From an optimization exercise on the open Yosys and OpenROAD flow, aimed at small area and a short achievable clock period; shortcuts taken in it are not production practice.
Only simulation tests tie the RTL to the original design; equivalence was not proved.
Not every run is shown, and edits may drop behaviour that the tests do not exercise.
No activity file was given, so power comes from the tool's default toggle rates.

**Run 1: the metal 1 layer**

Supply wires on this layer in grey. Cells faint in the background.
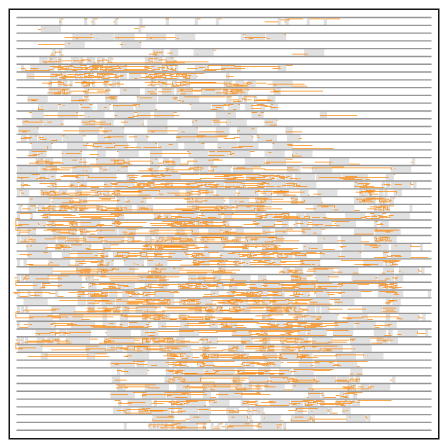
**Run 1: the metal 2 layer**

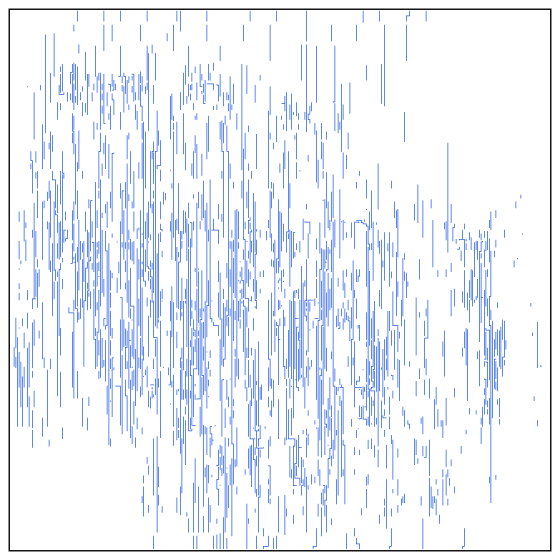
**Run 1: met3 routing**

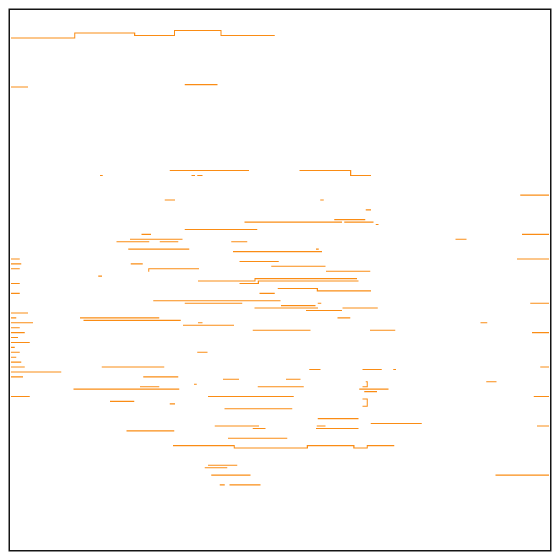
### flow/run.sh
#!/bin/bash
# Layout flow: the standard flow (standard.sh) with these changes.
#  1. Plain buffers (buf_1) instead of the default delay cells on the ports.
#  2. After the standard synthesis, the netlist is replaced by a gate-level
#     netlist that flow/gen.py writes from the same structure as the RTL
#     (same registers, same names and cell type; the combinational logic is
#     mapped by hand: full adders in one polarity, no stray inverters,
#     a Sklansky adder in alternating AOI/OAI cells).  If the register lists
#     differ, the standard netlist is kept (with fixpol.py's inverter cleanup).
set -e
export BUFFER_PORTS_ARGS="-buffer_cell sky130_fd_sc_hd__buf_1"
WH=$(grep -o 'WORK_HOME=[^ ]*' standard.sh | head -1 | cut -d= -f2)
R=$WH/results/sky130hd/IntegratedSystem/base
bash standard.sh $R/1_2_yosys.v > synth.log 2>&1
cp $R/1_2_yosys.v standard_synth.v
python3 flow/gen.py $(cat flow/gen_args.txt) -o gen_rtl.v --netlist gen_netlist.v > gen.log 2>&1
grep -o '\\[^ ]*\$_DFF_P_' standard_synth.v | sort > regs_standard.txt
grep -o '\\[^ ]*\$_DFF_P_' gen_netlist.v | sort > regs_gen.txt
strip() { grep -v '^\s*//' "$1" | sed 's://.*$::' | grep -v '^\s*$'; }
if cmp -s regs_standard.txt regs_gen.txt && cmp -s <(strip gen_rtl.v) <(strip design.v); then
  echo "using the generated netlist" > netlist_choice.log
  cp gen_netlist.v $R/1_2_yosys.v
else
  echo "using the standard netlist with fixpol" > netlist_choice.log
  python3 flow/fixpol.py $R/1_2_yosys.v > fixpol.log 2>&1
fi
bash standard.sh > standard.log 2>&1
### flow/fixpol.py
#!/usr/bin/env python3
"""Remove inverters around full-adder cells in a Yosys netlist.

A full adder is self-dual: FA(~a, ~b, ~c) = (~sum, ~cout).  Yosys's adder
extraction leaves many inverters between full adders; flipping the polarity
of a full adder (inverting its three inputs and both outputs) removes the
inverters on its pins when that lowers the inverter count.  Registers and
every other cell are left as they are.

usage: fixpol.py NETLIST.v   (rewrites the file in place)
"""
import re
import sys

path = sys.argv[1]
text = open(path).read()

m = re.search(r'^module\s+(\S+)\s*\((.*?)\);', text, re.S | re.M)
head_end = m.end()
endm = text.rindex('endmodule')
body = re.sub(r'\(\*.*?\*\)', '', text[head_end:endm], flags=re.S)

# split body into statements
stmts = []
for st in re.finditer(r'(\(\*.*?\*\)\s*)*([^;]*?;)', body, re.S):
    s = st.group(2).strip()
    if s:
        stmts.append(s)

decls = []
insts = {}      # name -> [type, {pin: net}, order]
order = []
other = []
inst_re = re.compile(r'^(\S+)\s+(\\\S+\s|\S+)\s*\((.*)\)\s*;$', re.S)
for s in stmts:
    if re.match(r'^(input|output|inout|wire|reg)\b', s):
        decls.append(s)
        continue
    if s.startswith('assign'):
        other.append(s)
        continue
    mm = inst_re.match(s)
    if not mm:
        other.append(s)
        continue
    typ, name, conns = mm.group(1), mm.group(2).strip(), mm.group(3)
    pins = {}
    for pm in re.finditer(r'\.(\w+)\s*\(\s*(.*?)\s*\)\s*(,|$)', conns, re.S):
        pins[pm.group(1)] = pm.group(2)
    insts[name] = [typ, pins]
    order.append(name)

OUTPINS = {'X', 'Y', 'Q', 'Q_N', 'SUM', 'COUT', 'HI', 'LO'}
PORTS = set(x.strip() for x in m.group(2).split(','))


def is_inv(n):
    return insts[n][0].startswith('sky130_fd_sc_hd__inv_')


def is_fa(n):
    return insts[n][0].startswith('sky130_fd_sc_hd__fa_')


def build():
    drv, lds = {}, {}
    for n in order:
        if n not in insts:
            continue
        for p, net in insts[n][1].items():
            if not net:
                continue
            if p in OUTPINS:
                drv[net] = (n, p)
            else:
                lds.setdefault(net, []).append((n, p))
    return drv, lds


def base(net):
    return net.split('[')[0].lstrip('\\').strip()


def is_port(net):
    return base(net) in PORTS


cnt = [0]


def new_net():
    cnt[0] += 1
    n = f'_fixpol_n{cnt[0]}_'
    decls.append(f'wire {n};')
    return n


def new_inv(a):
    cnt[0] += 1
    name = f'_fixpol_i{cnt[0]}_'
    y = new_net()
    insts[name] = ['sky130_fd_sc_hd__inv_1', {'A': a, 'Y': y}]
    order.append(name)
    return y


def delta(fa, drv, lds):
    d = 0
    typ, pins = insts[fa]
    for p in ('A', 'B', 'CIN'):
        net = pins[p]
        dv = drv.get(net)
        if dv and is_inv(dv[0]):
            if len(lds.get(net, [])) == 1 and not is_port(net):
                d -= 1
        else:
            if not any(is_inv(i) for i, _ in lds.get(net, [])):
                d += 1
    for p in ('SUM', 'COUT'):
        net = pins.get(p)
        if not net:
            continue
        L = lds.get(net, [])
        if not L:
            continue
        plain = False
        for i, q in L:
            if is_inv(i) and not is_port(insts[i][1]['Y']):
                d -= 1
            else:
                plain = True
        if plain or is_port(net):
            d += 1
    return d


def flip(fa, drv, lds):
    typ, pins = insts[fa]
    for p in ('A', 'B', 'CIN'):
        net = pins[p]
        dv = drv.get(net)
        if dv and is_inv(dv[0]):
            pins[p] = insts[dv[0]][1]['A']
            if len(lds.get(net, [])) == 1 and not is_port(net):
                del insts[dv[0]]
        else:
            invs = [i for i, _ in lds.get(net, []) if is_inv(i)]
            if invs:
                pins[p] = insts[invs[0]][1]['Y']
            else:
                pins[p] = new_inv(net)
    for p in ('SUM', 'COUT'):
        net = pins.get(p)
        if not net:
            continue
        L = lds.get(net, [])
        if not L:
            continue
        plain = []
        for i, q in L:
            if is_inv(i) and not is_port(insts[i][1]['Y']):
                y = insts[i][1]['Y']
                for j, r in lds.get(y, []):
                    insts[j][1][r] = net
                del insts[i]
            else:
                plain.append((i, q))
        if plain:
            y = new_inv(net)
            for i, q in plain:
                insts[i][1][q] = y


before = sum(1 for n in insts if is_inv(n))
flips = 0
for it in range(50):
    changed = False
    for fa in [n for n in order if n in insts and is_fa(n)]:
        if fa not in insts:
            continue
        drv, lds = build()
        if delta(fa, drv, lds) < 0:
            flip(fa, drv, lds)
            flips += 1
            changed = True
    if not changed:
        break
after = sum(1 for n in insts if is_inv(n))

out = [text[:head_end]]
for d in decls:
    out.append('  ' + d)
for n in order:
    if n not in insts:
        continue
    typ, pins = insts[n]
    conn = ',\n'.join(f'    .{p}({v}{" " if v.startswith(chr(92)) else ""})' for p, v in pins.items())
    nm = n if not n.startswith('\\') else n + ' '
    out.append(f'  {typ} {nm} (\n{conn}\n  );')
for s in other:
    out.append('  ' + s)
out.append('endmodule\n')
open(path, 'w').write('\n'.join(out))
print(f'fixpol: {flips} full adders flipped, inverters {before} -> {after}')
### flow/gen.py
#!/usr/bin/env python3
"""Generate rtl/multiplier.v: 3-stage radix-4 Booth signed 16x16 multiplier.

Stage 1 (input -> R1): register A and the Booth digit encoding of B.
Stage 2 (R1 -> R2): partial products and timing-driven carry-save reduction,
  stopped at an estimated arrival-time budget; live bits are registered.
Stage 3 (R2 -> R3): remaining reduction to two rows and the final adder.
"""
import argparse
import re

ap = argparse.ArgumentParser()
ap.add_argument('--tcut', type=float, default=2.0)
ap.add_argument('--tpp', type=float, default=0.85)
ap.add_argument('--tq', type=float, default=0.40)
ap.add_argument('--ds', type=float, default=0.45)
ap.add_argument('--dc', type=float, default=0.40)
ap.add_argument('--hs', type=float, default=0.30)
ap.add_argument('--hc', type=float, default=0.25)
ap.add_argument('--ha2', type=int, default=0, help='allow ripple HA/FA final add in stage 2')
ap.add_argument('--sumsel', type=int, default=0)
ap.add_argument('--tree2', default='dadda')
ap.add_argument('--fastyle', type=int, default=0)
ap.add_argument('--adder', default='sk')
ap.add_argument('--extra', type=int, default=1)
ap.add_argument('--levels2', type=int, default=3)
ap.add_argument('--netlist', default='')
ap.add_argument('-o', default='multiplier.v')
args = ap.parse_args()

W = 31
lines = []
wires = []
cnt = [0]
ops = []

def new(prefix):
    cnt[0] += 1
    n = f'{prefix}{cnt[0]}'
    wires.append(n)
    return n

def reduce(cols, tlimit, stage, final_ok):
    """cols: list of lists of (expr, t). Greedy per column, LSB first."""
    done_low = True  # all lower columns have <= 1 dot
    for k in range(W):
        col = cols[k]
        while True:
            col.sort(key=lambda d: d[1])
            if len(col) >= 3 and (done_low or not final_ok):
                a, b, c = col[0], col[1], col[2]
                tm = max(a[1], b[1], c[1])
                if tm + args.ds > tlimit:
                    break
                s = new(f's{stage}_')
                lines.append(f'assign {s} = {a[0]} ^ {b[0]} ^ {c[0]};')
                del col[0:3]
                col.append((s, tm + args.ds))
                if k + 1 < W:
                    co = new(f'c{stage}_')
                    lines.append(f'assign {co} = ({a[0]} & {b[0]}) | ({a[0]} & {c[0]}) | ({b[0]} & {c[0]});')
                    cols[k + 1].append((co, tm + args.dc))
            elif len(col) == 2 and final_ok and done_low:
                a, b = col[0], col[1]
                tm = max(a[1], b[1])
                if tm + args.hs > tlimit:
                    break
                s = new(f's{stage}_')
                lines.append(f'assign {s} = {a[0]} ^ {b[0]};')
                del col[0:2]
                col.append((s, tm + args.hs))
                if k + 1 < W:
                    co = new(f'c{stage}_')
                    lines.append(f'assign {co} = {a[0]} & {b[0]};')
                    cols[k + 1].append((co, tm + args.hc))
            else:
                break
        if len(col) > 1:
            done_low = False
    return cols

def fa(cols, k, a, b, c, stage, nxt):
    tm = max(a[1], b[1], c[1])
    s = new(f's{stage}_')
    ops.append(['fa', a, b, c, s, None])
    if args.fastyle == 1 and k + 1 < W:
        co = new(f'c{stage}_')
        lines.append(f'assign {{{co}, {s}}} = {a[0]} + {b[0]} + {c[0]};')
        nxt[k].append((s, tm + args.ds))
        nxt[k + 1].append((co, tm + args.dc))
        return
    lines.append(f'assign {s} = {a[0]} ^ {b[0]} ^ {c[0]};')
    nxt[k].append((s, tm + args.ds))
    if k + 1 < W:
        co = new(f'c{stage}_')
        ops[-1][5] = co
        if args.fastyle == 2:
            lines.append(f'assign {co} = ({a[0]} & {b[0]}) | ({c[0]} & ({a[0]} ^ {b[0]}));')
        else:
            lines.append(f'assign {co} = ({a[0]} & {b[0]}) | ({a[0]} & {c[0]}) | ({b[0]} & {c[0]});')
        nxt[k + 1].append((co, tm + args.dc))

def ha(cols, k, a, b, stage, nxt):
    tm = max(a[1], b[1])
    s = new(f's{stage}_')
    ops.append(['ha', a, b, s, None])
    lines.append(f'assign {s} = {a[0]} ^ {b[0]};')
    nxt[k].append((s, tm + args.hs))
    if k + 1 < W:
        co = new(f'c{stage}_')
        ops[-1][4] = co
        lines.append(f'assign {co} = {a[0]} & {b[0]};')
        nxt[k + 1].append((co, tm + args.hc))

def dadda_level(cols, target, stage):
    nxt = [[] for _ in range(W)]
    for k in range(W):
        old = sorted(cols[k], key=lambda d: d[1])
        while len(old) + len(nxt[k]) > target:
            excess = len(old) + len(nxt[k]) - target
            if excess >= 2 and len(old) >= 3:
                fa(cols, k, old[0], old[1], old[2], stage, nxt); del old[0:3]
            elif len(old) >= 2:
                ha(cols, k, old[0], old[1], stage, nxt); del old[0:2]
            else:
                raise Exception('cannot reduce')
        nxt[k].extend(old)
    return nxt

def tdm(cols, target, stage):
    for k in range(W):
        col = cols[k]
        while len(col) > target:
            col.sort(key=lambda d: d[1])
            if len(col) - target >= 2:
                a, b, c = col[0], col[1], col[2]
                del col[0:3]
                fa(cols, k, a, b, c, stage, cols)
            else:
                a, b = col[0], col[1]
                del col[0:2]
                ha(cols, k, a, b, stage, cols)
    return cols

def one_level_plan(hs):
    """Plan a single reduction level (FA/HA on the given dots only) that
    leaves every column with at most two dots. Returns [(f, e)] or None."""
    plan = []
    cin = 0
    for k in range(W):
        h = hs[k]
        best = None
        for f in range(h // 3 + 1):
            for e in range((h - 3 * f) // 2 + 1):
                if h + cin - 2 * f - e <= 2:
                    if best is None or f + e < best[0] + best[1]:
                        best = (f, e)
        if best is None:
            return None
        plan.append(best)
        cin = best[0] + best[1] if k + 1 < W else 0
    return plan

def one_level(cols, stage):
    plan = one_level_plan([len(c) for c in cols])
    assert plan is not None
    nxt = [[] for _ in range(W)]
    for k in range(W):
        old = sorted(cols[k], key=lambda d: d[1])
        f, e = plan[k]
        for _ in range(f):
            fa(cols, k, old[0], old[1], old[2], stage, nxt); del old[0:3]
        for _ in range(e):
            ha(cols, k, old[0], old[1], stage, nxt); del old[0:2]
        nxt[k].extend(old)
    return nxt

def targets(h):
    seq = [2]
    while seq[-1] < h:
        seq.append(seq[-1] * 3 // 2)
    return [t for t in reversed(seq) if t < h]

# ---- stage 2 partial products
cols = [[] for _ in range(W)]
for i in range(8):
    for j in range(17):
        pos = 2 * i + j
        if pos >= W:
            continue
        aj = f'r1_a[{j}]' if j < 16 else 'r1_a[15]'
        ajm = f'r1_a[{j-1}]' if j >= 1 else "1'b0"
        p = new('pp_')
        ops.append(['pp', p, i, j])
        if j >= 1:
            lines.append(f'assign {p} = ((r1_one[{i}] & {aj}) | (r1_two[{i}] & {ajm})) ^ r1_neg[{i}];')
        else:
            lines.append(f'assign {p} = (r1_one[{i}] & {aj}) ^ r1_neg[{i}];')
        if j == 16:
            cols[pos].append((f'~{p}', args.tpp))
        else:
            cols[pos].append((p, args.tpp))
    cols[2 * i].append((f'r1_neg[{i}]', args.tq))
K = (-sum(1 << (16 + 2 * i) for i in range(8))) % (1 << W)
for k in range(W):
    if (K >> k) & 1:
        cols[k].append(("1'b1", 0.0))

hmax = max(len(c) for c in cols)
tl = targets(hmax)
print('heights', [len(c) for c in cols], 'targets', tl)
if args.tree2 == 'tdm':
    cols = tdm(cols, 3, 2)
else:
    for t in tl[:args.levels2]:
        cols = dadda_level(cols, t, 2)
print('stage2 max arrival %.3f' % max(d[1] for c in cols for d in c))
print('col arrivals', ' '.join('%d:%.2f/%d' % (k, max([d[1] for d in cols[k]] + [0]), len(cols[k])) for k in range(W)))
if args.extra == 2:
    changed = True
    while changed:
        changed = False
        order = sorted(range(W), key=lambda k: max([d[1] for d in cols[k]] + [0]))
        for k in order:
            col = cols[k]
            col.sort(key=lambda d: d[1])
            if len(col) < 3 or max(d[1] for d in col[:3]) + args.ds > args.tcut:
                continue
            hs = [len(c) for c in cols]
            hs[k] -= 2
            if k + 1 < W:
                hs[k + 1] += 1
            if one_level_plan(hs) is None:
                continue
            a, b, c = col[0], col[1], col[2]
            del col[0:3]
            fa(cols, k, a, b, c, 2, cols)
            changed = True
            break
if args.extra == 1:
    # extra full adders where time allows and heights stay <= 3
    changed = True
    while changed:
        changed = False
        for k in reversed(range(W)):
            col = cols[k]
            col.sort(key=lambda d: d[1])
            if len(col) >= 3 and max(d[1] for d in col[:3]) + args.ds <= args.tcut \
                    and (k + 1 >= W or len(cols[k + 1]) + 1 <= 3):
                a, b, c = col[0], col[1], col[2]
                del col[0:3]
                fa(cols, k, a, b, c, 2, cols)
                changed = True
if args.ha2:
    # ripple-add the low columns while each one can be finished in time
    import copy
    saves = []
    for k in range(W):
        if len(cols[k]) <= 1:
            continue
        save = (copy.deepcopy(cols), len(lines), len(wires))
        col = cols[k]
        ok = True
        while len(col) > 1:
            col.sort(key=lambda d: d[1])
            if len(col) >= 3:
                a, b, c = col[0], col[1], col[2]
                if max(a[1], b[1], c[1]) + args.ds > args.tcut:
                    ok = False; break
                del col[0:3]
                fa(cols, k, a, b, c, 2, cols)
            else:
                a, b = col[0], col[1]
                if max(a[1], b[1]) + args.hs > args.tcut:
                    ok = False; break
                del col[0:2]
                ha(cols, k, a, b, 2, cols)
        if not ok:
            cols = save[0]; del lines[save[1]:]; del wires[save[2]:]
            while saves and len(cols[k]) > 3:
                k, sv = saves.pop()
                cols = sv[0]; del lines[sv[1]:]; del wires[sv[2]:]
            break
        saves.append((k, save))
# registers R2
r2 = []
for k in range(W):
    for d in cols[k]:
        r2.append((k, d[0]))
n2 = len(r2)
cols3 = [[] for _ in range(W)]
reg2_lines = []
for idx, (k, e) in enumerate(r2):
    if e == "1'b1":
        cols3[k].append(("1'b1", 0.0))
    else:
        reg2_lines.append(f'    r2[{idx}] <= {e};')
        cols3[k].append((f'r2[{idx}]', args.tq))
if one_level_plan([len(c) for c in cols3]) is not None:
    cols3 = one_level(cols3, 3)
else:
    hmax = max(len(c) for c in cols3)
    for t in targets(hmax):
        cols3 = dadda_level(cols3, t, 3)
xs, ys = [], []
for k in range(W):
    c = cols3[k]
    assert len(c) <= 2
    xs.append(c[0][0] if len(c) > 0 else "1'b0")
    ys.append(c[1][0] if len(c) > 1 else "1'b0")

# final adder: explicit Sklansky prefix adder over the two-row columns
lo = 0
while lo < W and len(cols3[lo]) <= 1:
    lo += 1
sum_bits = [xs[k] for k in range(lo)]
if lo < W and args.adder == 'plus':
    n = W - lo
    lines.append('wire [%d:0] fpx = {%s};' % (n-1, ', '.join(reversed(xs[lo:]))))
    lines.append('wire [%d:0] fpy = {%s};' % (n-1, ', '.join(reversed(ys[lo:]))))
    lines.append('wire [%d:0] fps = fpx + fpy;' % (n-1))
    sum_bits += ['fps[%d]' % i for i in range(n)]
elif lo < W:
    n = W - lo
    g = []; p = []
    for k in range(lo, W):
        gk = new('g_'); pk = new('p_')
        lines.append(f'assign {gk} = {xs[k]} & {ys[k]};')
        lines.append(f'assign {pk} = {xs[k]} ^ {ys[k]};')
        g.append(gk); p.append(pk)
    G = list(g); P = list(p)
    d = 1
    if args.adder == 'bk':
        # Brent-Kung: up-sweep then down-sweep
        def op(i, j):
            gn = new('G_'); pn = new('P_')
            lines.append(f'assign {gn} = {G[i]} | ({P[i]} & {G[j]});')
            lines.append(f'assign {pn} = {P[i]} & {P[j]};')
            G[i] = gn; P[i] = pn
        d = 1
        while d < n:
            for i in range(2 * d - 1, n, 2 * d):
                op(i, i - d)
            d *= 2
        d //= 2
        while d >= 1:
            for i in range(3 * d - 1, n, 2 * d):
                op(i, i - d)
            d //= 2
        d = n
    while d < n:
        G2 = list(G); P2 = list(P)
        for i in range(n):
            if args.adder == 'ks':
                j = i - d if i - d >= 0 else None
            else:
                j = (i // d) * d - 1 if (i // d) % 2 == 1 else None
            if j is not None:
                gn = new('G_')
                lines.append(f'assign {gn} = {G[i]} | ({P[i]} & {G[j]});')
                G2[i] = gn
                if True:
                    pn = new('P_')
                    lines.append(f'assign {pn} = {P[i]} & {P[j]};')
                    P2[i] = pn
        G, P = G2, P2
        d *= 2
    for i in range(n):
        if i == 0:
            sum_bits.append(p[0])
        else:
            sb = new('sum_')
            if args.sumsel:
                lines.append(f'assign {sb} = {G[i-1]} ? ~{p[i]} : {p[i]};')
            else:
                lines.append(f'assign {sb} = {p[i]} ^ {G[i-1]};')
            sum_bits.append(sb)
out = []
out.append('// Generated by gen/gen.py: three-stage radix-4 Booth signed multiplier.')
out.append('module IntegratedSystem (A, B, C, clk);')
out.append('input clk;\ninput [15:0] A;\ninput [15:0] B;\noutput [30:0] C;')
out.append('reg [30:0] C;')
out.append('// stage 1: operand A and Booth digits of B')
out.append('reg [15:0] r1_a;\nreg [7:0] r1_one, r1_two, r1_neg;')
out.append('wire [16:0] bx = {B, 1\'b0};')
out.append('wire [7:0] e_one, e_two, e_neg;')
out.append('genvar g;')
out.append('generate for (g = 0; g < 8; g = g + 1) begin : enc')
out.append('  assign e_one[g] = bx[2*g+1] ^ bx[2*g];')
out.append('  assign e_two[g] = (bx[2*g+2] & ~bx[2*g+1] & ~bx[2*g]) | (~bx[2*g+2] & bx[2*g+1] & bx[2*g]);')
out.append('  assign e_neg[g] = bx[2*g+2];')
out.append('end endgenerate')
out.append('always @(posedge clk) begin\n    r1_a <= A;\n    r1_one <= e_one;\n    r1_two <= e_two;\n    r1_neg <= e_neg;\nend')
out.append(f'// stage 2: partial products, partial reduction ({n2} bits registered)')
out.append(f'reg [{n2-1}:0] r2;')
for w in wires:
    out.append(f'wire {w};')
out.extend(lines)
out.append('wire [30:0] fsum = {' + ', '.join(reversed(sum_bits)) + '};')
out.append('always @(posedge clk) begin')
out.extend(reg2_lines)
out.append('    C <= fsum;')
out.append('end')
out.append('endmodule')
open(args.o, 'w').write('\n'.join(out) + '\n')
print(f'R2 bits: {n2}; col heights at cut:', [len(c) for c in cols])

# ---------------------------------------------------------------------------
# Optional gate-level netlist of the same structure, in sky130_fd_sc_hd cells.
if args.netlist:
    P_ = 'sky130_fd_sc_hd__'
    cells = []          # (type, name, {pin: net})
    nid = [0]
    alias = {}

    def nn(prefix='n'):
        nid[0] += 1
        return f'{prefix}_{nid[0]}'

    def cell(typ, pins):
        nid[0] += 1
        cells.append((P_ + typ, f'g_{nid[0]}', pins))

    def net(e):
        e = alias.get(e, e)
        if e.startswith('~pp_'):
            return 'ppn_' + e[4:]
        m = re.match(r'^(r1_a|r1_one|r1_two|r1_neg|r2)\[(\d+)\]$', e)
        if m:
            return f'{m.group(1)}_{m.group(2)}'
        assert re.match(r'^[A-Za-z_][A-Za-z0-9_]*$', e), e
        return e

    signbits = set()
    for op in ops:
        for d in (op[1:4] if op[0] == 'fa' else op[1:3] if op[0] == 'ha' else []):
            if d[0].startswith('~pp_'):
                signbits.add(d[0][1:])
    for d in r2:
        if d[1].startswith('~pp_'):
            signbits.add(d[1][1:])
    for op in ops:
        if op[0] == 'pp':
            _, p, i, j = op
            y = nn('ppy')
            if j == 0:
                cell('nand2_1', {'A': f'r1_one_{i}', 'B': 'r1_a_0', 'Y': y})
            else:
                aj = f'r1_a_{min(j, 15)}'
                cell('a22oi_1', {'A1': f'r1_one_{i}', 'A2': aj, 'B1': f'r1_two_{i}', 'B2': f'r1_a_{j-1}', 'Y': y})
            if p in signbits:
                cell('xor2_1', {'A': y, 'B': f'r1_neg_{i}', 'X': 'ppn_' + p[3:]})
            else:
                cell('xnor2_1', {'A': y, 'B': f'r1_neg_{i}', 'Y': p})
        elif op[0] == 'fa':
            _, a, b, c, s, co = op
            ins = [a, b, c]
            consts = [d for d in ins if d[0] == "1'b1"]
            vs = [d for d in ins if d[0] != "1'b1"]
            if consts:
                assert len(consts) == 1
                cell('xnor2_1', {'A': net(vs[0][0]), 'B': net(vs[1][0]), 'Y': s})
                if co:
                    cell('or2_1', {'A': net(vs[0][0]), 'B': net(vs[1][0]), 'X': co})
                continue
            vs.sort(key=lambda d: d[1])
            pins = {'A': net(vs[0][0]), 'B': net(vs[1][0]), 'CIN': net(vs[2][0]), 'SUM': s}
            if co:
                pins['COUT'] = co
                cell('fa_1', pins)
            else:
                cell('xor3_1', {'A': pins['A'], 'B': pins['B'], 'C': pins['CIN'], 'X': s})
        elif op[0] == 'ha':
            _, a, b, s, co = op
            if a[0] == "1'b1" or b[0] == "1'b1":
                x = b if a[0] == "1'b1" else a
                cell('inv_1', {'A': net(x[0]), 'Y': s})
                if co:
                    alias[co] = x[0]
                continue
            if co:
                cell('ha_1', {'A': net(a[0]), 'B': net(b[0]), 'SUM': s, 'COUT': co})
            else:
                cell('xor2_1', {'A': net(a[0]), 'B': net(b[0]), 'X': s})

    # final adder: Sklansky prefix with alternating-polarity AOI/OAI cells
    class S:
        def __init__(self, n, inv=False, const=None):
            self.n, self.inv, self.const = n, inv, const

    invcache = {}

    def inv_of(x):
        if x.n not in invcache:
            y = nn('iv')
            cell('inv_1', {'A': x.n, 'Y': y})
            invcache[x.n] = y
        return S(invcache[x.n], not x.inv)

    def norm(sigs):
        ninv = sum(1 for x in sigs if x.inv)
        want = ninv * 2 > len(sigs)
        return [x if x.inv == want else inv_of(x) for x in sigs], want

    def ao21(gi, pi, gj):      # gi | pi & gj
        if gj.const == 0:
            return gi
        if gi.const == 0:
            return and2(pi, gj)
        (gi, pi, gj), inv = norm([gi, pi, gj])
        y = nn('pg')
        if not inv:
            cell('a21oi_1', {'A1': pi.n, 'A2': gj.n, 'B1': gi.n, 'Y': y})
            return S(y, True)
        cell('o21ai_0', {'A1': pi.n, 'A2': gj.n, 'B1': gi.n, 'Y': y})
        return S(y, False)

    def and2(a, b):
        if a.const == 0 or b.const == 0:
            return S('', const=0)
        (a, b), inv = norm([a, b])
        y = nn('pp2')
        if not inv:
            cell('nand2_1', {'A': a.n, 'B': b.n, 'Y': y})
            return S(y, True)
        cell('nor2_1', {'A': a.n, 'B': b.n, 'Y': y})
        return S(y, False)

    xn = [net(x) if x != "1'b0" else None for x in xs]
    yn = [net(y) if y != "1'b0" else None for y in ys]
    sumn = []
    for k in range(lo):
        sumn.append(xn[k])
    if lo < W:
        n = W - lo
        g, p = [], []
        for k in range(lo, W):
            if yn[k] is None:
                g.append(S('', const=0)); p.append(S(xn[k]))
            else:
                gk, pk = nn('g'), nn('p')
                cell('ha_1', {'A': xn[k], 'B': yn[k], 'SUM': pk, 'COUT': gk})
                g.append(S(gk)); p.append(S(pk))
        G, Pp = list(g), list(p)
        d = 1
        while d < n:
            G2, P2 = list(G), list(Pp)
            for i in range(n):
                if (i // d) % 2 == 1:
                    j = (i // d) * d - 1
                    G2[i] = ao21(G[i], Pp[i], G[j])
                    P2[i] = and2(Pp[i], Pp[j])
            G, Pp = G2, P2
            d *= 2
        for i in range(n):
            if i == 0:
                sumn.append(p[0].n)
                continue
            c = G[i - 1]
            sb = nn('sum')
            if c.const == 0:
                sumn.append(p[i].n)
                continue
            if c.inv:
                cell('xnor2_1', {'A': p[i].n, 'B': c.n, 'Y': sb})
            else:
                cell('xor2_1', {'A': p[i].n, 'B': c.n, 'X': sb})
            sumn.append(sb)

    # registers, named as the standard synthesis names them
    regs = []
    for j in range(16):
        regs.append((f'r1_a[{j}]', f'A[{j}]', f'r1_a_{j}'))
    for i in range(8):
        regs.append((f'r1_neg[{i}]', f'B[{2*i+1}]', f'r1_neg_{i}'))
        if i == 0:
            regs.append((f'r1_one[0]', 'B[0]', 'r1_one_0'))
            e2 = nn('enc')
            cell('and2b_1', {'A_N': 'B[0]', 'B': 'B[1]', 'X': e2})
            regs.append((f'r1_two[0]', e2, 'r1_two_0'))
        else:
            e1, xn2, e2 = nn('enc'), nn('enc'), nn('enc')
            cell('xor2_1', {'A': f'B[{2*i}]', 'B': f'B[{2*i-1}]', 'X': e1})
            cell('xnor2_1', {'A': f'B[{2*i+1}]', 'B': f'B[{2*i}]', 'Y': xn2})
            cell('nor2_1', {'A': xn2, 'B': e1, 'Y': e2})
            regs.append((f'r1_one[{i}]', e1, f'r1_one_{i}'))
            regs.append((f'r1_two[{i}]', e2, f'r1_two_{i}'))
    for idx, (k, e) in enumerate(r2):
        if e != "1'b1":
            regs.append((f'r2[{idx}]', net(e), f'r2_{idx}'))
    for k in range(W):
        regs.append((f'C[{k}]', sumn[k], f'C[{k}]'))

    # drop unused cells (e.g. prefix P terms nobody reads)
    while True:
        used = set(d for _, d, _ in regs)
        for typ, nm, pins in cells:
            for pn, v in pins.items():
                if pn not in ('X', 'Y', 'SUM', 'COUT'):
                    used.add(v)
        keep = []
        for c in cells:
            outs = [v for pn, v in c[2].items() if pn in ('X', 'Y', 'SUM', 'COUT')]
            if any(o in used for o in outs):
                keep.append(c)
        if len(keep) == len(cells):
            break
        cells = keep
    for typ, nm, pins in cells:
        for pn in list(pins):
            if pn in ('SUM', 'COUT') and pins[pn] not in used and typ.endswith(('fa_1', 'ha_1')):
                pins[pn] = ''

    wires = set()
    for typ, nm, pins in cells:
        wires.update(v for v in pins.values() if v and '[' not in v)
    for _, d, q in regs:
        if '[' not in d:
            wires.add(d)
        if '[' not in q:
            wires.add(q)
    o = ['// Gate-level netlist generated by gen.py from the same structure as rtl/multiplier.v',
         'module IntegratedSystem(A, B, C, clk);',
         '  input [15:0] A;', '  input [15:0] B;', '  output [30:0] C;', '  input clk;']
    for w in sorted(wires):
        o.append(f'  wire {w};')
    for typ, nm, pins in cells:
        o.append(f'  {typ} {nm} (' + ', '.join(f'.{pn}({v})' for pn, v in pins.items()) + ');')
    for rn, d, q in regs:
        o.append(f'  {P_}dfxtp_1 \\{rn}$_DFF_P_  (.CLK(clk), .D({d}), .Q({q}));')
    o.append('endmodule')
    open(args.netlist, 'w').write('\n'.join(o) + '\n')
### flow/gen_args.txt
--tpp 0.95 --tq 0.35 --ds 0.53 --dc 0.45 --tcut 2.46 --extra 2 --adder sk
### standard.sh
#!/bin/bash
# synth_recipe.tcl (not shown) runs the flow's synth.tcl, then flattens the netlist and writes it again
# the make line also repeats each setting of config.mk as NAME=value (left out here)
make -C /OpenROAD-flow-scripts/flow DESIGN_CONFIG=/design/flow/config.mk WORK_HOME=/design/flow/orfs CLKGATE_MAP_FILE= SYNTH_SCRIPT=/design/flow/synth_recipe.tcl "${@:-finish}"
### config.mk
export PLATFORM = sky130hd
export DESIGN_NAME = IntegratedSystem
export DESIGN_NICKNAME = IntegratedSystem
export VERILOG_FILES = /design/flow/design.v
export SDC_FILE = /design/flow/constraint.sdc
export NUM_CORES = 4
export LEC_CHECK = 0
export CAP_MARGIN = 20
export CORE_MARGIN = 2
export CORE_UTILIZATION = 40
export CTS_BUF_LIST = sky130_fd_sc_hd__clkbuf_8
export CTS_CLUSTER_SIZE = 30
export SETUP_SLACK_MARGIN = 4.0
export SLEW_MARGIN = 20
### constraint.sdc
create_clock -name core_clock -period 6.5 [get_ports {clk}]
set_input_delay 1.3000 -clock core_clock [delete_from_list [all_inputs] [get_ports {clk}]]
set_output_delay 1.3000 -clock core_clock [all_outputs]
set_load 0.01 [all_outputs]
### design.v
module IntegratedSystem (A, B, C, clk);
input clk;
input [15:0] A;
input [15:0] B;
output [30:0] C;
reg [30:0] C;
reg [15:0] r1_a;
reg [7:0] r1_one, r1_two, r1_neg;
wire [16:0] bx = {B, 1'b0};
wire [7:0] e_one, e_two, e_neg;
genvar g;
generate for (g = 0; g < 8; g = g + 1) begin : enc
  assign e_one[g] = bx[2*g+1] ^ bx[2*g];
  assign e_two[g] = (bx[2*g+2] & ~bx[2*g+1] & ~bx[2*g]) | (~bx[2*g+2] & bx[2*g+1] & bx[2*g]);
  assign e_neg[g] = bx[2*g+2];
end endgenerate
always @(posedge clk) begin
    r1_a <= A;
    r1_one <= e_one;
    r1_two <= e_two;
    r1_neg <= e_neg;
end
reg [71:0] r2;
wire pp_1;
wire pp_2;
wire pp_3;
wire pp_4;
wire pp_5;
wire pp_6;
wire pp_7;
wire pp_8;
wire pp_9;
wire pp_10;
wire pp_11;
wire pp_12;
wire pp_13;
wire pp_14;
wire pp_15;
wire pp_16;
wire pp_17;
wire pp_18;
wire pp_19;
wire pp_20;
wire pp_21;
wire pp_22;
wire pp_23;
wire pp_24;
wire pp_25;
wire pp_26;
wire pp_27;
wire pp_28;
wire pp_29;
wire pp_30;
wire pp_31;
wire pp_32;
wire pp_33;
wire pp_34;
wire pp_35;
wire pp_36;
wire pp_37;
wire pp_38;
wire pp_39;
wire pp_40;
wire pp_41;
wire pp_42;
wire pp_43;
wire pp_44;
wire pp_45;
wire pp_46;
wire pp_47;
wire pp_48;
wire pp_49;
wire pp_50;
wire pp_51;
wire pp_52;
wire pp_53;
wire pp_54;
wire pp_55;
wire pp_56;
wire pp_57;
wire pp_58;
wire pp_59;
wire pp_60;
wire pp_61;
wire pp_62;
wire pp_63;
wire pp_64;
wire pp_65;
wire pp_66;
wire pp_67;
wire pp_68;
wire pp_69;
wire pp_70;
wire pp_71;
wire pp_72;
wire pp_73;
wire pp_74;
wire pp_75;
wire pp_76;
wire pp_77;
wire pp_78;
wire pp_79;
wire pp_80;
wire pp_81;
wire pp_82;
wire pp_83;
wire pp_84;
wire pp_85;
wire pp_86;
wire pp_87;
wire pp_88;
wire pp_89;
wire pp_90;
wire pp_91;
wire pp_92;
wire pp_93;
wire pp_94;
wire pp_95;
wire pp_96;
wire pp_97;
wire pp_98;
wire pp_99;
wire pp_100;
wire pp_101;
wire pp_102;
wire pp_103;
wire pp_104;
wire pp_105;
wire pp_106;
wire pp_107;
wire pp_108;
wire pp_109;
wire pp_110;
wire pp_111;
wire pp_112;
wire pp_113;
wire pp_114;
wire pp_115;
wire pp_116;
wire pp_117;
wire pp_118;
wire pp_119;
wire pp_120;
wire pp_121;
wire pp_122;
wire pp_123;
wire pp_124;
wire pp_125;
wire pp_126;
wire pp_127;
wire pp_128;
wire pp_129;
wire pp_130;
wire pp_131;
wire pp_132;
wire pp_133;
wire pp_134;
wire pp_135;
wire pp_136;
wire s2_137;
wire c2_138;
wire s2_139;
wire c2_140;
wire s2_141;
wire c2_142;
wire s2_143;
wire c2_144;
wire s2_145;
wire c2_146;
wire s2_147;
wire c2_148;
wire s2_149;
wire c2_150;
wire s2_151;
wire c2_152;
wire s2_153;
wire c2_154;
wire s2_155;
wire c2_156;
wire s2_157;
wire c2_158;
wire s2_159;
wire c2_160;
wire s2_161;
wire c2_162;
wire s2_163;
wire c2_164;
wire s2_165;
wire c2_166;
wire s2_167;
wire c2_168;
wire s2_169;
wire c2_170;
wire s2_171;
wire c2_172;
wire s2_173;
wire c2_174;
wire s2_175;
wire c2_176;
wire s2_177;
wire c2_178;
wire s2_179;
wire c2_180;
wire s2_181;
wire c2_182;
wire s2_183;
wire c2_184;
wire s2_185;
wire c2_186;
wire s2_187;
wire c2_188;
wire s2_189;
wire c2_190;
wire s2_191;
wire c2_192;
wire s2_193;
wire c2_194;
wire s2_195;
wire c2_196;
wire s2_197;
wire c2_198;
wire s2_199;
wire c2_200;
wire s2_201;
wire c2_202;
wire s2_203;
wire c2_204;
wire s2_205;
wire c2_206;
wire s2_207;
wire c2_208;
wire s2_209;
wire c2_210;
wire s2_211;
wire c2_212;
wire s2_213;
wire c2_214;
wire s2_215;
wire c2_216;
wire s2_217;
wire c2_218;
wire s2_219;
wire c2_220;
wire s2_221;
wire c2_222;
wire s2_223;
wire c2_224;
wire s2_225;
wire c2_226;
wire s2_227;
wire c2_228;
wire s2_229;
wire c2_230;
wire s2_231;
wire c2_232;
wire s2_233;
wire c2_234;
wire s2_235;
wire c2_236;
wire s2_237;
wire c2_238;
wire s2_239;
wire c2_240;
wire s2_241;
wire c2_242;
wire s2_243;
wire c2_244;
wire s2_245;
wire c2_246;
wire s2_247;
wire c2_248;
wire s2_249;
wire c2_250;
wire s2_251;
wire c2_252;
wire s2_253;
wire c2_254;
wire s2_255;
wire c2_256;
wire s2_257;
wire c2_258;
wire s2_259;
wire c2_260;
wire s2_261;
wire c2_262;
wire s2_263;
wire c2_264;
wire s2_265;
wire c2_266;
wire s2_267;
wire c2_268;
wire s2_269;
wire c2_270;
wire s2_271;
wire c2_272;
wire s2_273;
wire c2_274;
wire s2_275;
wire c2_276;
wire s2_277;
wire c2_278;
wire s2_279;
wire c2_280;
wire s2_281;
wire c2_282;
wire s2_283;
wire c2_284;
wire s2_285;
wire c2_286;
wire s2_287;
wire c2_288;
wire s2_289;
wire c2_290;
wire s2_291;
wire c2_292;
wire s2_293;
wire c2_294;
wire s2_295;
wire c2_296;
wire s2_297;
wire c2_298;
wire s2_299;
wire c2_300;
wire s2_301;
wire c2_302;
wire s2_303;
wire c2_304;
wire s2_305;
wire c2_306;
wire s2_307;
wire c2_308;
wire s2_309;
wire c2_310;
wire s2_311;
wire c2_312;
wire s2_313;
wire c2_314;
wire s2_315;
wire c2_316;
wire s2_317;
wire c2_318;
wire s2_319;
wire c2_320;
wire s2_321;
wire c2_322;
wire s2_323;
wire c2_324;
wire s2_325;
wire c2_326;
wire s2_327;
wire c2_328;
wire s2_329;
wire c2_330;
wire s2_331;
wire c2_332;
wire s3_333;
wire c3_334;
wire s3_335;
wire c3_336;
wire s3_337;
wire c3_338;
wire s3_339;
wire c3_340;
wire s3_341;
wire c3_342;
wire s3_343;
wire c3_344;
wire s3_345;
wire c3_346;
wire s3_347;
wire c3_348;
wire s3_349;
wire c3_350;
wire s3_351;
wire c3_352;
wire s3_353;
wire c3_354;
wire s3_355;
wire c3_356;
wire s3_357;
wire c3_358;
wire s3_359;
wire c3_360;
wire g_361;
wire p_362;
wire g_363;
wire p_364;
wire g_365;
wire p_366;
wire g_367;
wire p_368;
wire g_369;
wire p_370;
wire g_371;
wire p_372;
wire g_373;
wire p_374;
wire g_375;
wire p_376;
wire g_377;
wire p_378;
wire g_379;
wire p_380;
wire g_381;
wire p_382;
wire g_383;
wire p_384;
wire g_385;
wire p_386;
wire g_387;
wire p_388;
wire g_389;
wire p_390;
wire g_391;
wire p_392;
wire g_393;
wire p_394;
wire g_395;
wire p_396;
wire g_397;
wire p_398;
wire g_399;
wire p_400;
wire g_401;
wire p_402;
wire g_403;
wire p_404;
wire g_405;
wire p_406;
wire g_407;
wire p_408;
wire g_409;
wire p_410;
wire g_411;
wire p_412;
wire g_413;
wire p_414;
wire g_415;
wire p_416;
wire g_417;
wire p_418;
wire g_419;
wire p_420;
wire g_421;
wire p_422;
wire G_423;
wire P_424;
wire G_425;
wire P_426;
wire G_427;
wire P_428;
wire G_429;
wire P_430;
wire G_431;
wire P_432;
wire G_433;
wire P_434;
wire G_435;
wire P_436;
wire G_437;
wire P_438;
wire G_439;
wire P_440;
wire G_441;
wire P_442;
wire G_443;
wire P_444;
wire G_445;
wire P_446;
wire G_447;
wire P_448;
wire G_449;
wire P_450;
wire G_451;
wire P_452;
wire G_453;
wire P_454;
wire G_455;
wire P_456;
wire G_457;
wire P_458;
wire G_459;
wire P_460;
wire G_461;
wire P_462;
wire G_463;
wire P_464;
wire G_465;
wire P_466;
wire G_467;
wire P_468;
wire G_469;
wire P_470;
wire G_471;
wire P_472;
wire G_473;
wire P_474;
wire G_475;
wire P_476;
wire G_477;
wire P_478;
wire G_479;
wire P_480;
wire G_481;
wire P_482;
wire G_483;
wire P_484;
wire G_485;
wire P_486;
wire G_487;
wire P_488;
wire G_489;
wire P_490;
wire G_491;
wire P_492;
wire G_493;
wire P_494;
wire G_495;
wire P_496;
wire G_497;
wire P_498;
wire G_499;
wire P_500;
wire G_501;
wire P_502;
wire G_503;
wire P_504;
wire G_505;
wire P_506;
wire G_507;
wire P_508;
wire G_509;
wire P_510;
wire G_511;
wire P_512;
wire G_513;
wire P_514;
wire G_515;
wire P_516;
wire G_517;
wire P_518;
wire G_519;
wire P_520;
wire G_521;
wire P_522;
wire G_523;
wire P_524;
wire G_525;
wire P_526;
wire G_527;
wire P_528;
wire G_529;
wire P_530;
wire G_531;
wire P_532;
wire G_533;
wire P_534;
wire G_535;
wire P_536;
wire G_537;
wire P_538;
wire G_539;
wire P_540;
wire G_541;
wire P_542;
wire G_543;
wire P_544;
wire G_545;
wire P_546;
wire G_547;
wire P_548;
wire G_549;
wire P_550;
wire G_551;
wire P_552;
wire G_553;
wire P_554;
wire G_555;
wire P_556;
wire G_557;
wire P_558;
wire G_559;
wire P_560;
wire G_561;
wire P_562;
wire G_563;
wire P_564;
wire G_565;
wire P_566;
wire G_567;
wire P_568;
wire G_569;
wire P_570;
wire G_571;
wire P_572;
wire sum_573;
wire sum_574;
wire sum_575;
wire sum_576;
wire sum_577;
wire sum_578;
wire sum_579;
wire sum_580;
wire sum_581;
wire sum_582;
wire sum_583;
wire sum_584;
wire sum_585;
wire sum_586;
wire sum_587;
wire sum_588;
wire sum_589;
wire sum_590;
wire sum_591;
wire sum_592;
wire sum_593;
wire sum_594;
wire sum_595;
wire sum_596;
wire sum_597;
wire sum_598;
wire sum_599;
wire sum_600;
wire sum_601;
wire sum_602;
assign pp_1 = (r1_one[0] & r1_a[0]) ^ r1_neg[0];
assign pp_2 = ((r1_one[0] & r1_a[1]) | (r1_two[0] & r1_a[0])) ^ r1_neg[0];
assign pp_3 = ((r1_one[0] & r1_a[2]) | (r1_two[0] & r1_a[1])) ^ r1_neg[0];
assign pp_4 = ((r1_one[0] & r1_a[3]) | (r1_two[0] & r1_a[2])) ^ r1_neg[0];
assign pp_5 = ((r1_one[0] & r1_a[4]) | (r1_two[0] & r1_a[3])) ^ r1_neg[0];
assign pp_6 = ((r1_one[0] & r1_a[5]) | (r1_two[0] & r1_a[4])) ^ r1_neg[0];
assign pp_7 = ((r1_one[0] & r1_a[6]) | (r1_two[0] & r1_a[5])) ^ r1_neg[0];
assign pp_8 = ((r1_one[0] & r1_a[7]) | (r1_two[0] & r1_a[6])) ^ r1_neg[0];
assign pp_9 = ((r1_one[0] & r1_a[8]) | (r1_two[0] & r1_a[7])) ^ r1_neg[0];
assign pp_10 = ((r1_one[0] & r1_a[9]) | (r1_two[0] & r1_a[8])) ^ r1_neg[0];
assign pp_11 = ((r1_one[0] & r1_a[10]) | (r1_two[0] & r1_a[9])) ^ r1_neg[0];
assign pp_12 = ((r1_one[0] & r1_a[11]) | (r1_two[0] & r1_a[10])) ^ r1_neg[0];
assign pp_13 = ((r1_one[0] & r1_a[12]) | (r1_two[0] & r1_a[11])) ^ r1_neg[0];
assign pp_14 = ((r1_one[0] & r1_a[13]) | (r1_two[0] & r1_a[12])) ^ r1_neg[0];
assign pp_15 = ((r1_one[0] & r1_a[14]) | (r1_two[0] & r1_a[13])) ^ r1_neg[0];
assign pp_16 = ((r1_one[0] & r1_a[15]) | (r1_two[0] & r1_a[14])) ^ r1_neg[0];
assign pp_17 = ((r1_one[0] & r1_a[15]) | (r1_two[0] & r1_a[15])) ^ r1_neg[0];
assign pp_18 = (r1_one[1] & r1_a[0]) ^ r1_neg[1];
assign pp_19 = ((r1_one[1] & r1_a[1]) | (r1_two[1] & r1_a[0])) ^ r1_neg[1];
assign pp_20 = ((r1_one[1] & r1_a[2]) | (r1_two[1] & r1_a[1])) ^ r1_neg[1];
assign pp_21 = ((r1_one[1] & r1_a[3]) | (r1_two[1] & r1_a[2])) ^ r1_neg[1];
assign pp_22 = ((r1_one[1] & r1_a[4]) | (r1_two[1] & r1_a[3])) ^ r1_neg[1];
assign pp_23 = ((r1_one[1] & r1_a[5]) | (r1_two[1] & r1_a[4])) ^ r1_neg[1];
assign pp_24 = ((r1_one[1] & r1_a[6]) | (r1_two[1] & r1_a[5])) ^ r1_neg[1];
assign pp_25 = ((r1_one[1] & r1_a[7]) | (r1_two[1] & r1_a[6])) ^ r1_neg[1];
assign pp_26 = ((r1_one[1] & r1_a[8]) | (r1_two[1] & r1_a[7])) ^ r1_neg[1];
assign pp_27 = ((r1_one[1] & r1_a[9]) | (r1_two[1] & r1_a[8])) ^ r1_neg[1];
assign pp_28 = ((r1_one[1] & r1_a[10]) | (r1_two[1] & r1_a[9])) ^ r1_neg[1];
assign pp_29 = ((r1_one[1] & r1_a[11]) | (r1_two[1] & r1_a[10])) ^ r1_neg[1];
assign pp_30 = ((r1_one[1] & r1_a[12]) | (r1_two[1] & r1_a[11])) ^ r1_neg[1];
assign pp_31 = ((r1_one[1] & r1_a[13]) | (r1_two[1] & r1_a[12])) ^ r1_neg[1];
assign pp_32 = ((r1_one[1] & r1_a[14]) | (r1_two[1] & r1_a[13])) ^ r1_neg[1];
assign pp_33 = ((r1_one[1] & r1_a[15]) | (r1_two[1] & r1_a[14])) ^ r1_neg[1];
assign pp_34 = ((r1_one[1] & r1_a[15]) | (r1_two[1] & r1_a[15])) ^ r1_neg[1];
assign pp_35 = (r1_one[2] & r1_a[0]) ^ r1_neg[2];
assign pp_36 = ((r1_one[2] & r1_a[1]) | (r1_two[2] & r1_a[0])) ^ r1_neg[2];
assign pp_37 = ((r1_one[2] & r1_a[2]) | (r1_two[2] & r1_a[1])) ^ r1_neg[2];
assign pp_38 = ((r1_one[2] & r1_a[3]) | (r1_two[2] & r1_a[2])) ^ r1_neg[2];
assign pp_39 = ((r1_one[2] & r1_a[4]) | (r1_two[2] & r1_a[3])) ^ r1_neg[2];
assign pp_40 = ((r1_one[2] & r1_a[5]) | (r1_two[2] & r1_a[4])) ^ r1_neg[2];
assign pp_41 = ((r1_one[2] & r1_a[6]) | (r1_two[2] & r1_a[5])) ^ r1_neg[2];
assign pp_42 = ((r1_one[2] & r1_a[7]) | (r1_two[2] & r1_a[6])) ^ r1_neg[2];
assign pp_43 = ((r1_one[2] & r1_a[8]) | (r1_two[2] & r1_a[7])) ^ r1_neg[2];
assign pp_44 = ((r1_one[2] & r1_a[9]) | (r1_two[2] & r1_a[8])) ^ r1_neg[2];
assign pp_45 = ((r1_one[2] & r1_a[10]) | (r1_two[2] & r1_a[9])) ^ r1_neg[2];
assign pp_46 = ((r1_one[2] & r1_a[11]) | (r1_two[2] & r1_a[10])) ^ r1_neg[2];
assign pp_47 = ((r1_one[2] & r1_a[12]) | (r1_two[2] & r1_a[11])) ^ r1_neg[2];
assign pp_48 = ((r1_one[2] & r1_a[13]) | (r1_two[2] & r1_a[12])) ^ r1_neg[2];
assign pp_49 = ((r1_one[2] & r1_a[14]) | (r1_two[2] & r1_a[13])) ^ r1_neg[2];
assign pp_50 = ((r1_one[2] & r1_a[15]) | (r1_two[2] & r1_a[14])) ^ r1_neg[2];
assign pp_51 = ((r1_one[2] & r1_a[15]) | (r1_two[2] & r1_a[15])) ^ r1_neg[2];
assign pp_52 = (r1_one[3] & r1_a[0]) ^ r1_neg[3];
assign pp_53 = ((r1_one[3] & r1_a[1]) | (r1_two[3] & r1_a[0])) ^ r1_neg[3];
assign pp_54 = ((r1_one[3] & r1_a[2]) | (r1_two[3] & r1_a[1])) ^ r1_neg[3];
assign pp_55 = ((r1_one[3] & r1_a[3]) | (r1_two[3] & r1_a[2])) ^ r1_neg[3];
assign pp_56 = ((r1_one[3] & r1_a[4]) | (r1_two[3] & r1_a[3])) ^ r1_neg[3];
assign pp_57 = ((r1_one[3] & r1_a[5]) | (r1_two[3] & r1_a[4])) ^ r1_neg[3];
assign pp_58 = ((r1_one[3] & r1_a[6]) | (r1_two[3] & r1_a[5])) ^ r1_neg[3];
assign pp_59 = ((r1_one[3] & r1_a[7]) | (r1_two[3] & r1_a[6])) ^ r1_neg[3];
assign pp_60 = ((r1_one[3] & r1_a[8]) | (r1_two[3] & r1_a[7])) ^ r1_neg[3];
assign pp_61 = ((r1_one[3] & r1_a[9]) | (r1_two[3] & r1_a[8])) ^ r1_neg[3];
assign pp_62 = ((r1_one[3] & r1_a[10]) | (r1_two[3] & r1_a[9])) ^ r1_neg[3];
assign pp_63 = ((r1_one[3] & r1_a[11]) | (r1_two[3] & r1_a[10])) ^ r1_neg[3];
assign pp_64 = ((r1_one[3] & r1_a[12]) | (r1_two[3] & r1_a[11])) ^ r1_neg[3];
assign pp_65 = ((r1_one[3] & r1_a[13]) | (r1_two[3] & r1_a[12])) ^ r1_neg[3];
assign pp_66 = ((r1_one[3] & r1_a[14]) | (r1_two[3] & r1_a[13])) ^ r1_neg[3];
assign pp_67 = ((r1_one[3] & r1_a[15]) | (r1_two[3] & r1_a[14])) ^ r1_neg[3];
assign pp_68 = ((r1_one[3] & r1_a[15]) | (r1_two[3] & r1_a[15])) ^ r1_neg[3];
assign pp_69 = (r1_one[4] & r1_a[0]) ^ r1_neg[4];
assign pp_70 = ((r1_one[4] & r1_a[1]) | (r1_two[4] & r1_a[0])) ^ r1_neg[4];
assign pp_71 = ((r1_one[4] & r1_a[2]) | (r1_two[4] & r1_a[1])) ^ r1_neg[4];
assign pp_72 = ((r1_one[4] & r1_a[3]) | (r1_two[4] & r1_a[2])) ^ r1_neg[4];
assign pp_73 = ((r1_one[4] & r1_a[4]) | (r1_two[4] & r1_a[3])) ^ r1_neg[4];
assign pp_74 = ((r1_one[4] & r1_a[5]) | (r1_two[4] & r1_a[4])) ^ r1_neg[4];
assign pp_75 = ((r1_one[4] & r1_a[6]) | (r1_two[4] & r1_a[5])) ^ r1_neg[4];
assign pp_76 = ((r1_one[4] & r1_a[7]) | (r1_two[4] & r1_a[6])) ^ r1_neg[4];
assign pp_77 = ((r1_one[4] & r1_a[8]) | (r1_two[4] & r1_a[7])) ^ r1_neg[4];
assign pp_78 = ((r1_one[4] & r1_a[9]) | (r1_two[4] & r1_a[8])) ^ r1_neg[4];
assign pp_79 = ((r1_one[4] & r1_a[10]) | (r1_two[4] & r1_a[9])) ^ r1_neg[4];
assign pp_80 = ((r1_one[4] & r1_a[11]) | (r1_two[4] & r1_a[10])) ^ r1_neg[4];
assign pp_81 = ((r1_one[4] & r1_a[12]) | (r1_two[4] & r1_a[11])) ^ r1_neg[4];
assign pp_82 = ((r1_one[4] & r1_a[13]) | (r1_two[4] & r1_a[12])) ^ r1_neg[4];
assign pp_83 = ((r1_one[4] & r1_a[14]) | (r1_two[4] & r1_a[13])) ^ r1_neg[4];
assign pp_84 = ((r1_one[4] & r1_a[15]) | (r1_two[4] & r1_a[14])) ^ r1_neg[4];
assign pp_85 = ((r1_one[4] & r1_a[15]) | (r1_two[4] & r1_a[15])) ^ r1_neg[4];
assign pp_86 = (r1_one[5] & r1_a[0]) ^ r1_neg[5];
assign pp_87 = ((r1_one[5] & r1_a[1]) | (r1_two[5] & r1_a[0])) ^ r1_neg[5];
assign pp_88 = ((r1_one[5] & r1_a[2]) | (r1_two[5] & r1_a[1])) ^ r1_neg[5];
assign pp_89 = ((r1_one[5] & r1_a[3]) | (r1_two[5] & r1_a[2])) ^ r1_neg[5];
assign pp_90 = ((r1_one[5] & r1_a[4]) | (r1_two[5] & r1_a[3])) ^ r1_neg[5];
assign pp_91 = ((r1_one[5] & r1_a[5]) | (r1_two[5] & r1_a[4])) ^ r1_neg[5];
assign pp_92 = ((r1_one[5] & r1_a[6]) | (r1_two[5] & r1_a[5])) ^ r1_neg[5];
assign pp_93 = ((r1_one[5] & r1_a[7]) | (r1_two[5] & r1_a[6])) ^ r1_neg[5];
assign pp_94 = ((r1_one[5] & r1_a[8]) | (r1_two[5] & r1_a[7])) ^ r1_neg[5];
assign pp_95 = ((r1_one[5] & r1_a[9]) | (r1_two[5] & r1_a[8])) ^ r1_neg[5];
assign pp_96 = ((r1_one[5] & r1_a[10]) | (r1_two[5] & r1_a[9])) ^ r1_neg[5];
assign pp_97 = ((r1_one[5] & r1_a[11]) | (r1_two[5] & r1_a[10])) ^ r1_neg[5];
assign pp_98 = ((r1_one[5] & r1_a[12]) | (r1_two[5] & r1_a[11])) ^ r1_neg[5];
assign pp_99 = ((r1_one[5] & r1_a[13]) | (r1_two[5] & r1_a[12])) ^ r1_neg[5];
assign pp_100 = ((r1_one[5] & r1_a[14]) | (r1_two[5] & r1_a[13])) ^ r1_neg[5];
assign pp_101 = ((r1_one[5] & r1_a[15]) | (r1_two[5] & r1_a[14])) ^ r1_neg[5];
assign pp_102 = ((r1_one[5] & r1_a[15]) | (r1_two[5] & r1_a[15])) ^ r1_neg[5];
assign pp_103 = (r1_one[6] & r1_a[0]) ^ r1_neg[6];
assign pp_104 = ((r1_one[6] & r1_a[1]) | (r1_two[6] & r1_a[0])) ^ r1_neg[6];
assign pp_105 = ((r1_one[6] & r1_a[2]) | (r1_two[6] & r1_a[1])) ^ r1_neg[6];
assign pp_106 = ((r1_one[6] & r1_a[3]) | (r1_two[6] & r1_a[2])) ^ r1_neg[6];
assign pp_107 = ((r1_one[6] & r1_a[4]) | (r1_two[6] & r1_a[3])) ^ r1_neg[6];
assign pp_108 = ((r1_one[6] & r1_a[5]) | (r1_two[6] & r1_a[4])) ^ r1_neg[6];
assign pp_109 = ((r1_one[6] & r1_a[6]) | (r1_two[6] & r1_a[5])) ^ r1_neg[6];
assign pp_110 = ((r1_one[6] & r1_a[7]) | (r1_two[6] & r1_a[6])) ^ r1_neg[6];
assign pp_111 = ((r1_one[6] & r1_a[8]) | (r1_two[6] & r1_a[7])) ^ r1_neg[6];
assign pp_112 = ((r1_one[6] & r1_a[9]) | (r1_two[6] & r1_a[8])) ^ r1_neg[6];
assign pp_113 = ((r1_one[6] & r1_a[10]) | (r1_two[6] & r1_a[9])) ^ r1_neg[6];
assign pp_114 = ((r1_one[6] & r1_a[11]) | (r1_two[6] & r1_a[10])) ^ r1_neg[6];
assign pp_115 = ((r1_one[6] & r1_a[12]) | (r1_two[6] & r1_a[11])) ^ r1_neg[6];
assign pp_116 = ((r1_one[6] & r1_a[13]) | (r1_two[6] & r1_a[12])) ^ r1_neg[6];
assign pp_117 = ((r1_one[6] & r1_a[14]) | (r1_two[6] & r1_a[13])) ^ r1_neg[6];
assign pp_118 = ((r1_one[6] & r1_a[15]) | (r1_two[6] & r1_a[14])) ^ r1_neg[6];
assign pp_119 = ((r1_one[6] & r1_a[15]) | (r1_two[6] & r1_a[15])) ^ r1_neg[6];
assign pp_120 = (r1_one[7] & r1_a[0]) ^ r1_neg[7];
assign pp_121 = ((r1_one[7] & r1_a[1]) | (r1_two[7] & r1_a[0])) ^ r1_neg[7];
assign pp_122 = ((r1_one[7] & r1_a[2]) | (r1_two[7] & r1_a[1])) ^ r1_neg[7];
assign pp_123 = ((r1_one[7] & r1_a[3]) | (r1_two[7] & r1_a[2])) ^ r1_neg[7];
assign pp_124 = ((r1_one[7] & r1_a[4]) | (r1_two[7] & r1_a[3])) ^ r1_neg[7];
assign pp_125 = ((r1_one[7] & r1_a[5]) | (r1_two[7] & r1_a[4])) ^ r1_neg[7];
assign pp_126 = ((r1_one[7] & r1_a[6]) | (r1_two[7] & r1_a[5])) ^ r1_neg[7];
assign pp_127 = ((r1_one[7] & r1_a[7]) | (r1_two[7] & r1_a[6])) ^ r1_neg[7];
assign pp_128 = ((r1_one[7] & r1_a[8]) | (r1_two[7] & r1_a[7])) ^ r1_neg[7];
assign pp_129 = ((r1_one[7] & r1_a[9]) | (r1_two[7] & r1_a[8])) ^ r1_neg[7];
assign pp_130 = ((r1_one[7] & r1_a[10]) | (r1_two[7] & r1_a[9])) ^ r1_neg[7];
assign pp_131 = ((r1_one[7] & r1_a[11]) | (r1_two[7] & r1_a[10])) ^ r1_neg[7];
assign pp_132 = ((r1_one[7] & r1_a[12]) | (r1_two[7] & r1_a[11])) ^ r1_neg[7];
assign pp_133 = ((r1_one[7] & r1_a[13]) | (r1_two[7] & r1_a[12])) ^ r1_neg[7];
assign pp_134 = ((r1_one[7] & r1_a[14]) | (r1_two[7] & r1_a[13])) ^ r1_neg[7];
assign pp_135 = ((r1_one[7] & r1_a[15]) | (r1_two[7] & r1_a[14])) ^ r1_neg[7];
assign pp_136 = ((r1_one[7] & r1_a[15]) | (r1_two[7] & r1_a[15])) ^ r1_neg[7];
assign s2_137 = r1_neg[5] ^ pp_11;
assign c2_138 = r1_neg[5] & pp_11;
assign s2_139 = pp_12 ^ pp_27;
assign c2_140 = pp_12 & pp_27;
assign s2_141 = r1_neg[6] ^ pp_13 ^ pp_28;
assign c2_142 = (r1_neg[6] & pp_13) | (r1_neg[6] & pp_28) | (pp_13 & pp_28);
assign s2_143 = pp_43 ^ pp_58;
assign c2_144 = pp_43 & pp_58;
assign s2_145 = pp_14 ^ pp_29 ^ pp_44;
assign c2_146 = (pp_14 & pp_29) | (pp_14 & pp_44) | (pp_29 & pp_44);
assign s2_147 = pp_59 ^ pp_74;
assign c2_148 = pp_59 & pp_74;
assign s2_149 = r1_neg[7] ^ pp_15 ^ pp_30;
assign c2_150 = (r1_neg[7] & pp_15) | (r1_neg[7] & pp_30) | (pp_15 & pp_30);
assign s2_151 = pp_45 ^ pp_60 ^ pp_75;
assign c2_152 = (pp_45 & pp_60) | (pp_45 & pp_75) | (pp_60 & pp_75);
assign s2_153 = pp_90 ^ pp_105;
assign c2_154 = pp_90 & pp_105;
assign s2_155 = pp_16 ^ pp_31 ^ pp_46;
assign c2_156 = (pp_16 & pp_31) | (pp_16 & pp_46) | (pp_31 & pp_46);
assign s2_157 = pp_61 ^ pp_76 ^ pp_91;
assign c2_158 = (pp_61 & pp_76) | (pp_61 & pp_91) | (pp_76 & pp_91);
assign s2_159 = pp_106 ^ pp_121;
assign c2_160 = pp_106 & pp_121;
assign s2_161 = 1'b1 ^ ~pp_17 ^ pp_32;
assign c2_162 = (1'b1 & ~pp_17) | (1'b1 & pp_32) | (~pp_17 & pp_32);
assign s2_163 = pp_47 ^ pp_62 ^ pp_77;
assign c2_164 = (pp_47 & pp_62) | (pp_47 & pp_77) | (pp_62 & pp_77);
assign s2_165 = pp_92 ^ pp_107 ^ pp_122;
assign c2_166 = (pp_92 & pp_107) | (pp_92 & pp_122) | (pp_107 & pp_122);
assign s2_167 = 1'b1 ^ pp_33 ^ pp_48;
assign c2_168 = (1'b1 & pp_33) | (1'b1 & pp_48) | (pp_33 & pp_48);
assign s2_169 = pp_63 ^ pp_78 ^ pp_93;
assign c2_170 = (pp_63 & pp_78) | (pp_63 & pp_93) | (pp_78 & pp_93);
assign s2_171 = pp_108 ^ pp_123;
assign c2_172 = pp_108 & pp_123;
assign s2_173 = ~pp_34 ^ pp_49 ^ pp_64;
assign c2_174 = (~pp_34 & pp_49) | (~pp_34 & pp_64) | (pp_49 & pp_64);
assign s2_175 = pp_79 ^ pp_94 ^ pp_109;
assign c2_176 = (pp_79 & pp_94) | (pp_79 & pp_109) | (pp_94 & pp_109);
assign s2_177 = 1'b1 ^ pp_50 ^ pp_65;
assign c2_178 = (1'b1 & pp_50) | (1'b1 & pp_65) | (pp_50 & pp_65);
assign s2_179 = pp_80 ^ pp_95;
assign c2_180 = pp_80 & pp_95;
assign s2_181 = ~pp_51 ^ pp_66 ^ pp_81;
assign c2_182 = (~pp_51 & pp_66) | (~pp_51 & pp_81) | (pp_66 & pp_81);
assign s2_183 = 1'b1 ^ pp_67;
assign c2_184 = 1'b1 & pp_67;
assign s2_185 = r1_neg[3] ^ pp_7;
assign c2_186 = r1_neg[3] & pp_7;
assign s2_187 = pp_8 ^ pp_23;
assign c2_188 = pp_8 & pp_23;
assign s2_189 = r1_neg[4] ^ pp_9 ^ pp_24;
assign c2_190 = (r1_neg[4] & pp_9) | (r1_neg[4] & pp_24) | (pp_9 & pp_24);
assign s2_191 = pp_39 ^ pp_54;
assign c2_192 = pp_39 & pp_54;
assign s2_193 = pp_10 ^ pp_25 ^ pp_40;
assign c2_194 = (pp_10 & pp_25) | (pp_10 & pp_40) | (pp_25 & pp_40);
assign s2_195 = pp_55 ^ pp_70;
assign c2_196 = pp_55 & pp_70;
assign s2_197 = pp_26 ^ pp_41 ^ pp_56;
assign c2_198 = (pp_26 & pp_41) | (pp_26 & pp_56) | (pp_41 & pp_56);
assign s2_199 = pp_71 ^ pp_86 ^ s2_137;
assign c2_200 = (pp_71 & pp_86) | (pp_71 & s2_137) | (pp_86 & s2_137);
assign s2_201 = pp_42 ^ pp_57 ^ pp_72;
assign c2_202 = (pp_42 & pp_57) | (pp_42 & pp_72) | (pp_57 & pp_72);
assign s2_203 = pp_87 ^ c2_138 ^ s2_139;
assign c2_204 = (pp_87 & c2_138) | (pp_87 & s2_139) | (c2_138 & s2_139);
assign s2_205 = pp_73 ^ pp_88 ^ pp_103;
assign c2_206 = (pp_73 & pp_88) | (pp_73 & pp_103) | (pp_88 & pp_103);
assign s2_207 = c2_140 ^ s2_143 ^ s2_141;
assign c2_208 = (c2_140 & s2_143) | (c2_140 & s2_141) | (s2_143 & s2_141);
assign s2_209 = pp_89 ^ pp_104 ^ c2_144;
assign c2_210 = (pp_89 & pp_104) | (pp_89 & c2_144) | (pp_104 & c2_144);
assign s2_211 = s2_147 ^ c2_142 ^ s2_145;
assign c2_212 = (s2_147 & c2_142) | (s2_147 & s2_145) | (c2_142 & s2_145);
assign s2_213 = pp_120 ^ c2_148 ^ s2_153;
assign c2_214 = (pp_120 & c2_148) | (pp_120 & s2_153) | (c2_148 & s2_153);
assign s2_215 = c2_146 ^ s2_149 ^ s2_151;
assign c2_216 = (c2_146 & s2_149) | (c2_146 & s2_151) | (s2_149 & s2_151);
assign s2_217 = c2_154 ^ s2_159 ^ c2_150;
assign c2_218 = (c2_154 & s2_159) | (c2_154 & c2_150) | (s2_159 & c2_150);
assign s2_219 = c2_152 ^ s2_155 ^ s2_157;
assign c2_220 = (c2_152 & s2_155) | (c2_152 & s2_157) | (s2_155 & s2_157);
assign s2_221 = c2_160 ^ c2_156 ^ c2_158;
assign c2_222 = (c2_160 & c2_156) | (c2_160 & c2_158) | (c2_156 & c2_158);
assign s2_223 = s2_161 ^ s2_163 ^ s2_165;
assign c2_224 = (s2_161 & s2_163) | (s2_161 & s2_165) | (s2_163 & s2_165);
assign s2_225 = s2_171 ^ c2_162 ^ c2_164;
assign c2_226 = (s2_171 & c2_162) | (s2_171 & c2_164) | (c2_162 & c2_164);
assign s2_227 = c2_166 ^ s2_167 ^ s2_169;
assign c2_228 = (c2_166 & s2_167) | (c2_166 & s2_169) | (s2_167 & s2_169);
assign s2_229 = pp_124 ^ c2_172 ^ c2_168;
assign c2_230 = (pp_124 & c2_172) | (pp_124 & c2_168) | (c2_172 & c2_168);
assign s2_231 = c2_170 ^ s2_173 ^ s2_175;
assign c2_232 = (c2_170 & s2_173) | (c2_170 & s2_175) | (s2_173 & s2_175);
assign s2_233 = pp_110 ^ pp_125 ^ s2_179;
assign c2_234 = (pp_110 & pp_125) | (pp_110 & s2_179) | (pp_125 & s2_179);
assign s2_235 = c2_174 ^ c2_176 ^ s2_177;
assign c2_236 = (c2_174 & c2_176) | (c2_174 & s2_177) | (c2_176 & s2_177);
assign s2_237 = pp_96 ^ pp_111 ^ pp_126;
assign c2_238 = (pp_96 & pp_111) | (pp_96 & pp_126) | (pp_111 & pp_126);
assign s2_239 = c2_180 ^ c2_178 ^ s2_181;
assign c2_240 = (c2_180 & c2_178) | (c2_180 & s2_181) | (c2_178 & s2_181);
assign s2_241 = pp_82 ^ pp_97 ^ pp_112;
assign c2_242 = (pp_82 & pp_97) | (pp_82 & pp_112) | (pp_97 & pp_112);
assign s2_243 = pp_127 ^ s2_183 ^ c2_182;
assign c2_244 = (pp_127 & s2_183) | (pp_127 & c2_182) | (s2_183 & c2_182);
assign s2_245 = ~pp_68 ^ pp_83 ^ pp_98;
assign c2_246 = (~pp_68 & pp_83) | (~pp_68 & pp_98) | (pp_83 & pp_98);
assign s2_247 = pp_113 ^ pp_128 ^ c2_184;
assign c2_248 = (pp_113 & pp_128) | (pp_113 & c2_184) | (pp_128 & c2_184);
assign s2_249 = 1'b1 ^ pp_84 ^ pp_99;
assign c2_250 = (1'b1 & pp_84) | (1'b1 & pp_99) | (pp_84 & pp_99);
assign s2_251 = pp_114 ^ pp_129;
assign c2_252 = pp_114 & pp_129;
assign s2_253 = ~pp_85 ^ pp_100 ^ pp_115;
assign c2_254 = (~pp_85 & pp_100) | (~pp_85 & pp_115) | (pp_100 & pp_115);
assign s2_255 = 1'b1 ^ pp_101;
assign c2_256 = 1'b1 & pp_101;
assign s2_257 = r1_neg[2] ^ pp_5;
assign c2_258 = r1_neg[2] & pp_5;
assign s2_259 = pp_6 ^ pp_21;
assign c2_260 = pp_6 & pp_21;
assign s2_261 = pp_22 ^ pp_37 ^ pp_52;
assign c2_262 = (pp_22 & pp_37) | (pp_22 & pp_52) | (pp_37 & pp_52);
assign s2_263 = pp_38 ^ pp_53 ^ c2_186;
assign c2_264 = (pp_38 & pp_53) | (pp_38 & c2_186) | (pp_53 & c2_186);
assign s2_265 = pp_69 ^ c2_188 ^ s2_191;
assign c2_266 = (pp_69 & c2_188) | (pp_69 & s2_191) | (c2_188 & s2_191);
assign s2_267 = c2_192 ^ s2_195 ^ c2_190;
assign c2_268 = (c2_192 & s2_195) | (c2_192 & c2_190) | (s2_195 & c2_190);
assign s2_269 = c2_196 ^ c2_194 ^ s2_197;
assign c2_270 = (c2_196 & c2_194) | (c2_196 & s2_197) | (c2_194 & s2_197);
assign s2_271 = c2_198 ^ s2_201 ^ c2_200;
assign c2_272 = (c2_198 & s2_201) | (c2_198 & c2_200) | (s2_201 & c2_200);
assign s2_273 = c2_202 ^ s2_205 ^ c2_204;
assign c2_274 = (c2_202 & s2_205) | (c2_202 & c2_204) | (s2_205 & c2_204);
assign s2_275 = c2_206 ^ s2_209 ^ c2_208;
assign c2_276 = (c2_206 & s2_209) | (c2_206 & c2_208) | (s2_209 & c2_208);
assign s2_277 = c2_210 ^ s2_213 ^ c2_212;
assign c2_278 = (c2_210 & s2_213) | (c2_210 & c2_212) | (s2_213 & c2_212);
assign s2_279 = c2_214 ^ c2_216 ^ s2_217;
assign c2_280 = (c2_214 & c2_216) | (c2_214 & s2_217) | (c2_216 & s2_217);
assign s2_281 = c2_218 ^ c2_220 ^ s2_221;
assign c2_282 = (c2_218 & c2_220) | (c2_218 & s2_221) | (c2_220 & s2_221);
assign s2_283 = c2_222 ^ c2_224 ^ s2_225;
assign c2_284 = (c2_222 & c2_224) | (c2_222 & s2_225) | (c2_224 & s2_225);
assign s2_285 = c2_226 ^ c2_228 ^ s2_229;
assign c2_286 = (c2_226 & c2_228) | (c2_226 & s2_229) | (c2_228 & s2_229);
assign s2_287 = s2_233 ^ c2_230 ^ c2_232;
assign c2_288 = (s2_233 & c2_230) | (s2_233 & c2_232) | (c2_230 & c2_232);
assign s2_289 = s2_237 ^ c2_234 ^ c2_236;
assign c2_290 = (s2_237 & c2_234) | (s2_237 & c2_236) | (c2_234 & c2_236);
assign s2_291 = c2_238 ^ s2_241 ^ c2_240;
assign c2_292 = (c2_238 & s2_241) | (c2_238 & c2_240) | (s2_241 & c2_240);
assign s2_293 = c2_242 ^ s2_245 ^ s2_247;
assign c2_294 = (c2_242 & s2_245) | (c2_242 & s2_247) | (s2_245 & s2_247);
assign s2_295 = s2_251 ^ c2_246 ^ s2_249;
assign c2_296 = (s2_251 & c2_246) | (s2_251 & s2_249) | (c2_246 & s2_249);
assign s2_297 = pp_130 ^ c2_252 ^ c2_250;
assign c2_298 = (pp_130 & c2_252) | (pp_130 & c2_250) | (c2_252 & c2_250);
assign s2_299 = pp_116 ^ pp_131 ^ s2_255;
assign c2_300 = (pp_116 & pp_131) | (pp_116 & s2_255) | (pp_131 & s2_255);
assign s2_301 = ~pp_102 ^ pp_117 ^ pp_132;
assign c2_302 = (~pp_102 & pp_117) | (~pp_102 & pp_132) | (pp_117 & pp_132);
assign s2_303 = 1'b1 ^ pp_118;
assign c2_304 = 1'b1 & pp_118;
assign s2_305 = r1_neg[1] ^ pp_3 ^ pp_18;
assign c2_306 = (r1_neg[1] & pp_3) | (r1_neg[1] & pp_18) | (pp_3 & pp_18);
assign s2_307 = ~pp_119 ^ pp_134 ^ c2_304;
assign c2_308 = (~pp_119 & pp_134) | (~pp_119 & c2_304) | (pp_134 & c2_304);
assign s2_309 = pp_20 ^ pp_35 ^ s2_257;
assign c2_310 = (pp_20 & pp_35) | (pp_20 & s2_257) | (pp_35 & s2_257);
assign s2_311 = pp_4 ^ pp_19 ^ c2_306;
assign c2_312 = (pp_4 & pp_19) | (pp_4 & c2_306) | (pp_19 & c2_306);
assign s2_313 = pp_133 ^ s2_303 ^ c2_302;
assign c2_314 = (pp_133 & s2_303) | (pp_133 & c2_302) | (s2_303 & c2_302);
assign s2_315 = c2_260 ^ s2_185 ^ s2_261;
assign c2_316 = (c2_260 & s2_185) | (c2_260 & s2_261) | (s2_185 & s2_261);
assign s2_317 = 1'b1 ^ pp_135 ^ c2_308;
assign c2_318 = (1'b1 & pp_135) | (1'b1 & c2_308) | (pp_135 & c2_308);
assign s2_319 = pp_36 ^ c2_258 ^ s2_259;
assign c2_320 = (pp_36 & c2_258) | (pp_36 & s2_259) | (c2_258 & s2_259);
assign s2_321 = c2_256 ^ s2_301 ^ c2_300;
assign c2_322 = (c2_256 & s2_301) | (c2_256 & c2_300) | (s2_301 & c2_300);
assign s2_323 = s2_189 ^ c2_264 ^ s2_265;
assign c2_324 = (s2_189 & c2_264) | (s2_189 & s2_265) | (c2_264 & s2_265);
assign s2_325 = c2_254 ^ s2_299 ^ c2_298;
assign c2_326 = (c2_254 & s2_299) | (c2_254 & c2_298) | (s2_299 & c2_298);
assign s2_327 = s2_187 ^ c2_262 ^ s2_263;
assign c2_328 = (s2_187 & c2_262) | (s2_187 & s2_263) | (c2_262 & s2_263);
assign s2_329 = s2_253 ^ c2_296 ^ s2_297;
assign c2_330 = (s2_253 & c2_296) | (s2_253 & s2_297) | (c2_296 & s2_297);
assign s2_331 = s2_193 ^ c2_266 ^ s2_267;
assign c2_332 = (s2_193 & c2_266) | (s2_193 & s2_267) | (c2_266 & s2_267);
assign s3_333 = r2[17] ^ r2[18] ^ r2[19];
assign c3_334 = (r2[17] & r2[18]) | (r2[17] & r2[19]) | (r2[18] & r2[19]);
assign s3_335 = r2[21] ^ r2[22] ^ r2[23];
assign c3_336 = (r2[21] & r2[22]) | (r2[21] & r2[23]) | (r2[22] & r2[23]);
assign s3_337 = r2[24] ^ r2[25] ^ r2[26];
assign c3_338 = (r2[24] & r2[25]) | (r2[24] & r2[26]) | (r2[25] & r2[26]);
assign s3_339 = r2[27] ^ r2[28] ^ r2[29];
assign c3_340 = (r2[27] & r2[28]) | (r2[27] & r2[29]) | (r2[28] & r2[29]);
assign s3_341 = r2[30] ^ r2[31] ^ r2[32];
assign c3_342 = (r2[30] & r2[31]) | (r2[30] & r2[32]) | (r2[31] & r2[32]);
assign s3_343 = r2[33] ^ r2[34] ^ r2[35];
assign c3_344 = (r2[33] & r2[34]) | (r2[33] & r2[35]) | (r2[34] & r2[35]);
assign s3_345 = r2[36] ^ r2[37] ^ r2[38];
assign c3_346 = (r2[36] & r2[37]) | (r2[36] & r2[38]) | (r2[37] & r2[38]);
assign s3_347 = r2[39] ^ r2[40] ^ r2[41];
assign c3_348 = (r2[39] & r2[40]) | (r2[39] & r2[41]) | (r2[40] & r2[41]);
assign s3_349 = r2[42] ^ r2[43] ^ r2[44];
assign c3_350 = (r2[42] & r2[43]) | (r2[42] & r2[44]) | (r2[43] & r2[44]);
assign s3_351 = r2[45] ^ r2[46] ^ r2[47];
assign c3_352 = (r2[45] & r2[46]) | (r2[45] & r2[47]) | (r2[46] & r2[47]);
assign s3_353 = r2[48] ^ r2[49] ^ r2[50];
assign c3_354 = (r2[48] & r2[49]) | (r2[48] & r2[50]) | (r2[49] & r2[50]);
assign s3_355 = r2[51] ^ r2[52] ^ r2[53];
assign c3_356 = (r2[51] & r2[52]) | (r2[51] & r2[53]) | (r2[52] & r2[53]);
assign s3_357 = r2[54] ^ r2[55] ^ r2[56];
assign c3_358 = (r2[54] & r2[55]) | (r2[54] & r2[56]) | (r2[55] & r2[56]);
assign s3_359 = r2[57] ^ r2[58] ^ r2[59];
assign c3_360 = (r2[57] & r2[58]) | (r2[57] & r2[59]) | (r2[58] & r2[59]);
assign g_361 = r2[0] & r2[1];
assign p_362 = r2[0] ^ r2[1];
assign g_363 = r2[2] & 1'b0;
assign p_364 = r2[2] ^ 1'b0;
assign g_365 = r2[3] & 1'b0;
assign p_366 = r2[3] ^ 1'b0;
assign g_367 = r2[4] & 1'b0;
assign p_368 = r2[4] ^ 1'b0;
assign g_369 = r2[5] & r2[6];
assign p_370 = r2[5] ^ r2[6];
assign g_371 = r2[7] & r2[8];
assign p_372 = r2[7] ^ r2[8];
assign g_373 = r2[9] & r2[10];
assign p_374 = r2[9] ^ r2[10];
assign g_375 = r2[11] & r2[12];
assign p_376 = r2[11] ^ r2[12];
assign g_377 = r2[13] & r2[14];
assign p_378 = r2[13] ^ r2[14];
assign g_379 = r2[15] & r2[16];
assign p_380 = r2[15] ^ r2[16];
assign g_381 = s3_333 & r2[20];
assign p_382 = s3_333 ^ r2[20];
assign g_383 = c3_334 & s3_335;
assign p_384 = c3_334 ^ s3_335;
assign g_385 = c3_336 & s3_337;
assign p_386 = c3_336 ^ s3_337;
assign g_387 = c3_338 & s3_339;
assign p_388 = c3_338 ^ s3_339;
assign g_389 = c3_340 & s3_341;
assign p_390 = c3_340 ^ s3_341;
assign g_391 = c3_342 & s3_343;
assign p_392 = c3_342 ^ s3_343;
assign g_393 = c3_344 & s3_345;
assign p_394 = c3_344 ^ s3_345;
assign g_395 = c3_346 & s3_347;
assign p_396 = c3_346 ^ s3_347;
assign g_397 = c3_348 & s3_349;
assign p_398 = c3_348 ^ s3_349;
assign g_399 = c3_350 & s3_351;
assign p_400 = c3_350 ^ s3_351;
assign g_401 = c3_352 & s3_353;
assign p_402 = c3_352 ^ s3_353;
assign g_403 = c3_354 & s3_355;
assign p_404 = c3_354 ^ s3_355;
assign g_405 = c3_356 & s3_357;
assign p_406 = c3_356 ^ s3_357;
assign g_407 = c3_358 & s3_359;
assign p_408 = c3_358 ^ s3_359;
assign g_409 = c3_360 & r2[60];
assign p_410 = c3_360 ^ r2[60];
assign g_411 = r2[61] & r2[62];
assign p_412 = r2[61] ^ r2[62];
assign g_413 = r2[63] & r2[64];
assign p_414 = r2[63] ^ r2[64];
assign g_415 = r2[65] & r2[66];
assign p_416 = r2[65] ^ r2[66];
assign g_417 = r2[67] & r2[68];
assign p_418 = r2[67] ^ r2[68];
assign g_419 = r2[69] & 1'b0;
assign p_420 = r2[69] ^ 1'b0;
assign g_421 = r2[70] & r2[71];
assign p_422 = r2[70] ^ r2[71];
assign G_423 = g_363 | (p_364 & g_361);
assign P_424 = p_364 & p_362;
assign G_425 = g_367 | (p_368 & g_365);
assign P_426 = p_368 & p_366;
assign G_427 = g_371 | (p_372 & g_369);
assign P_428 = p_372 & p_370;
assign G_429 = g_375 | (p_376 & g_373);
assign P_430 = p_376 & p_374;
assign G_431 = g_379 | (p_380 & g_377);
assign P_432 = p_380 & p_378;
assign G_433 = g_383 | (p_384 & g_381);
assign P_434 = p_384 & p_382;
assign G_435 = g_387 | (p_388 & g_385);
assign P_436 = p_388 & p_386;
assign G_437 = g_391 | (p_392 & g_389);
assign P_438 = p_392 & p_390;
assign G_439 = g_395 | (p_396 & g_393);
assign P_440 = p_396 & p_394;
assign G_441 = g_399 | (p_400 & g_397);
assign P_442 = p_400 & p_398;
assign G_443 = g_403 | (p_404 & g_401);
assign P_444 = p_404 & p_402;
assign G_445 = g_407 | (p_408 & g_405);
assign P_446 = p_408 & p_406;
assign G_447 = g_411 | (p_412 & g_409);
assign P_448 = p_412 & p_410;
assign G_449 = g_415 | (p_416 & g_413);
assign P_450 = p_416 & p_414;
assign G_451 = g_419 | (p_420 & g_417);
assign P_452 = p_420 & p_418;
assign G_453 = g_365 | (p_366 & G_423);
assign P_454 = p_366 & P_424;
assign G_455 = G_425 | (P_426 & G_423);
assign P_456 = P_426 & P_424;
assign G_457 = g_373 | (p_374 & G_427);
assign P_458 = p_374 & P_428;
assign G_459 = G_429 | (P_430 & G_427);
assign P_460 = P_430 & P_428;
assign G_461 = g_381 | (p_382 & G_431);
assign P_462 = p_382 & P_432;
assign G_463 = G_433 | (P_434 & G_431);
assign P_464 = P_434 & P_432;
assign G_465 = g_389 | (p_390 & G_435);
assign P_466 = p_390 & P_436;
assign G_467 = G_437 | (P_438 & G_435);
assign P_468 = P_438 & P_436;
assign G_469 = g_397 | (p_398 & G_439);
assign P_470 = p_398 & P_440;
assign G_471 = G_441 | (P_442 & G_439);
assign P_472 = P_442 & P_440;
assign G_473 = g_405 | (p_406 & G_443);
assign P_474 = p_406 & P_444;
assign G_475 = G_445 | (P_446 & G_443);
assign P_476 = P_446 & P_444;
assign G_477 = g_413 | (p_414 & G_447);
assign P_478 = p_414 & P_448;
assign G_479 = G_449 | (P_450 & G_447);
assign P_480 = P_450 & P_448;
assign G_481 = g_421 | (p_422 & G_451);
assign P_482 = p_422 & P_452;
assign G_483 = g_369 | (p_370 & G_455);
assign P_484 = p_370 & P_456;
assign G_485 = G_427 | (P_428 & G_455);
assign P_486 = P_428 & P_456;
assign G_487 = G_457 | (P_458 & G_455);
assign P_488 = P_458 & P_456;
assign G_489 = G_459 | (P_460 & G_455);
assign P_490 = P_460 & P_456;
assign G_491 = g_385 | (p_386 & G_463);
assign P_492 = p_386 & P_464;
assign G_493 = G_435 | (P_436 & G_463);
assign P_494 = P_436 & P_464;
assign G_495 = G_465 | (P_466 & G_463);
assign P_496 = P_466 & P_464;
assign G_497 = G_467 | (P_468 & G_463);
assign P_498 = P_468 & P_464;
assign G_499 = g_401 | (p_402 & G_471);
assign P_500 = p_402 & P_472;
assign G_501 = G_443 | (P_444 & G_471);
assign P_502 = P_444 & P_472;
assign G_503 = G_473 | (P_474 & G_471);
assign P_504 = P_474 & P_472;
assign G_505 = G_475 | (P_476 & G_471);
assign P_506 = P_476 & P_472;
assign G_507 = g_417 | (p_418 & G_479);
assign P_508 = p_418 & P_480;
assign G_509 = G_451 | (P_452 & G_479);
assign P_510 = P_452 & P_480;
assign G_511 = G_481 | (P_482 & G_479);
assign P_512 = P_482 & P_480;
assign G_513 = g_377 | (p_378 & G_489);
assign P_514 = p_378 & P_490;
assign G_515 = G_431 | (P_432 & G_489);
assign P_516 = P_432 & P_490;
assign G_517 = G_461 | (P_462 & G_489);
assign P_518 = P_462 & P_490;
assign G_519 = G_463 | (P_464 & G_489);
assign P_520 = P_464 & P_490;
assign G_521 = G_491 | (P_492 & G_489);
assign P_522 = P_492 & P_490;
assign G_523 = G_493 | (P_494 & G_489);
assign P_524 = P_494 & P_490;
assign G_525 = G_495 | (P_496 & G_489);
assign P_526 = P_496 & P_490;
assign G_527 = G_497 | (P_498 & G_489);
assign P_528 = P_498 & P_490;
assign G_529 = g_409 | (p_410 & G_505);
assign P_530 = p_410 & P_506;
assign G_531 = G_447 | (P_448 & G_505);
assign P_532 = P_448 & P_506;
assign G_533 = G_477 | (P_478 & G_505);
assign P_534 = P_478 & P_506;
assign G_535 = G_479 | (P_480 & G_505);
assign P_536 = P_480 & P_506;
assign G_537 = G_507 | (P_508 & G_505);
assign P_538 = P_508 & P_506;
assign G_539 = G_509 | (P_510 & G_505);
assign P_540 = P_510 & P_506;
assign G_541 = G_511 | (P_512 & G_505);
assign P_542 = P_512 & P_506;
assign G_543 = g_393 | (p_394 & G_527);
assign P_544 = p_394 & P_528;
assign G_545 = G_439 | (P_440 & G_527);
assign P_546 = P_440 & P_528;
assign G_547 = G_469 | (P_470 & G_527);
assign P_548 = P_470 & P_528;
assign G_549 = G_471 | (P_472 & G_527);
assign P_550 = P_472 & P_528;
assign G_551 = G_499 | (P_500 & G_527);
assign P_552 = P_500 & P_528;
assign G_553 = G_501 | (P_502 & G_527);
assign P_554 = P_502 & P_528;
assign G_555 = G_503 | (P_504 & G_527);
assign P_556 = P_504 & P_528;
assign G_557 = G_505 | (P_506 & G_527);
assign P_558 = P_506 & P_528;
assign G_559 = G_529 | (P_530 & G_527);
assign P_560 = P_530 & P_528;
assign G_561 = G_531 | (P_532 & G_527);
assign P_562 = P_532 & P_528;
assign G_563 = G_533 | (P_534 & G_527);
assign P_564 = P_534 & P_528;
assign G_565 = G_535 | (P_536 & G_527);
assign P_566 = P_536 & P_528;
assign G_567 = G_537 | (P_538 & G_527);
assign P_568 = P_538 & P_528;
assign G_569 = G_539 | (P_540 & G_527);
assign P_570 = P_540 & P_528;
assign G_571 = G_541 | (P_542 & G_527);
assign P_572 = P_542 & P_528;
assign sum_573 = p_364 ^ g_361;
assign sum_574 = p_366 ^ G_423;
assign sum_575 = p_368 ^ G_453;
assign sum_576 = p_370 ^ G_455;
assign sum_577 = p_372 ^ G_483;
assign sum_578 = p_374 ^ G_485;
assign sum_579 = p_376 ^ G_487;
assign sum_580 = p_378 ^ G_489;
assign sum_581 = p_380 ^ G_513;
assign sum_582 = p_382 ^ G_515;
assign sum_583 = p_384 ^ G_517;
assign sum_584 = p_386 ^ G_519;
assign sum_585 = p_388 ^ G_521;
assign sum_586 = p_390 ^ G_523;
assign sum_587 = p_392 ^ G_525;
assign sum_588 = p_394 ^ G_527;
assign sum_589 = p_396 ^ G_543;
assign sum_590 = p_398 ^ G_545;
assign sum_591 = p_400 ^ G_547;
assign sum_592 = p_402 ^ G_549;
assign sum_593 = p_404 ^ G_551;
assign sum_594 = p_406 ^ G_553;
assign sum_595 = p_408 ^ G_555;
assign sum_596 = p_410 ^ G_557;
assign sum_597 = p_412 ^ G_559;
assign sum_598 = p_414 ^ G_561;
assign sum_599 = p_416 ^ G_563;
assign sum_600 = p_418 ^ G_565;
assign sum_601 = p_420 ^ G_567;
assign sum_602 = p_422 ^ G_569;
wire [30:0] fsum = {sum_602, sum_601, sum_600, sum_599, sum_598, sum_597, sum_596, sum_595, sum_594, sum_593, sum_592, sum_591, sum_590, sum_589, sum_588, sum_587, sum_586, sum_585, sum_584, sum_583, sum_582, sum_581, sum_580, sum_579, sum_578, sum_577, sum_576, sum_575, sum_574, sum_573, p_362};
always @(posedge clk) begin
    r2[0] <= r1_neg[0];
    r2[1] <= pp_1;
    r2[2] <= pp_2;
    r2[3] <= s2_305;
    r2[4] <= s2_311;
    r2[5] <= s2_309;
    r2[6] <= c2_312;
    r2[7] <= c2_310;
    r2[8] <= s2_319;
    r2[9] <= c2_320;
    r2[10] <= s2_315;
    r2[11] <= c2_316;
    r2[12] <= s2_327;
    r2[13] <= c2_328;
    r2[14] <= s2_323;
    r2[15] <= c2_324;
    r2[16] <= s2_331;
    r2[17] <= s2_199;
    r2[18] <= c2_268;
    r2[19] <= s2_269;
    r2[20] <= c2_332;
    r2[21] <= s2_203;
    r2[22] <= c2_270;
    r2[23] <= s2_271;
    r2[24] <= s2_207;
    r2[25] <= c2_272;
    r2[26] <= s2_273;
    r2[27] <= s2_211;
    r2[28] <= c2_274;
    r2[29] <= s2_275;
    r2[30] <= s2_215;
    r2[31] <= c2_276;
    r2[32] <= s2_277;
    r2[33] <= s2_219;
    r2[34] <= c2_278;
    r2[35] <= s2_279;
    r2[36] <= s2_223;
    r2[37] <= c2_280;
    r2[38] <= s2_281;
    r2[39] <= s2_227;
    r2[40] <= c2_282;
    r2[41] <= s2_283;
    r2[42] <= s2_231;
    r2[43] <= c2_284;
    r2[44] <= s2_285;
    r2[45] <= s2_235;
    r2[46] <= c2_286;
    r2[47] <= s2_287;
    r2[48] <= s2_239;
    r2[49] <= c2_288;
    r2[50] <= s2_289;
    r2[51] <= s2_243;
    r2[52] <= c2_290;
    r2[53] <= s2_291;
    r2[54] <= c2_244;
    r2[55] <= s2_293;
    r2[56] <= c2_292;
    r2[57] <= c2_248;
    r2[58] <= s2_295;
    r2[59] <= c2_294;
    r2[60] <= s2_329;
    r2[61] <= s2_325;
    r2[62] <= c2_330;
    r2[63] <= s2_321;
    r2[64] <= c2_326;
    r2[65] <= s2_313;
    r2[66] <= c2_322;
    r2[67] <= s2_307;
    r2[68] <= c2_314;
    r2[69] <= s2_317;
    r2[70] <= ~pp_136;
    r2[71] <= c2_318;
    C <= fsum;
end
endmodule
==> results.toml, run 1 <==
[run_status]
outcome = "finished clean"

[timing]
hold_viol = 0
finalSetupTns_ps = 0
worst_slack_ps = 4080
worst_slew_pin_slew_ps = 572

[worst_setup_path]
crit_buf_inv = 0
critical_path.max_stage_delay_ps = 700
critPathArrivalTime_ps = 2740
critPathRequiredTime_ps = 6820
cp_max_fo = 18
rr_worst_depth = 4
critical_path_class = "reg2reg"
startpoint = "r1_neg[2]"
worst-r2r-setup-slack_ps = 4080

[floorplanning]
dieWidth_um = 150
die_h_um = 150
ios = 64
initial_core_util = 0.405

[pwr]
peakVddDrop_mv = 0.266
powerComb_mw = 3.22
total_power_mw = 5.38
leakage_nw = 3.65

[clock_tree]
cts_sinks = 143
cts-resized-gates = 45
postCtsSetupBuffers = 2

[final_layout]
multi_input_area_um2 = 5660
mostFrequentLayoutCell = "xnor2_1"
fin_cells = 1129
clock_area_frac = 0.0376
seq_area_frac = 0.305

[route]
met3_length_um = 1090
ant_nets = 0
top_layer = "met4"
wire_per_inst_um = 16.8

[yosys]
syn-num-nets = 915
syn_inst = 752

[global_routing]
top_usage_layer = "met2"
grt_pass1_wl_um = 31400
grt_pass1_vias = 6067
overflow = 0

[placed_design]
place_inst = 1094
place_ws_ps = 3710

[hold_path]
holdPathEnd = "C[0]"
Back to the opening pictures, 'the metal 1 layer':
share of all routed wire = 43%
longest straight run = 46.0 um
wire length on this layer = 8220 um
Vias: 5890
final WL: 19000 um
M1 GR Usage: 0.236

Back to the opening pictures, 'the metal 2 layer':
main direction = vertical
longest straight run = 55.9 um
nets with wire on the layer = 836
met2 Use GR: 0.300

Back to the opening pictures, 'met3 routing':
longest straight run = 35.0 um
main direction = horizontal
M3 GR Usage: 0.0378

**Run 1: M4 wires**

Supply wires on this layer in grey. Cells faint in the background.
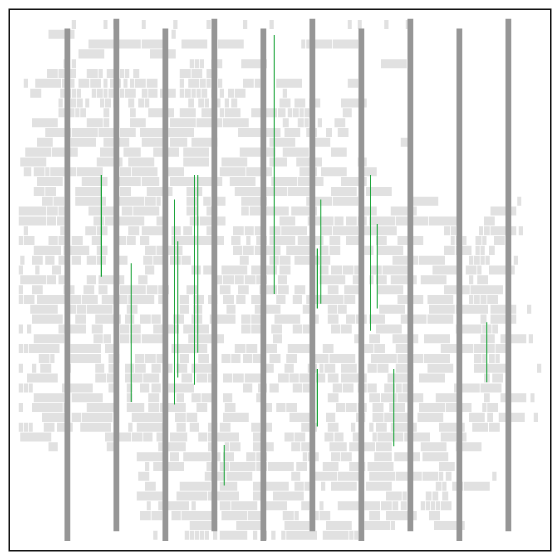

==> run 2, diff against run 1 <==
--- a/config.mk
+++ b/config.mk
@@ -10,5 +10,5 @@
 export CORE_UTILIZATION = 40
 export CTS_BUF_LIST = sky130_fd_sc_hd__clkbuf_8
 export CTS_CLUSTER_SIZE = 30
-export SETUP_SLACK_MARGIN = 4.0
+export SETUP_SLACK_MARGIN = 4.1
 export SLEW_MARGIN = 20
**Run 2: M4 wires**

Supply wires on this layer in grey. Cells faint in the background.
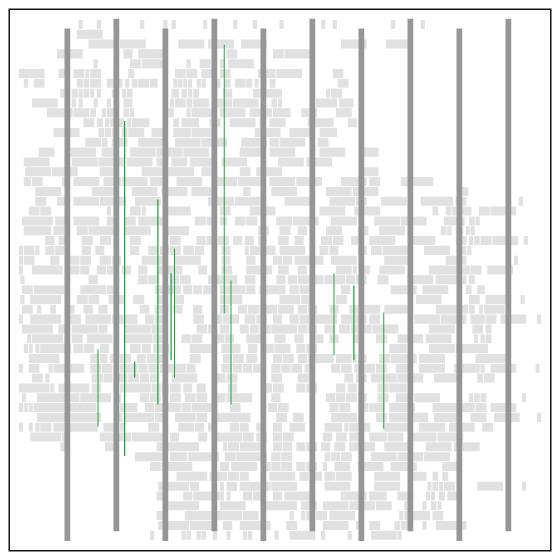
wire length on this layer = 416 um
share of all routed wire = 2.2%
longest straight run = 92.5 um
main direction = vertical
final WL: 19300 um
Vias: 6069

**Run 2: the metal 2 layer**

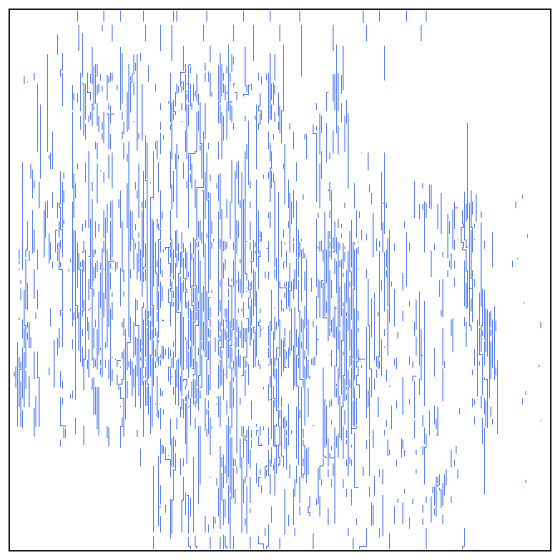
nets with wire on the layer = 873
longest straight run = 56.8 um
share of all routed wire = 49%
wire length on this layer = 9560 um
met2 Use GR: 0.301

**Run 2: clock routing**

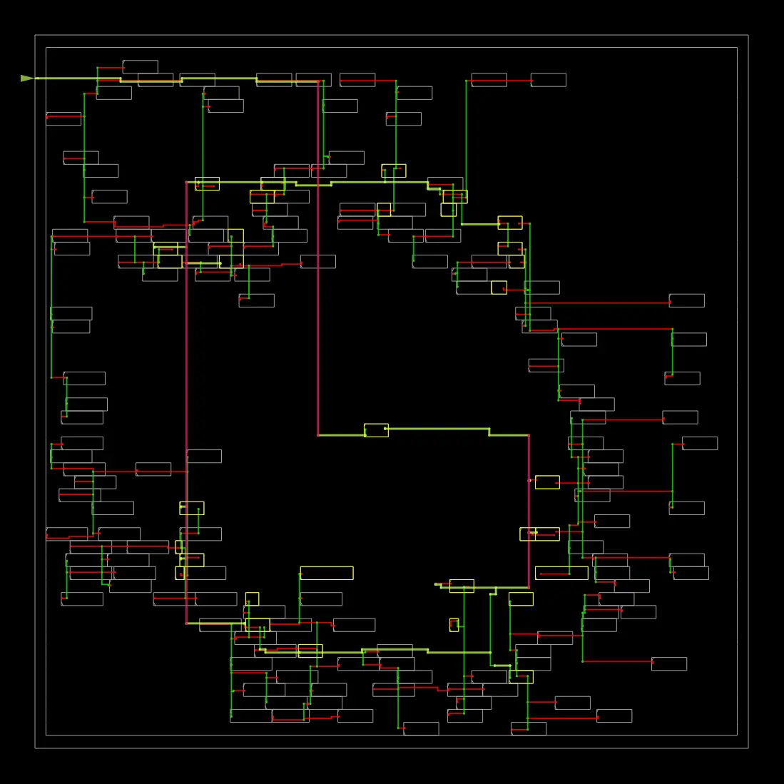
CTS buffer count: 17
clock skew: 13.6 ps
number of flip-flops and latches: 143

==> results.toml, run 2 <==
[run_status]
outcome = "finished clean"

[clock_tree]
cts_sinks = 143
clockRootBuffer = "clkbuf_8"
postCtsSetupBuffers = 7

[worst_setup_path]
worst-r2r-setup-slack_ps = 4160
startpoint = "r1_a[9]"
endpoint = "r2[44]"
critical_path.max_stage_delay_ps = 490
rr_worst_depth = 5
critPathRequiredTime_ps = 6840
critical_path_class = "reg2reg"
crit_buf_inv = 0
cp_max_fo = 16

[pwr]
leakage_nw = 3.86
p_sw_frac = 0.431
peakVddDrop_mv = 0.295
p_sw_mw = 2.47
powerComb_mw = 3.52

[final_layout]
clock_area_frac = 0.0401
seq_area_frac = 0.295
mostFrequentLayoutCell = "xnor2_1"
nNonClkInverters = 32
clkbuf_count = 20
fin_cells = 1165
drive_gt1_frac = 0.175
layout_common_cells = "xnor2_1, a22oi_1, dfxtp_1"
nMultiInputCombCells = 577
multi_input_area_um2 = 5740

[global_routing]
grt_max_degree = 19
use_met1 = 0.230
grt_pass1_wl_um = 31100
overflow = 0
grt_pass1_vias = 6065
top_usage_layer = "met2"
grtUsageMet3 = 0.0393

[timing]
worst_slack_ps = 4160
finalSetupTns_ps = 0
hold_viol = 0
worst_slew_pin_slew_ps = 489

[floorplanning]
core_um2 = 20900
dieWidth_um = 150
ios = 64
initial_core_util = 0.405

[hold_path]
min_path_cells = 1
holdPathEnd = "C[0]"

[route]
met3_length_um = 999
top_layer = "met4"
ant_nets = 0
wire_per_inst_um = 16.6

[yosys]
syn-num-nets = 915
syn_inst = 752
synth.cell_area_um2 = 8470

[placed_design]
gp_congestion = 0.832
place_inst = 1090
place_ws_ps = 3600
**Run 2: the metal 1 layer**

Supply wires on this layer in grey. Cells faint in the background.
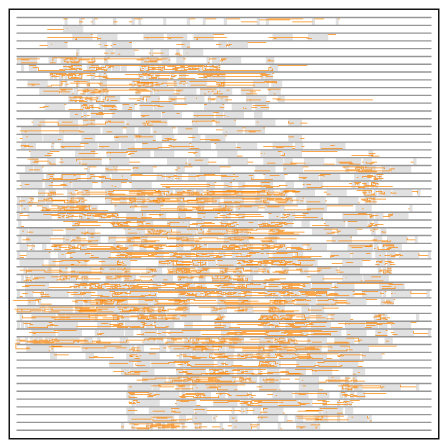

==> run 3, diff against run 2 <==
--- a/flow/run.sh
+++ b/flow/run.sh
@@ -9,6 +9,7 @@
 #     differ, the standard netlist is kept (with fixpol.py's inverter cleanup).
 set -e
 export BUFFER_PORTS_ARGS="-buffer_cell sky130_fd_sc_hd__buf_1"
+export POST_GLOBAL_ROUTE_TCL=$PWD/flow/recover.tcl
 WH=$(grep -o 'WORK_HOME=[^ ]*' standard.sh | head -1 | cut -d= -f2)
 R=$WH/results/sky130hd/IntegratedSystem/base
 bash standard.sh $R/1_2_yosys.v > synth.log 2>&1
--- a/flow/gen.py
+++ b/flow/gen.py
@@ -488,14 +488,10 @@
         def __init__(self, n, inv=False, const=None):
             self.n, self.inv, self.const = n, inv, const
 
-    invcache = {}
-
     def inv_of(x):
-        if x.n not in invcache:
-            y = nn('iv')
-            cell('inv_1', {'A': x.n, 'Y': y})
-            invcache[x.n] = y
-        return S(invcache[x.n], not x.inv)
+        y = nn('iv')
+        cell('inv_1', {'A': x.n, 'Y': y})
+        return S(y, not x.inv)
 
     def norm(sigs):
         ninv = sum(1 for x in sigs if x.inv)
==> flow/recover.tcl (new file) <==
# After global routing: give back area on paths that have slack beyond the
# setup margin (downsizing within the same cell footprint), keeping the
# margin the flow was asked for.
global_route -start_incremental
repair_timing -recover_power 100 -setup_margin $::env(SETUP_SLACK_MARGIN) -match_cell_footprint -verbose
global_route -end_incremental
report_worst_slack -max
**Run 3: the metal 1 layer**

Supply wires on this layer in grey. Cells faint in the background.
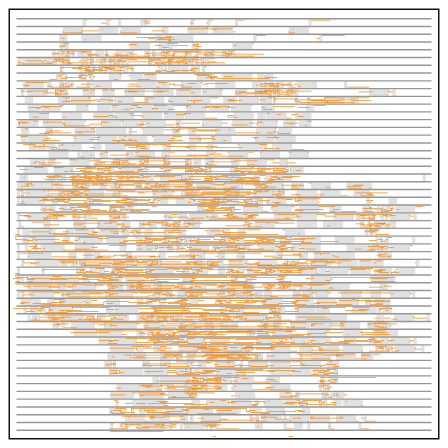
nets with wire on the layer = 906
wire length on this layer = 8630 um
M1 GR Usage: 0.232
final WL: 19000 um

**Run 3: the metal 2 layer**

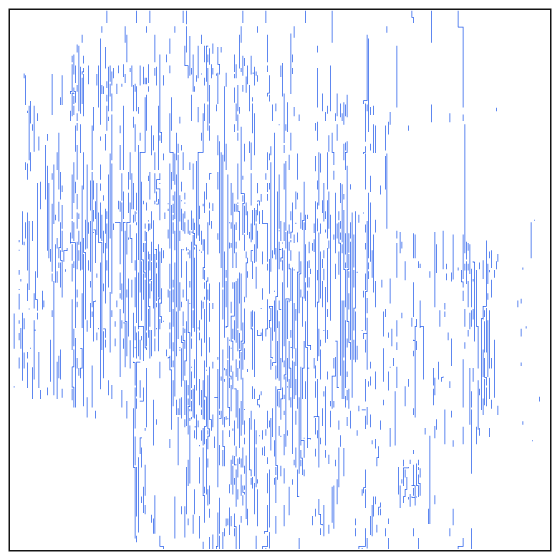
share of all routed wire = 48%
main direction = vertical
met2 Use GR: 0.296
Vias: 5972

**Run 3: IR drop map**

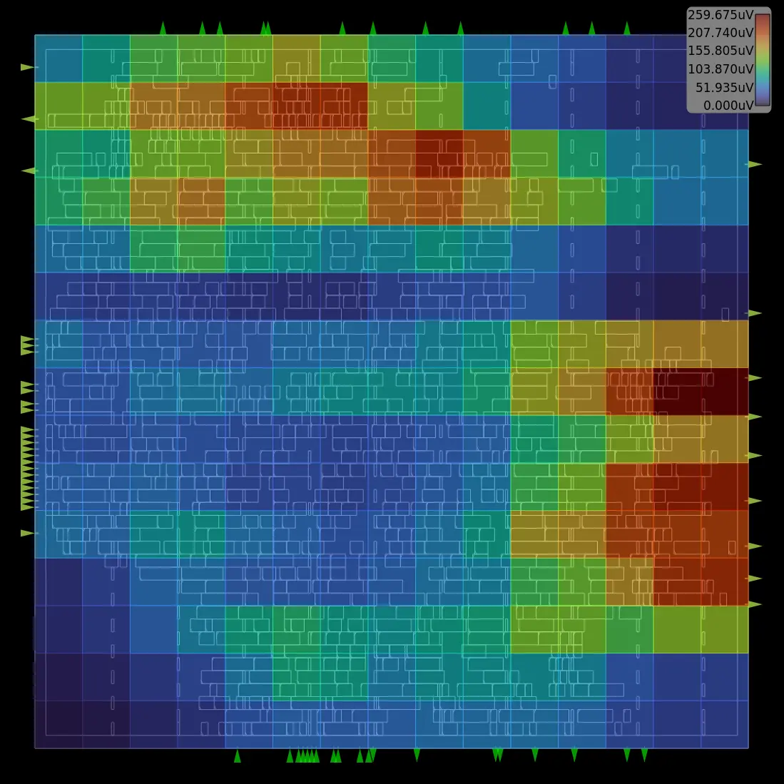
sw power: 2.34 mW
Pwr Total: 5.53 mW
P per Cell Area: 551 nW/um2

==> results.toml, run 3 <==
[final_layout]
multi_input_area_um2 = 5660
seq_area_frac = 0.299
nNonClkInverters = 45
nMultiInputCombCells = 577
fin_cells = 1159
clock_area_frac = 0.0446
mostFrequentLayoutCell = "xnor2_1"
clkbuf_count = 19

[timing]
fin_worst_skew_ps = 9.83
worst_slack_ps = 3630
hold_viol = 0
worst_slew_pin_slew_ps = 972

[worst_setup_path]
startpoint = "r1_a[15]"
cp_max_fo = 13
critical_path.max_stage_delay_ps = 660
endpoint = "r2[53]"
rr_worst_depth = 6
critPathRequiredTime_ps = 6840

[clock_tree]
postCtsSetupBuffers = 3
clockRootBuffer = "clkbuf_8"
cts_sinks = 143

[hold_path]
min_path_cells = 1
holdPathEnd = "C[1]"

[run_status]
outcome = "finished clean"

[placed_design]
gp_congestion = 0.803
place_ws_ps = 3640
place_inst = 1103

[global_routing]
overflow = 0
grt_pass1_vias = 6034
grt_max_degree = 19
grtUsageMet3 = 0.0405
top_usage_layer = "met2"

[pwr]
peakVddDrop_mv = 0.256
leakage_nw = 3.83

[route]
ant_nets = 0
met3_length_um = 1080

[floorplanning]
die_h_um = 150
initial_core_util = 0.406
ios = 64
core_um2 = 21000

[yosys]
syn-num-nets = 928
syn_inst = 765
**Run 3: met3 routing**

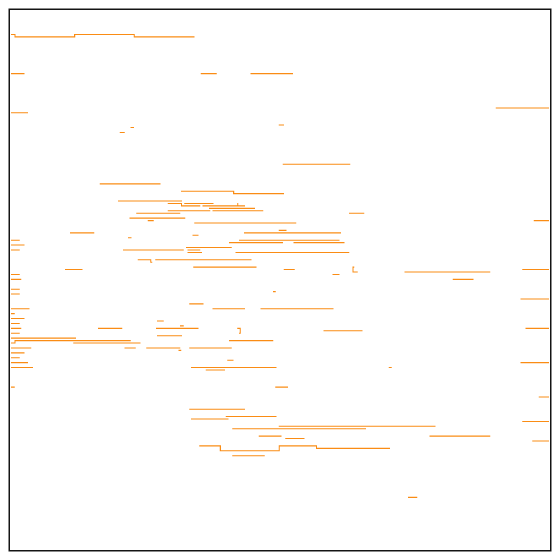

==> run 4, diff against run 3 <==
--- a/flow/run.sh
+++ b/flow/run.sh
@@ -9,7 +9,6 @@
 #     differ, the standard netlist is kept (with fixpol.py's inverter cleanup).
 set -e
 export BUFFER_PORTS_ARGS="-buffer_cell sky130_fd_sc_hd__buf_1"
-export POST_GLOBAL_ROUTE_TCL=$PWD/flow/recover.tcl
 WH=$(grep -o 'WORK_HOME=[^ ]*' standard.sh | head -1 | cut -d= -f2)
 R=$WH/results/sky130hd/IntegratedSystem/base
 bash standard.sh $R/1_2_yosys.v > synth.log 2>&1
--- a/flow/gen.py
+++ b/flow/gen.py
@@ -25,6 +25,9 @@
 ap.add_argument('--extra', type=int, default=1)
 ap.add_argument('--levels2', type=int, default=3)
 ap.add_argument('--netlist', default='')
+ap.add_argument('--pg', default='ha')
+ap.add_argument('--split', type=float, default=0)
+ap.add_argument('--split_skew', type=float, default=0.12)
 ap.add_argument('-o', default='multiplier.v')
 args = ap.parse_args()
 
@@ -214,7 +217,8 @@
 else:
     for t in tl[:args.levels2]:
         cols = dadda_level(cols, t, 2)
-print('stage2 max arrival %.3f' % max(d[1] for c in cols for d in c))
+stage2_max = max(d[1] for c in cols for d in c)
+print('stage2 max arrival %.3f' % stage2_max)
 print('col arrivals', ' '.join('%d:%.2f/%d' % (k, max([d[1] for d in cols[k]] + [0]), len(cols[k])) for k in range(W)))
 if args.extra == 2:
     changed = True
@@ -431,6 +435,8 @@
         assert re.match(r'^[A-Za-z_][A-Za-z0-9_]*$', e), e
         return e
 
+    nsplit = [0]
+    split_ref = stage2_max
     signbits = set()
     for op in ops:
         for d in (op[1:4] if op[0] == 'fa' else op[1:3] if op[0] == 'ha' else []):
@@ -464,6 +470,14 @@
                     cell('or2_1', {'A': net(vs[0][0]), 'B': net(vs[1][0]), 'X': co})
                 continue
             vs.sort(key=lambda d: d[1])
+            tout = vs[2][1] + args.ds
+            if args.split > 0 and tout >= split_ref - args.split and vs[2][1] - vs[1][1] >= args.split_skew and co:
+                x = nn('fx')
+                cell('xor2_1', {'A': net(vs[0][0]), 'B': net(vs[1][0]), 'X': x})
+                cell('xor2_1', {'A': x, 'B': net(vs[2][0]), 'X': s})
+                cell('maj3_1', {'A': net(vs[0][0]), 'B': net(vs[1][0]), 'C': net(vs[2][0]), 'X': co})
+                nsplit[0] += 1
+                continue
             pins = {'A': net(vs[0][0]), 'B': net(vs[1][0]), 'CIN': net(vs[2][0]), 'SUM': s}
             if co:
                 pins['COUT'] = co
@@ -488,10 +502,14 @@
         def __init__(self, n, inv=False, const=None):
             self.n, self.inv, self.const = n, inv, const
 
+    invcache = {}
+
     def inv_of(x):
-        y = nn('iv')
-        cell('inv_1', {'A': x.n, 'Y': y})
-        return S(y, not x.inv)
+        if x.n not in invcache:
+            y = nn('iv')
+            cell('inv_1', {'A': x.n, 'Y': y})
+            invcache[x.n] = y
+        return S(invcache[x.n], not x.inv)
 
     def norm(sigs):
         ninv = sum(1 for x in sigs if x.inv)
@@ -533,6 +551,16 @@
         for k in range(lo, W):
             if yn[k] is None:
                 g.append(S('', const=0)); p.append(S(xn[k]))
+            elif args.pg == 'nand' and k > lo:
+                gk, pk = nn('g'), nn('p')
+                cell('nand2_1', {'A': xn[k], 'B': yn[k], 'Y': gk})
+                cell('xnor2_1', {'A': xn[k], 'B': yn[k], 'Y': pk})
+                g.append(S(gk, True)); p.append(S(pk, True))
+            elif args.pg == 'nand':
+                gk, pk = nn('g'), nn('p')
+                cell('nand2_1', {'A': xn[k], 'B': yn[k], 'Y': gk})
+                cell('xor2_1', {'A': xn[k], 'B': yn[k], 'X': pk})
+                g.append(S(gk, True)); p.append(S(pk))
             else:
                 gk, pk = nn('g'), nn('p')
                 cell('ha_1', {'A': xn[k], 'B': yn[k], 'SUM': pk, 'COUT': gk})
@@ -550,14 +578,15 @@
             d *= 2
         for i in range(n):
             if i == 0:
+                assert not p[0].inv
                 sumn.append(p[0].n)
                 continue
             c = G[i - 1]
             sb = nn('sum')
             if c.const == 0:
-                sumn.append(p[i].n)
+                sumn.append(p[i].n if not p[i].inv else inv_of(p[i]).n)
                 continue
-            if c.inv:
+            if c.inv != p[i].inv:
                 cell('xnor2_1', {'A': p[i].n, 'B': c.n, 'Y': sb})
             else:
                 cell('xor2_1', {'A': p[i].n, 'B': c.n, 'X': sb})
@@ -626,3 +655,4 @@
         o.append(f'  {P_}dfxtp_1 \\{rn}$_DFF_P_  (.CLK(clk), .D({d}), .Q({q}));')
     o.append('endmodule')
     open(args.netlist, 'w').write('\n'.join(o) + '\n')
+    print('split full adders:', nsplit[0])
==> flow/gen_args.txt (replaced) <==
--tpp 0.95 --tq 0.35 --ds 0.53 --dc 0.45 --tcut 2.46 --extra 2 --adder sk --pg nand
--- a/config.mk
+++ b/config.mk
@@ -10,5 +10,5 @@
 export CORE_UTILIZATION = 40
 export CTS_BUF_LIST = sky130_fd_sc_hd__clkbuf_8
 export CTS_CLUSTER_SIZE = 30
-export SETUP_SLACK_MARGIN = 4.1
+export SETUP_SLACK_MARGIN = 4.15
 export SLEW_MARGIN = 20
removed: flow/recover.tcl
**Run 4: met3 routing**

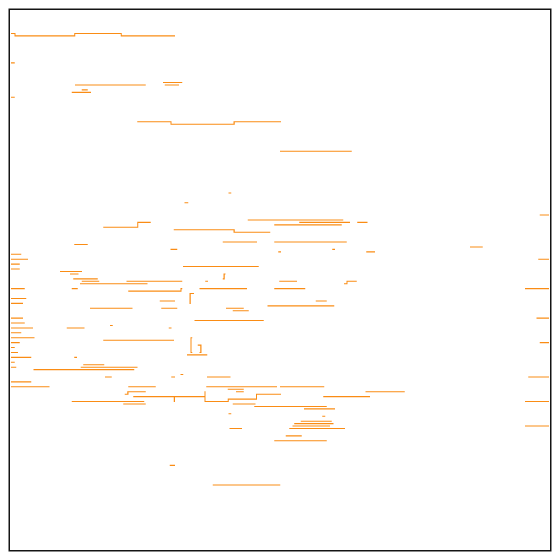
longest straight run = 27.6 um
share of all routed wire = 4.9%
wire length on this layer = 946 um
main direction = horizontal
nets with wire on the layer = 87
final WL: 19400 um
M3 GR Usage: 0.0341
Vias: 6253

**Run 4: M4 wires**

Supply wires on this layer in grey. Cells faint in the background.
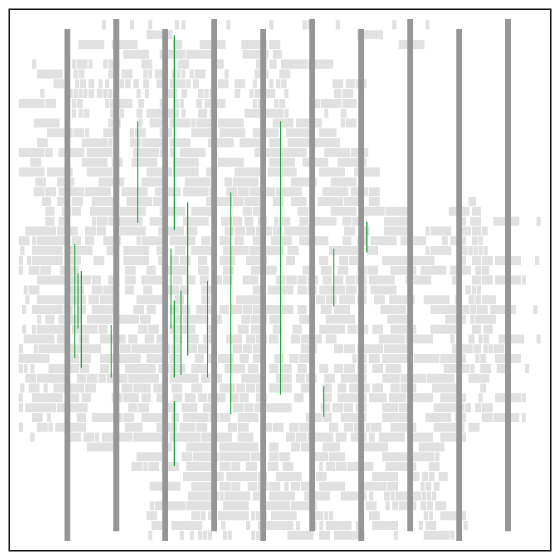
longest straight run = 75.5 um
nets with wire on the layer = 14

**Run 4: the metal 1 layer**

Supply wires on this layer in grey. Cells faint in the background.
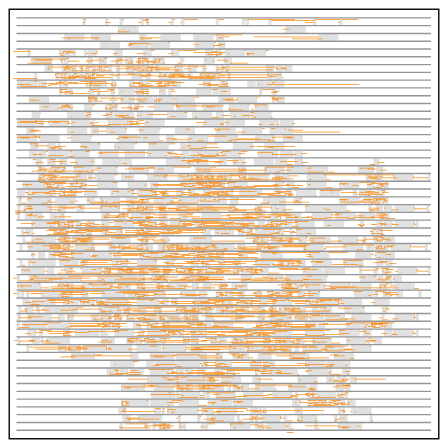
share of all routed wire = 42%
nets with wire on the layer = 959
wire length on this layer = 8160 um
longest straight run = 39.6 um
M1 GR Usage: 0.231

==> results.toml, run 4 <==
[global_routing]
grt_max_degree = 19
top_usage_layer = "met2"
grt_pass1_vias = 6269
grt_pass1_wl_um = 31800

[hold_path]
holdPathEnd = "C[3]"
min_path_cells = 1

[final_layout]
nNonClkInverters = 37
layout_common_cells = "xnor2_1, a22oi_1, dfxtp_1"
fin_cells = 1210
seq_area_frac = 0.290
multi_input_area_um2 = 5820

[timing]
fin_worst_skew_ps = 16.8
worst_slew_pin_slew_ps = 605
finalSetupTns_ps = 0
worst_slack_ps = 4170

[placed_design]
place_ws_ps = 3640
place_inst = 1122

[clock_tree]
clockRootBuffer = "clkbuf_8"
numCtsBuffers = 17
postCtsSetupBuffers = 23

[worst_setup_path]
worst-r2r-setup-slack_ps = 4170
cp_max_fo = 11
endpoint = "r2[32]"
critical_path.max_stage_delay_ps = 500
rr_worst_depth = 5
startpoint = "r1_a[13]"

[floorplanning]
dieWidth_um = 150

[pwr]
leakage_nw = 3.88
p_sw_mw = 2.58
p_sw_frac = 0.434
p_per_area_nw_per_um2 = 573
total_power_mw = 5.96

[yosys]
syn-num-nets = 920
syn_inst = 783

[route]
met3_length_um = 945
ant_nets = 0
wire_per_inst_um = 16.0
top_layer = "met4"

[run_status]
outcome = "finished clean"
**Run 4: the metal 2 layer**

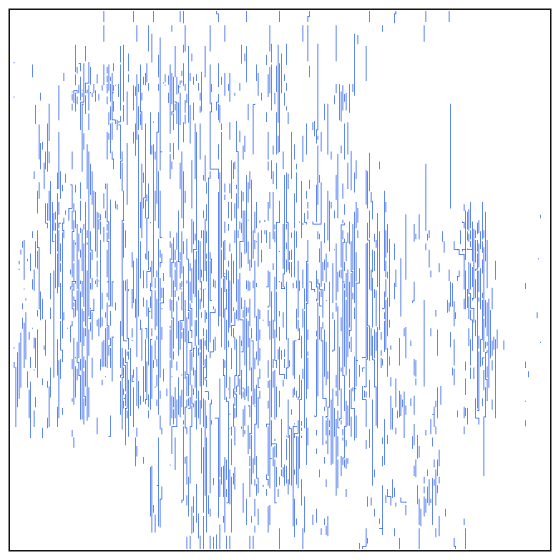

==> run 5, diff against run 4 <==
--- a/config.mk
+++ b/config.mk
@@ -10,5 +10,5 @@
 export CORE_UTILIZATION = 40
 export CTS_BUF_LIST = sky130_fd_sc_hd__clkbuf_8
 export CTS_CLUSTER_SIZE = 30
-export SETUP_SLACK_MARGIN = 4.15
+export SETUP_SLACK_MARGIN = 4.1
 export SLEW_MARGIN = 20
**Run 5: the metal 2 layer**

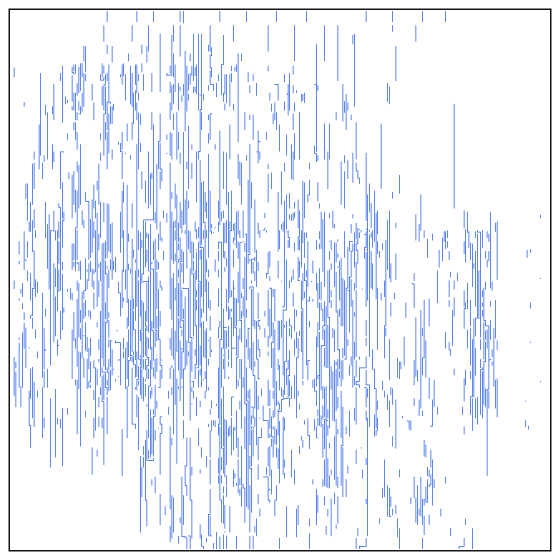
wire length on this layer = 9660 um
share of all routed wire = 48%
Vias: 6196
met2 Use GR: 0.302
final WL: 20000 um

**Run 5: the metal 1 layer**

Supply wires on this layer in grey. Cells faint in the background.
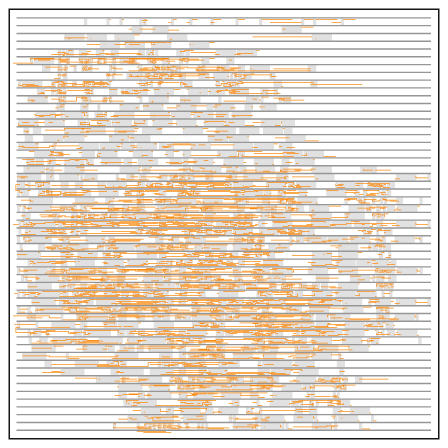
wire length on this layer = 8540 um
longest straight run = 54.3 um
nets with wire on the layer = 943
M1 GR Usage: 0.240

==> results.toml, run 5 <==
[route]
wire_per_inst_um = 16.5
met3_length_um = 1190

[final_layout]
drive_gt1_frac = 0.175
nNonClkInverters = 37
nMultiInputCombCells = 603
clock_area_frac = 0.0368
layout_common_cells = "xnor2_1, a22oi_1, dfxtp_1"
mostFrequentLayoutCell = "xnor2_1"

[hold_path]
holdPathEnd = "C[0]"
min_path_cells = 1

[timing]
worst_slew_pin_slew_ps = 572
finalSetupTns_ps = 0
worst_slack_ps = 4110

[placed_design]
gp_congestion = 0.816
place_ws_ps = 3640

[floorplanning]
initial_core_util = 0.406
die_h_um = 150
ios = 64
core_um2 = 20900

[global_routing]
grt_pass1_wl_um = 31900
overflow = 0
grtUsageMet3 = 0.0378
grt_pass1_vias = 6211
grt_max_degree = 19

[yosys]
syn-num-nets = 920
synth.cell_area_um2 = 8480
syn_inst = 783

[clock_tree]
postCtsSetupBuffers = 5
numCtsBuffers = 17
clockRootBuffer = "clkbuf_8"
cts-resized-gates = 71

[pwr]
peakVddDrop_mv = 0.335

[worst_setup_path]
critical_path.max_stage_delay_ps = 470
worst-r2r-setup-slack_ps = 4110
rr_worst_depth = 6
critPathRequiredTime_ps = 6820
critPathArrivalTime_ps = 2700
crit_buf_inv = 1

[run_status]
outcome = "finished clean"
**Run 5: clock routing**

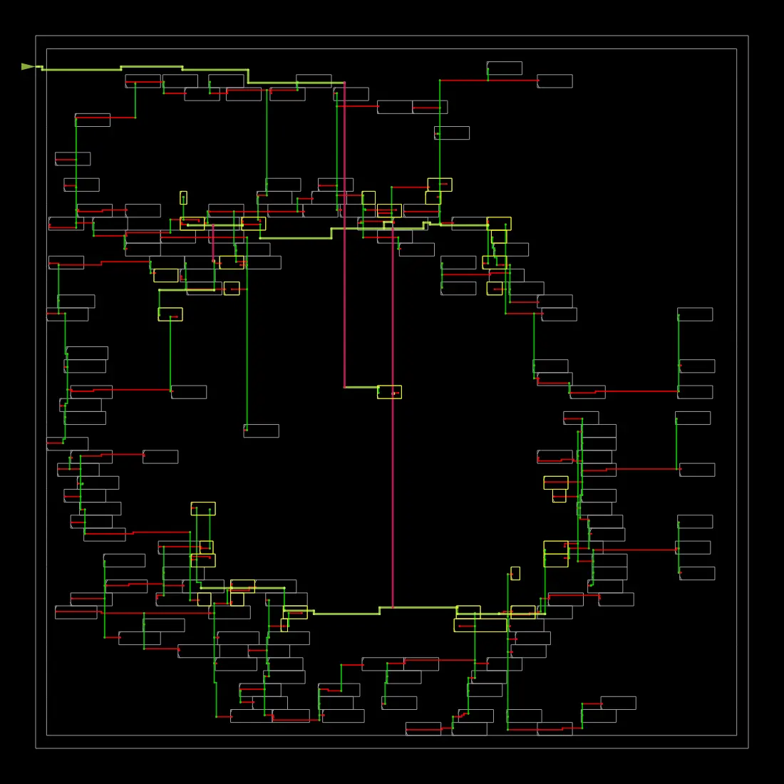
clock skew: 16.5 ps
clk latency of the worst-skew pair: 450 ps
CLK BUF: 19
# clock sinks: 143
Clock net power: 668 uW

**Run 5: M4 wires**

Supply wires on this layer in grey. Cells faint in the background.
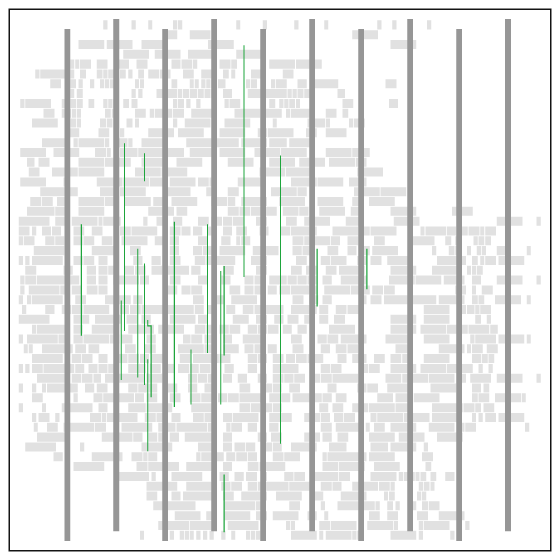

==> run 6, diff against run 5 <==
--- a/flow/gen.py
+++ b/flow/gen.py
@@ -28,6 +28,7 @@
 ap.add_argument('--pg', default='ha')
 ap.add_argument('--split', type=float, default=0)
 ap.add_argument('--split_skew', type=float, default=0.12)
+ap.add_argument('--jside', type=int, default=0)
 ap.add_argument('-o', default='multiplier.v')
 args = ap.parse_args()
 
@@ -521,7 +522,12 @@
             return gi
         if gi.const == 0:
             return and2(pi, gj)
-        (gi, pi, gj), inv = norm([gi, pi, gj])
+        if args.jside and gi.inv == pi.inv:
+            if gj.inv != gi.inv:
+                gj = inv_of(gj)
+            inv = gi.inv
+        else:
+            (gi, pi, gj), inv = norm([gi, pi, gj])
         y = nn('pg')
         if not inv:
             cell('a21oi_1', {'A1': pi.n, 'A2': gj.n, 'B1': gi.n, 'Y': y})
@@ -532,7 +538,12 @@
     def and2(a, b):
         if a.const == 0 or b.const == 0:
             return S('', const=0)
-        (a, b), inv = norm([a, b])
+        if args.jside:
+            if b.inv != a.inv:
+                b = inv_of(b)
+            inv = a.inv
+        else:
+            (a, b), inv = norm([a, b])
         y = nn('pp2')
         if not inv:
             cell('nand2_1', {'A': a.n, 'B': b.n, 'Y': y})
==> flow/gen_args.txt (replaced) <==
--tpp 0.95 --tq 0.35 --ds 0.53 --dc 0.45 --tcut 2.46 --extra 2 --adder sk --jside 1
**Run 6: M4 wires**

Supply wires on this layer in grey. Cells faint in the background.
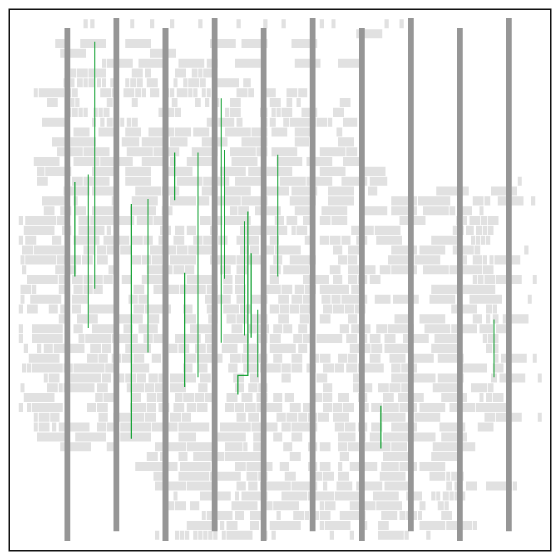
nets with wire on the layer = 14
share of all routed wire = 3.2%
wire length on this layer = 638 um
longest straight run = 68.0 um
Vias: 6068
final WL: 20000 um

**Run 6: the metal 2 layer**

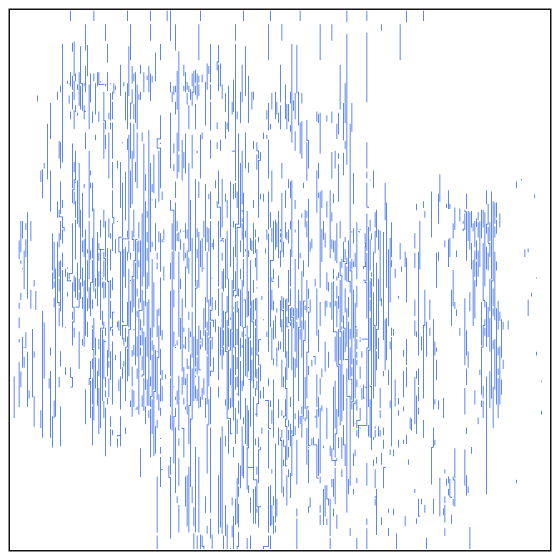
nets with wire on the layer = 871
main direction = vertical
met2 Use GR: 0.312

==> results.toml, run 6 <==
[run_status]
outcome = "finished clean"

[yosys]
syn_inst = 747
synth.cell_area_um2 = 8450

[placed_design]
place_inst = 1086

[worst_setup_path]
endpoint = "r2[32]"
critPathArrivalTime_ps = 2710
startpoint = "r1_a[11]"
worst-r2r-setup-slack_ps = 4120
crit_buf_inv = 1
rr_worst_depth = 6

[final_layout]
seq_area_frac = 0.298
multi_input_area_um2 = 5680
nNonClkInverters = 27
clock_area_frac = 0.0377
nMultiInputCombCells = 577
layout_common_cells = "xnor2_1, a22oi_1, dfxtp_1"
fin_cells = 1159
drive_gt1_frac = 0.165
design.seq.count = 143

[route]
wire_per_inst_um = 17.3
ant_nets = 0
top_layer = "met4"

[global_routing]
grtUsageMet3 = 0.0346
overflow = 0
use_met1 = 0.236
grt_pass1_wl_um = 32100
grt_max_degree = 19

[clock_tree]
numCtsBuffers = 17
cts-resized-gates = 69
clockRootBuffer = "clkbuf_8"

[pwr]
peakVddDrop_mv = 0.271
p_per_area_nw_per_um2 = 545

[hold_path]
min_path_cells = 1
holdPathEnd = "C[0]"

[floorplanning]
die_h_um = 149
initial_core_util = 0.405

[timing]
worst_slack_ps = 4120
finalSetupTns_ps = 0
hold_viol = 0
**Run 6: clock routing**

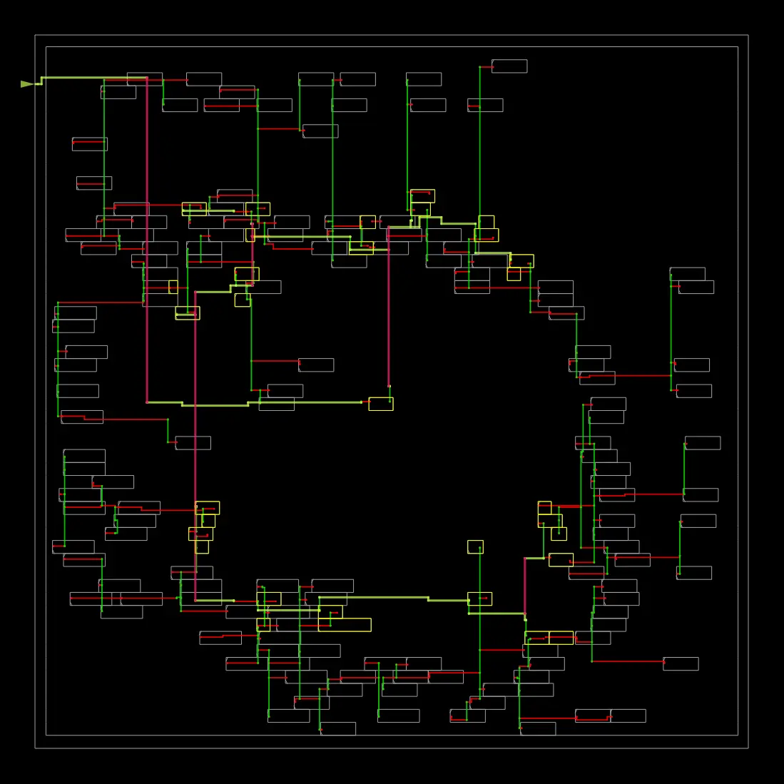
clock skew: 14.2 ps
CLK BUF: 18

**Run 6: IR drop map**

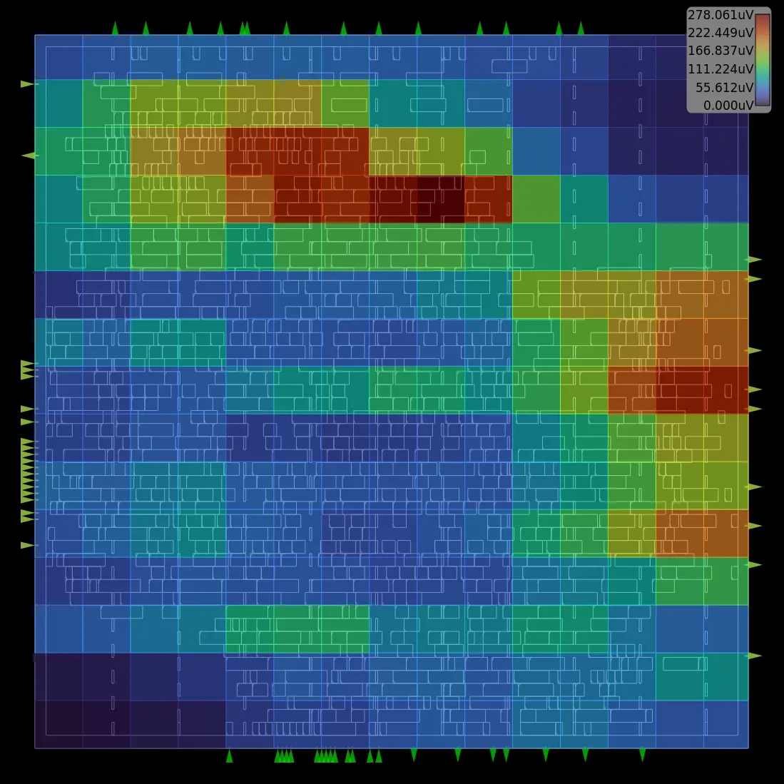

==> run 7, diff against run 6 <==
==> flow/gen_args.txt (replaced) <==
--tpp 0.95 --tq 0.35 --ds 0.53 --dc 0.45 --tcut 2.46 --extra 2 --adder sk
--- a/config.mk
+++ b/config.mk
@@ -7,7 +7,7 @@
 export LEC_CHECK = 0
 export CAP_MARGIN = 20
 export CORE_MARGIN = 2
-export CORE_UTILIZATION = 40
+export CORE_UTILIZATION = 60
 export CTS_BUF_LIST = sky130_fd_sc_hd__clkbuf_8
 export CTS_CLUSTER_SIZE = 30
 export SETUP_SLACK_MARGIN = 4.1
**Run 7: IR drop map**

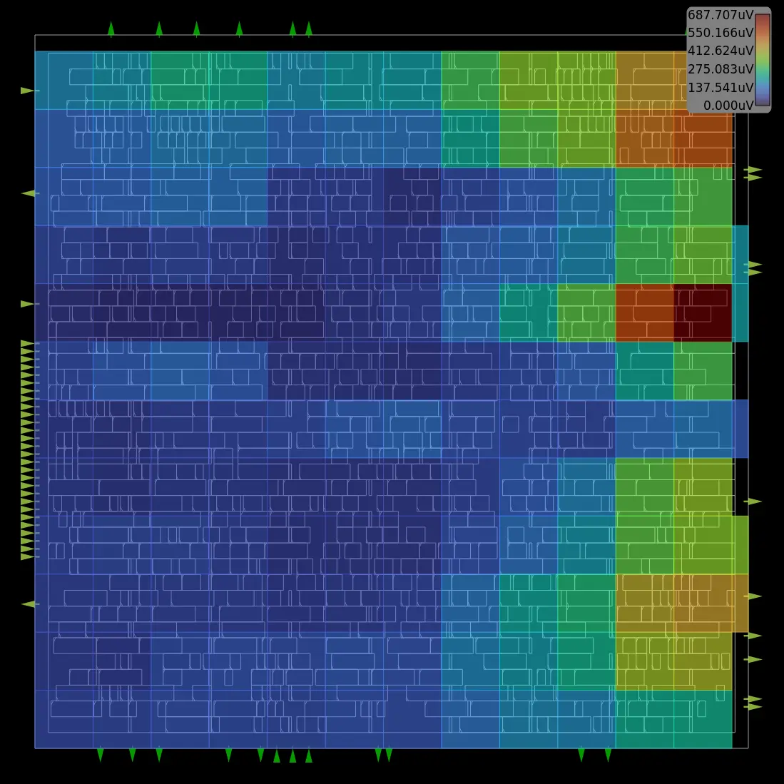
Pwr Total: 5.56 mW
sw power: 2.46 mW

**Run 7: clock routing**

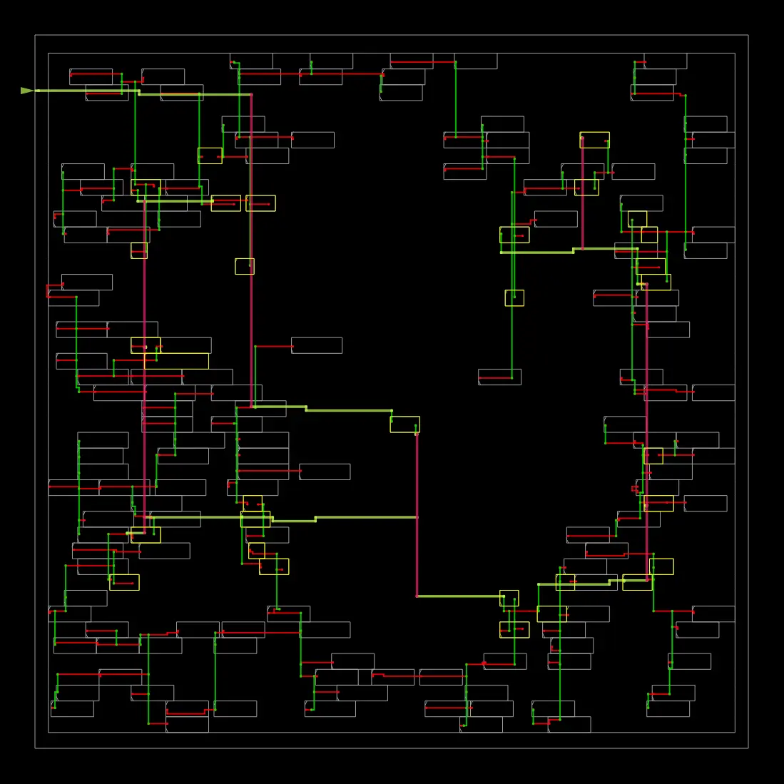
clk latency of the worst-skew pair: 460 ps
CLK BUF: 17
clock skew: 12.5 ps

==> results.toml, run 7 <==
[clock_tree]
cts-resized-gates = 75
postCtsSetupBuffers = 2
clockRootBuffer = "clkbuf_8"

[timing]
hold_viol = 0
finalSetupTns_ps = 0
worst_slack_ps = 4130
worst_slew_pin_slew_ps = 554

[final_layout]
fin_cells = 1058
drive_gt1_frac = 0.157
clock_area_frac = 0.0385
multi_input_area_um2 = 5700
design.seq.count = 143
mostFrequentLayoutCell = "xnor2_1"
layout_common_cells = "xnor2_1, a22oi_1, dfxtp_1"
seq_area_frac = 0.304
nNonClkInverters = 32

[worst_setup_path]
startpoint = "r1_a[13]"
cp_max_fo = 16
rr_worst_depth = 5
critPathRequiredTime_ps = 6830
crit_buf_inv = 0
worst-r2r-setup-slack_ps = 4130
endpoint = "r2[35]"
critPathArrivalTime_ps = 2710
critical_path.max_stage_delay_ps = 500

[hold_path]
min_path_cells = 1
holdPathEnd = "C[1]"

[yosys]
synth.cell_area_um2 = 8470
syn_inst = 752
syn-num-nets = 915

[pwr]
p_sw_frac = 0.443
peakVddDrop_mv = 0.304

[floorplanning]
dieWidth_um = 123
ios = 64
core_um2 = 13800
die_h_um = 123
initial_core_util = 0.613

[global_routing]
met2_usage = 0.409
use_met1 = 0.361
grt_max_degree = 25
overflow = 0
grt_pass1_vias = 6225
grtUsageMet3 = 0.0748

[run_status]
outcome = "finished clean"

[route]
wire_per_inst_um = 18.4
top_layer = "met4"
**Run 7: M4 wires**

Supply wires on this layer in grey. Cells faint in the background.
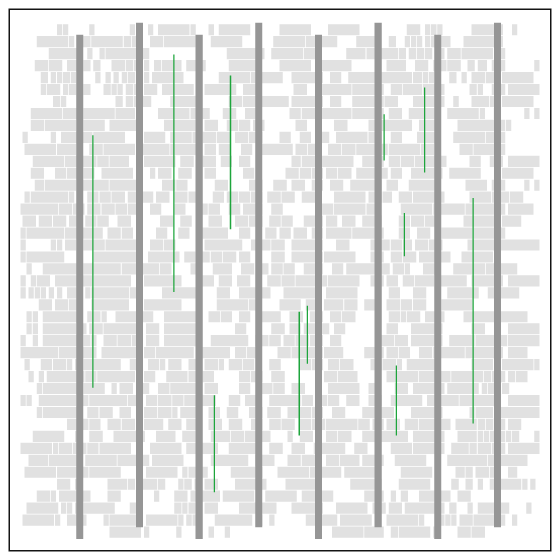
main direction = vertical
longest straight run = 57.1 um
final WL: 19400 um
Vias: 6147


==> gallery <==
Met3 routing.
picture 1
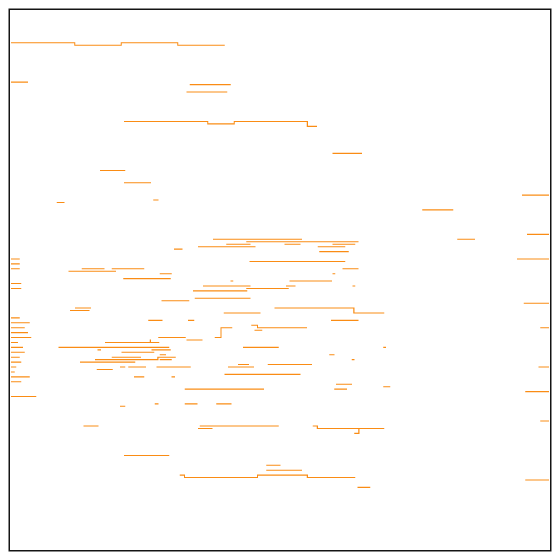
picture 2
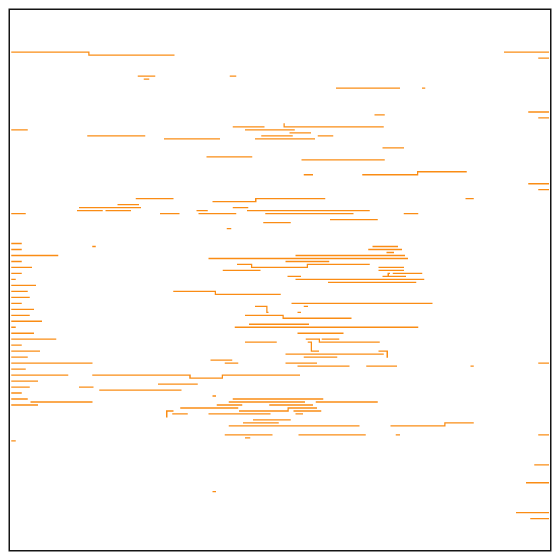
picture 3
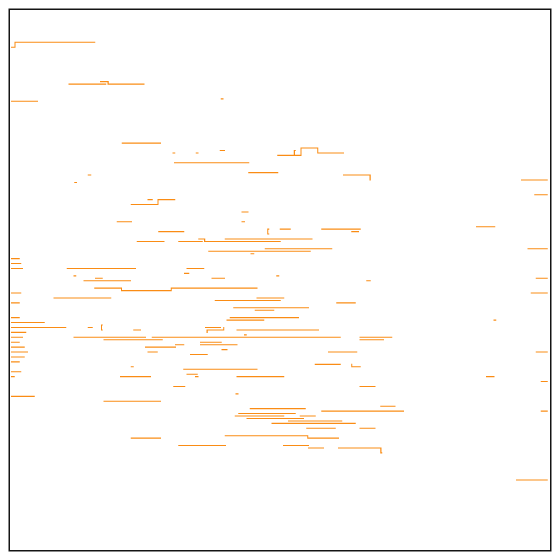
Picture 3 comes from run 6.
Picture 2 comes from run 7.
Picture 1 comes from run 2.

Key to picture 2:
main direction = horizontal
wire length on this layer = 1320 um
share of all routed wire = 6.8%
longest straight run = 45.1 um

[re-timing with driven ports]
The flow's constraints put no driver on any port. The routed layouts listed below were extracted and timed again, unchanged, in two steps. Step 1 assumes that a clkbuf_16 drives the clock port and a buf_2 every other input. Step 2 also shifts input and output timing later by t, the mid clock arrival at the registers, as if the neighbouring blocks saw the same clock. Slacks: ideal / step 1 / step 2; pairs: ideal / step 1.
run	t, ns	setup slack, ns	clock arrival spread, ns	worst register clock-pin slew, ns	pins driven straight from the clock port
run 1	0.483	4.078 / 4.078 / 4.078	0.020 / 0.020	0.09 / 0.09	1
run 2	0.502	4.156 / 4.156 / 4.156	0.013 / 0.014	0.08 / 0.08	1
run 3	0.490	3.634 / 3.634 / 3.634	0.010 / 0.010	0.08 / 0.08	1
run 4	0.493	4.173 / 4.173 / 4.173	0.017 / 0.017	0.09 / 0.09	1
run 5	0.482	4.114 / 4.114 / 4.114	0.016 / 0.016	0.09 / 0.09	1
run 6	0.488	4.118 / 4.118 / 4.118	0.014 / 0.015	0.09 / 0.09	1
run 7	0.491	4.127 / 4.127 / 4.127	0.015 / 0.015	0.09 / 0.09	1
After both steps setup and hold are still met in every run listed.
